Source: an optimization exercise on an open RTL-to-GDS flow (aim: a short achievable clock period and few clock cycles). Production flows keep margins and buffers that such runs may drop. Only simulation tests tie the RTL to the original design; equivalence was not proved. Not every run is shown, and edits may drop behaviour that the tests do not exercise. Power and IR drop assume default switching activity.

$ cat run.sh
#!/bin/bash
# synth_recipe.tcl (not shown) runs the flow's synth.tcl, then flattens the netlist and writes it again
# the make line also repeats each setting of config.mk as NAME=value (left out here)
make -C /OpenROAD-flow-scripts/flow DESIGN_CONFIG=/design/flow/config.mk WORK_HOME=/design/flow/orfs CLKGATE_MAP_FILE= SYNTH_SCRIPT=/design/flow/synth_recipe.tcl finish
$ cat config.mk
export PLATFORM = sky130hd
export DESIGN_NAME = KGPRISC
export DESIGN_NICKNAME = KGPRISC
export VERILOG_FILES = /design/flow/design.v
export SDC_FILE = /design/flow/constraint.sdc
export NUM_CORES = 4
export LEC_CHECK = 0
export CAP_MARGIN = 20
export CORE_MARGIN = 2
export CORE_UTILIZATION = 40
export SLEW_MARGIN = 20
$ cat constraint.sdc
create_clock -name core_clock -period 14.0 [get_ports {clk}]
set_input_delay 2.8000 -clock core_clock [delete_from_list [all_inputs] [get_ports {clk}]]
set_output_delay 2.8000 -clock core_clock [all_outputs]
set_load 0.01 [all_outputs]
$ cat design.v
`timescale 1ns / 1ps
module Mux2to1(Output, Sel, Input_0, Input_1);
	input wire Input_0, Input_1, Sel; 	 
	output wire Output;						 
	wire Sel_bar, F1, F2;					 
	not NG(Sel_bar, Sel); 				 
	and AG1(F1, Sel_bar, Input_0);	 
	and AG2(F2, Sel, Input_1);			 
	or OG(Output, F1, F2);				 
endmodule
`timescale 1ns / 1ps
module Mux2to1Width32 ( out , in0 , in1 , sel ) ;
    input wire sel ;
    input wire [31:0] in0 ;
    input wire [31:0] in1 ;
    output reg [31:0] out ;
    always @ ( * ) begin
        case ( sel )     
            1'b0 : out = in0 ;
            1'b1 : out = in1 ;
            default : out = in0 ;    
        endcase
    end
endmodule
`timescale 1ns / 1ps
module Mux3to1Width32 ( out , in0 , in1 , in2 , sel ) ;
    input wire [1:0] sel ;
    input wire [31:0] in0 ;
    input wire [31:0] in1 ;
    input wire [31:0] in2 ;
    output reg signed [31:0] out ;
    always @ ( * ) begin
        case ( sel )     
            2'b00 : out = in0 ;
            2'b01 : out = in1 ;
            2'b10 : out = in2 ;
            default : out = in0 ;    
        endcase
    end
endmodule
`timescale 1ns / 1ps
module Mux3to1Width5 ( out , in0 , in1 , in2 , sel ) ;
    input wire [1:0] sel ;
    input wire [4:0] in0 ;
    input wire [4:0] in1 ;
    input wire [4:0] in2 ;
    output reg [4:0] out ;
    always @ ( * ) begin
        case ( sel )     
            2'b00 : out = in0 ;
            2'b01 : out = in1 ;
            2'b10 : out = in2 ;
            default : out = in0 ;    
        endcase
    end
endmodule
`timescale 1ns / 1ps
module Mux5to1Width32 ( out , in0 , in1 , in2 , in3 , in4 , sel ) ;
    input wire [2:0] sel ;
    input wire [31:0] in0 ;
    input wire [31:0] in1 ;
    input wire [31:0] in2 ;
    input wire [31:0] in3 ;
    input wire [31:0] in4 ;
    output reg [31:0] out ;
    always @ ( * ) begin
        case ( sel )     
            3'b000 : out = in0 ;
            3'b001 : out = in1 ;
            3'b010 : out = in2 ;
            3'b011 : out = in3 ;
            3'b100 : out = in4 ;
            default : out = in0 ;    
        endcase
    end
endmodule
`timescale 1ns / 1ps
module CLA_4_bit( PP , GG , s , a , b , c_in ) ;
	input [3:0] a, b ;		 
	input c_in ;			 
	output [3:0] s ;		 
	output PP, GG ;			 
	wire [3:0] P, G ;		 
	wire C1, C2, C3 ;		 
	assign P[0] = a[0] ^ b[0] ,	 
		   P[1] = a[1] ^ b[1] ,
		   P[2] = a[2] ^ b[2] ,
		   P[3] = a[3] ^ b[3] ;
	assign G[0] = a[0] & b[0] ,	 
		   G[1] = a[1] & b[1] ,
		   G[2] = a[2] & b[2] ,
		   G[3] = a[3] & b[3] ;
	assign PP = P[3] & P[2] & P[1] & P[0] ;  
	assign GG = G[3] | (P[3] & (G[2] | (P[2] & (G[1] | (P[1] & G[0]))))) ;	 
	assign C1 = G[0] | (P[0] & c_in) ;	 
	assign C2 = G[1] | (P[1] & C1) ;	 
	assign C3 = G[2] | (P[2] & (G[1] | (P[1] & C1))) ;	 
	assign s[0] = P[0] ^ c_in ;	 
	assign s[1] = P[1] ^ C1 ;	 
	assign s[2] = P[2] ^ C2 ;	 
	assign s[3] = P[3] ^ C3 ;	 
endmodule
`timescale 1ns / 1ps
module LookAhead_Carry_Unit_Level_1( C , BP , BG , P , G , c_in ) ;
	input [3:0] P, G ;	 
	input c_in ;		 
	output [3:0] C ;	 
	output BP, BG ;		 
	assign C[0] = G[0] | (P[0] & c_in) ;	 
	assign C[1] = G[1] | (P[1] & (G[0] | (P[0] & c_in))) ;	 
	assign C[2] = G[2] | (P[2] & (G[1] | (P[1] & (G[0] | (P[0] & c_in))))) ;	 
	assign C[3] = G[3] | (P[3] & (G[2] | (P[2] & (G[1] | (P[1] & (G[0] | (P[0] & c_in))))))) ;	 
	assign BP = P[0] & P[1] & P[2] & P[3] ;	 
	assign BG = G[3] | (P[3] & G[2]) | (P[3] & P[2] & G[1]) | (P[3] & P[2] & P[1] & G[0]) ;	 
endmodule
`timescale 1ns / 1ps
module LookAhead_Carry_Unit_Level_2 ( C , P , G , c_in ) ;
	input [1:0] P, G ;	 
	input c_in ;		 
	output [1:0] C ;	 
	assign C[0] = G[0] | (P[0] & c_in) ;	 
	assign C[1] = G[1] | (P[1] & (G[0] | (P[0] & c_in))) ;	 
endmodule
`timescale 1ns / 1ps
module CLA_16_bit ( s , BP , BG , a , b , c_in ) ;
	input [15:0] a, b ;		 
	input c_in ;			 
	output [15:0] s ;		 
	output BP, BG ;			 
	wire [3:0] P, G, C ;
	CLA_4_bit C0 (.PP(P[0]), .GG(G[0]), .s(s[3:0]), .a(a[3:0]), .b(b[3:0]), .c_in(c_in)) ;
	CLA_4_bit C1 (.PP(P[1]), .GG(G[1]), .s(s[7:4]), .a(a[7:4]), .b(b[7:4]), .c_in(C[0])) ;
	CLA_4_bit C2 (.PP(P[2]), .GG(G[2]), .s(s[11:8]), .a(a[11:8]), .b(b[11:8]), .c_in(C[1])) ;
	CLA_4_bit C3 (.PP(P[3]), .GG(G[3]), .s(s[15:12]), .a(a[15:12]), .b(b[15:12]), .c_in(C[2])) ;
	LookAhead_Carry_Unit_Level_1 LAC (.C(C), .BP(BP), .BG(BG), .P(P), .G(G), .c_in(c_in)) ;
endmodule
`timescale 1ns / 1ps
module CLA_32_bit ( s , c_out, a , b , c_in ) ;
	input [31:0] a, b ;		 
	input c_in ;			 
	output [31:0] s ;		 
	output c_out ;			 
	wire [1:0] P, G, C ;
	assign c_out = C[1] ;  
	CLA_16_bit C0 (.BP(P[0]), .BG(G[0]), .s(s[15:0]), .a(a[15:0]), .b(b[15:0]), .c_in(c_in)) ;
	CLA_16_bit C1 (.BP(P[1]), .BG(G[1]), .s(s[31:16]), .a(a[31:16]), .b(b[31:16]), .c_in(C[0])) ;
	LookAhead_Carry_Unit_Level_2 LAC (.C(C), .P(P), .G(G), .c_in(c_in)) ;
endmodule
`timescale 1ns / 1ps
module CLA32BitNoCarry ( s, a , b ) ;
	input [31:0] a, b ;		 
	output [31:0] s ;		 
	wire [1:0] P, G, C ;
	CLA_16_bit C0 (.BP(P[0]), .BG(G[0]), .s(s[15:0]), .a(a[15:0]), .b(b[15:0]), .c_in(1'b0)) ;	 
	CLA_16_bit C1 (.BP(P[1]), .BG(G[1]), .s(s[31:16]), .a(a[31:16]), .b(b[31:16]), .c_in(C[0])) ;
	LookAhead_Carry_Unit_Level_2 LAC (.C(C), .P(P), .G(G), .c_in(1'b0)) ;	 
endmodule
`timescale 1ns / 1ps
module Barrel_Shifter(in, shamt, fill_bit, dir, out);
	input wire signed [31:0] in;			 
	input wire [5:0] shamt;		 
	input wire dir;				 
	input wire fill_bit;			 
	output wire signed [31:0] out;		 
	wire [31:0] w0, w1, w2, w3, w4, w5, w6;  
	Mux2to1 dir_Level_0_Mux_0(.Output(w0[31]), .Sel(dir), .Input_0(in[31]), .Input_1(in[0]));
	Mux2to1 dir_Level_0_Mux_1(.Output(w0[30]), .Sel(dir), .Input_0(in[30]), .Input_1(in[1]));
	Mux2to1 dir_Level_0_Mux_2(.Output(w0[29]), .Sel(dir), .Input_0(in[29]), .Input_1(in[2]));
	Mux2to1 dir_Level_0_Mux_3(.Output(w0[28]), .Sel(dir), .Input_0(in[28]), .Input_1(in[3]));
	Mux2to1 dir_Level_0_Mux_4(.Output(w0[27]), .Sel(dir), .Input_0(in[27]), .Input_1(in[4]));
	Mux2to1 dir_Level_0_Mux_5(.Output(w0[26]), .Sel(dir), .Input_0(in[26]), .Input_1(in[5]));
	Mux2to1 dir_Level_0_Mux_6(.Output(w0[25]), .Sel(dir), .Input_0(in[25]), .Input_1(in[6]));
	Mux2to1 dir_Level_0_Mux_7(.Output(w0[24]), .Sel(dir), .Input_0(in[24]), .Input_1(in[7]));
	Mux2to1 dir_Level_0_Mux_8(.Output(w0[23]), .Sel(dir), .Input_0(in[23]), .Input_1(in[8]));
	Mux2to1 dir_Level_0_Mux_9(.Output(w0[22]), .Sel(dir), .Input_0(in[22]), .Input_1(in[9]));
	Mux2to1 dir_Level_0_Mux_10(.Output(w0[21]), .Sel(dir), .Input_0(in[21]), .Input_1(in[10]));
	Mux2to1 dir_Level_0_Mux_11(.Output(w0[20]), .Sel(dir), .Input_0(in[20]), .Input_1(in[11]));
	Mux2to1 dir_Level_0_Mux_12(.Output(w0[19]), .Sel(dir), .Input_0(in[19]), .Input_1(in[12]));
	Mux2to1 dir_Level_0_Mux_13(.Output(w0[18]), .Sel(dir), .Input_0(in[18]), .Input_1(in[13]));
	Mux2to1 dir_Level_0_Mux_14(.Output(w0[17]), .Sel(dir), .Input_0(in[17]), .Input_1(in[14]));
	Mux2to1 dir_Level_0_Mux_15(.Output(w0[16]), .Sel(dir), .Input_0(in[16]), .Input_1(in[15]));
	Mux2to1 dir_Level_0_Mux_16(.Output(w0[15]), .Sel(dir), .Input_0(in[15]), .Input_1(in[16]));
	Mux2to1 dir_Level_0_Mux_17(.Output(w0[14]), .Sel(dir), .Input_0(in[14]), .Input_1(in[17]));
	Mux2to1 dir_Level_0_Mux_18(.Output(w0[13]), .Sel(dir), .Input_0(in[13]), .Input_1(in[18]));
	Mux2to1 dir_Level_0_Mux_19(.Output(w0[12]), .Sel(dir), .Input_0(in[12]), .Input_1(in[19]));
	Mux2to1 dir_Level_0_Mux_20(.Output(w0[11]), .Sel(dir), .Input_0(in[11]), .Input_1(in[20]));
	Mux2to1 dir_Level_0_Mux_21(.Output(w0[10]), .Sel(dir), .Input_0(in[10]), .Input_1(in[21]));
	Mux2to1 dir_Level_0_Mux_22(.Output(w0[9]), .Sel(dir), .Input_0(in[9]), .Input_1(in[22]));
	Mux2to1 dir_Level_0_Mux_23(.Output(w0[8]), .Sel(dir), .Input_0(in[8]), .Input_1(in[23]));
	Mux2to1 dir_Level_0_Mux_24(.Output(w0[7]), .Sel(dir), .Input_0(in[7]), .Input_1(in[24]));
	Mux2to1 dir_Level_0_Mux_25(.Output(w0[6]), .Sel(dir), .Input_0(in[6]), .Input_1(in[25]));
	Mux2to1 dir_Level_0_Mux_26(.Output(w0[5]), .Sel(dir), .Input_0(in[5]), .Input_1(in[26]));
	Mux2to1 dir_Level_0_Mux_27(.Output(w0[4]), .Sel(dir), .Input_0(in[4]), .Input_1(in[27]));
	Mux2to1 dir_Level_0_Mux_28(.Output(w0[3]), .Sel(dir), .Input_0(in[3]), .Input_1(in[28]));
	Mux2to1 dir_Level_0_Mux_29(.Output(w0[2]), .Sel(dir), .Input_0(in[2]), .Input_1(in[29]));
	Mux2to1 dir_Level_0_Mux_30(.Output(w0[1]), .Sel(dir), .Input_0(in[1]), .Input_1(in[30]));
	Mux2to1 dir_Level_0_Mux_31(.Output(w0[0]), .Sel(dir), .Input_0(in[0]), .Input_1(in[31]));
	Mux2to1 shift_Level_1_Mux_0(.Output(w1[31]), .Sel(shamt[5]), .Input_0(w0[31]), .Input_1(fill_bit));
	Mux2to1 shift_Level_1_Mux_1(.Output(w1[30]), .Sel(shamt[5]), .Input_0(w0[30]), .Input_1(fill_bit));
	Mux2to1 shift_Level_1_Mux_2(.Output(w1[29]), .Sel(shamt[5]), .Input_0(w0[29]), .Input_1(fill_bit));
	Mux2to1 shift_Level_1_Mux_3(.Output(w1[28]), .Sel(shamt[5]), .Input_0(w0[28]), .Input_1(fill_bit));
	Mux2to1 shift_Level_1_Mux_4(.Output(w1[27]), .Sel(shamt[5]), .Input_0(w0[27]), .Input_1(fill_bit));
	Mux2to1 shift_Level_1_Mux_5(.Output(w1[26]), .Sel(shamt[5]), .Input_0(w0[26]), .Input_1(fill_bit));
	Mux2to1 shift_Level_1_Mux_6(.Output(w1[25]), .Sel(shamt[5]), .Input_0(w0[25]), .Input_1(fill_bit));
	Mux2to1 shift_Level_1_Mux_7(.Output(w1[24]), .Sel(shamt[5]), .Input_0(w0[24]), .Input_1(fill_bit));
	Mux2to1 shift_Level_1_Mux_8(.Output(w1[23]), .Sel(shamt[5]), .Input_0(w0[23]), .Input_1(fill_bit));
	Mux2to1 shift_Level_1_Mux_9(.Output(w1[22]), .Sel(shamt[5]), .Input_0(w0[22]), .Input_1(fill_bit));
	Mux2to1 shift_Level_1_Mux_10(.Output(w1[21]), .Sel(shamt[5]), .Input_0(w0[21]), .Input_1(fill_bit));
	Mux2to1 shift_Level_1_Mux_11(.Output(w1[20]), .Sel(shamt[5]), .Input_0(w0[20]), .Input_1(fill_bit));
	Mux2to1 shift_Level_1_Mux_12(.Output(w1[19]), .Sel(shamt[5]), .Input_0(w0[19]), .Input_1(fill_bit));
	Mux2to1 shift_Level_1_Mux_13(.Output(w1[18]), .Sel(shamt[5]), .Input_0(w0[18]), .Input_1(fill_bit));
	Mux2to1 shift_Level_1_Mux_14(.Output(w1[17]), .Sel(shamt[5]), .Input_0(w0[17]), .Input_1(fill_bit));
	Mux2to1 shift_Level_1_Mux_15(.Output(w1[16]), .Sel(shamt[5]), .Input_0(w0[16]), .Input_1(fill_bit));
	Mux2to1 shift_Level_1_Mux_16(.Output(w1[15]), .Sel(shamt[5]), .Input_0(w0[15]), .Input_1(fill_bit));
	Mux2to1 shift_Level_1_Mux_17(.Output(w1[14]), .Sel(shamt[5]), .Input_0(w0[14]), .Input_1(fill_bit));
	Mux2to1 shift_Level_1_Mux_18(.Output(w1[13]), .Sel(shamt[5]), .Input_0(w0[13]), .Input_1(fill_bit));
	Mux2to1 shift_Level_1_Mux_19(.Output(w1[12]), .Sel(shamt[5]), .Input_0(w0[12]), .Input_1(fill_bit));
	Mux2to1 shift_Level_1_Mux_20(.Output(w1[11]), .Sel(shamt[5]), .Input_0(w0[11]), .Input_1(fill_bit));
	Mux2to1 shift_Level_1_Mux_21(.Output(w1[10]), .Sel(shamt[5]), .Input_0(w0[10]), .Input_1(fill_bit));
	Mux2to1 shift_Level_1_Mux_22(.Output(w1[9]), .Sel(shamt[5]), .Input_0(w0[9]), .Input_1(fill_bit));
	Mux2to1 shift_Level_1_Mux_23(.Output(w1[8]), .Sel(shamt[5]), .Input_0(w0[8]), .Input_1(fill_bit));
	Mux2to1 shift_Level_1_Mux_24(.Output(w1[7]), .Sel(shamt[5]), .Input_0(w0[7]), .Input_1(fill_bit));
	Mux2to1 shift_Level_1_Mux_25(.Output(w1[6]), .Sel(shamt[5]), .Input_0(w0[6]), .Input_1(fill_bit));
	Mux2to1 shift_Level_1_Mux_26(.Output(w1[5]), .Sel(shamt[5]), .Input_0(w0[5]), .Input_1(fill_bit));
	Mux2to1 shift_Level_1_Mux_27(.Output(w1[4]), .Sel(shamt[5]), .Input_0(w0[4]), .Input_1(fill_bit));
	Mux2to1 shift_Level_1_Mux_28(.Output(w1[3]), .Sel(shamt[5]), .Input_0(w0[3]), .Input_1(fill_bit));
	Mux2to1 shift_Level_1_Mux_29(.Output(w1[2]), .Sel(shamt[5]), .Input_0(w0[2]), .Input_1(fill_bit));
	Mux2to1 shift_Level_1_Mux_30(.Output(w1[1]), .Sel(shamt[5]), .Input_0(w0[1]), .Input_1(fill_bit));
	Mux2to1 shift_Level_1_Mux_31(.Output(w1[0]), .Sel(shamt[5]), .Input_0(w0[0]), .Input_1(fill_bit));
	Mux2to1 shift_Level_2_Mux_0(.Output(w2[31]), .Sel(shamt[4]), .Input_0(w1[31]), .Input_1(fill_bit));
	Mux2to1 shift_Level_2_Mux_1(.Output(w2[30]), .Sel(shamt[4]), .Input_0(w1[30]), .Input_1(fill_bit));
	Mux2to1 shift_Level_2_Mux_2(.Output(w2[29]), .Sel(shamt[4]), .Input_0(w1[29]), .Input_1(fill_bit));
	Mux2to1 shift_Level_2_Mux_3(.Output(w2[28]), .Sel(shamt[4]), .Input_0(w1[28]), .Input_1(fill_bit));
	Mux2to1 shift_Level_2_Mux_4(.Output(w2[27]), .Sel(shamt[4]), .Input_0(w1[27]), .Input_1(fill_bit));
	Mux2to1 shift_Level_2_Mux_5(.Output(w2[26]), .Sel(shamt[4]), .Input_0(w1[26]), .Input_1(fill_bit));
	Mux2to1 shift_Level_2_Mux_6(.Output(w2[25]), .Sel(shamt[4]), .Input_0(w1[25]), .Input_1(fill_bit));
	Mux2to1 shift_Level_2_Mux_7(.Output(w2[24]), .Sel(shamt[4]), .Input_0(w1[24]), .Input_1(fill_bit));
	Mux2to1 shift_Level_2_Mux_8(.Output(w2[23]), .Sel(shamt[4]), .Input_0(w1[23]), .Input_1(fill_bit));
	Mux2to1 shift_Level_2_Mux_9(.Output(w2[22]), .Sel(shamt[4]), .Input_0(w1[22]), .Input_1(fill_bit));
	Mux2to1 shift_Level_2_Mux_10(.Output(w2[21]), .Sel(shamt[4]), .Input_0(w1[21]), .Input_1(fill_bit));
	Mux2to1 shift_Level_2_Mux_11(.Output(w2[20]), .Sel(shamt[4]), .Input_0(w1[20]), .Input_1(fill_bit));
	Mux2to1 shift_Level_2_Mux_12(.Output(w2[19]), .Sel(shamt[4]), .Input_0(w1[19]), .Input_1(fill_bit));
	Mux2to1 shift_Level_2_Mux_13(.Output(w2[18]), .Sel(shamt[4]), .Input_0(w1[18]), .Input_1(fill_bit));
	Mux2to1 shift_Level_2_Mux_14(.Output(w2[17]), .Sel(shamt[4]), .Input_0(w1[17]), .Input_1(fill_bit));
	Mux2to1 shift_Level_2_Mux_15(.Output(w2[16]), .Sel(shamt[4]), .Input_0(w1[16]), .Input_1(fill_bit));
	Mux2to1 shift_Level_2_Mux_16(.Output(w2[15]), .Sel(shamt[4]), .Input_0(w1[15]), .Input_1(w1[31]));
	Mux2to1 shift_Level_2_Mux_17(.Output(w2[14]), .Sel(shamt[4]), .Input_0(w1[14]), .Input_1(w1[30]));
	Mux2to1 shift_Level_2_Mux_18(.Output(w2[13]), .Sel(shamt[4]), .Input_0(w1[13]), .Input_1(w1[29]));
	Mux2to1 shift_Level_2_Mux_19(.Output(w2[12]), .Sel(shamt[4]), .Input_0(w1[12]), .Input_1(w1[28]));
	Mux2to1 shift_Level_2_Mux_20(.Output(w2[11]), .Sel(shamt[4]), .Input_0(w1[11]), .Input_1(w1[27]));
	Mux2to1 shift_Level_2_Mux_21(.Output(w2[10]), .Sel(shamt[4]), .Input_0(w1[10]), .Input_1(w1[26]));
	Mux2to1 shift_Level_2_Mux_22(.Output(w2[9]), .Sel(shamt[4]), .Input_0(w1[9]), .Input_1(w1[25]));
	Mux2to1 shift_Level_2_Mux_23(.Output(w2[8]), .Sel(shamt[4]), .Input_0(w1[8]), .Input_1(w1[24]));
	Mux2to1 shift_Level_2_Mux_24(.Output(w2[7]), .Sel(shamt[4]), .Input_0(w1[7]), .Input_1(w1[23]));
	Mux2to1 shift_Level_2_Mux_25(.Output(w2[6]), .Sel(shamt[4]), .Input_0(w1[6]), .Input_1(w1[22]));
	Mux2to1 shift_Level_2_Mux_26(.Output(w2[5]), .Sel(shamt[4]), .Input_0(w1[5]), .Input_1(w1[21]));
	Mux2to1 shift_Level_2_Mux_27(.Output(w2[4]), .Sel(shamt[4]), .Input_0(w1[4]), .Input_1(w1[20]));
	Mux2to1 shift_Level_2_Mux_28(.Output(w2[3]), .Sel(shamt[4]), .Input_0(w1[3]), .Input_1(w1[19]));
	Mux2to1 shift_Level_2_Mux_29(.Output(w2[2]), .Sel(shamt[4]), .Input_0(w1[2]), .Input_1(w1[18]));
	Mux2to1 shift_Level_2_Mux_30(.Output(w2[1]), .Sel(shamt[4]), .Input_0(w1[1]), .Input_1(w1[17]));
	Mux2to1 shift_Level_2_Mux_31(.Output(w2[0]), .Sel(shamt[4]), .Input_0(w1[0]), .Input_1(w1[16]));
	Mux2to1 shift_Level_3_Mux_0(.Output(w3[31]), .Sel(shamt[3]), .Input_0(w2[31]), .Input_1(fill_bit));
	Mux2to1 shift_Level_3_Mux_1(.Output(w3[30]), .Sel(shamt[3]), .Input_0(w2[30]), .Input_1(fill_bit));
	Mux2to1 shift_Level_3_Mux_2(.Output(w3[29]), .Sel(shamt[3]), .Input_0(w2[29]), .Input_1(fill_bit));
	Mux2to1 shift_Level_3_Mux_3(.Output(w3[28]), .Sel(shamt[3]), .Input_0(w2[28]), .Input_1(fill_bit));
	Mux2to1 shift_Level_3_Mux_4(.Output(w3[27]), .Sel(shamt[3]), .Input_0(w2[27]), .Input_1(fill_bit));
	Mux2to1 shift_Level_3_Mux_5(.Output(w3[26]), .Sel(shamt[3]), .Input_0(w2[26]), .Input_1(fill_bit));
	Mux2to1 shift_Level_3_Mux_6(.Output(w3[25]), .Sel(shamt[3]), .Input_0(w2[25]), .Input_1(fill_bit));
	Mux2to1 shift_Level_3_Mux_7(.Output(w3[24]), .Sel(shamt[3]), .Input_0(w2[24]), .Input_1(fill_bit));
	Mux2to1 shift_Level_3_Mux_8(.Output(w3[23]), .Sel(shamt[3]), .Input_0(w2[23]), .Input_1(w2[31]));
	Mux2to1 shift_Level_3_Mux_9(.Output(w3[22]), .Sel(shamt[3]), .Input_0(w2[22]), .Input_1(w2[30]));
	Mux2to1 shift_Level_3_Mux_10(.Output(w3[21]), .Sel(shamt[3]), .Input_0(w2[21]), .Input_1(w2[29]));
	Mux2to1 shift_Level_3_Mux_11(.Output(w3[20]), .Sel(shamt[3]), .Input_0(w2[20]), .Input_1(w2[28]));
	Mux2to1 shift_Level_3_Mux_12(.Output(w3[19]), .Sel(shamt[3]), .Input_0(w2[19]), .Input_1(w2[27]));
	Mux2to1 shift_Level_3_Mux_13(.Output(w3[18]), .Sel(shamt[3]), .Input_0(w2[18]), .Input_1(w2[26]));
	Mux2to1 shift_Level_3_Mux_14(.Output(w3[17]), .Sel(shamt[3]), .Input_0(w2[17]), .Input_1(w2[25]));
	Mux2to1 shift_Level_3_Mux_15(.Output(w3[16]), .Sel(shamt[3]), .Input_0(w2[16]), .Input_1(w2[24]));
	Mux2to1 shift_Level_3_Mux_16(.Output(w3[15]), .Sel(shamt[3]), .Input_0(w2[15]), .Input_1(w2[23]));
	Mux2to1 shift_Level_3_Mux_17(.Output(w3[14]), .Sel(shamt[3]), .Input_0(w2[14]), .Input_1(w2[22]));
	Mux2to1 shift_Level_3_Mux_18(.Output(w3[13]), .Sel(shamt[3]), .Input_0(w2[13]), .Input_1(w2[21]));
	Mux2to1 shift_Level_3_Mux_19(.Output(w3[12]), .Sel(shamt[3]), .Input_0(w2[12]), .Input_1(w2[20]));
	Mux2to1 shift_Level_3_Mux_20(.Output(w3[11]), .Sel(shamt[3]), .Input_0(w2[11]), .Input_1(w2[19]));
	Mux2to1 shift_Level_3_Mux_21(.Output(w3[10]), .Sel(shamt[3]), .Input_0(w2[10]), .Input_1(w2[18]));
	Mux2to1 shift_Level_3_Mux_22(.Output(w3[9]), .Sel(shamt[3]), .Input_0(w2[9]), .Input_1(w2[17]));
	Mux2to1 shift_Level_3_Mux_23(.Output(w3[8]), .Sel(shamt[3]), .Input_0(w2[8]), .Input_1(w2[16]));
	Mux2to1 shift_Level_3_Mux_24(.Output(w3[7]), .Sel(shamt[3]), .Input_0(w2[7]), .Input_1(w2[15]));
	Mux2to1 shift_Level_3_Mux_25(.Output(w3[6]), .Sel(shamt[3]), .Input_0(w2[6]), .Input_1(w2[14]));
	Mux2to1 shift_Level_3_Mux_26(.Output(w3[5]), .Sel(shamt[3]), .Input_0(w2[5]), .Input_1(w2[13]));
	Mux2to1 shift_Level_3_Mux_27(.Output(w3[4]), .Sel(shamt[3]), .Input_0(w2[4]), .Input_1(w2[12]));
	Mux2to1 shift_Level_3_Mux_28(.Output(w3[3]), .Sel(shamt[3]), .Input_0(w2[3]), .Input_1(w2[11]));
	Mux2to1 shift_Level_3_Mux_29(.Output(w3[2]), .Sel(shamt[3]), .Input_0(w2[2]), .Input_1(w2[10]));
	Mux2to1 shift_Level_3_Mux_30(.Output(w3[1]), .Sel(shamt[3]), .Input_0(w2[1]), .Input_1(w2[9]));
	Mux2to1 shift_Level_3_Mux_31(.Output(w3[0]), .Sel(shamt[3]), .Input_0(w2[0]), .Input_1(w2[8]));
	Mux2to1 shift_Level_4_Mux_0(.Output(w4[31]), .Sel(shamt[2]), .Input_0(w3[31]), .Input_1(fill_bit));
	Mux2to1 shift_Level_4_Mux_1(.Output(w4[30]), .Sel(shamt[2]), .Input_0(w3[30]), .Input_1(fill_bit));
	Mux2to1 shift_Level_4_Mux_2(.Output(w4[29]), .Sel(shamt[2]), .Input_0(w3[29]), .Input_1(fill_bit));
	Mux2to1 shift_Level_4_Mux_3(.Output(w4[28]), .Sel(shamt[2]), .Input_0(w3[28]), .Input_1(fill_bit));
	Mux2to1 shift_Level_4_Mux_4(.Output(w4[27]), .Sel(shamt[2]), .Input_0(w3[27]), .Input_1(w3[31]));
	Mux2to1 shift_Level_4_Mux_5(.Output(w4[26]), .Sel(shamt[2]), .Input_0(w3[26]), .Input_1(w3[30]));
	Mux2to1 shift_Level_4_Mux_6(.Output(w4[25]), .Sel(shamt[2]), .Input_0(w3[25]), .Input_1(w3[29]));
	Mux2to1 shift_Level_4_Mux_7(.Output(w4[24]), .Sel(shamt[2]), .Input_0(w3[24]), .Input_1(w3[28]));
	Mux2to1 shift_Level_4_Mux_8(.Output(w4[23]), .Sel(shamt[2]), .Input_0(w3[23]), .Input_1(w3[27]));
	Mux2to1 shift_Level_4_Mux_9(.Output(w4[22]), .Sel(shamt[2]), .Input_0(w3[22]), .Input_1(w3[26]));
	Mux2to1 shift_Level_4_Mux_10(.Output(w4[21]), .Sel(shamt[2]), .Input_0(w3[21]), .Input_1(w3[25]));
	Mux2to1 shift_Level_4_Mux_11(.Output(w4[20]), .Sel(shamt[2]), .Input_0(w3[20]), .Input_1(w3[24]));
	Mux2to1 shift_Level_4_Mux_12(.Output(w4[19]), .Sel(shamt[2]), .Input_0(w3[19]), .Input_1(w3[23]));
	Mux2to1 shift_Level_4_Mux_13(.Output(w4[18]), .Sel(shamt[2]), .Input_0(w3[18]), .Input_1(w3[22]));
	Mux2to1 shift_Level_4_Mux_14(.Output(w4[17]), .Sel(shamt[2]), .Input_0(w3[17]), .Input_1(w3[21]));
	Mux2to1 shift_Level_4_Mux_15(.Output(w4[16]), .Sel(shamt[2]), .Input_0(w3[16]), .Input_1(w3[20]));
	Mux2to1 shift_Level_4_Mux_16(.Output(w4[15]), .Sel(shamt[2]), .Input_0(w3[15]), .Input_1(w3[19]));
	Mux2to1 shift_Level_4_Mux_17(.Output(w4[14]), .Sel(shamt[2]), .Input_0(w3[14]), .Input_1(w3[18]));
	Mux2to1 shift_Level_4_Mux_18(.Output(w4[13]), .Sel(shamt[2]), .Input_0(w3[13]), .Input_1(w3[17]));
	Mux2to1 shift_Level_4_Mux_19(.Output(w4[12]), .Sel(shamt[2]), .Input_0(w3[12]), .Input_1(w3[16]));
	Mux2to1 shift_Level_4_Mux_20(.Output(w4[11]), .Sel(shamt[2]), .Input_0(w3[11]), .Input_1(w3[15]));
	Mux2to1 shift_Level_4_Mux_21(.Output(w4[10]), .Sel(shamt[2]), .Input_0(w3[10]), .Input_1(w3[14]));
	Mux2to1 shift_Level_4_Mux_22(.Output(w4[9]), .Sel(shamt[2]), .Input_0(w3[9]), .Input_1(w3[13]));
	Mux2to1 shift_Level_4_Mux_23(.Output(w4[8]), .Sel(shamt[2]), .Input_0(w3[8]), .Input_1(w3[12]));
	Mux2to1 shift_Level_4_Mux_24(.Output(w4[7]), .Sel(shamt[2]), .Input_0(w3[7]), .Input_1(w3[11]));
	Mux2to1 shift_Level_4_Mux_25(.Output(w4[6]), .Sel(shamt[2]), .Input_0(w3[6]), .Input_1(w3[10]));
	Mux2to1 shift_Level_4_Mux_26(.Output(w4[5]), .Sel(shamt[2]), .Input_0(w3[5]), .Input_1(w3[9]));
	Mux2to1 shift_Level_4_Mux_27(.Output(w4[4]), .Sel(shamt[2]), .Input_0(w3[4]), .Input_1(w3[8]));
	Mux2to1 shift_Level_4_Mux_28(.Output(w4[3]), .Sel(shamt[2]), .Input_0(w3[3]), .Input_1(w3[7]));
	Mux2to1 shift_Level_4_Mux_29(.Output(w4[2]), .Sel(shamt[2]), .Input_0(w3[2]), .Input_1(w3[6]));
	Mux2to1 shift_Level_4_Mux_30(.Output(w4[1]), .Sel(shamt[2]), .Input_0(w3[1]), .Input_1(w3[5]));
	Mux2to1 shift_Level_4_Mux_31(.Output(w4[0]), .Sel(shamt[2]), .Input_0(w3[0]), .Input_1(w3[4]));
	Mux2to1 shift_Level_5_Mux_0(.Output(w5[31]), .Sel(shamt[1]), .Input_0(w4[31]), .Input_1(fill_bit));
	Mux2to1 shift_Level_5_Mux_1(.Output(w5[30]), .Sel(shamt[1]), .Input_0(w4[30]), .Input_1(fill_bit));
	Mux2to1 shift_Level_5_Mux_2(.Output(w5[29]), .Sel(shamt[1]), .Input_0(w4[29]), .Input_1(w4[31]));
	Mux2to1 shift_Level_5_Mux_3(.Output(w5[28]), .Sel(shamt[1]), .Input_0(w4[28]), .Input_1(w4[30]));
	Mux2to1 shift_Level_5_Mux_4(.Output(w5[27]), .Sel(shamt[1]), .Input_0(w4[27]), .Input_1(w4[29]));
	Mux2to1 shift_Level_5_Mux_5(.Output(w5[26]), .Sel(shamt[1]), .Input_0(w4[26]), .Input_1(w4[28]));
	Mux2to1 shift_Level_5_Mux_6(.Output(w5[25]), .Sel(shamt[1]), .Input_0(w4[25]), .Input_1(w4[27]));
	Mux2to1 shift_Level_5_Mux_7(.Output(w5[24]), .Sel(shamt[1]), .Input_0(w4[24]), .Input_1(w4[26]));
	Mux2to1 shift_Level_5_Mux_8(.Output(w5[23]), .Sel(shamt[1]), .Input_0(w4[23]), .Input_1(w4[25]));
	Mux2to1 shift_Level_5_Mux_9(.Output(w5[22]), .Sel(shamt[1]), .Input_0(w4[22]), .Input_1(w4[24]));
	Mux2to1 shift_Level_5_Mux_10(.Output(w5[21]), .Sel(shamt[1]), .Input_0(w4[21]), .Input_1(w4[23]));
	Mux2to1 shift_Level_5_Mux_11(.Output(w5[20]), .Sel(shamt[1]), .Input_0(w4[20]), .Input_1(w4[22]));
	Mux2to1 shift_Level_5_Mux_12(.Output(w5[19]), .Sel(shamt[1]), .Input_0(w4[19]), .Input_1(w4[21]));
	Mux2to1 shift_Level_5_Mux_13(.Output(w5[18]), .Sel(shamt[1]), .Input_0(w4[18]), .Input_1(w4[20]));
	Mux2to1 shift_Level_5_Mux_14(.Output(w5[17]), .Sel(shamt[1]), .Input_0(w4[17]), .Input_1(w4[19]));
	Mux2to1 shift_Level_5_Mux_15(.Output(w5[16]), .Sel(shamt[1]), .Input_0(w4[16]), .Input_1(w4[18]));
	Mux2to1 shift_Level_5_Mux_16(.Output(w5[15]), .Sel(shamt[1]), .Input_0(w4[15]), .Input_1(w4[17]));
	Mux2to1 shift_Level_5_Mux_17(.Output(w5[14]), .Sel(shamt[1]), .Input_0(w4[14]), .Input_1(w4[16]));
	Mux2to1 shift_Level_5_Mux_18(.Output(w5[13]), .Sel(shamt[1]), .Input_0(w4[13]), .Input_1(w4[15]));
	Mux2to1 shift_Level_5_Mux_19(.Output(w5[12]), .Sel(shamt[1]), .Input_0(w4[12]), .Input_1(w4[14]));
	Mux2to1 shift_Level_5_Mux_20(.Output(w5[11]), .Sel(shamt[1]), .Input_0(w4[11]), .Input_1(w4[13]));
	Mux2to1 shift_Level_5_Mux_21(.Output(w5[10]), .Sel(shamt[1]), .Input_0(w4[10]), .Input_1(w4[12]));
	Mux2to1 shift_Level_5_Mux_22(.Output(w5[9]), .Sel(shamt[1]), .Input_0(w4[9]), .Input_1(w4[11]));
	Mux2to1 shift_Level_5_Mux_23(.Output(w5[8]), .Sel(shamt[1]), .Input_0(w4[8]), .Input_1(w4[10]));
	Mux2to1 shift_Level_5_Mux_24(.Output(w5[7]), .Sel(shamt[1]), .Input_0(w4[7]), .Input_1(w4[9]));
	Mux2to1 shift_Level_5_Mux_25(.Output(w5[6]), .Sel(shamt[1]), .Input_0(w4[6]), .Input_1(w4[8]));
	Mux2to1 shift_Level_5_Mux_26(.Output(w5[5]), .Sel(shamt[1]), .Input_0(w4[5]), .Input_1(w4[7]));
	Mux2to1 shift_Level_5_Mux_27(.Output(w5[4]), .Sel(shamt[1]), .Input_0(w4[4]), .Input_1(w4[6]));
	Mux2to1 shift_Level_5_Mux_28(.Output(w5[3]), .Sel(shamt[1]), .Input_0(w4[3]), .Input_1(w4[5]));
	Mux2to1 shift_Level_5_Mux_29(.Output(w5[2]), .Sel(shamt[1]), .Input_0(w4[2]), .Input_1(w4[4]));
	Mux2to1 shift_Level_5_Mux_30(.Output(w5[1]), .Sel(shamt[1]), .Input_0(w4[1]), .Input_1(w4[3]));
	Mux2to1 shift_Level_5_Mux_31(.Output(w5[0]), .Sel(shamt[1]), .Input_0(w4[0]), .Input_1(w4[2]));
	Mux2to1 shift_Level_6_Mux_0(.Output(w6[31]), .Sel(shamt[0]), .Input_0(w5[31]), .Input_1(fill_bit));
	Mux2to1 shift_Level_6_Mux_1(.Output(w6[30]), .Sel(shamt[0]), .Input_0(w5[30]), .Input_1(w5[31]));
	Mux2to1 shift_Level_6_Mux_2(.Output(w6[29]), .Sel(shamt[0]), .Input_0(w5[29]), .Input_1(w5[30]));
	Mux2to1 shift_Level_6_Mux_3(.Output(w6[28]), .Sel(shamt[0]), .Input_0(w5[28]), .Input_1(w5[29]));
	Mux2to1 shift_Level_6_Mux_4(.Output(w6[27]), .Sel(shamt[0]), .Input_0(w5[27]), .Input_1(w5[28]));
	Mux2to1 shift_Level_6_Mux_5(.Output(w6[26]), .Sel(shamt[0]), .Input_0(w5[26]), .Input_1(w5[27]));
	Mux2to1 shift_Level_6_Mux_6(.Output(w6[25]), .Sel(shamt[0]), .Input_0(w5[25]), .Input_1(w5[26]));
	Mux2to1 shift_Level_6_Mux_7(.Output(w6[24]), .Sel(shamt[0]), .Input_0(w5[24]), .Input_1(w5[25]));
	Mux2to1 shift_Level_6_Mux_8(.Output(w6[23]), .Sel(shamt[0]), .Input_0(w5[23]), .Input_1(w5[24]));
	Mux2to1 shift_Level_6_Mux_9(.Output(w6[22]), .Sel(shamt[0]), .Input_0(w5[22]), .Input_1(w5[23]));
	Mux2to1 shift_Level_6_Mux_10(.Output(w6[21]), .Sel(shamt[0]), .Input_0(w5[21]), .Input_1(w5[22]));
	Mux2to1 shift_Level_6_Mux_11(.Output(w6[20]), .Sel(shamt[0]), .Input_0(w5[20]), .Input_1(w5[21]));
	Mux2to1 shift_Level_6_Mux_12(.Output(w6[19]), .Sel(shamt[0]), .Input_0(w5[19]), .Input_1(w5[20]));
	Mux2to1 shift_Level_6_Mux_13(.Output(w6[18]), .Sel(shamt[0]), .Input_0(w5[18]), .Input_1(w5[19]));
	Mux2to1 shift_Level_6_Mux_14(.Output(w6[17]), .Sel(shamt[0]), .Input_0(w5[17]), .Input_1(w5[18]));
	Mux2to1 shift_Level_6_Mux_15(.Output(w6[16]), .Sel(shamt[0]), .Input_0(w5[16]), .Input_1(w5[17]));
	Mux2to1 shift_Level_6_Mux_16(.Output(w6[15]), .Sel(shamt[0]), .Input_0(w5[15]), .Input_1(w5[16]));
	Mux2to1 shift_Level_6_Mux_17(.Output(w6[14]), .Sel(shamt[0]), .Input_0(w5[14]), .Input_1(w5[15]));
	Mux2to1 shift_Level_6_Mux_18(.Output(w6[13]), .Sel(shamt[0]), .Input_0(w5[13]), .Input_1(w5[14]));
	Mux2to1 shift_Level_6_Mux_19(.Output(w6[12]), .Sel(shamt[0]), .Input_0(w5[12]), .Input_1(w5[13]));
	Mux2to1 shift_Level_6_Mux_20(.Output(w6[11]), .Sel(shamt[0]), .Input_0(w5[11]), .Input_1(w5[12]));
	Mux2to1 shift_Level_6_Mux_21(.Output(w6[10]), .Sel(shamt[0]), .Input_0(w5[10]), .Input_1(w5[11]));
	Mux2to1 shift_Level_6_Mux_22(.Output(w6[9]), .Sel(shamt[0]), .Input_0(w5[9]), .Input_1(w5[10]));
	Mux2to1 shift_Level_6_Mux_23(.Output(w6[8]), .Sel(shamt[0]), .Input_0(w5[8]), .Input_1(w5[9]));
	Mux2to1 shift_Level_6_Mux_24(.Output(w6[7]), .Sel(shamt[0]), .Input_0(w5[7]), .Input_1(w5[8]));
	Mux2to1 shift_Level_6_Mux_25(.Output(w6[6]), .Sel(shamt[0]), .Input_0(w5[6]), .Input_1(w5[7]));
	Mux2to1 shift_Level_6_Mux_26(.Output(w6[5]), .Sel(shamt[0]), .Input_0(w5[5]), .Input_1(w5[6]));
	Mux2to1 shift_Level_6_Mux_27(.Output(w6[4]), .Sel(shamt[0]), .Input_0(w5[4]), .Input_1(w5[5]));
	Mux2to1 shift_Level_6_Mux_28(.Output(w6[3]), .Sel(shamt[0]), .Input_0(w5[3]), .Input_1(w5[4]));
	Mux2to1 shift_Level_6_Mux_29(.Output(w6[2]), .Sel(shamt[0]), .Input_0(w5[2]), .Input_1(w5[3]));
	Mux2to1 shift_Level_6_Mux_30(.Output(w6[1]), .Sel(shamt[0]), .Input_0(w5[1]), .Input_1(w5[2]));
	Mux2to1 shift_Level_6_Mux_31(.Output(w6[0]), .Sel(shamt[0]), .Input_0(w5[0]), .Input_1(w5[1]));
	Mux2to1 dir_Level_7_Mux_0(.Output(out[31]), .Sel(dir), .Input_0(w6[31]), .Input_1(w6[0]));
	Mux2to1 dir_Level_7_Mux_1(.Output(out[30]), .Sel(dir), .Input_0(w6[30]), .Input_1(w6[1]));
	Mux2to1 dir_Level_7_Mux_2(.Output(out[29]), .Sel(dir), .Input_0(w6[29]), .Input_1(w6[2]));
	Mux2to1 dir_Level_7_Mux_3(.Output(out[28]), .Sel(dir), .Input_0(w6[28]), .Input_1(w6[3]));
	Mux2to1 dir_Level_7_Mux_4(.Output(out[27]), .Sel(dir), .Input_0(w6[27]), .Input_1(w6[4]));
	Mux2to1 dir_Level_7_Mux_5(.Output(out[26]), .Sel(dir), .Input_0(w6[26]), .Input_1(w6[5]));
	Mux2to1 dir_Level_7_Mux_6(.Output(out[25]), .Sel(dir), .Input_0(w6[25]), .Input_1(w6[6]));
	Mux2to1 dir_Level_7_Mux_7(.Output(out[24]), .Sel(dir), .Input_0(w6[24]), .Input_1(w6[7]));
	Mux2to1 dir_Level_7_Mux_8(.Output(out[23]), .Sel(dir), .Input_0(w6[23]), .Input_1(w6[8]));
	Mux2to1 dir_Level_7_Mux_9(.Output(out[22]), .Sel(dir), .Input_0(w6[22]), .Input_1(w6[9]));
	Mux2to1 dir_Level_7_Mux_10(.Output(out[21]), .Sel(dir), .Input_0(w6[21]), .Input_1(w6[10]));
	Mux2to1 dir_Level_7_Mux_11(.Output(out[20]), .Sel(dir), .Input_0(w6[20]), .Input_1(w6[11]));
	Mux2to1 dir_Level_7_Mux_12(.Output(out[19]), .Sel(dir), .Input_0(w6[19]), .Input_1(w6[12]));
	Mux2to1 dir_Level_7_Mux_13(.Output(out[18]), .Sel(dir), .Input_0(w6[18]), .Input_1(w6[13]));
	Mux2to1 dir_Level_7_Mux_14(.Output(out[17]), .Sel(dir), .Input_0(w6[17]), .Input_1(w6[14]));
	Mux2to1 dir_Level_7_Mux_15(.Output(out[16]), .Sel(dir), .Input_0(w6[16]), .Input_1(w6[15]));
	Mux2to1 dir_Level_7_Mux_16(.Output(out[15]), .Sel(dir), .Input_0(w6[15]), .Input_1(w6[16]));
	Mux2to1 dir_Level_7_Mux_17(.Output(out[14]), .Sel(dir), .Input_0(w6[14]), .Input_1(w6[17]));
	Mux2to1 dir_Level_7_Mux_18(.Output(out[13]), .Sel(dir), .Input_0(w6[13]), .Input_1(w6[18]));
	Mux2to1 dir_Level_7_Mux_19(.Output(out[12]), .Sel(dir), .Input_0(w6[12]), .Input_1(w6[19]));
	Mux2to1 dir_Level_7_Mux_20(.Output(out[11]), .Sel(dir), .Input_0(w6[11]), .Input_1(w6[20]));
	Mux2to1 dir_Level_7_Mux_21(.Output(out[10]), .Sel(dir), .Input_0(w6[10]), .Input_1(w6[21]));
	Mux2to1 dir_Level_7_Mux_22(.Output(out[9]), .Sel(dir), .Input_0(w6[9]), .Input_1(w6[22]));
	Mux2to1 dir_Level_7_Mux_23(.Output(out[8]), .Sel(dir), .Input_0(w6[8]), .Input_1(w6[23]));
	Mux2to1 dir_Level_7_Mux_24(.Output(out[7]), .Sel(dir), .Input_0(w6[7]), .Input_1(w6[24]));
	Mux2to1 dir_Level_7_Mux_25(.Output(out[6]), .Sel(dir), .Input_0(w6[6]), .Input_1(w6[25]));
	Mux2to1 dir_Level_7_Mux_26(.Output(out[5]), .Sel(dir), .Input_0(w6[5]), .Input_1(w6[26]));
	Mux2to1 dir_Level_7_Mux_27(.Output(out[4]), .Sel(dir), .Input_0(w6[4]), .Input_1(w6[27]));
	Mux2to1 dir_Level_7_Mux_28(.Output(out[3]), .Sel(dir), .Input_0(w6[3]), .Input_1(w6[28]));
	Mux2to1 dir_Level_7_Mux_29(.Output(out[2]), .Sel(dir), .Input_0(w6[2]), .Input_1(w6[29]));
	Mux2to1 dir_Level_7_Mux_30(.Output(out[1]), .Sel(dir), .Input_0(w6[1]), .Input_1(w6[30]));
	Mux2to1 dir_Level_7_Mux_31(.Output(out[0]), .Sel(dir), .Input_0(w6[0]), .Input_1(w6[31]));
endmodule
`timescale 1ns / 1ps
module D_Flip_Flop(clk, rst, D, Q);
	input wire clk, rst, D;  
	output reg Q; 	 
	always @(posedge clk)	 
	begin
		if(rst)
			begin
				Q <= 1'b0;
			end
		else
			begin
				Q <= D;
			end
	end
endmodule
`timescale 1ns / 1ps
module ALU(clk, rst, a, b, control_signal, result, carry_out, zero);
	input clk, rst;					 
	input signed [31:0] a, b; 				 
	input [6:0] control_signal;	 
	output reg signed [31:0] result;		 
	output carry_out;					 
	output zero;						 
	reg [31:0] adder_input1, adder_input2;		 
	reg fill_bit;						 
	wire c_in, c_out, direction;	 
	wire [31:0] adder_result, shift_result;	 
	assign direction = control_signal[4];	 
	assign c_in = control_signal[3];			 
	assign zero = ~(|result);					 
	Mux2to1 Carry_Out(.Output(new_c_out), .Sel(control_signal[6]), .Input_0(carry_out), .Input_1(c_out));	
	CLA_32_bit Adder(.s(adder_result) , .c_out(c_out), .a(adder_input1) , .b(adder_input2) , .c_in(c_in));
	Barrel_Shifter BS(.in(a), .shamt(b[5:0]), .fill_bit(fill_bit), .dir(direction), .out(shift_result));
	D_Flip_Flop DFF_(.clk(clk), .rst(rst), .D(new_c_out), .Q(carry_out));
	always @(*)
	begin
		case(control_signal[3])
			1'b0:			 
				begin
					adder_input1 = a;
					adder_input2 = b;
				end
			1'b1:			 
				begin
					adder_input1 = 0;
					adder_input2 = ~b;
				end
		endcase
		case(control_signal[5])
			1'b0: 		 
				begin
					fill_bit = 1'b0;
				end
			1'b1:			 
				begin
					fill_bit = a[31];
				end
		endcase
		case(control_signal[2:0])
			3'b000:	 	 
				begin
					result = adder_result;
				end
			3'b001: 		 
				begin
					result = a & b;
				end
			3'b010: 		 
				begin
					result = a ^ b;
				end
			3'b011: 		 
				begin
					result = shift_result;
				end
			default:		 
				begin
					result = 32'b0;
				end
		endcase
	end
endmodule
`timescale 1ns / 1ps
module ALU_Control(control_signal, ALUOp, function_code);
	input [2:0] ALUOp;				 
	input [9:0] function_code;		 
	output reg [6:0] control_signal;	 
	always @(*)
		begin
			case(ALUOp)
				3'b001:								 
					begin
						case(function_code)
							10'b0000000000:		 
								begin
									control_signal = 7'b1000000;
								end
							10'b0000000001:		 
								begin
									control_signal = 7'b0000001;
								end
							10'b0000000010:		 
								begin
									control_signal = 7'b0000010;
								end
							10'b0000000011:		 
								begin
									control_signal = 7'b0001000;
								end
							default:					 
								begin
									control_signal = 7'b0111111;
								end
						endcase
					end
				3'b010:								 
					begin
						case(function_code)
							10'b0000000000:		 
								begin
									control_signal = 7'b0010011;
								end
							10'b0000000001:		 
								begin
									control_signal = 7'b0000011;
								end
							10'b0000000010:		 
								begin
									control_signal = 7'b0100011;
								end
							default:					 
								begin
									control_signal = 7'b0111111;
								end
						endcase
					end
				3'b011:								 
					begin
						case(function_code)
							10'b0000000000:		 
								begin
									control_signal = 7'b0010011;
								end
							10'b0000000001:		 
								begin
									control_signal = 7'b0000011;
								end
							10'b0000000010:		 
								begin
									control_signal = 7'b0100011;
								end
							default:					 
								begin
									control_signal = 7'b0111111;
								end
						endcase
					end
				3'b100:		 
					begin
						control_signal = 7'b1000000;
					end
				3'b101:		 
					begin
						control_signal = 7'b0001000;
					end
				3'b110:		 
					begin
						control_signal = 7'b0000000;
					end
				3'b000:		 
					begin
						control_signal = 7'b0111111;
					end
				default:		 
					begin
						control_signal = 7'b0111111;
					end
			endcase
		end
endmodule
`timescale 1ns / 1ps
module Controller ( opcode , aluOp , memWrite , aluSrc , regWrite , branchCompType , 
                    regDest , branchReg , branchCarryType , branchCarryDep , 
                    branchNoRegNoCond , branchComp , mem2RegData ) ;
    output wire memWrite, regWrite, branchReg, branchCarryType, 
                branchCarryDep, branchNoRegNoCond, branchComp ;
    output wire [2:0] aluOp, aluSrc ;
    output wire [1:0] branchCompType, regDest, mem2RegData ;
    input wire [5:0] opcode ;
    wire [5:0] neg_opcode ;    
    not NOT0 (neg_opcode[0], opcode[0]) ;
    not NOT1 (neg_opcode[1], opcode[1]) ;
    not NOT2 (neg_opcode[2], opcode[2]) ;
    not NOT3 (neg_opcode[3], opcode[3]) ;
    not NOT4 (neg_opcode[4], opcode[4]) ;
    not NOT5 (neg_opcode[5], opcode[5]) ;
    and AND0 (memWrite, neg_opcode[5], neg_opcode[4], neg_opcode[3], opcode[2], opcode[1], neg_opcode[0]) ;
    wire wire0, wire1, wire2, wire3, wire4, wire5, wire6, wire7, wire8, wire9,
         wire13, wire15, wire16, wire19, wire20, wire21,
         wire23, wire24, wire25, wire26, wire27 ;
    and AND1 (wire0, opcode[2], neg_opcode[1]) ;
    or OR0 (wire1, wire0, neg_opcode[2]) ;
    and AND2 (wire2, neg_opcode[3], wire1) ;
    and AND3 (wire3, opcode[3], neg_opcode[2], neg_opcode[1], neg_opcode[0]) ;
    or OR1 (wire4, wire2, wire3) ;
    and AND4 (regWrite, neg_opcode[5], neg_opcode[4], wire4) ;
    and AND5 (branchReg, neg_opcode[5], neg_opcode[4], opcode[3], neg_opcode[2], opcode[1], opcode[0]) ;
    and AND6 (branchCarryType, neg_opcode[5], neg_opcode[4], opcode[3], neg_opcode[2], neg_opcode[1], opcode[0]) ;
    xor XOR0 (wire5, opcode[1], opcode[0]) ;
    and AND7 (branchCarryDep, neg_opcode[5], neg_opcode[4], opcode[3], neg_opcode[2], wire5) ;
    and AND8 (wire6, neg_opcode[3], opcode[2], opcode[1], opcode[0]) ;
    and AND9 (wire7, opcode[3], neg_opcode[2], neg_opcode[1], neg_opcode[0]) ;
    or OR2 (wire8, wire6, wire7) ;
    and AND10 (branchNoRegNoCond, neg_opcode[5], neg_opcode[4], wire8) ;
    nand NAND0 (wire9, opcode[1], opcode[0]) ;
    and AND11 (branchComp, neg_opcode[5], neg_opcode[4], opcode[3], opcode[2], wire9) ;
    nand NAND1 (wire13, opcode[1], opcode[2]) ;
    and AND26 (wire23, neg_opcode[2], opcode[1], opcode[0]) ;
    and AND27 (wire24, opcode[2], wire9) ;
    or OR8 (wire25, wire23, wire24) ;
    and AND28 (wire26, neg_opcode[5], neg_opcode[4], neg_opcode[3], wire25) ;
    or OR9 (aluOp[2], wire26, branchComp) ;
    and AND29 (wire27, neg_opcode[5], neg_opcode[4], neg_opcode[3], wire5) ;
    or OR10 (aluOp[1], wire27, branchComp) ;
    and AND20 (aluOp[0], neg_opcode[5], neg_opcode[4], neg_opcode[3], neg_opcode[0], wire13) ;
    xnor XNOR0 (wire15, opcode[1], opcode[0]) ;
    xor XOR1 (wire16, opcode[2], opcode[1]) ;
    and AND18 (aluSrc[2], neg_opcode[5], neg_opcode[4], neg_opcode[3], wire15, wire16) ;
    and AND19 (wire19, neg_opcode[5], neg_opcode[4], neg_opcode[3], neg_opcode[2], neg_opcode[1], opcode[0]) ;
    or OR5 (aluSrc[1], wire19, branchComp) ;
    and AND30 (wire20, neg_opcode[5], neg_opcode[4], neg_opcode[3], opcode[2], wire5) ;
    or OR6 (aluSrc[0], wire20, branchComp) ;
    and AND21 (wire21, neg_opcode[5], neg_opcode[4], opcode[3], opcode[2], neg_opcode[0]) ;
    and AND22 (branchCompType[1], wire21, opcode[1]) ;
    and AND23 (branchCompType[0], wire21, neg_opcode[1]) ;
    and AND24 (regDest[1], neg_opcode[5], neg_opcode[4], neg_opcode[3], opcode[2], neg_opcode[1], opcode[0]) ;
    and AND25 (regDest[0], neg_opcode[5], neg_opcode[4], opcode[3], neg_opcode[2], neg_opcode[1], neg_opcode[0]) ;
    assign mem2RegData[1] = regDest[0] ;
    assign mem2RegData[0] = regDest[1] ;
endmodule
`timescale 1ns / 1ps
module BranchComparisonSuccess ( zero , leadBitResult , ctrl , isSuccess ) ;
    input wire zero ;
    input wire [1:0] ctrl ;
    input wire leadBitResult ;
    output reg isSuccess ;
    always @ ( * ) begin     
        case ({ctrl, zero, leadBitResult})
            4'b00_1_0 : isSuccess = 1'b1 ;
            4'b00_1_1 : isSuccess = 1'b1 ;
            4'b00_0_0 : isSuccess = 1'b0 ;
            4'b00_0_1 : isSuccess = 1'b0 ;
            4'b01_1_0 : isSuccess = 1'b0 ;
            4'b01_0_0 : isSuccess = 1'b0 ;
            4'b01_1_1 : isSuccess = 1'b1 ;
            4'b01_0_1 : isSuccess = 1'b1 ;
            4'b10_1_0 : isSuccess = 1'b0 ;
            4'b10_1_1 : isSuccess = 1'b0 ;
            4'b10_0_0 : isSuccess = 1'b1 ;
            4'b10_0_1 : isSuccess = 1'b1 ;
            default : isSuccess = 1'b0 ;     
        endcase
    end
endmodule
`timescale 1ns / 1ps
module DFF ( writeEnable , writeData , data , clk , rst ) ;
    input wire writeEnable, writeData, clk , rst ;
    output reg data ;
    always @ ( posedge clk ) begin   
        if ( rst )  data <= 1'b0 ;   
        else if ( writeEnable )	data <= writeData ;  
    end
endmodule
`timescale 1ns / 1ps
module Register ( writeEnable , writeData , data , clk , rst ) ;
    input wire writeEnable, clk, rst ;
    input wire [31:0] writeData ;
    output wire [31:0] data ;
    DFF F00 (writeEnable, writeData[0], data[0], clk, rst) ;
    DFF F01 (writeEnable, writeData[1], data[1], clk, rst) ;
    DFF F02 (writeEnable, writeData[2], data[2], clk, rst) ;
    DFF F03 (writeEnable, writeData[3], data[3], clk, rst) ;
    DFF F04 (writeEnable, writeData[4], data[4], clk, rst) ;
    DFF F05 (writeEnable, writeData[5], data[5], clk, rst) ;
    DFF F06 (writeEnable, writeData[6], data[6], clk, rst) ;
    DFF F07 (writeEnable, writeData[7], data[7], clk, rst) ;
    DFF F08 (writeEnable, writeData[8], data[8], clk, rst) ;
    DFF F09 (writeEnable, writeData[9], data[9], clk, rst) ;
    DFF F10 (writeEnable, writeData[10], data[10], clk, rst) ;
    DFF F11 (writeEnable, writeData[11], data[11], clk, rst) ;
    DFF F12 (writeEnable, writeData[12], data[12], clk, rst) ;
    DFF F13 (writeEnable, writeData[13], data[13], clk, rst) ;
    DFF F14 (writeEnable, writeData[14], data[14], clk, rst) ;
    DFF F15 (writeEnable, writeData[15], data[15], clk, rst) ;
    DFF F16 (writeEnable, writeData[16], data[16], clk, rst) ;
    DFF F17 (writeEnable, writeData[17], data[17], clk, rst) ;
    DFF F18 (writeEnable, writeData[18], data[18], clk, rst) ;
    DFF F19 (writeEnable, writeData[19], data[19], clk, rst) ;
    DFF F20 (writeEnable, writeData[20], data[20], clk, rst) ;
    DFF F21 (writeEnable, writeData[21], data[21], clk, rst) ;
    DFF F22 (writeEnable, writeData[22], data[22], clk, rst) ;
    DFF F23 (writeEnable, writeData[23], data[23], clk, rst) ;
    DFF F24 (writeEnable, writeData[24], data[24], clk, rst) ;
    DFF F25 (writeEnable, writeData[25], data[25], clk, rst) ;
    DFF F26 (writeEnable, writeData[26], data[26], clk, rst) ;
    DFF F27 (writeEnable, writeData[27], data[27], clk, rst) ;
    DFF F28 (writeEnable, writeData[28], data[28], clk, rst) ;
    DFF F29 (writeEnable, writeData[29], data[29], clk, rst) ;
    DFF F30 (writeEnable, writeData[30], data[30], clk, rst) ;
    DFF F31 (writeEnable, writeData[31], data[31], clk, rst) ;
endmodule
`timescale 1ns / 1ps
module RegisterFile ( rs, rt , rd , regWrite , writeData , rsReadData , rtReadData , clk , rst ) ;
    input wire [4:0] rs, rt, rd ;    
    input wire regWrite, clk, rst ;  
    input wire signed [31:0] writeData ;     
    output reg signed [31:0] rsReadData, rtReadData ;    
    wire signed [1023:32] data ;     
    reg [31:1] writeEnable ;     
    Register R01 (writeEnable[1], writeData, data[63:32], clk, rst) ;
    Register R02 (writeEnable[2], writeData, data[95:64], clk, rst) ;
    Register R03 (writeEnable[3], writeData, data[127:96], clk, rst) ;
    Register R04 (writeEnable[4], writeData, data[159:128], clk, rst) ;
    Register R05 (writeEnable[5], writeData, data[191:160], clk, rst) ;
    Register R06 (writeEnable[6], writeData, data[223:192], clk, rst) ;
    Register R07 (writeEnable[7], writeData, data[255:224], clk, rst) ;
    Register R08 (writeEnable[8], writeData, data[287:256], clk, rst) ;
    Register R09 (writeEnable[9], writeData, data[319:288], clk, rst) ;
    Register R10 (writeEnable[10], writeData, data[351:320], clk, rst) ;
    Register R11 (writeEnable[11], writeData, data[383:352], clk, rst) ;
    Register R12 (writeEnable[12], writeData, data[415:384], clk, rst) ;
    Register R13 (writeEnable[13], writeData, data[447:416], clk, rst) ;
    Register R14 (writeEnable[14], writeData, data[479:448], clk, rst) ;
    Register R15 (writeEnable[15], writeData, data[511:480], clk, rst) ;
    Register R16 (writeEnable[16], writeData, data[543:512], clk, rst) ;
    Register R17 (writeEnable[17], writeData, data[575:544], clk, rst) ;
    Register R18 (writeEnable[18], writeData, data[607:576], clk, rst) ;
    Register R19 (writeEnable[19], writeData, data[639:608], clk, rst) ;
    Register R20 (writeEnable[20], writeData, data[671:640], clk, rst) ;
    Register R21 (writeEnable[21], writeData, data[703:672], clk, rst) ;
    Register R22 (writeEnable[22], writeData, data[735:704], clk, rst) ;
    Register R23 (writeEnable[23], writeData, data[767:736], clk, rst) ;
    Register R24 (writeEnable[24], writeData, data[799:768], clk, rst) ;
    Register R25 (writeEnable[25], writeData, data[831:800], clk, rst) ;
    Register R26 (writeEnable[26], writeData, data[863:832], clk, rst) ;
    Register R27 (writeEnable[27], writeData, data[895:864], clk, rst) ;
    Register R28 (writeEnable[28], writeData, data[927:896], clk, rst) ;
    Register R29 (writeEnable[29], writeData, data[959:928], clk, rst) ;
    Register R30 (writeEnable[30], writeData, data[991:960], clk, rst) ;
    Register R31 (writeEnable[31], writeData, data[1023:992], clk, rst) ;
    always @ ( * ) begin
        if ( ~ regWrite )
            writeEnable = 32'b0 ;
        else begin   
            writeEnable = 32'b0 ;
            case ( rd )  
                5'b00001: writeEnable[1] = 1'b1 ;
                5'b00010: writeEnable[2] = 1'b1 ;
                5'b00011: writeEnable[3] = 1'b1 ;
                5'b00100: writeEnable[4] = 1'b1 ;
                5'b00101: writeEnable[5] = 1'b1 ;
                5'b00110: writeEnable[6] = 1'b1 ;
                5'b00111: writeEnable[7] = 1'b1 ;
                5'b01000: writeEnable[8] = 1'b1 ;
                5'b01001: writeEnable[9] = 1'b1 ;
                5'b01010: writeEnable[10] = 1'b1 ;
                5'b01011: writeEnable[11] = 1'b1 ;
                5'b01100: writeEnable[12] = 1'b1 ;
                5'b01101: writeEnable[13] = 1'b1 ;
                5'b01110: writeEnable[14] = 1'b1 ;
                5'b01111: writeEnable[15] = 1'b1 ;
                5'b10000: writeEnable[16] = 1'b1 ;
                5'b10001: writeEnable[17] = 1'b1 ;
                5'b10010: writeEnable[18] = 1'b1 ;
                5'b10011: writeEnable[19] = 1'b1 ;
                5'b10100: writeEnable[20] = 1'b1 ;
                5'b10101: writeEnable[21] = 1'b1 ;
                5'b10110: writeEnable[22] = 1'b1 ;
                5'b10111: writeEnable[23] = 1'b1 ;
                5'b11000: writeEnable[24] = 1'b1 ;
                5'b11001: writeEnable[25] = 1'b1 ;
                5'b11010: writeEnable[26] = 1'b1 ;
                5'b11011: writeEnable[27] = 1'b1 ;
                5'b11100: writeEnable[28] = 1'b1 ;
                5'b11101: writeEnable[29] = 1'b1 ;
                5'b11110: writeEnable[30] = 1'b1 ;
                5'b11111: writeEnable[31] = 1'b1 ;
                default: ;   
            endcase
        end
        case ( rs )  
            5'b00000: rsReadData = 32'd0 ;      
            5'b00001: rsReadData = data[63:32] ;
            5'b00010: rsReadData = data[95:64] ;
            5'b00011: rsReadData = data[127:96] ;
            5'b00100: rsReadData = data[159:128] ;
            5'b00101: rsReadData = data[191:160] ;
            5'b00110: rsReadData = data[223:192] ;
            5'b00111: rsReadData = data[255:224] ;
            5'b01000: rsReadData = data[287:256] ;
            5'b01001: rsReadData = data[319:288] ;
            5'b01010: rsReadData = data[351:320] ;
            5'b01011: rsReadData = data[383:352] ;
            5'b01100: rsReadData = data[415:384] ;
            5'b01101: rsReadData = data[447:416] ;
            5'b01110: rsReadData = data[479:448] ;
            5'b01111: rsReadData = data[511:480] ;
            5'b10000: rsReadData = data[543:512] ;
            5'b10001: rsReadData = data[575:544] ;
            5'b10010: rsReadData = data[607:576] ;
            5'b10011: rsReadData = data[639:608] ;
            5'b10100: rsReadData = data[671:640] ;
            5'b10101: rsReadData = data[703:672] ;
            5'b10110: rsReadData = data[735:704] ;
            5'b10111: rsReadData = data[767:736] ;
            5'b11000: rsReadData = data[799:768] ;
            5'b11001: rsReadData = data[831:800] ;
            5'b11010: rsReadData = data[863:832] ;
            5'b11011: rsReadData = data[895:864] ;
            5'b11100: rsReadData = data[927:896] ;
            5'b11101: rsReadData = data[959:928] ;
            5'b11110: rsReadData = data[991:960] ;
            default: rsReadData = data[1023:992] ;   
        endcase
        case ( rt )  
            5'b00000: rtReadData = 32'd0 ;      
            5'b00001: rtReadData = data[63:32] ;
            5'b00010: rtReadData = data[95:64] ;
            5'b00011: rtReadData = data[127:96] ;
            5'b00100: rtReadData = data[159:128] ;
            5'b00101: rtReadData = data[191:160] ;
            5'b00110: rtReadData = data[223:192] ;
            5'b00111: rtReadData = data[255:224] ;
            5'b01000: rtReadData = data[287:256] ;
            5'b01001: rtReadData = data[319:288] ;
            5'b01010: rtReadData = data[351:320] ;
            5'b01011: rtReadData = data[383:352] ;
            5'b01100: rtReadData = data[415:384] ;
            5'b01101: rtReadData = data[447:416] ;
            5'b01110: rtReadData = data[479:448] ;
            5'b01111: rtReadData = data[511:480] ;
            5'b10000: rtReadData = data[543:512] ;
            5'b10001: rtReadData = data[575:544] ;
            5'b10010: rtReadData = data[607:576] ;
            5'b10011: rtReadData = data[639:608] ;
            5'b10100: rtReadData = data[671:640] ;
            5'b10101: rtReadData = data[703:672] ;
            5'b10110: rtReadData = data[735:704] ;
            5'b10111: rtReadData = data[767:736] ;
            5'b11000: rtReadData = data[799:768] ;
            5'b11001: rtReadData = data[831:800] ;
            5'b11010: rtReadData = data[863:832] ;
            5'b11011: rtReadData = data[895:864] ;
            5'b11100: rtReadData = data[927:896] ;
            5'b11101: rtReadData = data[959:928] ;
            5'b11110: rtReadData = data[991:960] ;
            default: rtReadData = data[1023:992] ;   
        endcase
    end
endmodule
`timescale 1ns / 1ps
module ProgramCounter ( clk , rst , next , add ) ;
	input wire clk, rst ;
	input wire [31:0] next ;
	output reg [31:0] add ;
	always @ ( posedge clk ) begin	 
		if ( rst )	add <= 32'b0 ;	 
		else			add <= next ;
	end
endmodule
`timescale 1ns / 1ps
module SignExtension16to32 ( in , out ) ;
    input wire [15:0] in ;
    output reg signed [31:0] out ;
    always @ ( * ) begin
        case ( in[15] )
            1'b0 : out = {16'b0, in} ;    
            1'b1 : out = {16'b1111111111111111, in} ;    
            default : out = {16'b0, in} ;    
        endcase
    end
endmodule
`timescale 1ns / 1ps
module SignExtension21to32 ( in , out ) ;
    input wire [20:0] in ;
    output reg signed [31:0] out ;
    always @ ( * ) begin
        case ( in[20] )
            1'b0 : out = {11'b0, in} ;    
            1'b1 : out = {11'b11111111111, in} ;    
            default : out = {11'b0, in} ;    
        endcase
    end
endmodule
`timescale 1ns / 1ps
module SignExtension23to32 ( in , out ) ;
    input wire [22:0] in ;
    output reg signed [31:0] out ;
    always @ ( * ) begin
        case ( in[22] )
            1'b0 : out = {9'b0, in} ;    
            1'b1 : out = {9'b111111111, in} ;    
            default : out = {9'b0, in} ;    
        endcase
    end
endmodule
`timescale 1ns / 1ps
module PadLeadingZeros6to32 ( in , out ) ;
    input wire [5:0] in ;
    output wire [31:0] out ;
    assign out = {26'b0, in} ;   
endmodule
`timescale 1ns / 1ps
module LeftShiftTwoPlacesWidth21 ( in , out ) ;
    input wire [20:0] in ;
    output wire [22:0] out ;
    assign out = {in, 2'b0} ;    
endmodule
`timescale 1ns / 1ps
module LeftShiftTwoPlacesWidth26 ( in , out ) ;
    input wire [25:0] in ;
    output wire [27:0] out ;
    assign out = {in, 2'b0} ;    
endmodule
`timescale 1ns / 1ps
module ConcatenateHigh4Low28 ( high , low , out ) ;
    input wire [3:0] high ;
    input wire [27:0] low ;
    output wire [31:0] out ;
    assign out = {high, low} ;   
endmodule
`timescale 1ns / 1ps
module Datapath ( clk , rst , imem_addr , imem_rdata , dmem_addr , dmem_wdata , dmem_we , dmem_rdata ) ;
    input wire clk, rst ;
    output wire [31:0] imem_addr ;       
    input wire [31:0] imem_rdata ;       
    output wire [31:0] dmem_addr ;       
    output wire [31:0] dmem_wdata ;      
    output wire dmem_we ;                
    input wire [31:0] dmem_rdata ;       
    wire [2:0] aluOp;
	wire memWrite;
	wire [2:0] aluSrc;
	wire regWrite;
	wire [1:0] branchCompType;
	wire [1:0] regDest;
	wire branchReg;
	wire branchCarryType;
	wire branchCarryDep;
	wire branchNoRegNoCond;
	wire branchComp;
	wire [1:0] mem2RegData;
    wire [31:0] nextInstrAdd ;
    wire [31:0] instrAdd ;
    wire [31:0] instr ;
    wire [4:0] destReg ;
	wire signed [31:0] rsReadData;
	wire signed [31:0] rtReadData;
    wire signed [31:0] writeData ;
    Controller CNT (
		.opcode(instr[31:26]),
		.aluOp(aluOp), 
		.memWrite(memWrite), 
		.aluSrc(aluSrc), 
		.regWrite(regWrite), 
		.branchCompType(branchCompType), 
		.regDest(regDest), 
		.branchReg(branchReg), 
		.branchCarryType(branchCarryType), 
		.branchCarryDep(branchCarryDep), 
		.branchNoRegNoCond(branchNoRegNoCond), 
		.branchComp(branchComp),
		.mem2RegData(mem2RegData)
	);
    ProgramCounter PC (.clk(clk), .rst(rst), .next(nextInstrAdd), .add(instrAdd)) ;
    assign imem_addr = instrAdd ;
    assign instr = imem_rdata ;
    RegisterFile RF (
		.rs(instr[25:21]), 
		.rt(instr[20:16]), 
		.rd(destReg), 
		.regWrite(regWrite), 
		.writeData(writeData), 
		.rsReadData(rsReadData), 
		.rtReadData(rtReadData), 
		.clk(clk), 
		.rst(rst)
	) ;
    Mux3to1Width5 DESTREG (.out(destReg), .in0(instr[25:21]), .in1(5'b11111), .in2(instr[20:16]), .sel(regDest)) ;
    wire signed [31:0] immedExt ;
    wire signed [31:0] offsetExt ;
    wire [31:0] shamtPadded ;
    SignExtension16to32 SIGNEXTD16 (.in(instr[15:0]), .out(immedExt)) ;
    SignExtension21to32 SIGNEXTD21 (.in(instr[20:0]), .out(offsetExt)) ;
    PadLeadingZeros6to32 ZEROPADDER (.in(instr[15:10]), .out(shamtPadded)) ;
    wire signed [31:0] aluSecOperand ;
    Mux5to1Width32 ALUSECOP (.out(aluSecOperand), .in0(rtReadData), .in1(immedExt), 
                             .in2(shamtPadded), .in3(32'b0), .in4(offsetExt), .sel(aluSrc)) ;
    wire [6:0] aluControlSig ;
    ALU_Control ALUCNT (.control_signal(aluControlSig), .ALUOp(aluOp), .function_code(instr[9:0])) ;
    wire [31:0] aluResult ;
    wire aluCarryOut ;
    wire aluZero ;
    ALU ALU32BIT (.clk(clk), .rst(rst), .a(rsReadData), .b(aluSecOperand), .control_signal(aluControlSig),
                  .result(aluResult), .carry_out(aluCarryOut), .zero(aluZero)) ;
    wire signed [31:0] memReadData ;
    assign dmem_addr = aluResult ;
    assign dmem_wdata = rtReadData ;
    assign dmem_we = memWrite ;
    assign memReadData = dmem_rdata ;
    wire [31:0] pcPlus4 ;
    Mux3to1Width32 REGWRITEDATA (.out(writeData), .in0(aluResult), .in1(memReadData), .in2(pcPlus4), .sel(mem2RegData)) ;
    CLA32BitNoCarry ADDER1 (.a(instrAdd), .b(32'b100), .s(pcPlus4)) ;
    wire [27:0] addrShifted ;
    wire [31:0] pseudoDirAdd ;
    LeftShiftTwoPlacesWidth26 LSH1 (.in(instr[25:0]), .out(addrShifted)) ;
    ConcatenateHigh4Low28 CONCAT (.high(pcPlus4[31:28]), .low(addrShifted), .out(pseudoDirAdd)) ;
    wire [22:0] offsetShifted ;
    wire [31:0] pcRelAdd ;
	 wire signed [31:0] offsetShiftedExtd ; 
    LeftShiftTwoPlacesWidth21 LSH2 (.in(instr[20:0]), .out(offsetShifted)) ;
	 SignExtension23to32 SIGNEXTD23 (.in(offsetShifted), .out(offsetShiftedExtd)) ;
    CLA32BitNoCarry ADDER2 (.a(offsetShiftedExtd), .b(pcPlus4), .s(pcRelAdd)) ;
    wire branchSuccess, branchPermit ;
    BranchComparisonSuccess BCS (.zero(aluZero), .leadBitResult(aluResult[31]), .ctrl(branchCompType), .isSuccess(branchSuccess)) ;
    and BP1 (branchPermit, branchSuccess, branchComp) ;
    wire [31:0] nextInstrAdd1 ;
    wire [31:0] nextInstrAdd2 ;
    wire [31:0] nextInstrAdd3 ;
    Mux2to1Width32 CHK1 (.out(nextInstrAdd1), .in0(pcPlus4), .in1(pcRelAdd), .sel(branchPermit)) ;
    Mux2to1Width32 CHK2 (.out(nextInstrAdd2), .in0(nextInstrAdd1), .in1(pseudoDirAdd), .sel(branchNoRegNoCond)) ;
    wire carryBrPermit ;
    wire carryBrPossible ;
    xnor CARRYBRSUC (carryBrPossible, aluCarryOut, branchCarryType) ;
    and BP2 (carryBrPermit, carryBrPossible, branchCarryDep) ;
    Mux2to1Width32 CHK3 (.out(nextInstrAdd3), .in0(nextInstrAdd2), .in1(pseudoDirAdd), .sel(carryBrPermit)) ;
    Mux2to1Width32 CHK4 (.out(nextInstrAdd), .in0(nextInstrAdd3), .in1(rsReadData), .sel(branchReg)) ;
endmodule
`timescale 1ns / 1ps
module KGPRISC(clk, rst, imem_addr, imem_rdata, dmem_addr, dmem_wdata, dmem_we, dmem_rdata);
	input wire clk, rst; 		 
	output wire [31:0] imem_addr;
	input wire [31:0] imem_rdata;
	output wire [31:0] dmem_addr;
	output wire [31:0] dmem_wdata;
	output wire dmem_we;
	input wire [31:0] dmem_rdata;
	Datapath DP( .clk(clk) , .rst(rst) , .imem_addr(imem_addr) , .imem_rdata(imem_rdata) ,
	             .dmem_addr(dmem_addr) , .dmem_wdata(dmem_wdata) , .dmem_we(dmem_we) ,
	             .dmem_rdata(dmem_rdata) ) ; 	 
endmodule
Run 1, wire density map:
The bar under the picture is 100 µm long. 38 x 38 tiles, from dark purple (low) to yellow (high), scaled to the fullest tile. Values are wire area over tile area, all layers added.
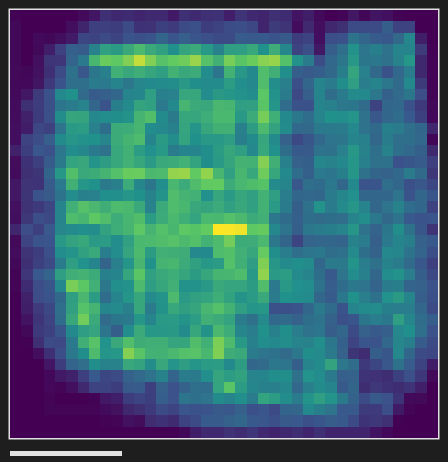
The densest ninth of the die: middle. 7.3% of the tiles are nearly empty. 30% of the tiles are over half the peak. The mean over all tiles is 0.46.
average wire per standard cell: 39.5 µm
DR vias: 65.9k
detailed-route wire length: 359000 µm
total track usage: 46.9%

Run 1, cell sizes after repair:
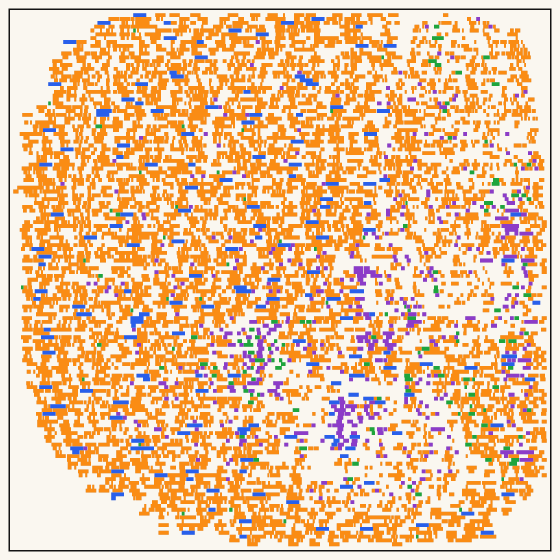
Key: orange = _0 and _1 cells [cells 6320, share 88%, most used nor2_1]; purple = _3 and _4 cells [cells 507, share 7.1%, most used buf_4]; green = _2 cells [cells 154, share 2.2%, most used clkinv_2]; blue = _6 and larger [cells 174, share 2.4%, most used clkbuf_16]

Run 1, wires at chosen ports, followed through buffers:
The bar under the picture is 100 µm long.
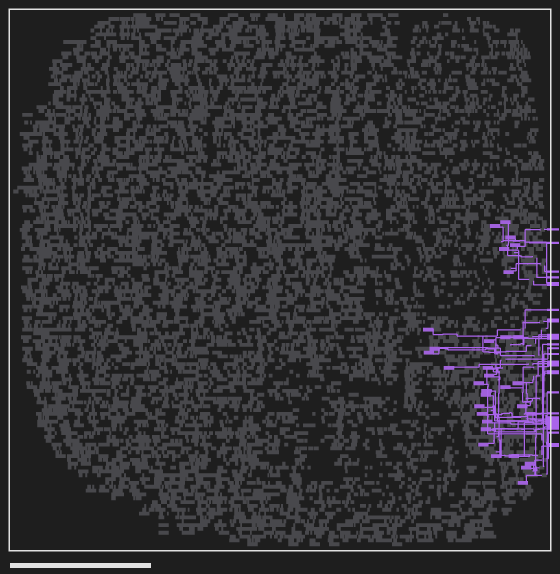
Key: purple = imem_addr [bits 32, direction output, end cells 32, wire 2100 µm]
number of top-level pins: 163
count of input and output buffers: 162

==> flow_summary.toml, run 1 <==
[drt]
via_per_inst = 7.27
postRouteAntennaNets = 0
post-route-drc-count = 0
met2_length_um = 139000
route.top_layer_used = "met5"
route.layer.met1.wl_um = 131000

[final_layout]
inverters = 144
diodes = 17
multiInputGateArea_mm2 = 0.0346
commonest_non_fill_non_tap_cell_in_the_layout = "sky130_fd_sc_hd__nor2_1"
largest_register_ff_count = 32
area_share_nonclk_buffers_pct = 7.41
clock_buffers = 152
num-multi-input-gates = 5208
n_all_buffers = 574
layout.cells.most_common_list = "1213 x sky130_fd_sc_hd__nor2_1, 1025 x sky130_fd_sc_hd__dfxtp_1, 1022 x sky130_fd_sc_hd__a211oi_1, 609 x sky130_fd_sc_hd__a22oi_1, 389 x sky130_fd_sc_hd__buf_4"
regMostFlops = "DP.PC.add"
multi_input_area_share_pct = 51.8
finish.net_count = 7288
nFlopsAndLatches = 1025
layout.core_utilization_pct = 46.6
layout.cells.non_filler = 9075
sh_seq_area_pct = 30.7
clkCellAreaFrac_pct = 5.57
fillerInstances = 14100

[placed_design]
gp_congestion = 1.03
dp_slack_ns = 0.165
dp_hpwl_um = 235000
dp.cells = 8848
postPlaceCellArea_mm2 = 0.0628

[min_path]
hold_path_end = "DP.RF.R26.F02.data$_SDFFE_PP0P_"
min-delay-start = "DP.RF.R26.F02.data$_SDFFE_PP0P_"
worstHoldPathCells = 2

[sta]
finalHoldViolCount = 0
max-slew-margin-rel_pct = 11.9
hold-worst-slack_ns = 0.505
finalCriticalPeriod_ns = 13.75
timing.setup.tns_ns = 0
period_share_pct = 98.2
clock_skew_ns = 0.0560
finalSetupViolations = 0
fmaxAchievable_mhz = 72.7

[clocking]
postCtsResizedCells = 0
cts-buffers-inserted = 110
tritoncts = "done"
cts-htree-levels = 3
insertion_delay_ns = 0.80
cts.root.buffer_cell = "sky130_fd_sc_hd__clkbuf_16"
post_cts_buffers = 0
cts_num_sinks = 1025
hold_fix_buffers_cts = 0
clock_tree.buffer_depth = 3

[global_route]
grt_pass1_vias = 59200
layer_with_the_highest_usage_after_global_routing = "met2"
use_met1_pct = 58.6
grt_start_max_net_pins = 206
grt_antenna_before_repair = 30
globalRouteMet3Util_pct = 19.2
use_met2_pct = 65.0
global_route_wire_length_before_repair_um = 487000

[floorplan]
core_area_mm2 = 0.143
fp-row-count = 139
tap_cells = 1903

[setup_path]
timing.reg2reg.worst_path_depth = 37
worst-r2r-setup-slack_ns = 4.60
worstSetupPathDepth = 32
type_of_element_capturing_the_critical_path = "output pin"
startpoint_class_of_the_critical_path = "input port"
critical_path_buf_inv_count = 5
worst-endpoint-required_ns = 11.20
regToRegEndpoint = "DP.PC.add[24]$_SDFF_PP0_"
crit_start = "imem_rdata[23]"
regToRegStartpoint = "DP.RF.R21.F03.data$_SDFFE_PP0P_"
critical_path.top_delay_family = "simple AND/OR/NAND/NOR gates"
criticalPathCategory = "input port to output pin"
cpPeakStageDelay_ns = 0.65

[logic_synthesis]
synth-warning-count = 16
ys.flop_type = "sky130_fd_sc_hd__dfxtp_1"
ys_async_sr_fraction_pct = 0
ys_types = 102
synth-xor-area-share_pct = 0.853
synthMuxAreaShare_pct = 0.973
synth.yosys.seq_area_share_pct = 35.7
mappedNetlistNets = 7365
yosys.area.top_type_share_pct = 35.7
flip_flop_and_latch_count_after_synthesis = 1025
yosys.area_share.simple_pct = 20.8
avgSynthCellArea_um2 = 8.05
synth_largest_area_cell = "sky130_fd_sc_hd__dfxtp_1"
synth_edf_count = 0
post_synth_fa_ha_maj_area_fraction_pct = 4.05
synth-compound-area-share_pct = 31.5
post_synthesis_cell_area_mm2 = 0.0575
synthesis.instances = 7140

[job]
max_cap_viol_count = 0

[power]
clockNetworkPower_uw = 3070
switching_share_of_power_pct = 29.0
power_leader = "the clock network"
p_comb_share_pct = 12.3
vdd_drop_max_v = 0.000107
switchingPower_uw = 1990
comb_cell_power_uw = 846
seq_power_share_pct = 43.0
leakage_uw = 0.0236
p_total_uw = 6870

[run_status]
run_status = "timing/DRC/antenna clean"
Testbench counts for the RTL of run 1, summed over its fixed seeds: cycles 26,791.
==> run 2: a larger rewrite; changed files in full <==
removed: run.sh
==> design.v <==
`timescale 1ns / 1ps
module KGPRISC(clk, rst, imem_addr, imem_rdata, dmem_addr, dmem_wdata, dmem_we, dmem_rdata);
	input wire clk, rst;
	output wire [31:0] imem_addr;
	input wire [31:0] imem_rdata;
	output wire [31:0] dmem_addr;
	output wire [31:0] dmem_wdata;
	output wire dmem_we;
	input wire [31:0] dmem_rdata;
	reg  [31:0] pc_f;
	reg         v_d, ptk_d;
	reg  [31:0] ir_d, pc4_d;
	reg         v_e, we_e, ld_e, st_e, setc_e, useimm_e;
	reg  [4:0]  rd_e;
	reg  [31:0] a_e, t_e, imm_e, pv_e;
	reg         fa_m, fa_w, ft_m, ft_w;
	reg         r_add, r_and, r_xor, r_neg, r_shl, r_shr, r_sra, r_pass;
	reg         we_m, st_m;
	reg         ld_m;
	reg  [4:0]  rd_m;
	reg  [31:0] res_m, sd_m;
	reg         we_w;
	reg  [4:0]  rd_w;
	reg  [31:0] wv_w;
	reg         carry;
	reg         rst_q;    
	reg  [31:1] wsel_w;
	reg         wz_w;
	reg  [31:1] rs_oh, rt_oh;
	reg         se_a, sm_a, sw_a, se_t, sm_t, sw_t;
	wire [31:0] rfq [1:31];
	wire [31:1] rfz;
	genvar g;
	generate for (g = 1; g < 32; g = g + 1) begin : RF
		reg [31:0] q;
		reg        z;
		always @(posedge clk)
			if (rst_q) begin
				q <= 32'd0;
				z <= 1'b1;
			end else if (wsel_w[g]) begin
				q <= wv_w;
				z <= wz_w;
			end
		assign rfq[g] = q;
		assign rfz[g] = z;
	end endgenerate
	reg  [31:0] ra, rb;
	integer k;
	always @(*) begin
		ra = 32'd0;
		rb = 32'd0;
		for (k = 1; k < 32; k = k + 1) begin
			ra = ra | ({32{rs_oh[k]}} & rfq[k]);
			rb = rb | ({32{rt_oh[k]}} & rfq[k]);
		end
	end
	wire ra_z = ~|(rs_oh & ~rfz);
	wire [31:0] a_fw = fa_m ? res_m : (fa_w ? wv_w : a_e);
	wire [31:0] t_fw = ft_m ? res_m : (ft_w ? wv_w : t_e);
	wire [31:0] b_op = useimm_e ? imm_e : t_fw;
	wire [32:0] sum  = {1'b0, a_fw} + {1'b0, b_op};
	wire [31:0] neg  = 32'd0 - t_fw;
	wire [5:0]  amt  = b_op[5:0];
	wire [63:0] sra_x = {{32{a_fw[31]}}, a_fw} >> amt[4:0];
	wire [31:0] shl  = amt[5] ? 32'd0 : (a_fw << amt[4:0]);
	wire [31:0] shr  = amt[5] ? 32'd0 : (a_fw >> amt[4:0]);
	wire [31:0] sra  = amt[5] ? {32{a_fw[31]}} : sra_x[31:0];
	wire [31:0] res_e = ({32{r_add}} & sum[31:0]) | ({32{r_and}} & (a_fw & b_op)) |
	                    ({32{r_xor}} & (a_fw ^ b_op)) | ({32{r_neg}} & neg) |
	                    ({32{r_shl}} & shl) | ({32{r_shr}} & shr) | ({32{r_sra}} & sra) |
	                    ({32{r_pass}} & pv_e);
	wire [31:0] s_p = a_fw ^ b_op;
	wire [31:0] s_g = a_fw | b_op;
	wire sum_zero = &(s_p ~^ {s_g[30:0], 1'b0});    
	wire [5:0] op = ir_d[31:26];
	wire [4:0] rs = ir_d[25:21];
	wire [4:0] rt = ir_d[20:16];
	wire [9:0] fn = ir_d[9:0];
	wire fn0 = (fn == 10'd0), fn1 = (fn == 10'd1), fn2 = (fn == 10'd2), fn3 = (fn == 10'd3);
	wire o_alu = (op == 6'd0), o_shi = (op == 6'd1), o_shv = (op == 6'd2), o_addi = (op == 6'd3);
	wire o_compi = (op == 6'd4), o_lw = (op == 6'd5), o_sw = (op == 6'd6), o_b = (op == 6'd7);
	wire o_bl = (op == 6'd8), o_bcy = (op == 6'd9), o_bncy = (op == 6'd10), o_br = (op == 6'd11);
	wire o_bltz = (op == 6'd12), o_bz = (op == 6'd13), o_bnz = (op == 6'd14);
	wire o_sh = o_shi | o_shv;
	wire sh_ok = fn0 | fn1 | fn2;
	wire o_rel = o_bltz | o_bz | o_bnz;
	wire o_pd = o_b | o_bl | o_bcy | o_bncy;
	wire [31:0] imm21 = {{11{ir_d[20]}}, ir_d[20:0]};
	wire [31:0] imm16 = {{16{ir_d[15]}}, ir_d[15:0]};
	wire [31:0] rel_tgt = pc4_d + {imm21[29:0], 2'b00};
	wire [31:0] pd_tgt  = {pc4_d[31:28], ir_d[25:0], 2'b00};
	wire seq_d = (o_pd & (ir_d[25:0] == pc4_d[27:2])) | (o_rel & (ir_d[20:0] == 21'd0));
	wire uses_a = (o_alu & (fn0 | fn1 | fn2)) | o_shi | o_shv | o_addi | o_lw | o_sw | o_br | o_rel;
	wire uses_t = (o_alu & (fn0 | fn1 | fn2 | fn3)) | o_shv | o_sw;
	wire writes = o_alu | o_sh | o_addi | o_compi;    
	wire [4:0] rd_d = o_lw ? rt : (o_bl ? 5'd31 : rs);
	wire we_d = ((writes | o_lw) & (rd_d != 5'd0)) | o_bl;
	wire [31:0] a_d = sw_a ? wv_w : ra;
	wire [31:0] t_d = sw_t ? wv_w : rb;
	wire a_d_z = sw_a ? wz_w : ra_z;
	wire m_z = (res_m == 32'd0);
	wire hit_e = se_a;
	wire hit_m = sm_a;
	wire hitt_e = se_t;
	wire hitt_m = sm_t;
	wire o_regbr = o_rel | o_br;
	wire [31:0] bv = hit_e ? sum[31:0] : (hit_m ? res_m : a_d);
	wire b_zero = hit_e ? sum_zero : (hit_m ? m_z : a_d_z);
	wire cy = setc_e ? sum[32] : carry;
	wire stall_d = v_d & ((ld_e & ((uses_a & hit_e) | (uses_t & hitt_e))) |
	                      (o_regbr & ((hit_e & ~setc_e) | (hit_m & ld_m))));
	wire adv_d = v_d & ~stall_d;
	wire taken_d = (o_bz & b_zero) | (o_bnz & ~b_zero) | (o_bltz & bv[31]) | o_br |
	               o_b | o_bl | (o_bcy & cy) | (o_bncy & ~cy);
	wire redir_d = adv_d & (taken_d ^ ptk_d) & ~seq_d;
	wire [31:0] rtgt_d = taken_d ? (o_br ? bv : (o_rel ? rel_tgt : pd_tgt)) : pc4_d;
	wire [31:0] fi = imem_rdata;
	wire [5:0] f_op = fi[31:26];
	wire f_pd = (f_op == 6'd7) | (f_op == 6'd8);
	wire f_rel = (f_op == 6'd12) | (f_op == 6'd13) | (f_op == 6'd14);
	wire [31:0] pc4_f = pc_f + 32'd4;
	wire [31:0] f_rel_tgt = pc4_f + {{9{fi[20]}}, fi[20:0], 2'b00};
	wire [31:0] f_pd_tgt = {pc4_f[31:28], fi[25:0], 2'b00};
	wire f_bcy = (f_op == 6'd9), f_bncy = (f_op == 6'd10);
	wire f_cknow = ~(v_d & ((o_alu & fn0) | o_addi)) & ~setc_e;
	wire f_ctk = f_cknow & ((f_bcy & carry) | (f_bncy & ~carry));
	wire f_ptk = f_pd | f_ctk | (f_rel & fi[20]);
	wire [31:0] f_npc = f_ptk ? (f_rel ? f_rel_tgt : f_pd_tgt) : pc4_f;
	wire [31:0] npc = redir_d ? rtgt_d : (stall_d ? pc_f : f_npc);
	wire [4:0] rs_n = stall_d ? rs : fi[25:21];
	wire [4:0] rt_n = stall_d ? rt : fi[20:16];
	assign imem_addr  = pc_f;
	assign dmem_addr  = res_m;
	assign dmem_wdata = sd_m;
	assign dmem_we    = st_m;
	always @(posedge clk) begin
		rst_q <= rst;
		if (rst) begin
			pc_f <= 32'd0;
			carry <= 1'b0;
			v_d <= 1'b0;
			v_e <= 1'b0; we_e <= 1'b0; ld_e <= 1'b0; st_e <= 1'b0; setc_e <= 1'b0;
			we_m <= 1'b0; st_m <= 1'b0; ld_m <= 1'b0;
			we_w <= 1'b0;
			wsel_w <= 31'd0;
		end else begin
			pc_f <= npc;
			if (v_e & setc_e) carry <= sum[32];
			v_d <= ~redir_d;
			if (!stall_d) begin
				ir_d <= fi;
				pc4_d <= pc4_f;
				ptk_d <= f_ptk;
				for (k = 1; k < 32; k = k + 1) begin
					rs_oh[k] <= (fi[25:21] == k);
					rt_oh[k] <= (fi[20:16] == k);
				end
			end
			v_e    <= adv_d;
			we_e   <= adv_d & we_d;
			ld_e   <= adv_d & o_lw;
			st_e   <= adv_d & o_sw;
			setc_e <= adv_d & ((o_alu & fn0) | o_addi);
			we_m  <= we_e;
			ld_m  <= ld_e;
			st_m  <= st_e;
			we_w <= we_m;
			for (k = 1; k < 32; k = k + 1) wsel_w[k] <= we_m & (rd_m == k);
		end
	end
	always @(posedge clk) begin
		rd_e   <= rd_d;
		a_e    <= a_d;
		t_e    <= t_d;
		fa_m   <= hit_e;
		fa_w   <= hit_m;
		ft_m   <= hitt_e;
		ft_w   <= hitt_m;
		se_a   <= adv_d & we_d & (rd_d == rs_n);
		sm_a   <= we_e & (rd_e == rs_n);
		sw_a   <= we_m & (rd_m == rs_n);
		se_t   <= adv_d & we_d & (rd_d == rt_n);
		sm_t   <= we_e & (rd_e == rt_n);
		sw_t   <= we_m & (rd_m == rt_n);
		useimm_e <= o_addi | o_lw | o_sw | o_shi;
		imm_e  <= o_shi ? {26'd0, ir_d[15:10]} : (o_addi ? imm21 : imm16);
		pv_e   <= o_compi ? (32'd0 - imm21) : (o_bl ? pc4_d : 32'd0);
		r_add  <= (o_alu & fn0) | o_addi | o_lw | o_sw;
		r_and  <= o_alu & fn1;
		r_xor  <= o_alu & fn2;
		r_neg  <= o_alu & fn3;
		r_shl  <= o_sh & fn0;
		r_shr  <= o_sh & fn1;
		r_sra  <= o_sh & fn2;
		r_pass <= o_compi | o_bl | (o_alu & ~(fn0 | fn1 | fn2 | fn3)) | (o_sh & ~sh_ok);
		rd_m  <= rd_e;
		res_m <= res_e;
		sd_m  <= t_fw;
		rd_w <= rd_m;
		wv_w <= ld_m ? dmem_rdata : res_m;
		wz_w <= ld_m ? (dmem_rdata == 32'd0) : m_z;
	end
endmodule
==> flow/run.sh <==
#!/bin/bash
# Own layout flow: the standard ORFS flow (standard.sh, unchanged synthesis), with
# - the port buffers made buf_4 cells (buffer_ports otherwise picks a slow delay cell);
# - gate sizing not limited to the same footprint.
set -euo pipefail
MARGIN=${MARGIN:-9.8}
sed "s|\"\${@:-finish}\"|SETUP_SLACK_MARGIN=$MARGIN MATCH_CELL_FOOTPRINT=0 'BUFFER_PORTS_ARGS=-buffer_cell sky130_fd_sc_hd__buf_4' \"\${@:-finish}\"|" standard.sh > standard_margin.sh
grep -q "SETUP_SLACK_MARGIN=$MARGIN" standard_margin.sh
bash standard_margin.sh > standard_margin.log 2>&1
==> standard.sh <==
#!/bin/bash
# synth_recipe.tcl (not shown) runs the flow's synth.tcl, then flattens the netlist and writes it again
# the make line also repeats each setting of config.mk as NAME=value (left out here)
make -C /OpenROAD-flow-scripts/flow DESIGN_CONFIG=/design/flow/config.mk WORK_HOME=/design/flow/orfs CLKGATE_MAP_FILE= SYNTH_SCRIPT=/design/flow/synth_recipe.tcl "${@:-finish}"
Run 2, sequential cells coloured by netlist name:
Other sequential cells in the stronger grey, the rest of the logic in the fainter grey.
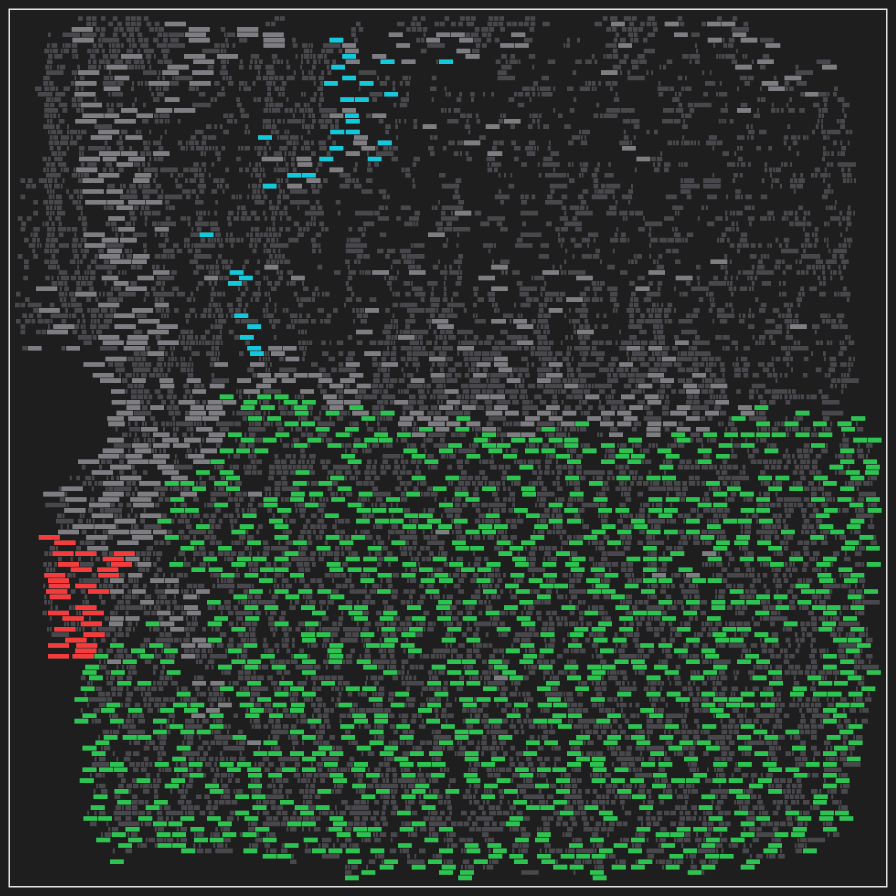
Key: cyan = pv_e [sequential cells 32]; green = RF.q [sequential cells 992]; red = rs_oh [sequential cells 31]
Another 412 sequential cells are not coloured.

Run 2, I/O pins on the die edge:
Pins as bars across the die edge, other pins in grey.
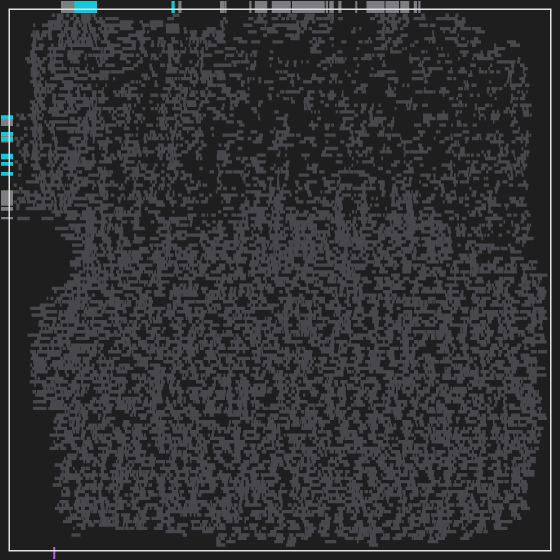
Key: cyan = imem_addr [pins 32, direction output, edge 19 top, 13 left]; purple = clk [pins 1, direction input, edge bottom]
All pins by edge: 131 top, 31 left, 1 bottom.

==> flow_summary.toml, run 2 <==
[run_status]
run_status = "timing/DRC/antenna clean"

[logic_synthesis]
ys_types = 93
flip_flop_and_latch_count_after_synthesis = 1467
synth_edf_count = 127
post_synth_fa_ha_maj_area_fraction_pct = 2.18
avgSynthCellArea_um2 = 9.02
synth-xor-area-share_pct = 2.31
post_synthesis_cell_area_mm2 = 0.0763
yosys.area.top_type_share_pct = 35.1
yosys.area_share.simple_pct = 13.8

[drt]
wl_um = 437000
route.top_layer_used = "met5"
met2_length_um = 169000
via_per_inst = 6.97

[clocking]
cts-htree-levels = 4
post_cts_buffers = 79
cts-buffers-inserted = 165
cts_num_sinks = 1467
hold_fix_buffers_cts = 0

[global_route]
grt_pass1_vias = 71100
global_route_wire_length_before_repair_um = 589000
globalRouteMet3Util_pct = 15.2
grt_antenna_before_repair = 32
use_met2_pct = 58.4

[setup_path]
critical_path_buf_inv_count = 1
regToRegStartpoint = "rs_oh[22]$_DFFE_PP_"
worstSetupPathDepth = 10
worst-r2r-setup-slack_ns = 8.59
regToRegEndpoint = "pc_f[4]$_SDFFE_PP0P_"

[sta]
finalHoldViolCount = 0
period_share_pct = 38.6
max-slew-margin-rel_pct = 12.8
hold-worst-slack_ns = 0.386
finalCriticalPeriod_ns = 5.41
finalSetupViolations = 0

[power]
leakage_uw = 0.0319
vdd_drop_max_v = 0.000139
comb_cell_power_uw = 571
p_comb_share_pct = 6.0
switchingPower_uw = 2430

[final_layout]
regMostFlops = "RF.q"
clkCellAreaFrac_pct = 6.34
n_all_buffers = 558
fillerInstances = 18100
multiInputGateArea_mm2 = 0.0437
sh_seq_area_pct = 34.8
largest_register_ff_count = 992
diodes = 18
finish.net_count = 8599
layout.cells.most_common_list = "1276 x sky130_fd_sc_hd__nor2_1, 1218 x sky130_fd_sc_hd__dfxtp_1, 1172 x sky130_fd_sc_hd__mux2i_1, 461 x sky130_fd_sc_hd__buf_4, 351 x sky130_fd_sc_hd__nand2_1"
commonest_non_fill_non_tap_cell_in_the_layout = "sky130_fd_sc_hd__nor2_1"
area_share_nonclk_buffers_pct = 5.51

[placed_design]
place.port_buffers = 162
gp_congestion = 1.02

[floorplan]
tap_cells = 2511
number_of_top_level_pins = 163
core_area_mm2 = 0.190

[job]
max_cap_viol_count = 0

[min_path]
hold_path_end = "ft_w$_DFF_P_"
Testbench counts for the RTL of run 2, summed over its fixed seeds: cycles 28,386.
Run 2, track usage over the die:
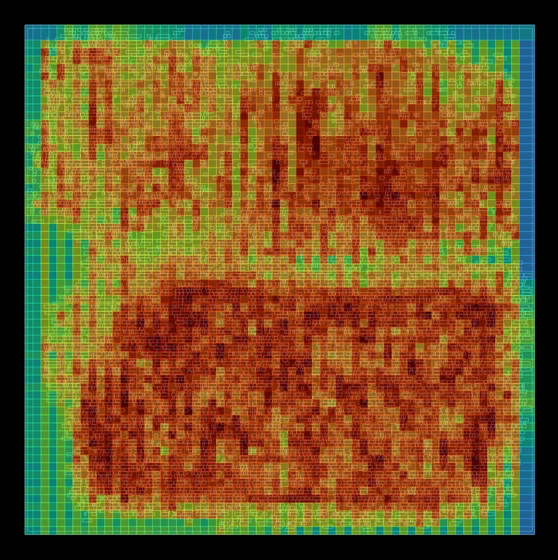
layer with the highest usage after global routing: met2
total track usage: 43.2%

--- run 3 (diff from run 2) ---
--- a/design.v
+++ b/design.v
@@ -19,5 +19,5 @@
 	reg         ld_m;
 	reg  [4:0]  rd_m;
-	reg  [31:0] res_m, sd_m;
+	reg  [31:0] res_m, sd_m, da_m;    
 	reg         we_w;
 	reg  [4:0]  rd_w;
@@ -26,23 +26,26 @@
 	reg         rst_q;    
 	reg  [31:1] wsel_w;
-	reg         wz_w;
+	reg         wz_w, wo_w;
 	reg  [31:1] rs_oh, rt_oh;
 	reg         se_a, sm_a, sw_a, se_t, sm_t, sw_t;
 	wire [31:0] rfq [1:31];
-	wire [31:1] rfz;
+	wire [31:1] rfz, rfo;
 	genvar g;
 	generate for (g = 1; g < 32; g = g + 1) begin : RF
 		reg [31:0] q;
-		reg        z;
+		reg        z, o;
 		always @(posedge clk)
 			if (rst_q) begin
 				q <= 32'd0;
 				z <= 1'b1;
+				o <= 1'b0;
 			end else if (wsel_w[g]) begin
 				q <= wv_w;
 				z <= wz_w;
+				o <= wo_w;
 			end
 		assign rfq[g] = q;
 		assign rfz[g] = z;
+		assign rfo[g] = o;
 	end endgenerate
 	reg  [31:0] ra, rb;
@@ -57,4 +60,5 @@
 	end
 	wire ra_z = ~|(rs_oh & ~rfz);
+	wire ra_o = |(rs_oh & rfo);
 	wire [31:0] a_fw = fa_m ? res_m : (fa_w ? wv_w : a_e);
 	wire [31:0] t_fw = ft_m ? res_m : (ft_w ? wv_w : t_e);
@@ -101,4 +105,5 @@
 	wire a_d_z = sw_a ? wz_w : ra_z;
 	wire m_z = (res_m == 32'd0);
+	wire m_o = (res_m == 32'd1);
 	wire hit_e = se_a;
 	wire hit_m = sm_a;
@@ -114,23 +119,42 @@
 	wire taken_d = (o_bz & b_zero) | (o_bnz & ~b_zero) | (o_bltz & bv[31]) | o_br |
 	               o_b | o_bl | (o_bcy & cy) | (o_bncy & ~cy);
-	wire redir_d = adv_d & (taken_d ^ ptk_d) & ~seq_d;
-	wire [31:0] rtgt_d = taken_d ? (o_br ? bv : (o_rel ? rel_tgt : pd_tgt)) : pc4_d;
+	wire c_t = adv_d & ~seq_d & ~ptk_d;
+	wire c_n = adv_d & ~seq_d & ptk_d;
+	wire s_bv = c_t & o_br;
+	wire s_tg = c_t & ~o_br & taken_d;
+	wire s_p4 = c_n & ~taken_d;
+	wire redir_d = s_bv | s_tg | s_p4;
+	wire [31:0] tgt_d = o_rel ? rel_tgt : pd_tgt;
+	wire d_dec = v_d & o_addi & (ir_d[20:0] == 21'h1FFFFF) & ~hit_e & ~(hit_m & ld_m);
+	wire d_one = hit_m ? m_o : (sw_a ? wo_w : ra_o);
 	wire [31:0] fi = imem_rdata;
 	wire [5:0] f_op = fi[31:26];
 	wire f_pd = (f_op == 6'd7) | (f_op == 6'd8);
-	wire f_rel = (f_op == 6'd12) | (f_op == 6'd13) | (f_op == 6'd14);
+	wire f_bz = (f_op == 6'd13), f_bnz = (f_op == 6'd14);
+	wire f_rel = (f_op == 6'd12) | f_bz | f_bnz;
+	wire f_know = d_dec & (f_bz | f_bnz) & (fi[25:21] == rs);
 	wire [31:0] pc4_f = pc_f + 32'd4;
-	wire [31:0] f_rel_tgt = pc4_f + {{9{fi[20]}}, fi[20:0], 2'b00};
+	wire f_short = (fi[20:9] == 12'd0) | (fi[20:9] == 12'hFFF);
+	wire [9:0]  f_lo = {1'b0, pc4_f[10:2]} + {1'b0, fi[8:0]};
+	wire [20:0] f_hi = pc4_f[31:11];
+	wire [20:0] f_hi_p1 = f_hi + 21'd1;
+	wire [20:0] f_hi_m1 = f_hi - 21'd1;
+	wire [20:0] f_hi_t = fi[20] ? (f_lo[9] ? f_hi : f_hi_m1) : (f_lo[9] ? f_hi_p1 : f_hi);
+	wire [31:0] f_rel_tgt = {f_hi_t, f_lo[8:0], pc4_f[1:0]};
 	wire [31:0] f_pd_tgt = {pc4_f[31:28], fi[25:0], 2'b00};
 	wire f_bcy = (f_op == 6'd9), f_bncy = (f_op == 6'd10);
 	wire f_cknow = ~(v_d & ((o_alu & fn0) | o_addi)) & ~setc_e;
 	wire f_ctk = f_cknow & ((f_bcy & carry) | (f_bncy & ~carry));
-	wire f_ptk = f_pd | f_ctk | (f_rel & fi[20]);
-	wire [31:0] f_npc = f_ptk ? (f_rel ? f_rel_tgt : f_pd_tgt) : pc4_f;
-	wire [31:0] npc = redir_d ? rtgt_d : (stall_d ? pc_f : f_npc);
+	wire f_ptk = f_pd | f_ctk | (f_rel & f_short & (f_know ? (f_bnz ^ d_one) : fi[20]));
+	wire [31:0] f_tgt = f_rel ? f_rel_tgt : f_pd_tgt;
+	wire s_keep = ~redir_d & stall_d;
+	wire s_ft = ~redir_d & ~stall_d & f_ptk;
+	wire s_f4 = ~redir_d & ~stall_d & ~f_ptk;
+	wire [31:0] npc = ({32{s_bv}} & bv) | ({32{s_tg}} & tgt_d) | ({32{s_p4}} & pc4_d) |
+	                  ({32{s_keep}} & pc_f) | ({32{s_ft}} & f_tgt) | ({32{s_f4}} & pc4_f);
 	wire [4:0] rs_n = stall_d ? rs : fi[25:21];
 	wire [4:0] rt_n = stall_d ? rt : fi[20:16];
 	assign imem_addr  = pc_f;
-	assign dmem_addr  = res_m;
+	assign dmem_addr  = da_m;
 	assign dmem_wdata = sd_m;
 	assign dmem_we    = st_m;
@@ -197,8 +221,10 @@
 		rd_m  <= rd_e;
 		res_m <= res_e;
+		da_m  <= sum[31:0];
 		sd_m  <= t_fw;
 		rd_w <= rd_m;
 		wv_w <= ld_m ? dmem_rdata : res_m;
 		wz_w <= ld_m ? (dmem_rdata == 32'd0) : m_z;
+		wo_w <= ld_m ? (dmem_rdata == 32'd1) : m_o;
 	end
 endmodule
==> flow_summary.toml, run 3 <==
[logic_synthesis]
synth-xor-area-share_pct = 2.33
ys.flop_type = "sky130_fd_sc_hd__dfxtp_1"
synth.yosys.seq_area_share_pct = 40.8
post_synthesis_cell_area_mm2 = 0.0782
synth_edf_count = 127
synthMuxAreaShare_pct = 17.0
mappedNetlistNets = 8871
ys_async_sr_fraction_pct = 0
synth_largest_area_cell = "sky130_fd_sc_hd__dfxtp_1"
yosys.area_share.simple_pct = 13.8
synthesis.instances = 8692
post_synth_fa_ha_maj_area_fraction_pct = 1.84
flip_flop_and_latch_count_after_synthesis = 1531
ys_types = 88
synth-compound-area-share_pct = 19.0
avgSynthCellArea_um2 = 9.00

[final_layout]
layout.cells.most_common_list = "1351 x sky130_fd_sc_hd__nor2_1, 1314 x sky130_fd_sc_hd__dfxtp_1, 1256 x sky130_fd_sc_hd__mux2i_1, 462 x sky130_fd_sc_hd__buf_4, 356 x sky130_fd_sc_hd__nand2_1"
largest_register_ff_count = 992
area_share_nonclk_buffers_pct = 5.04
n_all_buffers = 528
clock_buffers = 242
multiInputGateArea_mm2 = 0.0433
sh_seq_area_pct = 35.8
clkCellAreaFrac_pct = 6.63
fillerInstances = 18600
diodes = 21
nFlopsAndLatches = 1531
inverters = 196
commonest_non_fill_non_tap_cell_in_the_layout = "sky130_fd_sc_hd__nor2_1"
finish.net_count = 8717
multi_input_area_share_pct = 48.1
layout.cells.non_filler = 11200
num-multi-input-gates = 6112
regMostFlops = "RF.q"

[power]
comb_cell_power_uw = 789
p_total_uw = 10100
clockNetworkPower_uw = 4840
vdd_drop_max_v = 0.000117
switchingPower_uw = 2690
switching_share_of_power_pct = 26.5
p_comb_share_pct = 7.8
seq_power_share_pct = 44.5
leakage_uw = 0.0322

[global_route]
grt_start_max_net_pins = 228
grt_overflow = 0
grt_pass1_vias = 71200
layer_with_the_highest_usage_after_global_routing = "met2"
global_route_wire_length_before_repair_um = 569000
grt_antenna_before_repair = 25

[clocking]
tritoncts = "done"
clock_tree.buffer_depth = 3
cts.root.buffer_cell = "sky130_fd_sc_hd__clkbuf_16"
cts_num_sinks = 1531
hold_fix_buffers_cts = 0
insertion_delay_ns = 0.87
cts-buffers-inserted = 169
postCtsResizedCells = 254
cts-htree-levels = 4
post_cts_buffers = 74

[sta]
max-slew-margin-rel_pct = 9.31
finalHoldViolCount = 0
finalSetupViolations = 0
fmaxAchievable_mhz = 203
clock_skew_ns = 0.0647
hold-worst-slack_ns = 0.346
period_share_pct = 35.2
timing.setup.tns_ns = 0

[setup_path]
crit_start = "wv_w[8]$_DFF_P_"
type_of_element_capturing_the_critical_path = "flop"
timing.reg2reg.worst_path_depth = 22
worst-endpoint-required_ns = 14.69
startpoint_class_of_the_critical_path = "flop"
critical_path.top_delay_family = "buffers and inverters"
regToRegEndpoint = "pc_f[20]$_SDFF_PP0_"
critical_path_buf_inv_count = 7
worst-r2r-setup-slack_ns = 9.07
regToRegStartpoint = "wv_w[8]$_DFF_P_"
cpPeakStageDelay_ns = 0.51
worstSetupPathDepth = 22

[floorplan]
number_of_top_level_pins = 163
core_area_mm2 = 0.195
tap_cells = 2542
fp-row-count = 162

[job]
max_cap_viol_count = 0

[drt]
route.top_layer_used = "met5"
via_per_inst = 6.91
postRouteAntennaNets = 0
wl_um = 419000
post-route-drc-count = 0
route.layer.met1.wl_um = 160000

[placed_design]
dp.cells = 10800
gp_congestion = 1.06
postPlaceCellArea_mm2 = 0.0817
dp_hpwl_um = 257000
dp_slack_ns = 7.15
place.port_buffers = 162

[run_status]
run_status = "timing/DRC/antenna clean"

[min_path]
worstHoldPathCells = 0
hold_path_end = "ft_w$_DFF_P_"
min-delay-start = "sm_t$_DFF_P_"
Testbench counts for the RTL of run 3, summed over its fixed seeds: cycles 27,624.
Run 3, wire density map:
The bar under the picture is 100 µm long. 22 x 22 tiles, from dark purple (low) to yellow (high), scaled to the fullest tile. Values are wire area over tile area, all layers added.
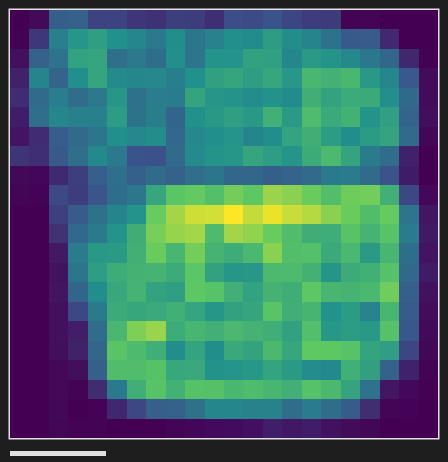
The densest ninth of the die: middle. The fullest tile reaches 0.94. The mean over all tiles is 0.39.

Run 3, I/O pins on the die edge:
Pins as bars across the die edge, other pins in grey.
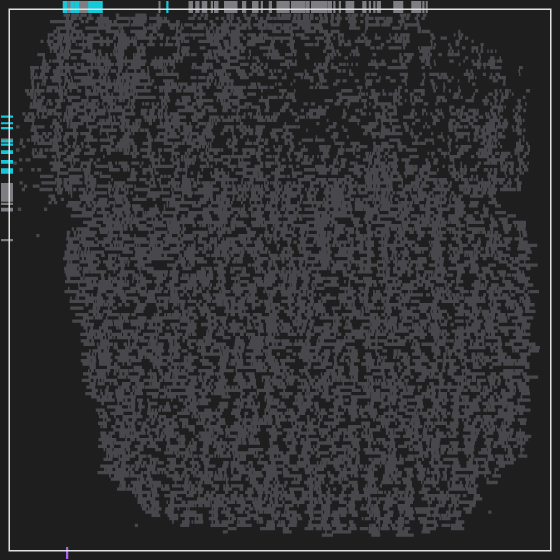
Key: cyan = imem_addr [pins 32, direction output, edge 20 top, 12 left]; purple = clk [pins 1, direction input, edge bottom]
All pins by edge: 134 top, 28 left, 1 bottom.

Run 3, track usage over the die:
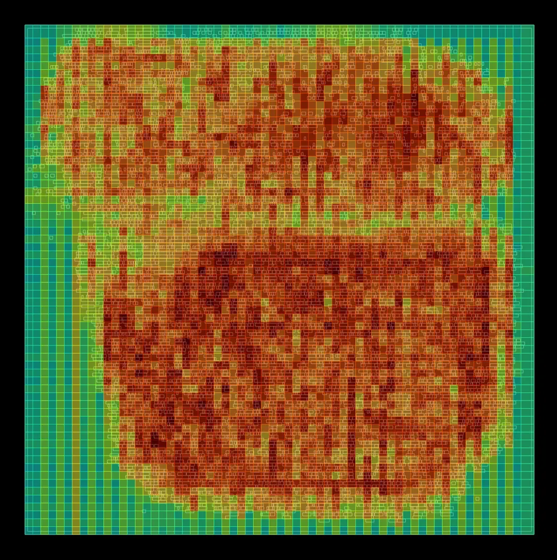
M1 GR Usage: 53.6%
average wire per standard cell: 37.2 µm
total track usage: 40.3%
met2 Track Usage GR: 54.8%
met3 Resource Use GR: 14.8%

--- run 4 (diff from run 3) ---
--- a/design.v
+++ b/design.v
@@ -75,7 +75,4 @@
 	                    ({32{r_shl}} & shl) | ({32{r_shr}} & shr) | ({32{r_sra}} & sra) |
 	                    ({32{r_pass}} & pv_e);
-	wire [31:0] s_p = a_fw ^ b_op;
-	wire [31:0] s_g = a_fw | b_op;
-	wire sum_zero = &(s_p ~^ {s_g[30:0], 1'b0});    
 	wire [5:0] op = ir_d[31:26];
 	wire [4:0] rs = ir_d[25:21];
@@ -111,14 +108,19 @@
 	wire hitt_m = sm_t;
 	wire o_regbr = o_rel | o_br;
-	wire [31:0] bv = hit_e ? sum[31:0] : (hit_m ? res_m : a_d);
-	wire b_zero = hit_e ? sum_zero : (hit_m ? m_z : a_d_z);
-	wire cy = setc_e ? sum[32] : carry;
+	reg         brw;
+	reg  [31:0] brv;
+	wire br_slow = o_br & ~hit_e & ~hit_m & ~brw;
+	reg         pex_d;    
+	wire [31:0] bv = hit_m ? res_m : brv;
+	wire b_neg = hit_m ? res_m[31] : a_d[31];
+	wire b_zero = hit_m ? m_z : a_d_z;
 	wire stall_d = v_d & ((ld_e & ((uses_a & hit_e) | (uses_t & hitt_e))) |
-	                      (o_regbr & ((hit_e & ~setc_e) | (hit_m & ld_m))));
+	                      (~pex_d & ((o_regbr & (hit_e | (hit_m & ld_m))) |
+	                                 ((o_bcy | o_bncy) & setc_e) | br_slow)));
 	wire adv_d = v_d & ~stall_d;
-	wire taken_d = (o_bz & b_zero) | (o_bnz & ~b_zero) | (o_bltz & bv[31]) | o_br |
-	               o_b | o_bl | (o_bcy & cy) | (o_bncy & ~cy);
-	wire c_t = adv_d & ~seq_d & ~ptk_d;
-	wire c_n = adv_d & ~seq_d & ptk_d;
+	wire taken_d = (o_bz & b_zero) | (o_bnz & ~b_zero) | (o_bltz & b_neg) | o_br |
+	               o_b | o_bl | (o_bcy & carry) | (o_bncy & ~carry);
+	wire c_t = adv_d & ~seq_d & ~pex_d & ~ptk_d;
+	wire c_n = adv_d & ~seq_d & ~pex_d & ptk_d;
 	wire s_bv = c_t & o_br;
 	wire s_tg = c_t & ~o_br & taken_d;
@@ -126,6 +128,8 @@
 	wire redir_d = s_bv | s_tg | s_p4;
 	wire [31:0] tgt_d = o_rel ? rel_tgt : pd_tgt;
-	wire d_dec = v_d & o_addi & (ir_d[20:0] == 21'h1FFFFF) & ~hit_e & ~(hit_m & ld_m);
+	wire d_dec = v_d & o_addi & (rs != 5'd0) & (ir_d[20:0] == 21'h1FFFFF) & ~hit_e & ~(hit_m & ld_m);
 	wire d_one = hit_m ? m_o : (sw_a ? wo_w : ra_o);
+	wire d_brk = v_d & o_addi & (rs != 5'd0) & ((hit_e & r_pass) | (~hit_e & hit_m & ~ld_m));
+	wire [31:0] d_bsum = (hit_e ? pv_e : res_m) + imm21;
 	wire [31:0] fi = imem_rdata;
 	wire [5:0] f_op = fi[31:26];
@@ -134,4 +138,5 @@
 	wire f_rel = (f_op == 6'd12) | f_bz | f_bnz;
 	wire f_know = d_dec & (f_bz | f_bnz) & (fi[25:21] == rs);
+	wire f_brk = d_brk & (f_op == 6'd11) & (fi[25:21] == rs);
 	wire [31:0] pc4_f = pc_f + 32'd4;
 	wire f_short = (fi[20:9] == 12'd0) | (fi[20:9] == 12'hFFF);
@@ -150,7 +155,9 @@
 	wire s_keep = ~redir_d & stall_d;
 	wire s_ft = ~redir_d & ~stall_d & f_ptk;
-	wire s_f4 = ~redir_d & ~stall_d & ~f_ptk;
+	wire s_fb = ~redir_d & ~stall_d & f_brk;
+	wire s_f4 = ~redir_d & ~stall_d & ~f_ptk & ~f_brk;
 	wire [31:0] npc = ({32{s_bv}} & bv) | ({32{s_tg}} & tgt_d) | ({32{s_p4}} & pc4_d) |
-	                  ({32{s_keep}} & pc_f) | ({32{s_ft}} & f_tgt) | ({32{s_f4}} & pc4_f);
+	                  ({32{s_keep}} & pc_f) | ({32{s_ft}} & f_tgt) | ({32{s_fb}} & d_bsum) |
+	                  ({32{s_f4}} & pc4_f);
 	wire [4:0] rs_n = stall_d ? rs : fi[25:21];
 	wire [4:0] rt_n = stall_d ? rt : fi[20:16];
@@ -169,12 +176,15 @@
 			we_w <= 1'b0;
 			wsel_w <= 31'd0;
+			brw <= 1'b0;
 		end else begin
 			pc_f <= npc;
 			if (v_e & setc_e) carry <= sum[32];
 			v_d <= ~redir_d;
+			brw <= v_d & br_slow;
 			if (!stall_d) begin
 				ir_d <= fi;
 				pc4_d <= pc4_f;
 				ptk_d <= f_ptk;
+				pex_d <= f_brk | (f_know & f_short);
 				for (k = 1; k < 32; k = k + 1) begin
 					rs_oh[k] <= (fi[25:21] == k);
@@ -195,4 +205,5 @@
 	end
 	always @(posedge clk) begin
+		brv <= a_d;
 		rd_e   <= rd_d;
 		a_e    <= a_d;
--- a/flow/run.sh
+++ b/flow/run.sh
@@ -4,5 +4,5 @@
 # - gate sizing not limited to the same footprint.
 set -euo pipefail
-MARGIN=${MARGIN:-9.8}
+MARGIN=${MARGIN:-9.5}
 sed "s|\"\${@:-finish}\"|SETUP_SLACK_MARGIN=$MARGIN MATCH_CELL_FOOTPRINT=0 'BUFFER_PORTS_ARGS=-buffer_cell sky130_fd_sc_hd__buf_4' \"\${@:-finish}\"|" standard.sh > standard_margin.sh
 grep -q "SETUP_SLACK_MARGIN=$MARGIN" standard_margin.sh
Run 4, sequential cells coloured by netlist name:
Other sequential cells in the stronger grey, the rest of the logic in the fainter grey.
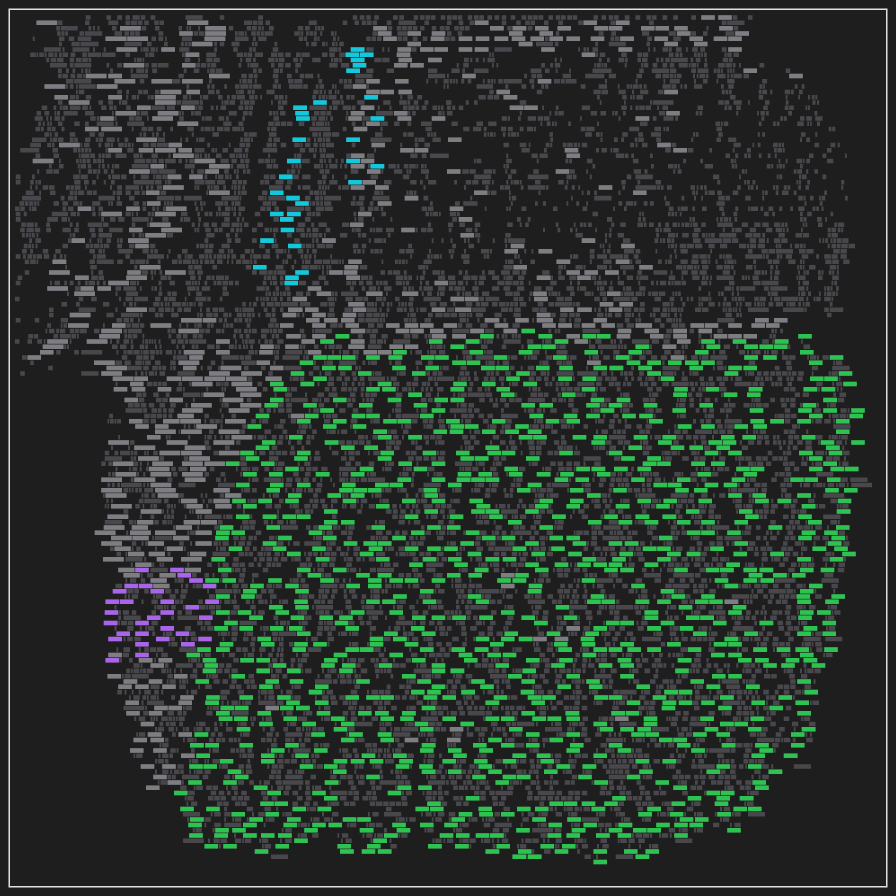
Key: purple = RF.o [sequential cells 31]; green = RF.q [sequential cells 992]; cyan = pv_e [sequential cells 32]

Run 4, I/O pins on the die edge:
Pins as bars across the die edge, other pins in grey.
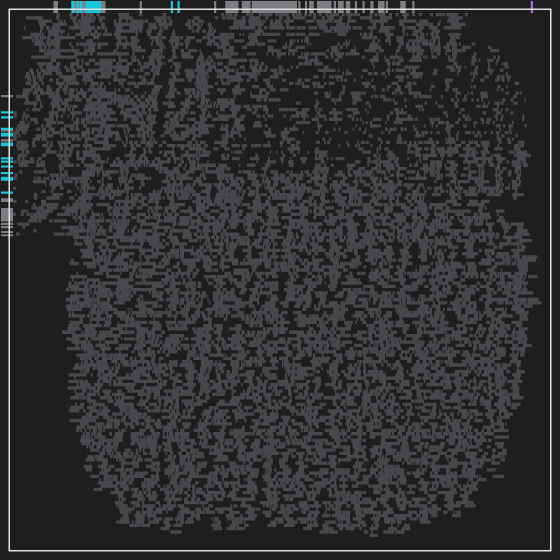
Key: purple = clk [pins 1, direction input, edge top]; cyan = imem_addr [pins 32, direction output, edge 18 top, 14 left]
All pins by edge: 132 top, 31 left.

==> flow_summary.toml, run 4 <==
[run_status]
run_status = "timing/DRC/antenna clean"

[drt]
route.layer.met1.wl_um = 165000
post-route-drc-count = 0
met3RoutedLength_um = 64300
routed-via-count = 78600
wl_um = 422000
met2_length_um = 162000
via_per_inst = 6.89
postRouteAntennaNets = 0
route.top_layer_used = "met5"

[final_layout]
layout.cells.most_common_list = "1379 x sky130_fd_sc_hd__nor2_1, 1353 x sky130_fd_sc_hd__dfxtp_1, 1222 x sky130_fd_sc_hd__mux2i_1, 411 x sky130_fd_sc_hd__buf_4, 368 x sky130_fd_sc_hd__nand2_1"
clkCellAreaFrac_pct = 6.56
sh_seq_area_pct = 35.6
commonest_non_fill_non_tap_cell_in_the_layout = "sky130_fd_sc_hd__nor2_1"
finish.net_count = 8777
largest_register_ff_count = 992
final_area_mm2 = 0.0903
layout.core_utilization_pct = 45.9
multiInputGateArea_mm2 = 0.0441
num-multi-input-gates = 6246
layout.cells.non_filler = 11400
inverters = 187
regMostFlops = "RF.q"
fillerInstances = 18800
multi_input_area_share_pct = 48.9
area_share_nonclk_buffers_pct = 4.40
clock_buffers = 243
nFlopsAndLatches = 1533
n_all_buffers = 459
diodes = 29

[power]
p_comb_share_pct = 7.1
comb_cell_power_uw = 720
power_leader = "the clock network"
switchingPower_uw = 2610
p_total_uw = 10100
switching_share_of_power_pct = 25.9
leakage_uw = 0.0322
clockNetworkPower_uw = 4850
seq_power_share_pct = 44.8
vdd_drop_max_v = 0.000135

[setup_path]
critical_path_buf_inv_count = 3
criticalPathCategory = "input port to flop"
worst-endpoint-required_ns = 14.77
critical_path.top_delay_family = "simple AND/OR/NAND/NOR gates"
type_of_element_capturing_the_critical_path = "flop"
worst-r2r-setup-slack_ns = 9.36
worstSetupPathDepth = 13
startpoint_class_of_the_critical_path = "input port"
cpPeakStageDelay_ns = 0.45
regToRegEndpoint = "pc_f[31]$_SDFF_PP0_"
regToRegStartpoint = "ir_d[7]$_DFFE_PP_"
crit_start = "imem_rdata[20]"
timing.reg2reg.worst_path_depth = 12

[clocking]
cts_num_sinks = 1533
cts-htree-levels = 4
tritoncts = "done"
insertion_delay_ns = 0.87
postCtsResizedCells = 136
clock_tree.buffer_depth = 3
hold_fix_buffers_cts = 0
cts-buffers-inserted = 170
cts.root.buffer_cell = "sky130_fd_sc_hd__clkbuf_16"

[placed_design]
dp_slack_ns = 7.64
dp.cells = 11000
dp_hpwl_um = 260000
postPlaceCellArea_mm2 = 0.0825
gp_congestion = 1.02

[global_route]
use_met2_pct = 53.3
use_met1_pct = 53.6
grt_pass1_vias = 72000
grt_usage_pct = 39.7
grt_antenna_before_repair = 38
layer_with_the_highest_usage_after_global_routing = "met1"
global_route_wire_length_before_repair_um = 573000
grt_overflow = 0
grt_start_max_net_pins = 226

[logic_synthesis]
flip_flop_and_latch_count_after_synthesis = 1533
avgSynthCellArea_um2 = 8.99
post_synth_fa_ha_maj_area_fraction_pct = 1.84
mappedNetlistNets = 8975
synth_edf_count = 128
yosys.area.top_type_share_pct = 35.6
post_synthesis_cell_area_mm2 = 0.0791
synth_largest_area_cell = "sky130_fd_sc_hd__dfxtp_1"
synth-compound-area-share_pct = 19.1
synth.yosys.seq_area_share_pct = 40.4
ys_async_sr_fraction_pct = 0
synthesis.instances = 8795
synth-xor-area-share_pct = 2.40
synth-warning-count = 1
synthMuxAreaShare_pct = 17.3
ys_types = 98
yosys.area_share.simple_pct = 14.0

[sta]
finalSetupViolations = 0
finalMaxSlewViolations = 0
hold-worst-slack_ns = 0.390
finalHoldViolCount = 0
period_share_pct = 33.9
timing.setup.tns_ns = 0
clock_skew_ns = 0.0540
max-slew-margin-rel_pct = 8.46

[floorplan]
fp-row-count = 163
tap_cells = 2640
core_area_mm2 = 0.197
dieArea_mm2 = 0.201
number_of_top_level_pins = 163

[min_path]
hold_path_end = "rd_m[4]$_DFF_P_"
min-delay-start = "rd_e[4]$_DFF_P_"
worstHoldPathCells = 0

[job]
max_cap_viol_count = 0
Testbench counts for the RTL of run 4, summed over its fixed seeds: cycles 27,326.
Run 4, track usage over the die:
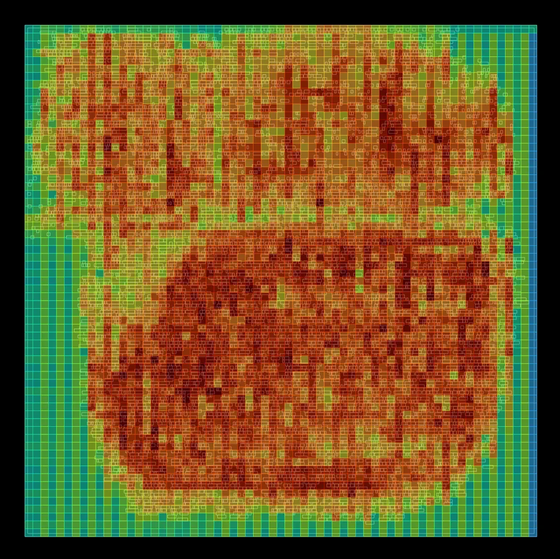
met3 Resource Use GR: 15.0%
average wire per standard cell: 37.0 µm

Run 4, wire density map:
The bar under the picture is 100 µm long. 22 x 22 tiles, from dark purple (low) to yellow (high), scaled to the fullest tile. Values are wire area over tile area, all layers added.
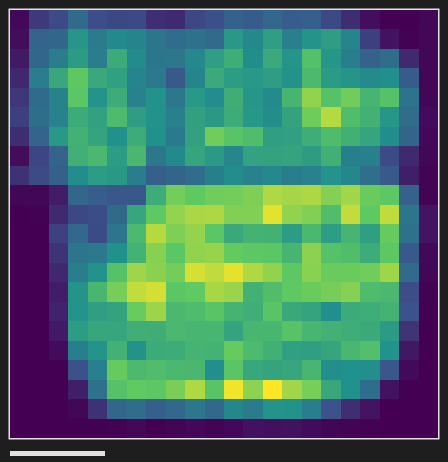

--- run 5 (diff from run 4) ---
--- a/design.v
+++ b/design.v
@@ -121,5 +121,6 @@
 	wire taken_d = (o_bz & b_zero) | (o_bnz & ~b_zero) | (o_bltz & b_neg) | o_br |
 	               o_b | o_bl | (o_bcy & carry) | (o_bncy & ~carry);
-	wire c_t = adv_d & ~seq_d & ~pex_d & ~ptk_d;
+	wire long_d = o_rel & ~((ir_d[20:9] == 12'd0) | (ir_d[20:9] == 12'hFFF));
+	wire c_t = adv_d & ~seq_d & ~pex_d & (~ptk_d | long_d);
 	wire c_n = adv_d & ~seq_d & ~pex_d & ptk_d;
 	wire s_bv = c_t & o_br;
@@ -151,5 +152,5 @@
 	wire f_cknow = ~(v_d & ((o_alu & fn0) | o_addi)) & ~setc_e;
 	wire f_ctk = f_cknow & ((f_bcy & carry) | (f_bncy & ~carry));
-	wire f_ptk = f_pd | f_ctk | (f_rel & f_short & (f_know ? (f_bnz ^ d_one) : fi[20]));
+	wire f_ptk = f_pd | f_ctk | (f_rel & (f_know ? (f_bnz ^ d_one) : fi[20]));
 	wire [31:0] f_tgt = f_rel ? f_rel_tgt : f_pd_tgt;
 	wire s_keep = ~redir_d & stall_d;
Run 5, wire density map:
The bar under the picture is 100 µm long. 22 x 22 tiles, from dark purple (low) to yellow (high), scaled to the fullest tile. Values are wire area over tile area, all layers added.
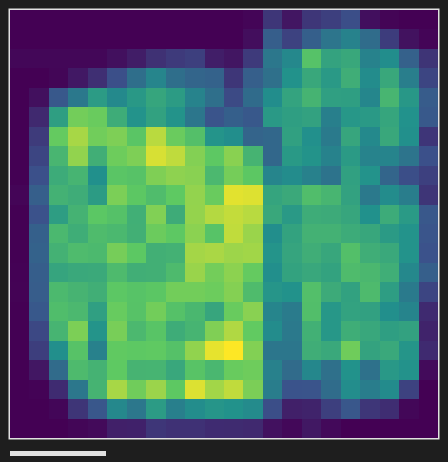
The mean over all tiles is 0.38. The emptiest ninth of the die: top left. The densest ninth of the die: middle. 14% of the tiles are nearly empty. 51% of the tiles are over half the peak.
detailed-route wire length: 417000 µm
total track usage: 39.7%
DR vias: 78.2k
average wire per standard cell: 36.6 µm

Run 5, track usage over the die:
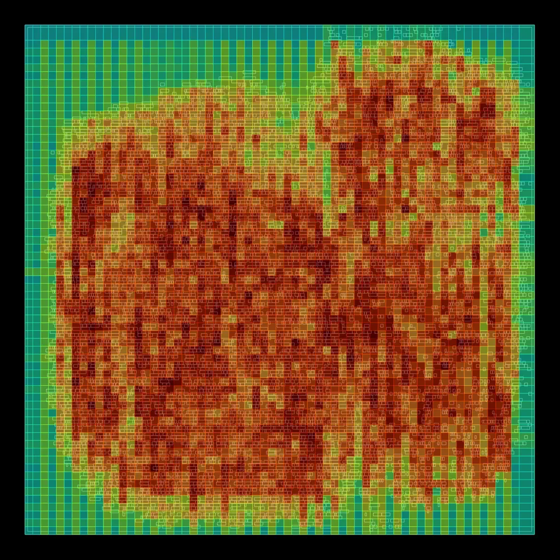
Post-Route Utilization: 45.9%
M1 GR Usage: 48.4%

==> flow_summary.toml, run 5 <==
[clocking]
cts.root.buffer_cell = "sky130_fd_sc_hd__clkbuf_16"
insertion_delay_ns = 0.88
tritoncts = "done"
cts_num_sinks = 1533
hold_fix_buffers_cts = 0
cts-htree-levels = 4

[global_route]
use_met2_pct = 58.1
layer_with_the_highest_usage_after_global_routing = "met2"
grt_start_max_net_pins = 227
grt_pass1_vias = 71600
globalRouteMet3Util_pct = 12.6
grt_antenna_before_repair = 33
global_route_wire_length_before_repair_um = 569000
grt_overflow = 0

[power]
p_total_uw = 10300
leakage_uw = 0.0323
vdd_drop_max_v = 0.000136
comb_cell_power_uw = 778
switchingPower_uw = 2740
switching_share_of_power_pct = 26.6
p_comb_share_pct = 7.6
power_leader = "the clock network"
clockNetworkPower_uw = 4990

[drt]
met3RoutedLength_um = 56800
postRouteAntennaNets = 0
met2_length_um = 171000
route.layer.met1.wl_um = 148000

[setup_path]
criticalPathCategory = "input port to flop"
startpoint_class_of_the_critical_path = "input port"
type_of_element_capturing_the_critical_path = "flop"
regToRegEndpoint = "pc_f[31]$_SDFF_PP0_"
worst-endpoint-required_ns = 14.68
critical_path_buf_inv_count = 2
crit_start = "imem_rdata[2]"
worstSetupPathDepth = 13
worst-r2r-setup-slack_ns = 9.49

[logic_synthesis]
synthMuxAreaShare_pct = 17.3
ys.flop_type = "sky130_fd_sc_hd__dfxtp_1"
synth-xor-area-share_pct = 2.33
synth-compound-area-share_pct = 19.1
synth-warning-count = 1
synth.yosys.seq_area_share_pct = 40.5
ys_async_sr_fraction_pct = 0
synth_edf_count = 128
yosys.area_share.simple_pct = 14.2
yosys.area.top_type_share_pct = 35.6
avgSynthCellArea_um2 = 9.00
post_synthesis_cell_area_mm2 = 0.0789
flip_flop_and_latch_count_after_synthesis = 1533
yosys-top-cells-count = "1405 x sky130_fd_sc_hd__dfxtp_1, 1371 x sky130_fd_sc_hd__nor2_1, 1251 x sky130_fd_sc_hd__mux2i_1"
ys_types = 93
synth_largest_area_cell = "sky130_fd_sc_hd__dfxtp_1"
synthesis.instances = 8770

[sta]
finalMaxSlewViolations = 0
finalWorstSetupSlack_ns = 9.31
finalHoldViolCount = 0
finalSetupViolations = 0
finalCriticalPeriod_ns = 4.69
timing.setup.tns_ns = 0
period_share_pct = 33.5
hold-worst-slack_ns = 0.369
fmaxAchievable_mhz = 213
clock_skew_ns = 0.0563

[floorplan]
tap_cells = 2640
dieArea_mm2 = 0.201
fp-row-count = 163
core_area_mm2 = 0.197
number_of_top_level_pins = 163

[final_layout]
final_area_mm2 = 0.0902
regMostFlops = "RF.q"
diodes = 24
num-multi-input-gates = 6252
sh_seq_area_pct = 35.6
multiInputGateArea_mm2 = 0.0441
commonest_non_fill_non_tap_cell_in_the_layout = "sky130_fd_sc_hd__nor2_1"
area_share_nonclk_buffers_pct = 4.22
nFlopsAndLatches = 1533
layout.cells.most_common_list = "1366 x sky130_fd_sc_hd__nor2_1, 1350 x sky130_fd_sc_hd__dfxtp_1, 1244 x sky130_fd_sc_hd__mux2i_1, 421 x sky130_fd_sc_hd__buf_4, 398 x sky130_fd_sc_hd__nand2_1"
clkCellAreaFrac_pct = 6.89
largest_register_ff_count = 992
inverters = 159
clock_buffers = 231
finish.net_count = 8756

[placed_design]
place.port_buffers = 162
dp.cells = 11000
gp_congestion = 1.00
postPlaceCellArea_mm2 = 0.0825

[min_path]
hold_path_end = "ft_w$_DFF_P_"
worstHoldPathCells = 0

[run_status]
run_status = "timing/DRC/antenna clean"

[job]
max_cap_viol_count = 0
Testbench counts for the RTL of run 5, summed over its fixed seeds: cycles 27,326.
Run 5, I/O pins on the die edge:
Pins as bars across the die edge, other pins in grey.
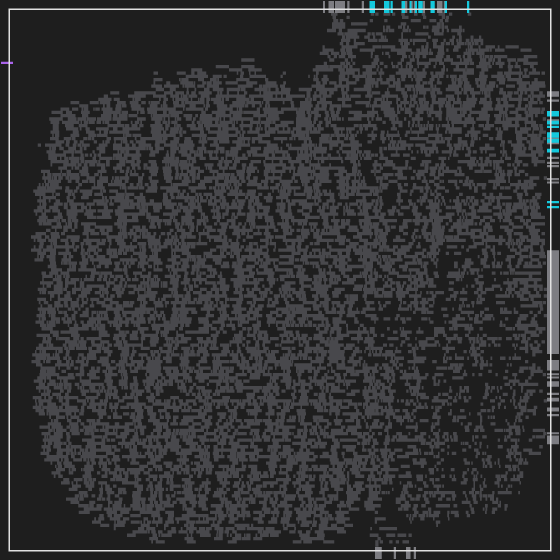
Key: purple = clk [pins 1, direction input, edge left]; cyan = imem_addr [pins 32, direction output, edge 17 top, 15 right]
die width: 448 µm
die boundary height: 448 µm

--- run 6 (diff from run 5) ---
--- a/design.v
+++ b/design.v
@@ -138,6 +138,7 @@
 	wire f_bz = (f_op == 6'd13), f_bnz = (f_op == 6'd14);
 	wire f_rel = (f_op == 6'd12) | f_bz | f_bnz;
-	wire f_know = d_dec & (f_bz | f_bnz) & (fi[25:21] == rs);
-	wire f_brk = d_brk & (f_op == 6'd11) & (fi[25:21] == rs);
+	wire f_rsm = (fi[25:21] == rs);
+	wire f_know = d_dec & (f_bz | f_bnz);
+	wire f_brk = d_brk & (f_op == 6'd11);
 	wire [31:0] pc4_f = pc_f + 32'd4;
 	wire f_short = (fi[20:9] == 12'd0) | (fi[20:9] == 12'hFFF);
@@ -187,5 +188,5 @@
 				pc4_d <= pc4_f;
 				ptk_d <= f_ptk;
-				pex_d <= f_brk | (f_know & f_short);
+				pex_d <= f_rsm & (f_brk | (f_know & f_short));
 				for (k = 1; k < 32; k = k + 1) begin
 					rs_oh[k] <= (fi[25:21] == k);
Run 6, sequential cells coloured by netlist name:
Other sequential cells in the stronger grey, the rest of the logic in the fainter grey.
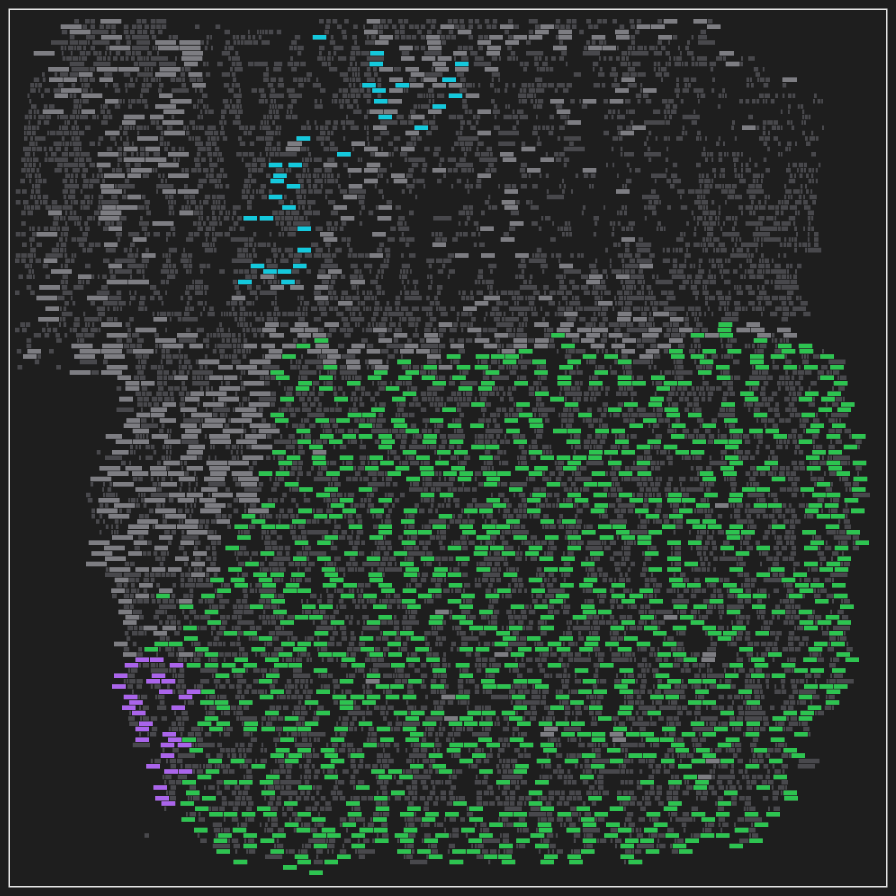
Key: green = RF.q [sequential cells 992]; cyan = pv_e [sequential cells 32]; purple = RF.o [sequential cells 31, where bottom left]
Another 478 sequential cells are not coloured.
area taken by flip-flops and latches: 0.0321 mm²
Post-Route Utilization: 45.8%
fraction of area in registers: 35.9%
power attributed to sequential cells: 4530 µW

Run 6, I/O pins on the die edge:
Pins as bars across the die edge, other pins in grey.
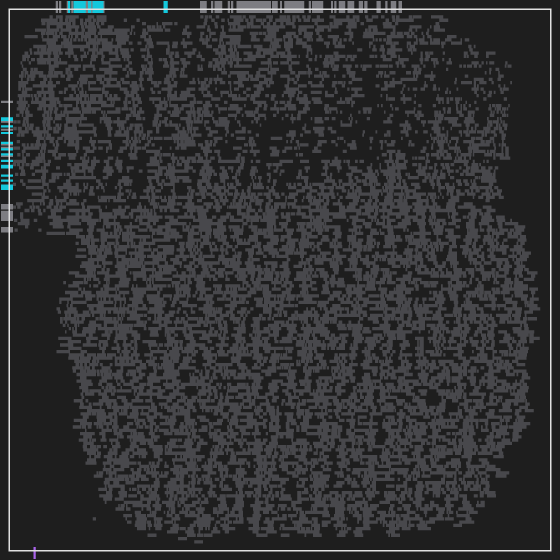
Key: purple = clk [pins 1, direction input, edge bottom]; cyan = imem_addr [pins 32, direction output, edge 17 top, 15 left]
die boundary height: 448 µm
die width: 448 µm

==> flow_summary.toml, run 6 <==
[placed_design]
dp_hpwl_um = 254000
dp_slack_ns = 8.15
place.port_buffers = 162
gp_congestion = 1.01

[final_layout]
largest_register_ff_count = 992
final_area_mm2 = 0.0895
n_all_buffers = 432
layout.cells.most_common_list = "1350 x sky130_fd_sc_hd__dfxtp_1, 1323 x sky130_fd_sc_hd__nor2_1, 1199 x sky130_fd_sc_hd__mux2i_1, 396 x sky130_fd_sc_hd__buf_4, 362 x sky130_fd_sc_hd__nand2_1"
area_share_nonclk_buffers_pct = 4.08

[clocking]
clock_tree.buffer_depth = 3
insertion_delay_ns = 0.88
tritoncts = "done"
cts.root.buffer_cell = "sky130_fd_sc_hd__clkbuf_16"
cts-buffers-inserted = 169

[global_route]
use_met1_pct = 53.6
grt_antenna_before_repair = 27
global_route_wire_length_before_repair_um = 567000

[floorplan]
fp-row-count = 162
core_area_mm2 = 0.195

[logic_synthesis]
synthesis.instances = 8683
synth-warning-count = 1
synth_largest_area_cell = "sky130_fd_sc_hd__dfxtp_1"
post_synthesis_cell_area_mm2 = 0.0788
post_synth_fa_ha_maj_area_fraction_pct = 1.87
yosys.area_share.simple_pct = 13.8
synth_edf_count = 128

[power]
seq_power_share_pct = 44.9
vdd_drop_max_v = 0.000141
comb_cell_power_uw = 782
clockNetworkPower_uw = 4780
leakage_uw = 0.0318

[drt]
postRouteAntennaNets = 0
post-route-drc-count = 0
met3RoutedLength_um = 63700
via_per_inst = 6.87
met2_length_um = 159000

[sta]
period_share_pct = 34.3
fmaxAchievable_mhz = 208
timing.setup.tns_ns = 0
finalWorstSetupSlack_ns = 9.20
finalCriticalPeriod_ns = 4.80

[setup_path]
worst-endpoint-required_ns = 14.71
timing.reg2reg.worst_path_depth = 14
critical_path_buf_inv_count = 1
type_of_element_capturing_the_critical_path = "flop"

[min_path]
hold_path_end = "ft_w$_DFF_P_"

[run_status]
run_status = "timing/DRC/antenna clean"

[job]
max_cap_viol_count = 0
Testbench counts for the RTL of run 6, summed over its fixed seeds: cycles 27,326.
Run 6, track usage over the die:
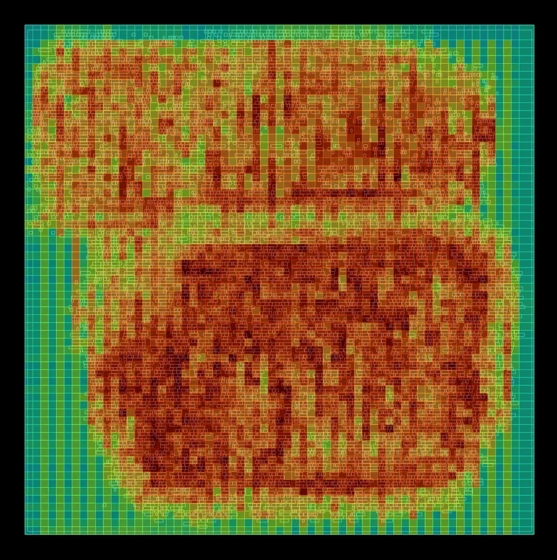
met2 Track Usage GR: 53.1%
total track usage: 39.9%
average wire per standard cell: 37.2 µm

Run 6, wire density map:
The bar under the picture is 100 µm long. 22 x 22 tiles, from dark purple (low) to yellow (high), scaled to the fullest tile. Values are wire area over tile area, all layers added.
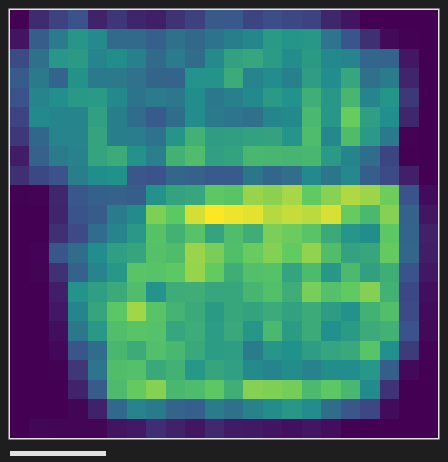

--- run 7 (diff from run 6) ---
--- a/design.v
+++ b/design.v
@@ -121,5 +121,5 @@
 	wire taken_d = (o_bz & b_zero) | (o_bnz & ~b_zero) | (o_bltz & b_neg) | o_br |
 	               o_b | o_bl | (o_bcy & carry) | (o_bncy & ~carry);
-	wire long_d = o_rel & ~((ir_d[20:9] == 12'd0) | (ir_d[20:9] == 12'hFFF));
+	wire long_d = o_rel & ~((ir_d[20:6] == 15'd0) | (ir_d[20:6] == 15'h7FFF));
 	wire c_t = adv_d & ~seq_d & ~pex_d & (~ptk_d | long_d);
 	wire c_n = adv_d & ~seq_d & ~pex_d & ptk_d;
@@ -138,15 +138,14 @@
 	wire f_bz = (f_op == 6'd13), f_bnz = (f_op == 6'd14);
 	wire f_rel = (f_op == 6'd12) | f_bz | f_bnz;
-	wire f_rsm = (fi[25:21] == rs);
-	wire f_know = d_dec & (f_bz | f_bnz);
-	wire f_brk = d_brk & (f_op == 6'd11);
+	wire f_know = d_dec & (f_bz | f_bnz) & (fi[25:21] == rs);
+	wire f_brk = d_brk & (f_op == 6'd11) & (fi[25:21] == rs);
 	wire [31:0] pc4_f = pc_f + 32'd4;
-	wire f_short = (fi[20:9] == 12'd0) | (fi[20:9] == 12'hFFF);
-	wire [9:0]  f_lo = {1'b0, pc4_f[10:2]} + {1'b0, fi[8:0]};
-	wire [20:0] f_hi = pc4_f[31:11];
-	wire [20:0] f_hi_p1 = f_hi + 21'd1;
-	wire [20:0] f_hi_m1 = f_hi - 21'd1;
-	wire [20:0] f_hi_t = fi[20] ? (f_lo[9] ? f_hi : f_hi_m1) : (f_lo[9] ? f_hi_p1 : f_hi);
-	wire [31:0] f_rel_tgt = {f_hi_t, f_lo[8:0], pc4_f[1:0]};
+	wire f_short = (fi[20:6] == 15'd0) | (fi[20:6] == 15'h7FFF);
+	wire [6:0]  f_lo = {1'b0, pc4_f[7:2]} + {1'b0, fi[5:0]};
+	wire [23:0] f_hi = pc4_f[31:8];
+	wire [23:0] f_hi_p1 = f_hi + 24'd1;
+	wire [23:0] f_hi_m1 = f_hi - 24'd1;
+	wire [23:0] f_hi_t = fi[20] ? (f_lo[6] ? f_hi : f_hi_m1) : (f_lo[6] ? f_hi_p1 : f_hi);
+	wire [31:0] f_rel_tgt = {f_hi_t, f_lo[5:0], pc4_f[1:0]};
 	wire [31:0] f_pd_tgt = {pc4_f[31:28], fi[25:0], 2'b00};
 	wire f_bcy = (f_op == 6'd9), f_bncy = (f_op == 6'd10);
@@ -188,5 +187,5 @@
 				pc4_d <= pc4_f;
 				ptk_d <= f_ptk;
-				pex_d <= f_rsm & (f_brk | (f_know & f_short));
+				pex_d <= f_brk | (f_know & f_short);
 				for (k = 1; k < 32; k = k + 1) begin
 					rs_oh[k] <= (fi[25:21] == k);
Run 7, wire density map:
The bar under the picture is 100 µm long. 22 x 22 tiles, from dark purple (low) to yellow (high), scaled to the fullest tile. Values are wire area over tile area, all layers added.
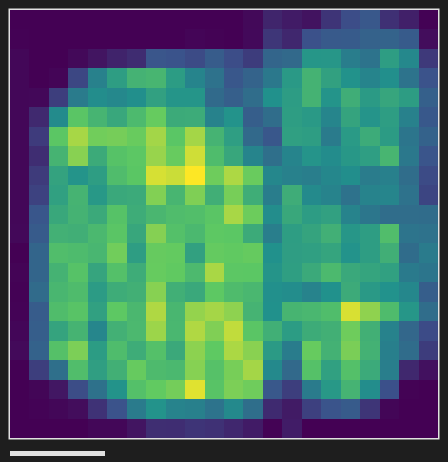
The densest ninth of the die: middle. 50% of the tiles are over half the peak. The mean over all tiles is 0.38. The fullest tile reaches 0.86. The emptiest ninth of the die: top left.

Run 7, sequential cells coloured by netlist name:
Other sequential cells in the stronger grey, the rest of the logic in the fainter grey.
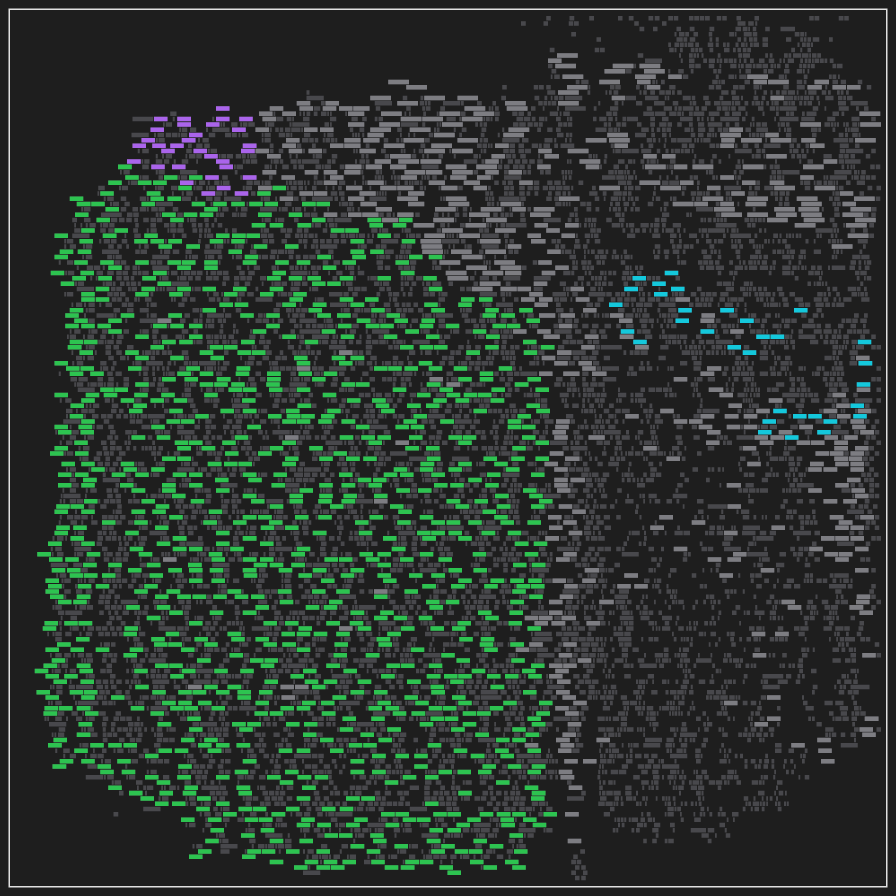
Key: purple = RF.o [sequential cells 31, where top left]; green = RF.q [sequential cells 992]; cyan = pv_e [sequential cells 32]
fraction of area in registers: 35.8%
Post-Route Utilization: 45.6%

==> flow_summary.toml, run 7 <==
[final_layout]
seq_area_mm2 = 0.0321
finish.net_count = 8803
final_area_mm2 = 0.0897
largest_register_ff_count = 992
layout.cells.non_filler = 11400
multiInputGateArea_mm2 = 0.0440
nFlopsAndLatches = 1533

[global_route]
global_route_wire_length_before_repair_um = 574000
layer_with_the_highest_usage_after_global_routing = "met2"
grt_antenna_before_repair = 35
grt_pass1_vias = 72000
grt_start_max_net_pins = 241
use_met1_pct = 47.5

[sta]
hold-worst-slack_ns = 0.352
timing.setup.tns_ns = 0
period_share_pct = 35.4

[run_status]
run_status = "timing/DRC/antenna clean"

[power]
seq_power_share_pct = 45.8
p_total_uw = 9900
clockNetworkPower_uw = 4640
seq-power_uw = 4530

[logic_synthesis]
ys_async_sr_fraction_pct = 0
synth-warning-count = 1
ys_types = 100
yosys.area_share.simple_pct = 14.2
mappedNetlistNets = 9001
synthMuxAreaShare_pct = 17.0
yosys-top-cells-count = "1405 x sky130_fd_sc_hd__dfxtp_1, 1334 x sky130_fd_sc_hd__nor2_1, 1237 x sky130_fd_sc_hd__mux2i_1"

[setup_path]
crit_start = "imem_rdata[0]"
worst-r2r-setup-slack_ns = 9.14
regToRegStartpoint = "se_a$_DFF_P_"
criticalPathCategory = "input port to flop"
critical_path.top_delay_family = "compound AO/OA/AOI/OAI gates"

[min_path]
min-delay-start = "sm_t$_DFF_P_"

[placed_design]
dp_slack_ns = 7.96
gp_congestion = 1.05
place.port_buffers = 162
dp_hpwl_um = 266000

[clocking]
cts-buffers-inserted = 166
tritoncts = "done"
cts_num_sinks = 1533
postCtsResizedCells = 96
post_cts_buffers = 18

[drt]
met3RoutedLength_um = 57800
wl_um = 421000
met2_length_um = 172000

[floorplan]
core_area_mm2 = 0.197
Testbench counts for the RTL of run 7, summed over its fixed seeds: cycles 27,326.
Run 7, I/O pins on the die edge:
Pins as bars across the die edge, other pins in grey.
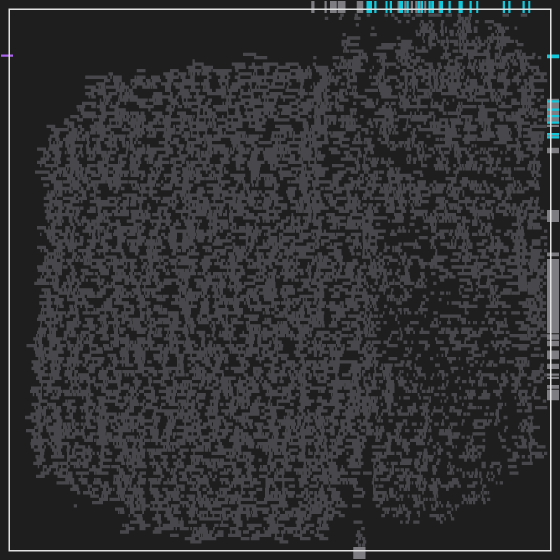
Key: cyan = imem_addr [pins 32, direction output, edge 24 top, 8 right]; purple = clk [pins 1, direction input, edge left]
All pins by edge: 102 right, 50 top, 10 bottom, 1 left.
die boundary height: 449 µm
die width: 449 µm

--- run 8 (diff from run 7) ---
--- a/design.v
+++ b/design.v
@@ -14,5 +14,5 @@
 	reg  [4:0]  rd_e;
 	reg  [31:0] a_e, t_e, imm_e, pv_e;
-	reg         fa_m, fa_w, ft_m, ft_w;
+	reg         fa_m, ft_m;
 	reg         r_add, r_and, r_xor, r_neg, r_shl, r_shr, r_sra, r_pass;
 	reg         we_m, st_m;
@@ -61,6 +61,6 @@
 	wire ra_z = ~|(rs_oh & ~rfz);
 	wire ra_o = |(rs_oh & rfo);
-	wire [31:0] a_fw = fa_m ? res_m : (fa_w ? wv_w : a_e);
-	wire [31:0] t_fw = ft_m ? res_m : (ft_w ? wv_w : t_e);
+	wire [31:0] a_fw = fa_m ? res_m : a_e;
+	wire [31:0] t_fw = ft_m ? res_m : t_e;
 	wire [31:0] b_op = useimm_e ? imm_e : t_fw;
 	wire [32:0] sum  = {1'b0, a_fw} + {1'b0, b_op};
@@ -102,4 +102,5 @@
 	wire a_d_z = sw_a ? wz_w : ra_z;
 	wire m_z = (res_m == 32'd0);
+	wire [31:0] m_val = ld_m ? dmem_rdata : res_m;    
 	wire m_o = (res_m == 32'd1);
 	wire hit_e = se_a;
@@ -208,10 +209,8 @@
 		brv <= a_d;
 		rd_e   <= rd_d;
-		a_e    <= a_d;
-		t_e    <= t_d;
+		a_e    <= hit_m ? m_val : a_d;
+		t_e    <= hitt_m ? m_val : t_d;
 		fa_m   <= hit_e;
-		fa_w   <= hit_m;
 		ft_m   <= hitt_e;
-		ft_w   <= hitt_m;
 		se_a   <= adv_d & we_d & (rd_d == rs_n);
 		sm_a   <= we_e & (rd_e == rs_n);
@@ -236,5 +235,5 @@
 		sd_m  <= t_fw;
 		rd_w <= rd_m;
-		wv_w <= ld_m ? dmem_rdata : res_m;
+		wv_w <= m_val;
 		wz_w <= ld_m ? (dmem_rdata == 32'd0) : m_z;
 		wo_w <= ld_m ? (dmem_rdata == 32'd1) : m_o;
Run 8, track usage over the die:
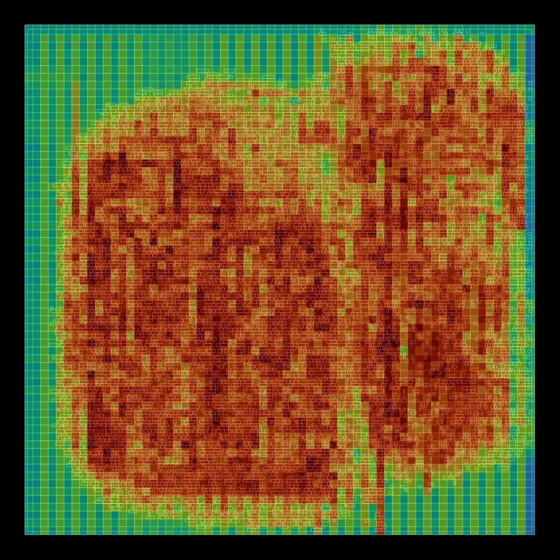
met3 Resource Use GR: 13.7%
average wire per standard cell: 36.8 µm
M1 GR Usage: 47.5%
met2 Track Usage GR: 56.1%
total track usage: 39.1%

Run 8, I/O pins on the die edge:
Pins as bars across the die edge, other pins in grey.
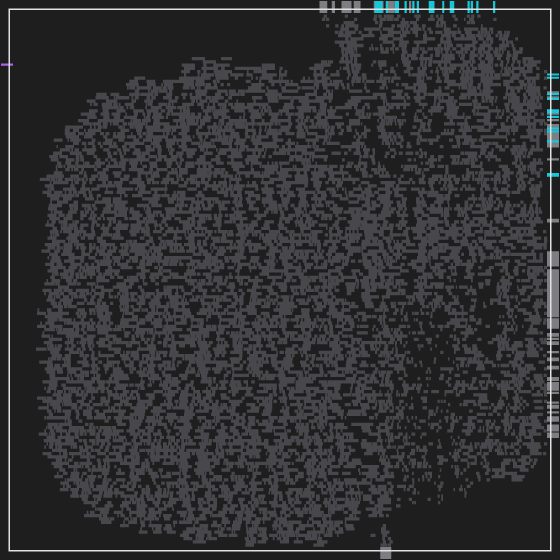
Key: cyan = imem_addr [pins 32, direction output, edge 20 top, 12 right]; purple = clk [pins 1, direction input, edge left]
All pins by edge: 106 right, 48 top, 8 bottom, 1 left.
die boundary height: 450 µm
die width: 450 µm

Run 8, wire density map:
The bar under the picture is 100 µm long. 22 x 22 tiles, from dark purple (low) to yellow (high), scaled to the fullest tile. Values are wire area over tile area, all layers added.
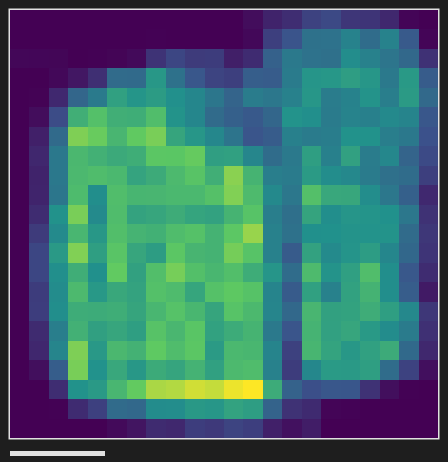
The mean over all tiles is 0.38. The densest ninth of the die: middle. The emptiest ninth of the die: top left. The fullest tile reaches 0.95. 16% of the tiles are nearly empty. 42% of the tiles are over half the peak.
detailed-route wire length: 417000 µm
DR vias: 77.7k

==> flow_summary.toml, run 8 <==
[clocking]
post_cts_buffers = 35
cts_num_sinks = 1563
cts-buffers-inserted = 171
clock_tree.buffer_depth = 3
cts.root.buffer_cell = "sky130_fd_sc_hd__clkbuf_16"
postCtsResizedCells = 79

[logic_synthesis]
synth_edf_count = 128
synthMuxAreaShare_pct = 17.1
synth-compound-area-share_pct = 19.6
avgSynthCellArea_um2 = 9.13
yosys.area.top_type_share_pct = 36.1
synth-xor-area-share_pct = 2.18
post_synth_fa_ha_maj_area_fraction_pct = 1.78

[drt]
route.layer.met1.wl_um = 151000
met3RoutedLength_um = 56100
postRouteAntennaNets = 0
route.top_layer_used = "met5"
post-route-drc-count = 0

[power]
vdd_drop_max_v = 0.000126
seq_power_share_pct = 43.7
comb_cell_power_uw = 996
switchingPower_uw = 2930
power_leader = "the clock network"

[floorplan]
dieArea_mm2 = 0.202
number_of_top_level_pins = 163
core_area_mm2 = 0.197

[global_route]
grt_antenna_before_repair = 33
global_route_wire_length_before_repair_um = 568000
grt_start_max_net_pins = 198

[sta]
hold-worst-slack_ns = 0.401
finalWorstSetupSlack_ns = 8.90
finalSetupViolations = 0
finalMaxSlewViolations = 0
finalHoldViolCount = 0

[final_layout]
area_share_nonclk_buffers_pct = 4.28
nFlopsAndLatches = 1563
n_all_buffers = 479
num-multi-input-gates = 6215
diodes = 32
clkCellAreaFrac_pct = 6.81
inverters = 83
layout.cells.non_filler = 11300

[setup_path]
regToRegStartpoint = "se_a$_DFF_P_"
critical_path_buf_inv_count = 4
criticalPathCategory = "input port to flop"
worstSetupPathDepth = 16
critical_path.top_delay_family = "compound AO/OA/AOI/OAI gates"
worst-endpoint-required_ns = 14.69
worst-r2r-setup-slack_ns = 9.31
cpPeakStageDelay_ns = 0.60

[placed_design]
dp.cells = 10900
gp_congestion = 1.09
dp_hpwl_um = 262000

[run_status]
run_status = "timing/DRC/antenna clean"

[min_path]
worstHoldPathCells = 0
Testbench counts for the RTL of run 8, summed over its fixed seeds: cycles 27,326.
--- run 9 (diff from run 8) ---
--- a/design.v
+++ b/design.v
@@ -122,5 +122,5 @@
 	wire taken_d = (o_bz & b_zero) | (o_bnz & ~b_zero) | (o_bltz & b_neg) | o_br |
 	               o_b | o_bl | (o_bcy & carry) | (o_bncy & ~carry);
-	wire long_d = o_rel & ~((ir_d[20:6] == 15'd0) | (ir_d[20:6] == 15'h7FFF));
+	wire long_d = o_rel & (rel_tgt[31:10] != pc4_d[31:10]);
 	wire c_t = adv_d & ~seq_d & ~pex_d & (~ptk_d | long_d);
 	wire c_n = adv_d & ~seq_d & ~pex_d & ptk_d;
@@ -142,11 +142,7 @@
 	wire f_brk = d_brk & (f_op == 6'd11) & (fi[25:21] == rs);
 	wire [31:0] pc4_f = pc_f + 32'd4;
-	wire f_short = (fi[20:6] == 15'd0) | (fi[20:6] == 15'h7FFF);
-	wire [6:0]  f_lo = {1'b0, pc4_f[7:2]} + {1'b0, fi[5:0]};
-	wire [23:0] f_hi = pc4_f[31:8];
-	wire [23:0] f_hi_p1 = f_hi + 24'd1;
-	wire [23:0] f_hi_m1 = f_hi - 24'd1;
-	wire [23:0] f_hi_t = fi[20] ? (f_lo[6] ? f_hi : f_hi_m1) : (f_lo[6] ? f_hi_p1 : f_hi);
-	wire [31:0] f_rel_tgt = {f_hi_t, f_lo[5:0], pc4_f[1:0]};
+	wire [8:0]  f_lo = {1'b0, pc4_f[9:2]} + {1'b0, fi[7:0]};
+	wire [31:0] f_rel_tgt = {pc4_f[31:10], f_lo[7:0], pc4_f[1:0]};
+	wire f_ok = fi[20] ? ((fi[20:8] == 13'h1FFF) & f_lo[8]) : ((fi[20:8] == 13'd0) & ~f_lo[8]);
 	wire [31:0] f_pd_tgt = {pc4_f[31:28], fi[25:0], 2'b00};
 	wire f_bcy = (f_op == 6'd9), f_bncy = (f_op == 6'd10);
@@ -188,5 +184,5 @@
 				pc4_d <= pc4_f;
 				ptk_d <= f_ptk;
-				pex_d <= f_brk | (f_know & f_short);
+				pex_d <= f_brk | (f_know & f_ok);
 				for (k = 1; k < 32; k = k + 1) begin
 					rs_oh[k] <= (fi[25:21] == k);
Run 9, I/O pins on the die edge:
Pins as bars across the die edge, other pins in grey.
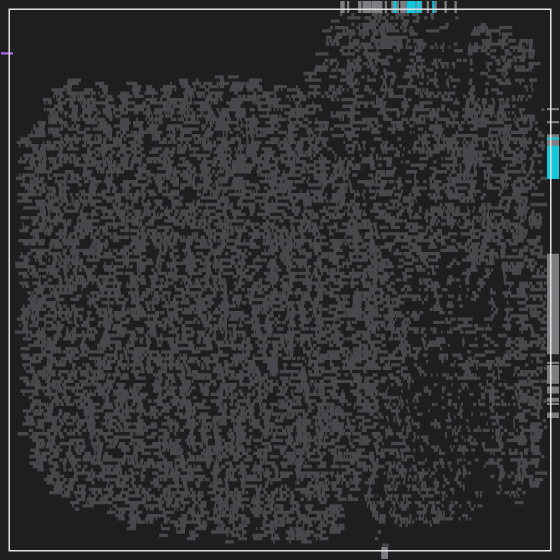
Key: purple = clk [pins 1, direction input, edge left]; cyan = imem_addr [pins 32, direction output, edge 21 right, 11 top]
All pins by edge: 112 right, 46 top, 4 bottom, 1 left.
die width: 449 µm
die boundary height: 449 µm

Run 9, track usage over the die:
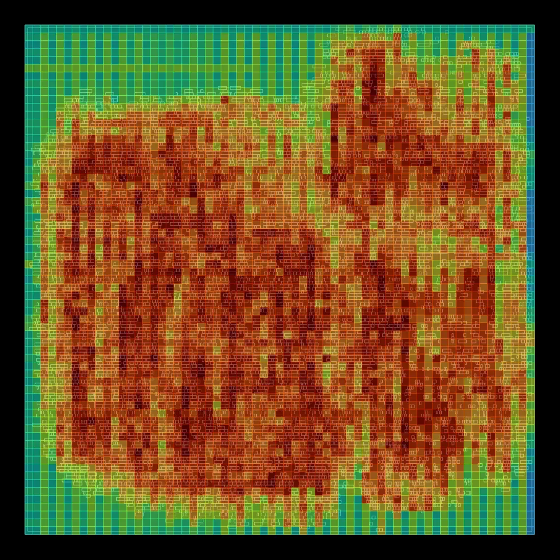
average wire per standard cell: 37.8 µm
met3 Resource Use GR: 14.7%
Post-Route Utilization: 46.1%

==> flow_summary.toml, run 9 <==
[run_status]
run_status = "timing/DRC/antenna clean"

[global_route]
layer_with_the_highest_usage_after_global_routing = "met2"
use_met2_pct = 58.1
grt_start_max_net_pins = 241
grt_usage_pct = 40.6
use_met1_pct = 49.3
grt_pass1_vias = 72100
global_route_wire_length_before_repair_um = 583000
grt_overflow = 0

[clocking]
cts.root.buffer_cell = "sky130_fd_sc_hd__clkbuf_16"
clock_tree.buffer_depth = 3
tritoncts = "done"
insertion_delay_ns = 0.87
cts-htree-levels = 4
post_cts_buffers = 56
postCtsResizedCells = 125
hold_fix_buffers_cts = 0
cts_num_sinks = 1563
cts-buffers-inserted = 170

[sta]
finalHoldViolCount = 0
hold-worst-slack_ns = 0.383
finalMaxSlewViolations = 0
clock_skew_ns = 0.0523
finalWorstSetupSlack_ns = 9.37
finalCriticalPeriod_ns = 4.63
period_share_pct = 33.1
timing.setup.tns_ns = 0
rsz_0062_raised_after_global_routing = "yes"
fmaxAchievable_mhz = 216
finalSetupViolations = 0
max-slew-margin-rel_pct = 13.8

[drt]
route.top_layer_used = "met5"
post-route-drc-count = 0
via_per_inst = 6.85
route.layer.met1.wl_um = 155000
wl_um = 429000
met2_length_um = 174000
postRouteAntennaNets = 0
dr.first_iter.drc_count = 13600
routed-via-count = 77700
met3RoutedLength_um = 58900

[placed_design]
dp_slack_ns = 8.07
postPlaceCellArea_mm2 = 0.0826
gp_congestion = 1.04
dp.cells = 10900
dp_hpwl_um = 272000
place.port_buffers = 162

[final_layout]
regMostFlops = "RF.q"
clock_buffers = 241
fillerInstances = 18800
final_area_mm2 = 0.0906
multiInputGateArea_mm2 = 0.0439
diodes = 22
clkCellAreaFrac_pct = 6.66
layout.cells.most_common_list = "1401 x sky130_fd_sc_hd__nor2_1, 1374 x sky130_fd_sc_hd__dfxtp_1, 1135 x sky130_fd_sc_hd__mux2i_1, 457 x sky130_fd_sc_hd__buf_4, 352 x sky130_fd_sc_hd__a221oi_1"
n_all_buffers = 499
largest_register_ff_count = 992
inverters = 115
layout.cells.non_filler = 11300
largestClassByArea = "multi-input combinational cells"
finish.net_count = 8714
multi_input_area_share_pct = 48.5
area_share_nonclk_buffers_pct = 4.56

[power]
switchingPower_uw = 2700
p_total_uw = 10300
seq_power_share_pct = 44.7
power_leader = "the clock network"
comb_cell_power_uw = 814
switching_share_of_power_pct = 26.3
p_comb_share_pct = 7.9
leakage_uw = 0.0321

[logic_synthesis]
synthMuxAreaShare_pct = 16.9
ys.flop_type = "sky130_fd_sc_hd__dfxtp_1"
ys_async_sr_fraction_pct = 0
synth.yosys.seq_area_share_pct = 41.2
synth-compound-area-share_pct = 19.4
yosys.area_share.simple_pct = 13.7
flip_flop_and_latch_count_after_synthesis = 1563
mappedNetlistNets = 8855
synth-warning-count = 1
ys_types = 93
synth_largest_area_cell = "sky130_fd_sc_hd__dfxtp_1"
synth-xor-area-share_pct = 2.47
synthesis.instances = 8678
avgSynthCellArea_um2 = 9.11
yosys.area.top_type_share_pct = 36.3
yosys-top-cells-count = "1435 x sky130_fd_sc_hd__dfxtp_1, 1404 x sky130_fd_sc_hd__nor2_1, 1143 x sky130_fd_sc_hd__mux2i_1"
post_synthesis_cell_area_mm2 = 0.0790
synth_edf_count = 128

[floorplan]
core_area_mm2 = 0.197
fp-row-count = 163
dieArea_mm2 = 0.201
number_of_top_level_pins = 163

[setup_path]
crit_start = "rs_oh[29]$_DFFE_PP_"
startpoint_class_of_the_critical_path = "flop"
worst-endpoint-required_ns = 14.74
worstSetupPathDepth = 15
regToRegEndpoint = "pc_f[2]$_SDFF_PP0_"
worst-r2r-setup-slack_ns = 9.37
cpPeakStageDelay_ns = 0.58
regToRegStartpoint = "rs_oh[29]$_DFFE_PP_"
criticalPathCategory = "flop to flop"
type_of_element_capturing_the_critical_path = "flop"

[min_path]
min-delay-start = "rd_e[2]$_DFF_P_"
hold_path_end = "rd_m[2]$_DFF_P_"

[job]
max_cap_viol_count = 0
Testbench counts for the RTL of run 9, summed over its fixed seeds: cycles 27,417.
Run 9, sequential cells coloured by netlist name:
Other sequential cells in the stronger grey, the rest of the logic in the fainter grey.
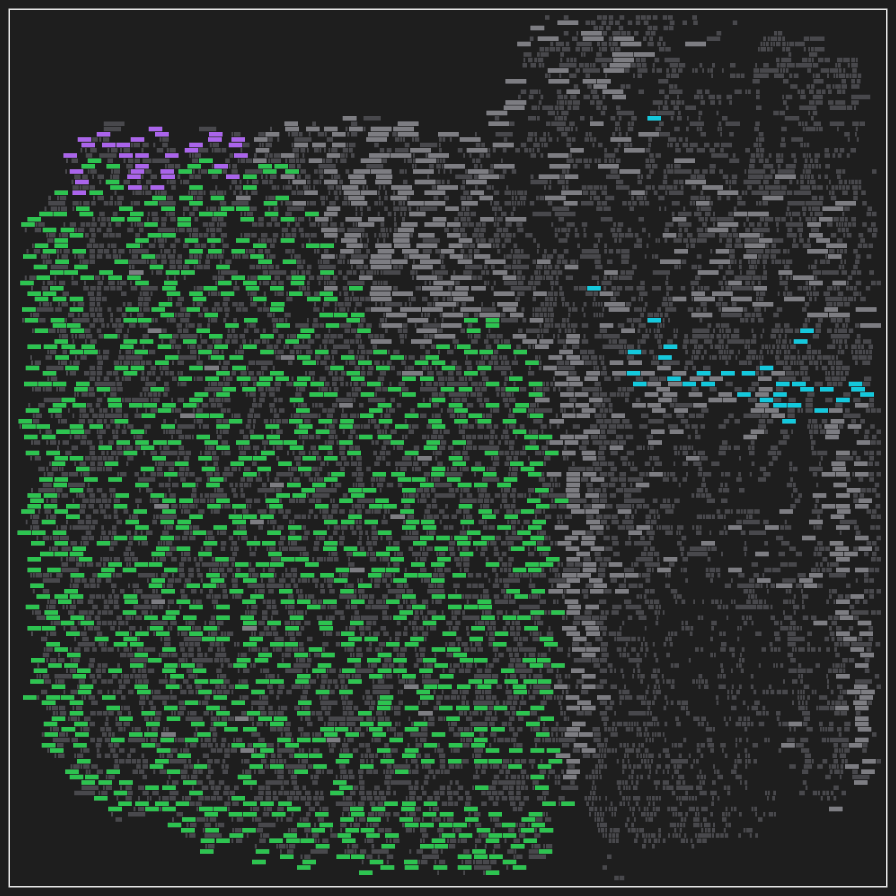
Key: green = RF.q [sequential cells 992]; cyan = pv_e [sequential cells 32, where right middle]; purple = RF.o [sequential cells 31, where top left]
Another 508 sequential cells are not coloured.
area taken by flip-flops and latches: 0.0327 mm²
power attributed to sequential cells: 4600 µW
fraction of area in registers: 36.1%

--- run 10 (diff from run 9) ---
--- a/flow/run.sh
+++ b/flow/run.sh
@@ -4,5 +4,5 @@
 # - gate sizing not limited to the same footprint.
 set -euo pipefail
-MARGIN=${MARGIN:-9.5}
+MARGIN=${MARGIN:-9.7}
 sed "s|\"\${@:-finish}\"|SETUP_SLACK_MARGIN=$MARGIN MATCH_CELL_FOOTPRINT=0 'BUFFER_PORTS_ARGS=-buffer_cell sky130_fd_sc_hd__buf_4' \"\${@:-finish}\"|" standard.sh > standard_margin.sh
 grep -q "SETUP_SLACK_MARGIN=$MARGIN" standard_margin.sh
==> flow_summary.toml, run 10 <==
[setup_path]
criticalPathCategory = "flop to flop"
regToRegEndpoint = "pc_f[9]$_SDFF_PP0_"
cpPeakStageDelay_ns = 0.64
worst-endpoint-required_ns = 14.74
critical_path_buf_inv_count = 4
startpoint_class_of_the_critical_path = "flop"
crit_start = "rs_oh[18]$_DFFE_PP_"
critical_path.top_delay_family = "compound AO/OA/AOI/OAI gates"
timing.reg2reg.worst_path_depth = 15
regToRegStartpoint = "rs_oh[18]$_DFFE_PP_"
worstSetupPathDepth = 15

[final_layout]
regMostFlops = "RF.q"
largest_register_ff_count = 992
clock_buffers = 242
nFlopsAndLatches = 1563
final_area_mm2 = 0.0914
finish.net_count = 8759
diodes = 12
fillerInstances = 18700
layout.cells.most_common_list = "1401 x sky130_fd_sc_hd__nor2_1, 1351 x sky130_fd_sc_hd__dfxtp_1, 1126 x sky130_fd_sc_hd__mux2i_1, 487 x sky130_fd_sc_hd__buf_4, 359 x sky130_fd_sc_hd__a22oi_1"
multiInputGateArea_mm2 = 0.0444
layout.cells.non_filler = 11400

[clocking]
clock_tree.buffer_depth = 3
postCtsResizedCells = 223
cts-buffers-inserted = 169
hold_fix_buffers_cts = 0
cts-htree-levels = 4
cts_num_sinks = 1563

[logic_synthesis]
synth-warning-count = 1
flip_flop_and_latch_count_after_synthesis = 1563
synth_edf_count = 128
ys_types = 93
ys.flop_type = "sky130_fd_sc_hd__dfxtp_1"
synthMuxAreaShare_pct = 16.9
yosys.area.top_type_share_pct = 36.3
synth.yosys.seq_area_share_pct = 41.2
synth_largest_area_cell = "sky130_fd_sc_hd__dfxtp_1"
avgSynthCellArea_um2 = 9.11
ys_async_sr_fraction_pct = 0
synth-compound-area-share_pct = 19.4

[job]
max_cap_viol_count = 0

[run_status]
run_status = "timing/DRC/antenna clean"

[min_path]
min-delay-start = "se_t$_DFF_P_"

[power]
power_leader = "the clock network"
vdd_drop_max_v = 0.000132
p_comb_share_pct = 8.1
p_total_uw = 10200
clockNetworkPower_uw = 4740
switching_share_of_power_pct = 26.8
seq-power_uw = 4600
switchingPower_uw = 2720

[sta]
clock_skew_ns = 0.0651
finalWorstSetupSlack_ns = 9.35
period_share_pct = 33.2
fmaxAchievable_mhz = 215
rsz_0062_raised_after_global_routing = "yes"
timing.setup.tns_ns = 0
finalMaxSlewViolations = 0
finalCriticalPeriod_ns = 4.65
finalHoldViolCount = 0

[global_route]
globalRouteMet3Util_pct = 15.2
grt_usage_pct = 40.3
grt_antenna_before_repair = 33
grt_overflow = 0
use_met1_pct = 49.0

[placed_design]
gp_congestion = 1.06
dp_hpwl_um = 270000
place.port_buffers = 162

[drt]
post-route-drc-count = 0
met3RoutedLength_um = 60900
postRouteAntennaNets = 0
met2_length_um = 172000
routed-via-count = 78000
wl_um = 427000
avgRoutedWirePerCell_um = 37.6

[floorplan]
core_area_mm2 = 0.197
fp-row-count = 163
die_h_um = 449
fp.dieW_um = 449
Run 10, I/O pins on the die edge:
Pins as bars across the die edge, other pins in grey.
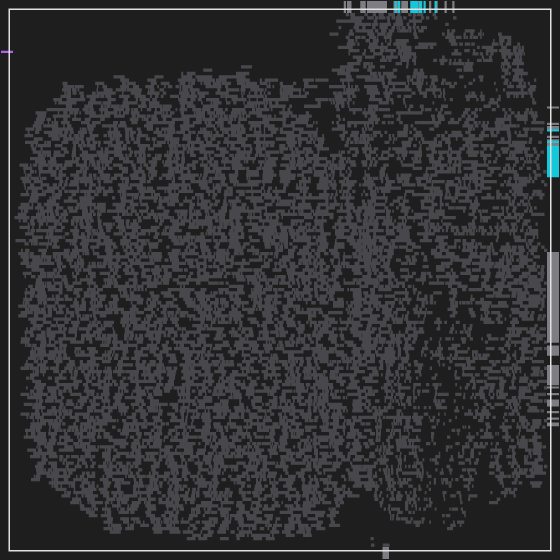
Key: purple = clk [pins 1, direction input, edge left]; cyan = imem_addr [pins 32, direction output, edge 21 right, 11 top]
All pins by edge: 112 right, 46 top, 4 bottom, 1 left.

Run 10, wire density map:
The bar under the picture is 100 µm long. 22 x 22 tiles, from dark purple (low) to yellow (high), scaled to the fullest tile. Values are wire area over tile area, all layers added.
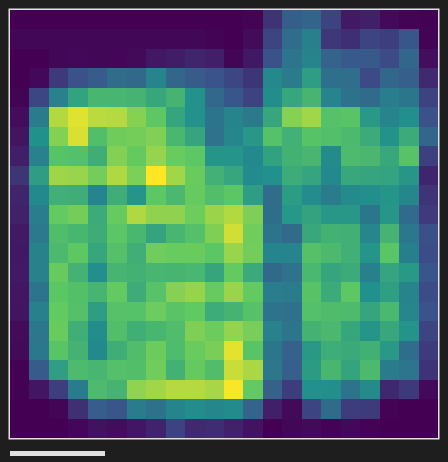
The mean over all tiles is 0.39. The densest ninth of the die: middle. 11% of the tiles are nearly empty. 49% of the tiles are over half the peak. The fullest tile reaches 0.86.

Run 10, sequential cells coloured by netlist name:
Other sequential cells in the stronger grey, the rest of the logic in the fainter grey.
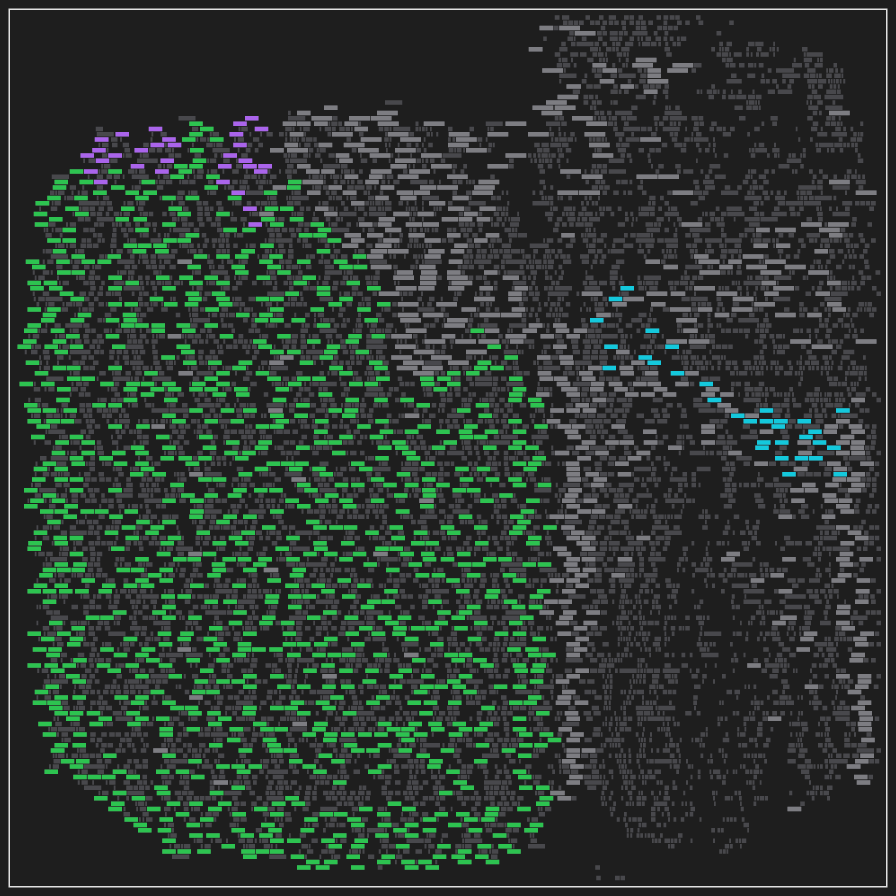
Key: purple = RF.o [sequential cells 31, where top left]; green = RF.q [sequential cells 992]; cyan = pv_e [sequential cells 32, where right middle]
Another 508 sequential cells are not coloured.
area taken by flip-flops and latches: 0.0328 mm²
fraction of area in registers: 35.8%
Post-Route Utilization: 46.5%

Run 10, track usage over the die:
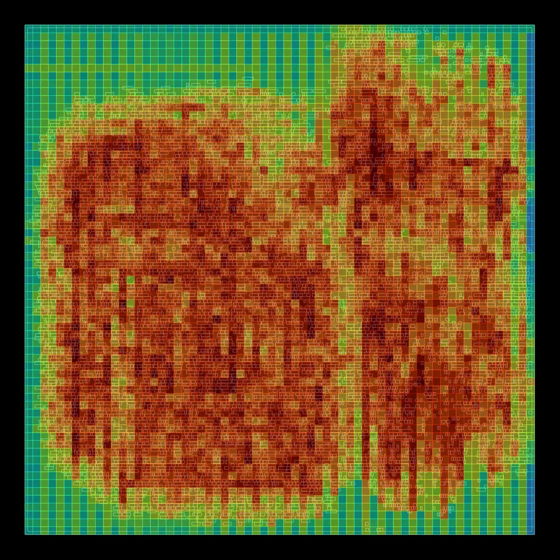

--- run 11 (diff from run 10) ---
--- a/flow/run.sh
+++ b/flow/run.sh
@@ -4,5 +4,5 @@
 # - gate sizing not limited to the same footprint.
 set -euo pipefail
-MARGIN=${MARGIN:-9.7}
+MARGIN=${MARGIN:-9.5}
 sed "s|\"\${@:-finish}\"|SETUP_SLACK_MARGIN=$MARGIN MATCH_CELL_FOOTPRINT=0 'BUFFER_PORTS_ARGS=-buffer_cell sky130_fd_sc_hd__buf_4' \"\${@:-finish}\"|" standard.sh > standard_margin.sh
 grep -q "SETUP_SLACK_MARGIN=$MARGIN" standard_margin.sh
--- a/config.mk
+++ b/config.mk
@@ -8,4 +8,4 @@
 export CAP_MARGIN = 20
 export CORE_MARGIN = 2
-export CORE_UTILIZATION = 40
+export CORE_UTILIZATION = 50
 export SLEW_MARGIN = 20
Run 11, track usage over the die:
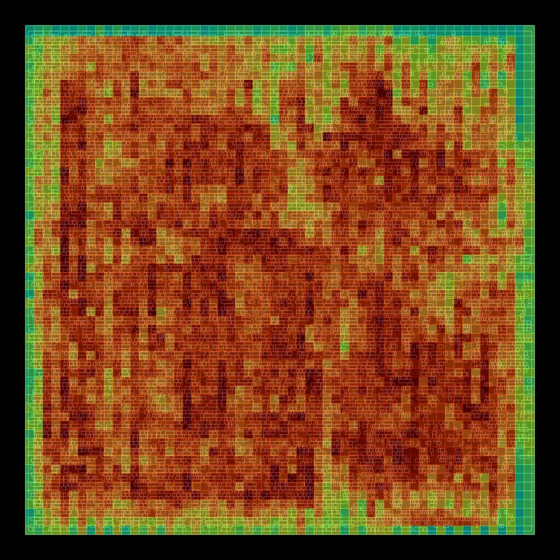
Post-Route Utilization: 56.9%
met2 Track Usage GR: 69.3%
M1 GR Usage: 59.8%
met3 Resource Use GR: 19.6%
average wire per standard cell: 39.0 µm

Run 11, sequential cells coloured by netlist name:
Other sequential cells in the stronger grey, the rest of the logic in the fainter grey.
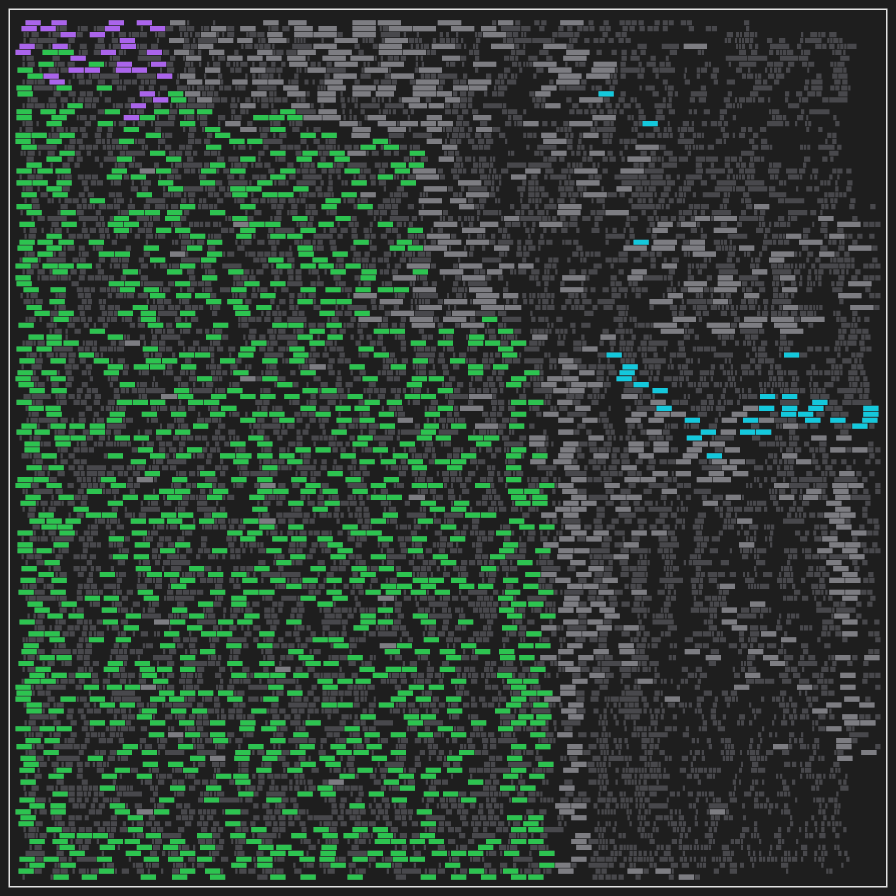
Key: cyan = pv_e [sequential cells 32, where right middle]; green = RF.q [sequential cells 992]; purple = RF.o [sequential cells 31, where top left]
Another 508 sequential cells are not coloured.

==> flow_summary.toml, run 11 <==
[run_status]
run_status = "timing/DRC/antenna clean"

[logic_synthesis]
post_synthesis_cell_area_mm2 = 0.0790
yosys.area_share.simple_pct = 13.7
yosys.area.top_type_share_pct = 36.3
mappedNetlistNets = 8855
synth.yosys.seq_area_share_pct = 41.2
yosys-top-cells-count = "1435 x sky130_fd_sc_hd__dfxtp_1, 1404 x sky130_fd_sc_hd__nor2_1, 1143 x sky130_fd_sc_hd__mux2i_1"
ys_types = 93
synth-compound-area-share_pct = 19.4
synth_largest_area_cell = "sky130_fd_sc_hd__dfxtp_1"
flip_flop_and_latch_count_after_synthesis = 1563
avgSynthCellArea_um2 = 9.11
synthesis.instances = 8678
synthMuxAreaShare_pct = 16.9
synth-xor-area-share_pct = 2.47
ys_async_sr_fraction_pct = 0
post_synth_fa_ha_maj_area_fraction_pct = 1.80
ys.flop_type = "sky130_fd_sc_hd__dfxtp_1"
synth_edf_count = 128
synth-warning-count = 1

[clocking]
post_cts_buffers = 34
cts-buffers-inserted = 168
clock_tree.buffer_depth = 3
tritoncts = "done"
postCtsResizedCells = 88
hold_fix_buffers_cts = 0
insertion_delay_ns = 0.86

[setup_path]
worstSetupPathDepth = 11
startpoint_class_of_the_critical_path = "flop"
timing.reg2reg.worst_path_depth = 11
regToRegStartpoint = "fa_m$_DFF_P_"
crit_start = "fa_m$_DFF_P_"
worst-endpoint-required_ns = 14.70
critical_path_buf_inv_count = 2
type_of_element_capturing_the_critical_path = "flop"
cpPeakStageDelay_ns = 0.95
critical_path.top_delay_family = "compound AO/OA/AOI/OAI gates"

[power]
p_total_uw = 10100
power_leader = "the clock network"
p_comb_share_pct = 7.7
leakage_uw = 0.0318
seq_power_share_pct = 45.5
clockNetworkPower_uw = 4740
seq-power_uw = 4600
switchingPower_uw = 2710

[sta]
max-slew-margin-rel_pct = 11.5
finalSetupViolations = 0
finalHoldViolCount = 0
period_share_pct = 34.2
finalMaxSlewViolations = 0

[floorplan]
die_h_um = 402
fp.dieW_um = 402
fp-row-count = 145
number_of_top_level_pins = 163
dieArea_mm2 = 0.161
core_area_mm2 = 0.157
tap_cells = 2058

[final_layout]
inverters = 115
nFlopsAndLatches = 1563
n_all_buffers = 468
layout.cells.most_common_list = "1401 x sky130_fd_sc_hd__nor2_1, 1381 x sky130_fd_sc_hd__dfxtp_1, 1134 x sky130_fd_sc_hd__mux2i_1, 444 x sky130_fd_sc_hd__buf_4, 364 x sky130_fd_sc_hd__a22oi_1"
sh_seq_area_pct = 36.7
multiInputGateArea_mm2 = 0.0437
seq_area_mm2 = 0.0327
regMostFlops = "RF.q"
layout.cells.non_filler = 10700
diodes = 17
final_area_mm2 = 0.0891
multi_input_area_share_pct = 49.1
clock_buffers = 230
commonest_non_fill_non_tap_cell_in_the_layout = "sky130_fd_sc_hd__nor2_1"
num-multi-input-gates = 6187
fillerInstances = 14100
largest_register_ff_count = 992

[min_path]
min-delay-start = "rd_e[3]$_DFF_P_"
worstHoldPathCells = 0

[drt]
route.layer.met1.wl_um = 147000
via_per_inst = 7.30
wl_um = 418000
post-route-drc-count = 0
met3RoutedLength_um = 62400
route.top_layer_used = "met5"
postRouteAntennaNets = 0
routed-via-count = 78300

[placed_design]
dp_slack_ns = 8.24
dp.cells = 10300
postPlaceCellArea_mm2 = 0.0819
gp_congestion = 1.08
dp_hpwl_um = 261000

[global_route]
layer_with_the_highest_usage_after_global_routing = "met2"
global_route_wire_length_before_repair_um = 569000
grt_start_max_net_pins = 212
grt_usage_pct = 49.5
grt_overflow = 0
grt_antenna_before_repair = 35

[job]
max_cap_viol_count = 0
Run 11, wire density map:
The bar under the picture is 100 µm long. 20 x 20 tiles, from dark purple (low) to yellow (high), scaled to the fullest tile. Values are wire area over tile area, all layers added.
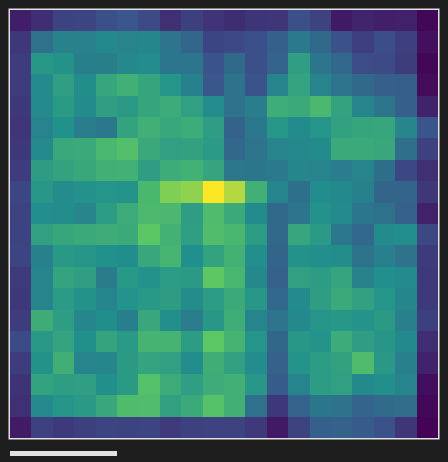
The emptiest ninth of the die: top right. The densest ninth of the die: middle. The mean over all tiles is 0.49. 0.70% of the tiles are nearly empty. The fullest tile reaches 1.1. 42% of the tiles are over half the peak.

--- run 12 (diff from run 11) ---
--- a/design.v
+++ b/design.v
@@ -122,5 +122,6 @@
 	wire taken_d = (o_bz & b_zero) | (o_bnz & ~b_zero) | (o_bltz & b_neg) | o_br |
 	               o_b | o_bl | (o_bcy & carry) | (o_bncy & ~carry);
-	wire long_d = o_rel & (rel_tgt[31:10] != pc4_d[31:10]);
+	reg         fok_d;    
+	wire long_d = o_rel & ~fok_d;
 	wire c_t = adv_d & ~seq_d & ~pex_d & (~ptk_d | long_d);
 	wire c_n = adv_d & ~seq_d & ~pex_d & ptk_d;
@@ -185,4 +186,5 @@
 				ptk_d <= f_ptk;
 				pex_d <= f_brk | (f_know & f_ok);
+				fok_d <= f_ok;
 				for (k = 1; k < 32; k = k + 1) begin
 					rs_oh[k] <= (fi[25:21] == k);
--- a/config.mk
+++ b/config.mk
@@ -8,4 +8,4 @@
 export CAP_MARGIN = 20
 export CORE_MARGIN = 2
-export CORE_UTILIZATION = 50
+export CORE_UTILIZATION = 40
 export SLEW_MARGIN = 20
Run 12, track usage over the die:
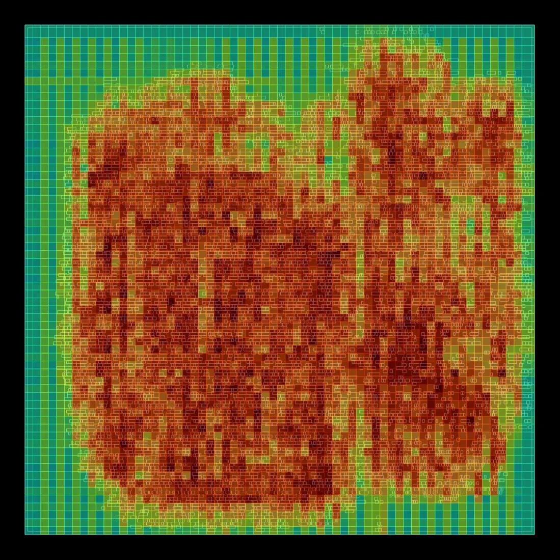
Post-Route Utilization: 45.4%
met3 Resource Use GR: 14.5%
M1 GR Usage: 46.7%

Run 12, I/O pins on the die edge:
Pins as bars across the die edge, other pins in grey.
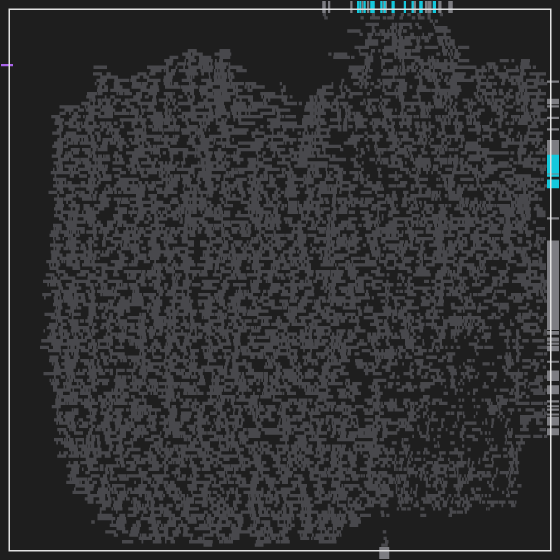
Key: cyan = imem_addr [pins 32, direction output, edge 17 right, 15 top]; purple = clk [pins 1, direction input, edge left]
All pins by edge: 122 right, 32 top, 8 bottom, 1 left.

Run 12, sequential cells coloured by netlist name:
Other sequential cells in the stronger grey, the rest of the logic in the fainter grey.
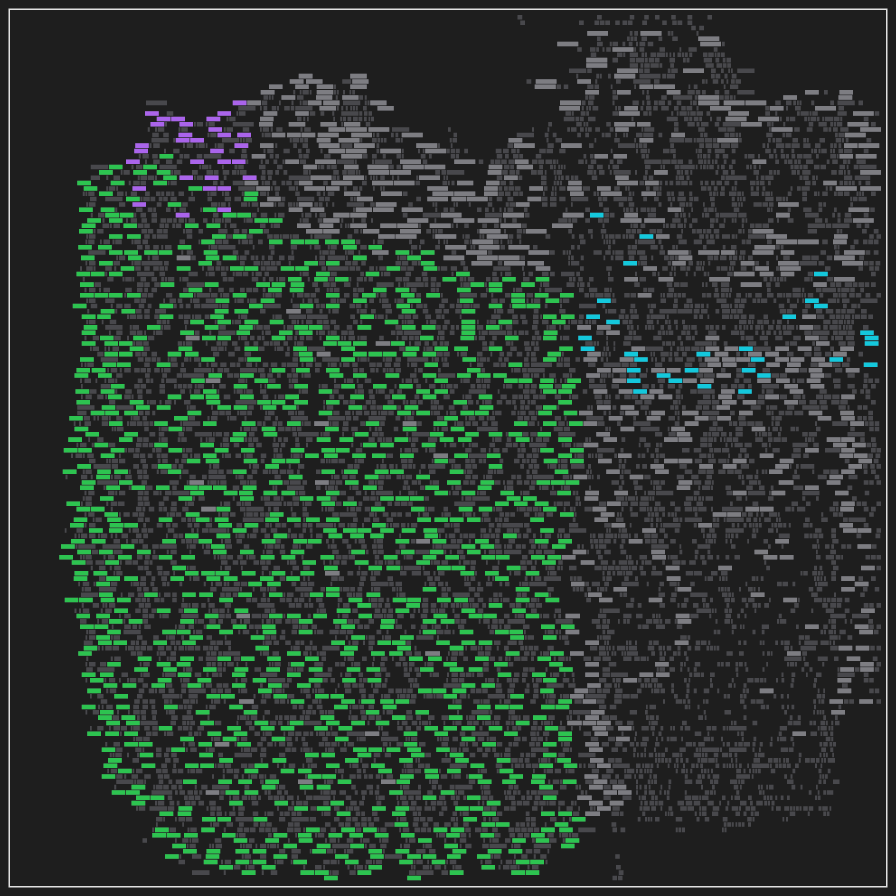
Key: purple = RF.o [sequential cells 31, where top left]; green = RF.q [sequential cells 992]; cyan = pv_e [sequential cells 32, where right middle]
Another 509 sequential cells are not coloured.
area taken by flip-flops and latches: 0.0328 mm²
power attributed to sequential cells: 4610 µW
fraction of area in registers: 37.2%

==> flow_summary.toml, run 12 <==
[final_layout]
clkCellAreaFrac_pct = 6.88
largestClassByArea = "multi-input combinational cells"
n_all_buffers = 416
fillerInstances = 18500
commonest_non_fill_non_tap_cell_in_the_layout = "sky130_fd_sc_hd__nor2_1"
clock_buffers = 239
inverters = 72
num-multi-input-gates = 6016

[placed_design]
dp_hpwl_um = 251000
place.port_buffers = 162
dp.cells = 10600
dp_slack_ns = 8.33

[logic_synthesis]
synth.yosys.seq_area_share_pct = 41.8
synthesis.instances = 8459
yosys.area_share.simple_pct = 13.6
post_synthesis_cell_area_mm2 = 0.0781
synth_largest_area_cell = "sky130_fd_sc_hd__dfxtp_1"
yosys-top-cells-count = "1435 x sky130_fd_sc_hd__dfxtp_1, 1401 x sky130_fd_sc_hd__nor2_1, 1155 x sky130_fd_sc_hd__mux2i_1"
post_synth_fa_ha_maj_area_fraction_pct = 1.82
avgSynthCellArea_um2 = 9.23
synth_edf_count = 129
synthMuxAreaShare_pct = 17.4

[sta]
fmaxAchievable_mhz = 224
rsz_0062_raised_after_global_routing = "yes"
finalWorstSetupSlack_ns = 9.54
max-slew-margin-rel_pct = 10.6
timing.setup.tns_ns = 0
finalCriticalPeriod_ns = 4.46
finalMaxSlewViolations = 0
period_share_pct = 31.8
finalSetupViolations = 0
hold-worst-slack_ns = 0.396

[global_route]
use_met2_pct = 56.4
grt_start_max_net_pins = 237
grt_usage_pct = 39.1
layer_with_the_highest_usage_after_global_routing = "met2"
grt_overflow = 0
global_route_wire_length_before_repair_um = 554000

[clocking]
cts-buffers-inserted = 172
tritoncts = "done"
clock_tree.buffer_depth = 3
cts_num_sinks = 1564
post_cts_buffers = 7
postCtsResizedCells = 41

[drt]
route.top_layer_used = "met5"
postRouteAntennaNets = 0
met2_length_um = 164000
avgRoutedWirePerCell_um = 37.2

[power]
comb_cell_power_uw = 641
switchingPower_uw = 2630
clockNetworkPower_uw = 4920
vdd_drop_max_v = 0.000127

[min_path]
hold_path_end = "rd_m[3]$_DFF_P_"

[setup_path]
type_of_element_capturing_the_critical_path = "output pin"
critical_path.top_delay_family = "flip-flops"
critical_path_buf_inv_count = 1
worst-r2r-setup-slack_ns = 9.55
worst-endpoint-required_ns = 11.20
regToRegEndpoint = "res_m[31]$_DFF_P_"
crit_start = "pc_f[18]$_SDFF_PP0_"
criticalPathCategory = "flop to output pin"
cpPeakStageDelay_ns = 0.59

[floorplan]
die_h_um = 446
core_area_mm2 = 0.194
fp-row-count = 162
dieArea_mm2 = 0.199
fp.dieW_um = 446
number_of_top_level_pins = 163

[run_status]
run_status = "timing/DRC/antenna clean"
Testbench counts for the RTL of run 12, summed over its fixed seeds: cycles 27,417.
--- run 13 (diff from run 12) ---
--- a/design.v
+++ b/design.v
@@ -14,5 +14,5 @@
 	reg  [4:0]  rd_e;
 	reg  [31:0] a_e, t_e, imm_e, pv_e;
-	reg         fa_m, ft_m;
+	reg         fa_m, fa_w, ft_m, ft_w;
 	reg         r_add, r_and, r_xor, r_neg, r_shl, r_shr, r_sra, r_pass;
 	reg         we_m, st_m;
@@ -61,6 +61,6 @@
 	wire ra_z = ~|(rs_oh & ~rfz);
 	wire ra_o = |(rs_oh & rfo);
-	wire [31:0] a_fw = fa_m ? res_m : a_e;
-	wire [31:0] t_fw = ft_m ? res_m : t_e;
+	wire [31:0] a_fw = fa_m ? res_m : (fa_w ? wv_w : a_e);
+	wire [31:0] t_fw = ft_m ? res_m : (ft_w ? wv_w : t_e);
 	wire [31:0] b_op = useimm_e ? imm_e : t_fw;
 	wire [32:0] sum  = {1'b0, a_fw} + {1'b0, b_op};
@@ -102,5 +102,4 @@
 	wire a_d_z = sw_a ? wz_w : ra_z;
 	wire m_z = (res_m == 32'd0);
-	wire [31:0] m_val = ld_m ? dmem_rdata : res_m;    
 	wire m_o = (res_m == 32'd1);
 	wire hit_e = se_a;
@@ -122,7 +121,5 @@
 	wire taken_d = (o_bz & b_zero) | (o_bnz & ~b_zero) | (o_bltz & b_neg) | o_br |
 	               o_b | o_bl | (o_bcy & carry) | (o_bncy & ~carry);
-	reg         fok_d;    
-	wire long_d = o_rel & ~fok_d;
-	wire c_t = adv_d & ~seq_d & ~pex_d & (~ptk_d | long_d);
+	wire c_t = adv_d & ~seq_d & ~pex_d & ~ptk_d;
 	wire c_n = adv_d & ~seq_d & ~pex_d & ptk_d;
 	wire s_bv = c_t & o_br;
@@ -143,12 +140,16 @@
 	wire f_brk = d_brk & (f_op == 6'd11) & (fi[25:21] == rs);
 	wire [31:0] pc4_f = pc_f + 32'd4;
-	wire [8:0]  f_lo = {1'b0, pc4_f[9:2]} + {1'b0, fi[7:0]};
-	wire [31:0] f_rel_tgt = {pc4_f[31:10], f_lo[7:0], pc4_f[1:0]};
-	wire f_ok = fi[20] ? ((fi[20:8] == 13'h1FFF) & f_lo[8]) : ((fi[20:8] == 13'd0) & ~f_lo[8]);
+	wire f_short = (fi[20:9] == 12'd0) | (fi[20:9] == 12'hFFF);
+	wire [9:0]  f_lo = {1'b0, pc4_f[10:2]} + {1'b0, fi[8:0]};
+	wire [20:0] f_hi = pc4_f[31:11];
+	wire [20:0] f_hi_p1 = f_hi + 21'd1;
+	wire [20:0] f_hi_m1 = f_hi - 21'd1;
+	wire [20:0] f_hi_t = fi[20] ? (f_lo[9] ? f_hi : f_hi_m1) : (f_lo[9] ? f_hi_p1 : f_hi);
+	wire [31:0] f_rel_tgt = {f_hi_t, f_lo[8:0], pc4_f[1:0]};
 	wire [31:0] f_pd_tgt = {pc4_f[31:28], fi[25:0], 2'b00};
 	wire f_bcy = (f_op == 6'd9), f_bncy = (f_op == 6'd10);
 	wire f_cknow = ~(v_d & ((o_alu & fn0) | o_addi)) & ~setc_e;
 	wire f_ctk = f_cknow & ((f_bcy & carry) | (f_bncy & ~carry));
-	wire f_ptk = f_pd | f_ctk | (f_rel & (f_know ? (f_bnz ^ d_one) : fi[20]));
+	wire f_ptk = f_pd | f_ctk | (f_rel & f_short & (f_know ? (f_bnz ^ d_one) : fi[20]));
 	wire [31:0] f_tgt = f_rel ? f_rel_tgt : f_pd_tgt;
 	wire s_keep = ~redir_d & stall_d;
@@ -185,6 +186,5 @@
 				pc4_d <= pc4_f;
 				ptk_d <= f_ptk;
-				pex_d <= f_brk | (f_know & f_ok);
-				fok_d <= f_ok;
+				pex_d <= f_brk | (f_know & f_short);
 				for (k = 1; k < 32; k = k + 1) begin
 					rs_oh[k] <= (fi[25:21] == k);
@@ -207,8 +207,10 @@
 		brv <= a_d;
 		rd_e   <= rd_d;
-		a_e    <= hit_m ? m_val : a_d;
-		t_e    <= hitt_m ? m_val : t_d;
+		a_e    <= a_d;
+		t_e    <= t_d;
 		fa_m   <= hit_e;
+		fa_w   <= hit_m;
 		ft_m   <= hitt_e;
+		ft_w   <= hitt_m;
 		se_a   <= adv_d & we_d & (rd_d == rs_n);
 		sm_a   <= we_e & (rd_e == rs_n);
@@ -233,5 +235,5 @@
 		sd_m  <= t_fw;
 		rd_w <= rd_m;
-		wv_w <= m_val;
+		wv_w <= ld_m ? dmem_rdata : res_m;
 		wz_w <= ld_m ? (dmem_rdata == 32'd0) : m_z;
 		wo_w <= ld_m ? (dmem_rdata == 32'd1) : m_o;
==> flow/run.sh (replaced) <==
#!/bin/bash
# Own layout flow: the standard ORFS flow (standard.sh, unchanged synthesis), with
# - the port buffers made buf_4 cells (buffer_ports otherwise picks a slow delay cell);
# - gate sizing not limited to the same footprint;
# - the repair after global routing sees wires 25% more resistive and capacitive than the
#   platform's estimate (flow/grt_rc.tcl), to leave room for the detailed route.
set -euo pipefail
MARGIN=${MARGIN:-9.5}
export PRE_GLOBAL_ROUTE_TCL=$PWD/flow/grt_rc.tcl
sed "s|\"\${@:-finish}\"|SETUP_SLACK_MARGIN=$MARGIN MATCH_CELL_FOOTPRINT=0 'BUFFER_PORTS_ARGS=-buffer_cell sky130_fd_sc_hd__buf_4' PRE_GLOBAL_ROUTE_TCL=$PRE_GLOBAL_ROUTE_TCL \"\${@:-finish}\"|" standard.sh > standard_margin.sh
grep -q "SETUP_SLACK_MARGIN=$MARGIN" standard_margin.sh
bash standard_margin.sh > standard_margin.log 2>&1
==> flow/grt_rc.tcl (new file) <==
# Sourced before global routing: the platform's wire RC (platforms/sky130hd/setRC.tcl)
# scaled by 1.25 for the estimates the repair after global routing works from.
set k 1.25
foreach {layer c r} {
  li1  1.499e-04   7.176e-02
  met1 1.72375E-04 8.929e-04
  met2 1.36233E-04 8.929e-04
  met3 2.14962E-04 1.567e-04
  met4 1.48128E-04 1.567e-04
  met5 1.54087E-04 1.781e-05
} {
  set_layer_rc -layer $layer -capacitance [expr {$c * $k}] -resistance [expr {$r * $k}]
}
puts "grt_rc.tcl: wire RC scaled by $k"
==> flow_summary.toml, run 13 <==
[clocking]
hold_fix_buffers_cts = 0
cts-buffers-inserted = 170
cts.root.buffer_cell = "sky130_fd_sc_hd__clkbuf_16"
tritoncts = "done"
insertion_delay_ns = 0.87
cts-htree-levels = 4
clock_tree.buffer_depth = 3
cts_num_sinks = 1533
post_cts_buffers = 29
postCtsResizedCells = 136

[setup_path]
type_of_element_capturing_the_critical_path = "flop"
crit_start = "imem_rdata[20]"
worst-endpoint-required_ns = 14.75
cpPeakStageDelay_ns = 0.44
regToRegStartpoint = "rs_oh[18]$_DFFE_PP_"
criticalPathCategory = "input port to flop"
startpoint_class_of_the_critical_path = "input port"
regToRegEndpoint = "pc_f[31]$_SDFF_PP0_"
critical_path.top_delay_family = "simple AND/OR/NAND/NOR gates"
timing.reg2reg.worst_path_depth = 14
worstSetupPathDepth = 13
worst-r2r-setup-slack_ns = 9.57
critical_path_buf_inv_count = 3

[final_layout]
final_area_mm2 = 0.0913
inverters = 187
nFlopsAndLatches = 1533
largestClassByArea = "multi-input combinational cells"
layout.core_utilization_pct = 46.4
sh_seq_area_pct = 35.2
clkCellAreaFrac_pct = 6.49
layout.cells.non_filler = 11500
multiInputGateArea_mm2 = 0.0445
fillerInstances = 18700
layout.cells.most_common_list = "1377 x sky130_fd_sc_hd__nor2_1, 1332 x sky130_fd_sc_hd__dfxtp_1, 1214 x sky130_fd_sc_hd__mux2i_1, 449 x sky130_fd_sc_hd__buf_4, 366 x sky130_fd_sc_hd__nand2_1"
finish.net_count = 8840
regMostFlops = "RF.q"
n_all_buffers = 519
num-multi-input-gates = 6249
largest_register_ff_count = 992
seq_area_mm2 = 0.0322
diodes = 25

[sta]
finalCriticalPeriod_ns = 4.76
fmaxAchievable_mhz = 210
hold-worst-slack_ns = 0.391
max-slew-margin-rel_pct = 16.3
finalWorstSetupSlack_ns = 9.24
period_share_pct = 34.0
rsz_0062_raised_after_global_routing = "yes"
clock_skew_ns = 0.0487

[job]
max_cap_viol_count = 0

[logic_synthesis]
synth-compound-area-share_pct = 19.1
synth_largest_area_cell = "sky130_fd_sc_hd__dfxtp_1"
synthesis.instances = 8795
yosys.area_share.simple_pct = 14.0
synth.yosys.seq_area_share_pct = 40.4
avgSynthCellArea_um2 = 8.99
post_synthesis_cell_area_mm2 = 0.0791
post_synth_fa_ha_maj_area_fraction_pct = 1.84
yosys-top-cells-count = "1405 x sky130_fd_sc_hd__dfxtp_1, 1387 x sky130_fd_sc_hd__nor2_1, 1225 x sky130_fd_sc_hd__mux2i_1"
flip_flop_and_latch_count_after_synthesis = 1533

[floorplan]
tap_cells = 2640
number_of_top_level_pins = 163
die_h_um = 449
core_area_mm2 = 0.197
dieArea_mm2 = 0.201
fp-row-count = 163

[power]
leakage_uw = 0.0327
vdd_drop_max_v = 0.000136
clockNetworkPower_uw = 4850
p_total_uw = 10100
switchingPower_uw = 2620
p_comb_share_pct = 7.3
comb_cell_power_uw = 738
power_leader = "the clock network"
seq_power_share_pct = 44.7

[global_route]
grt_overflow = 0
grt_pass1_vias = 72000
use_met1_pct = 53.6
grt_antenna_before_repair = 32
global_route_wire_length_before_repair_um = 573000
layer_with_the_highest_usage_after_global_routing = "met1"
grt_start_max_net_pins = 226

[run_status]
run_status = "timing/DRC/antenna clean"

[placed_design]
dp_slack_ns = 7.64
dp_hpwl_um = 260000
gp_congestion = 1.02

[drt]
dr.first_iter.drc_count = 14300
postRouteAntennaNets = 0
post-route-drc-count = 0
via_per_inst = 6.88
route.layer.met1.wl_um = 165000
routed-via-count = 78900
route.top_layer_used = "met5"
wl_um = 423000
met2_length_um = 163000

[min_path]
hold_path_end = "rd_m[4]$_DFF_P_"
min-delay-start = "rd_e[4]$_DFF_P_"
worstHoldPathCells = 0
Testbench counts for the RTL of run 13, summed over its fixed seeds: cycles 27,326.
Run 13, track usage over the die:
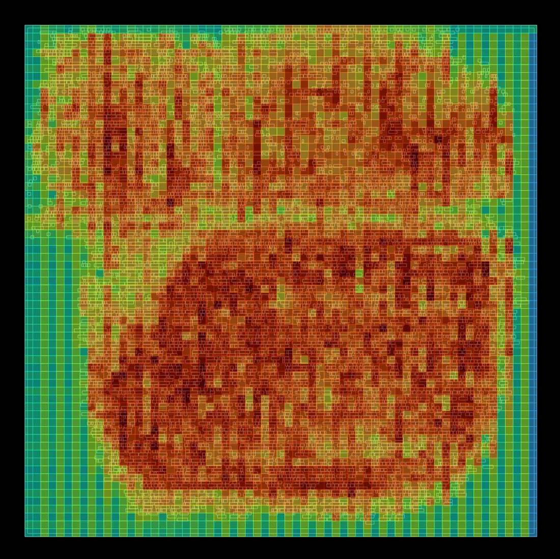
met3 Resource Use GR: 15.0%
met2 Track Usage GR: 53.3%
total track usage: 39.7%
average wire per standard cell: 36.9 µm

Run 13, wire density map:
The bar under the picture is 100 µm long. 22 x 22 tiles, from dark purple (low) to yellow (high), scaled to the fullest tile. Values are wire area over tile area, all layers added.
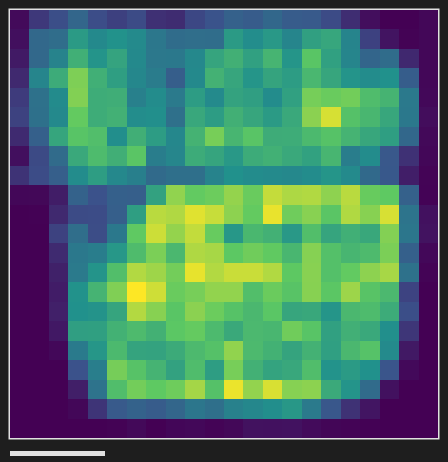
The emptiest ninth of the die: bottom left. 51% of the tiles are over half the peak. 13% of the tiles are nearly empty. The mean over all tiles is 0.38.

Run 13, sequential cells coloured by netlist name:
Other sequential cells in the stronger grey, the rest of the logic in the fainter grey.
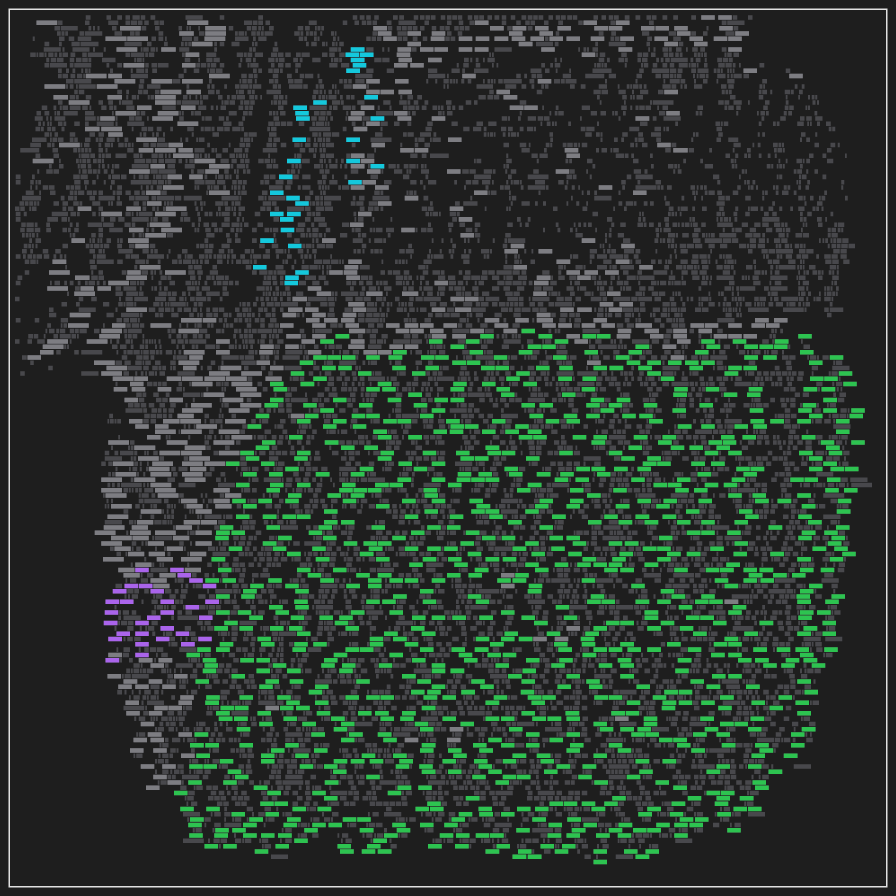
Key: green = RF.q [sequential cells 992]; purple = RF.o [sequential cells 31]; cyan = pv_e [sequential cells 32]


## Gallery

I/O pins on the die edge.
Pins as bars across the die edge, other pins in grey.
Plate I
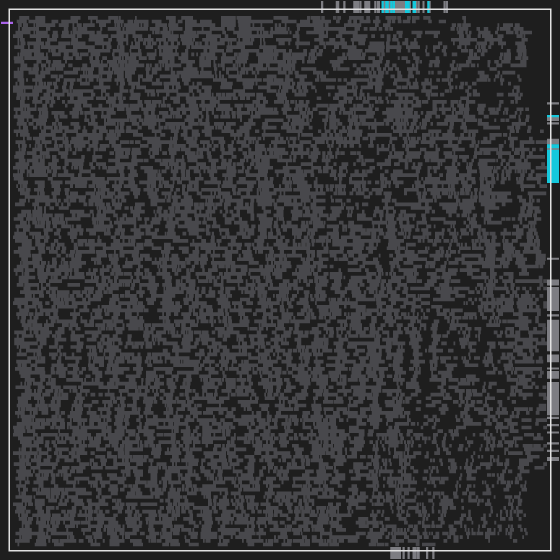
Plate II
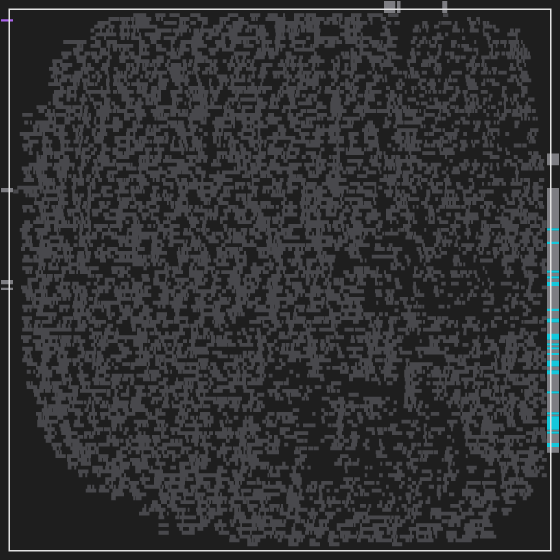
Plate III
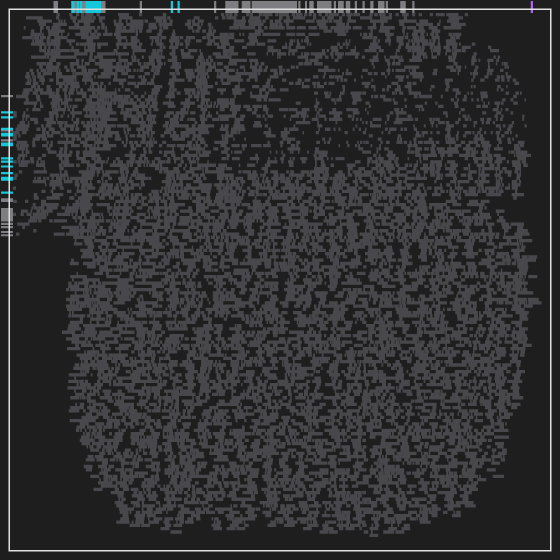
| picture | from |
|---|---|
| Plate III | run 13 |
| Plate II | run 1 |
| Plate I | run 11 |

==> static timing again, ports no longer ideal <==
How much do the figures lean on ideal ports? The routed layouts below were timed once more, with nothing changed but the port constraints. Step 1, drivers: a clkbuf_16 drives clk and a buf_2 each remaining input, both assumed. Step 2 also shifts input and output timing later by t, the mid clock arrival at the registers, as if the neighbouring blocks saw the same clock. Three values: ideal ports, drivers, drivers and shift; two values: the first two.
run	t, ns	slack for setup (ns)	worst register clock-pin slew, ns	worst data-port slew with drivers (ns)
run 1	0.847	0.246 / 0.146 / 0.146	0.07 / 0.07	0.21
run 2	0.942	8.593 / 8.593 / 8.221	0.07 / 0.07	0.04
run 3	0.933	9.073 / 9.073 / 8.308	0.07 / 0.07	0.06
run 4	0.930	9.261 / 9.277 / 8.347	0.07 / 0.07	0.10
run 5	0.930	9.311 / 9.351 / 8.421	0.07 / 0.07	0.09
run 6	0.936	9.196 / 9.261 / 8.325	0.07 / 0.07	0.05
run 7	0.921	9.038 / 9.069 / 8.148	0.07 / 0.07	0.09
run 8	0.952	8.899 / 8.951 / 7.999	0.07 / 0.07	0.07
run 9	0.936	9.371 / 9.371 / 8.698	0.07 / 0.07	0.11
run 10	0.929	9.347 / 9.347 / 8.784	0.08 / 0.08	0.04
run 11	0.908	9.215 / 9.215 / 8.749	0.07 / 0.07	0.08
run 12	0.936	9.543 / 9.452 / 8.816	0.07 / 0.07	0.12
run 13	0.930	9.238 / 9.255 / 8.325	0.07 / 0.07	0.10
After both steps setup and hold are still met in every run listed. The setup slack of run 4, which loses most, moves by +0.016 ns with the drivers and by -0.914 ns with both steps.
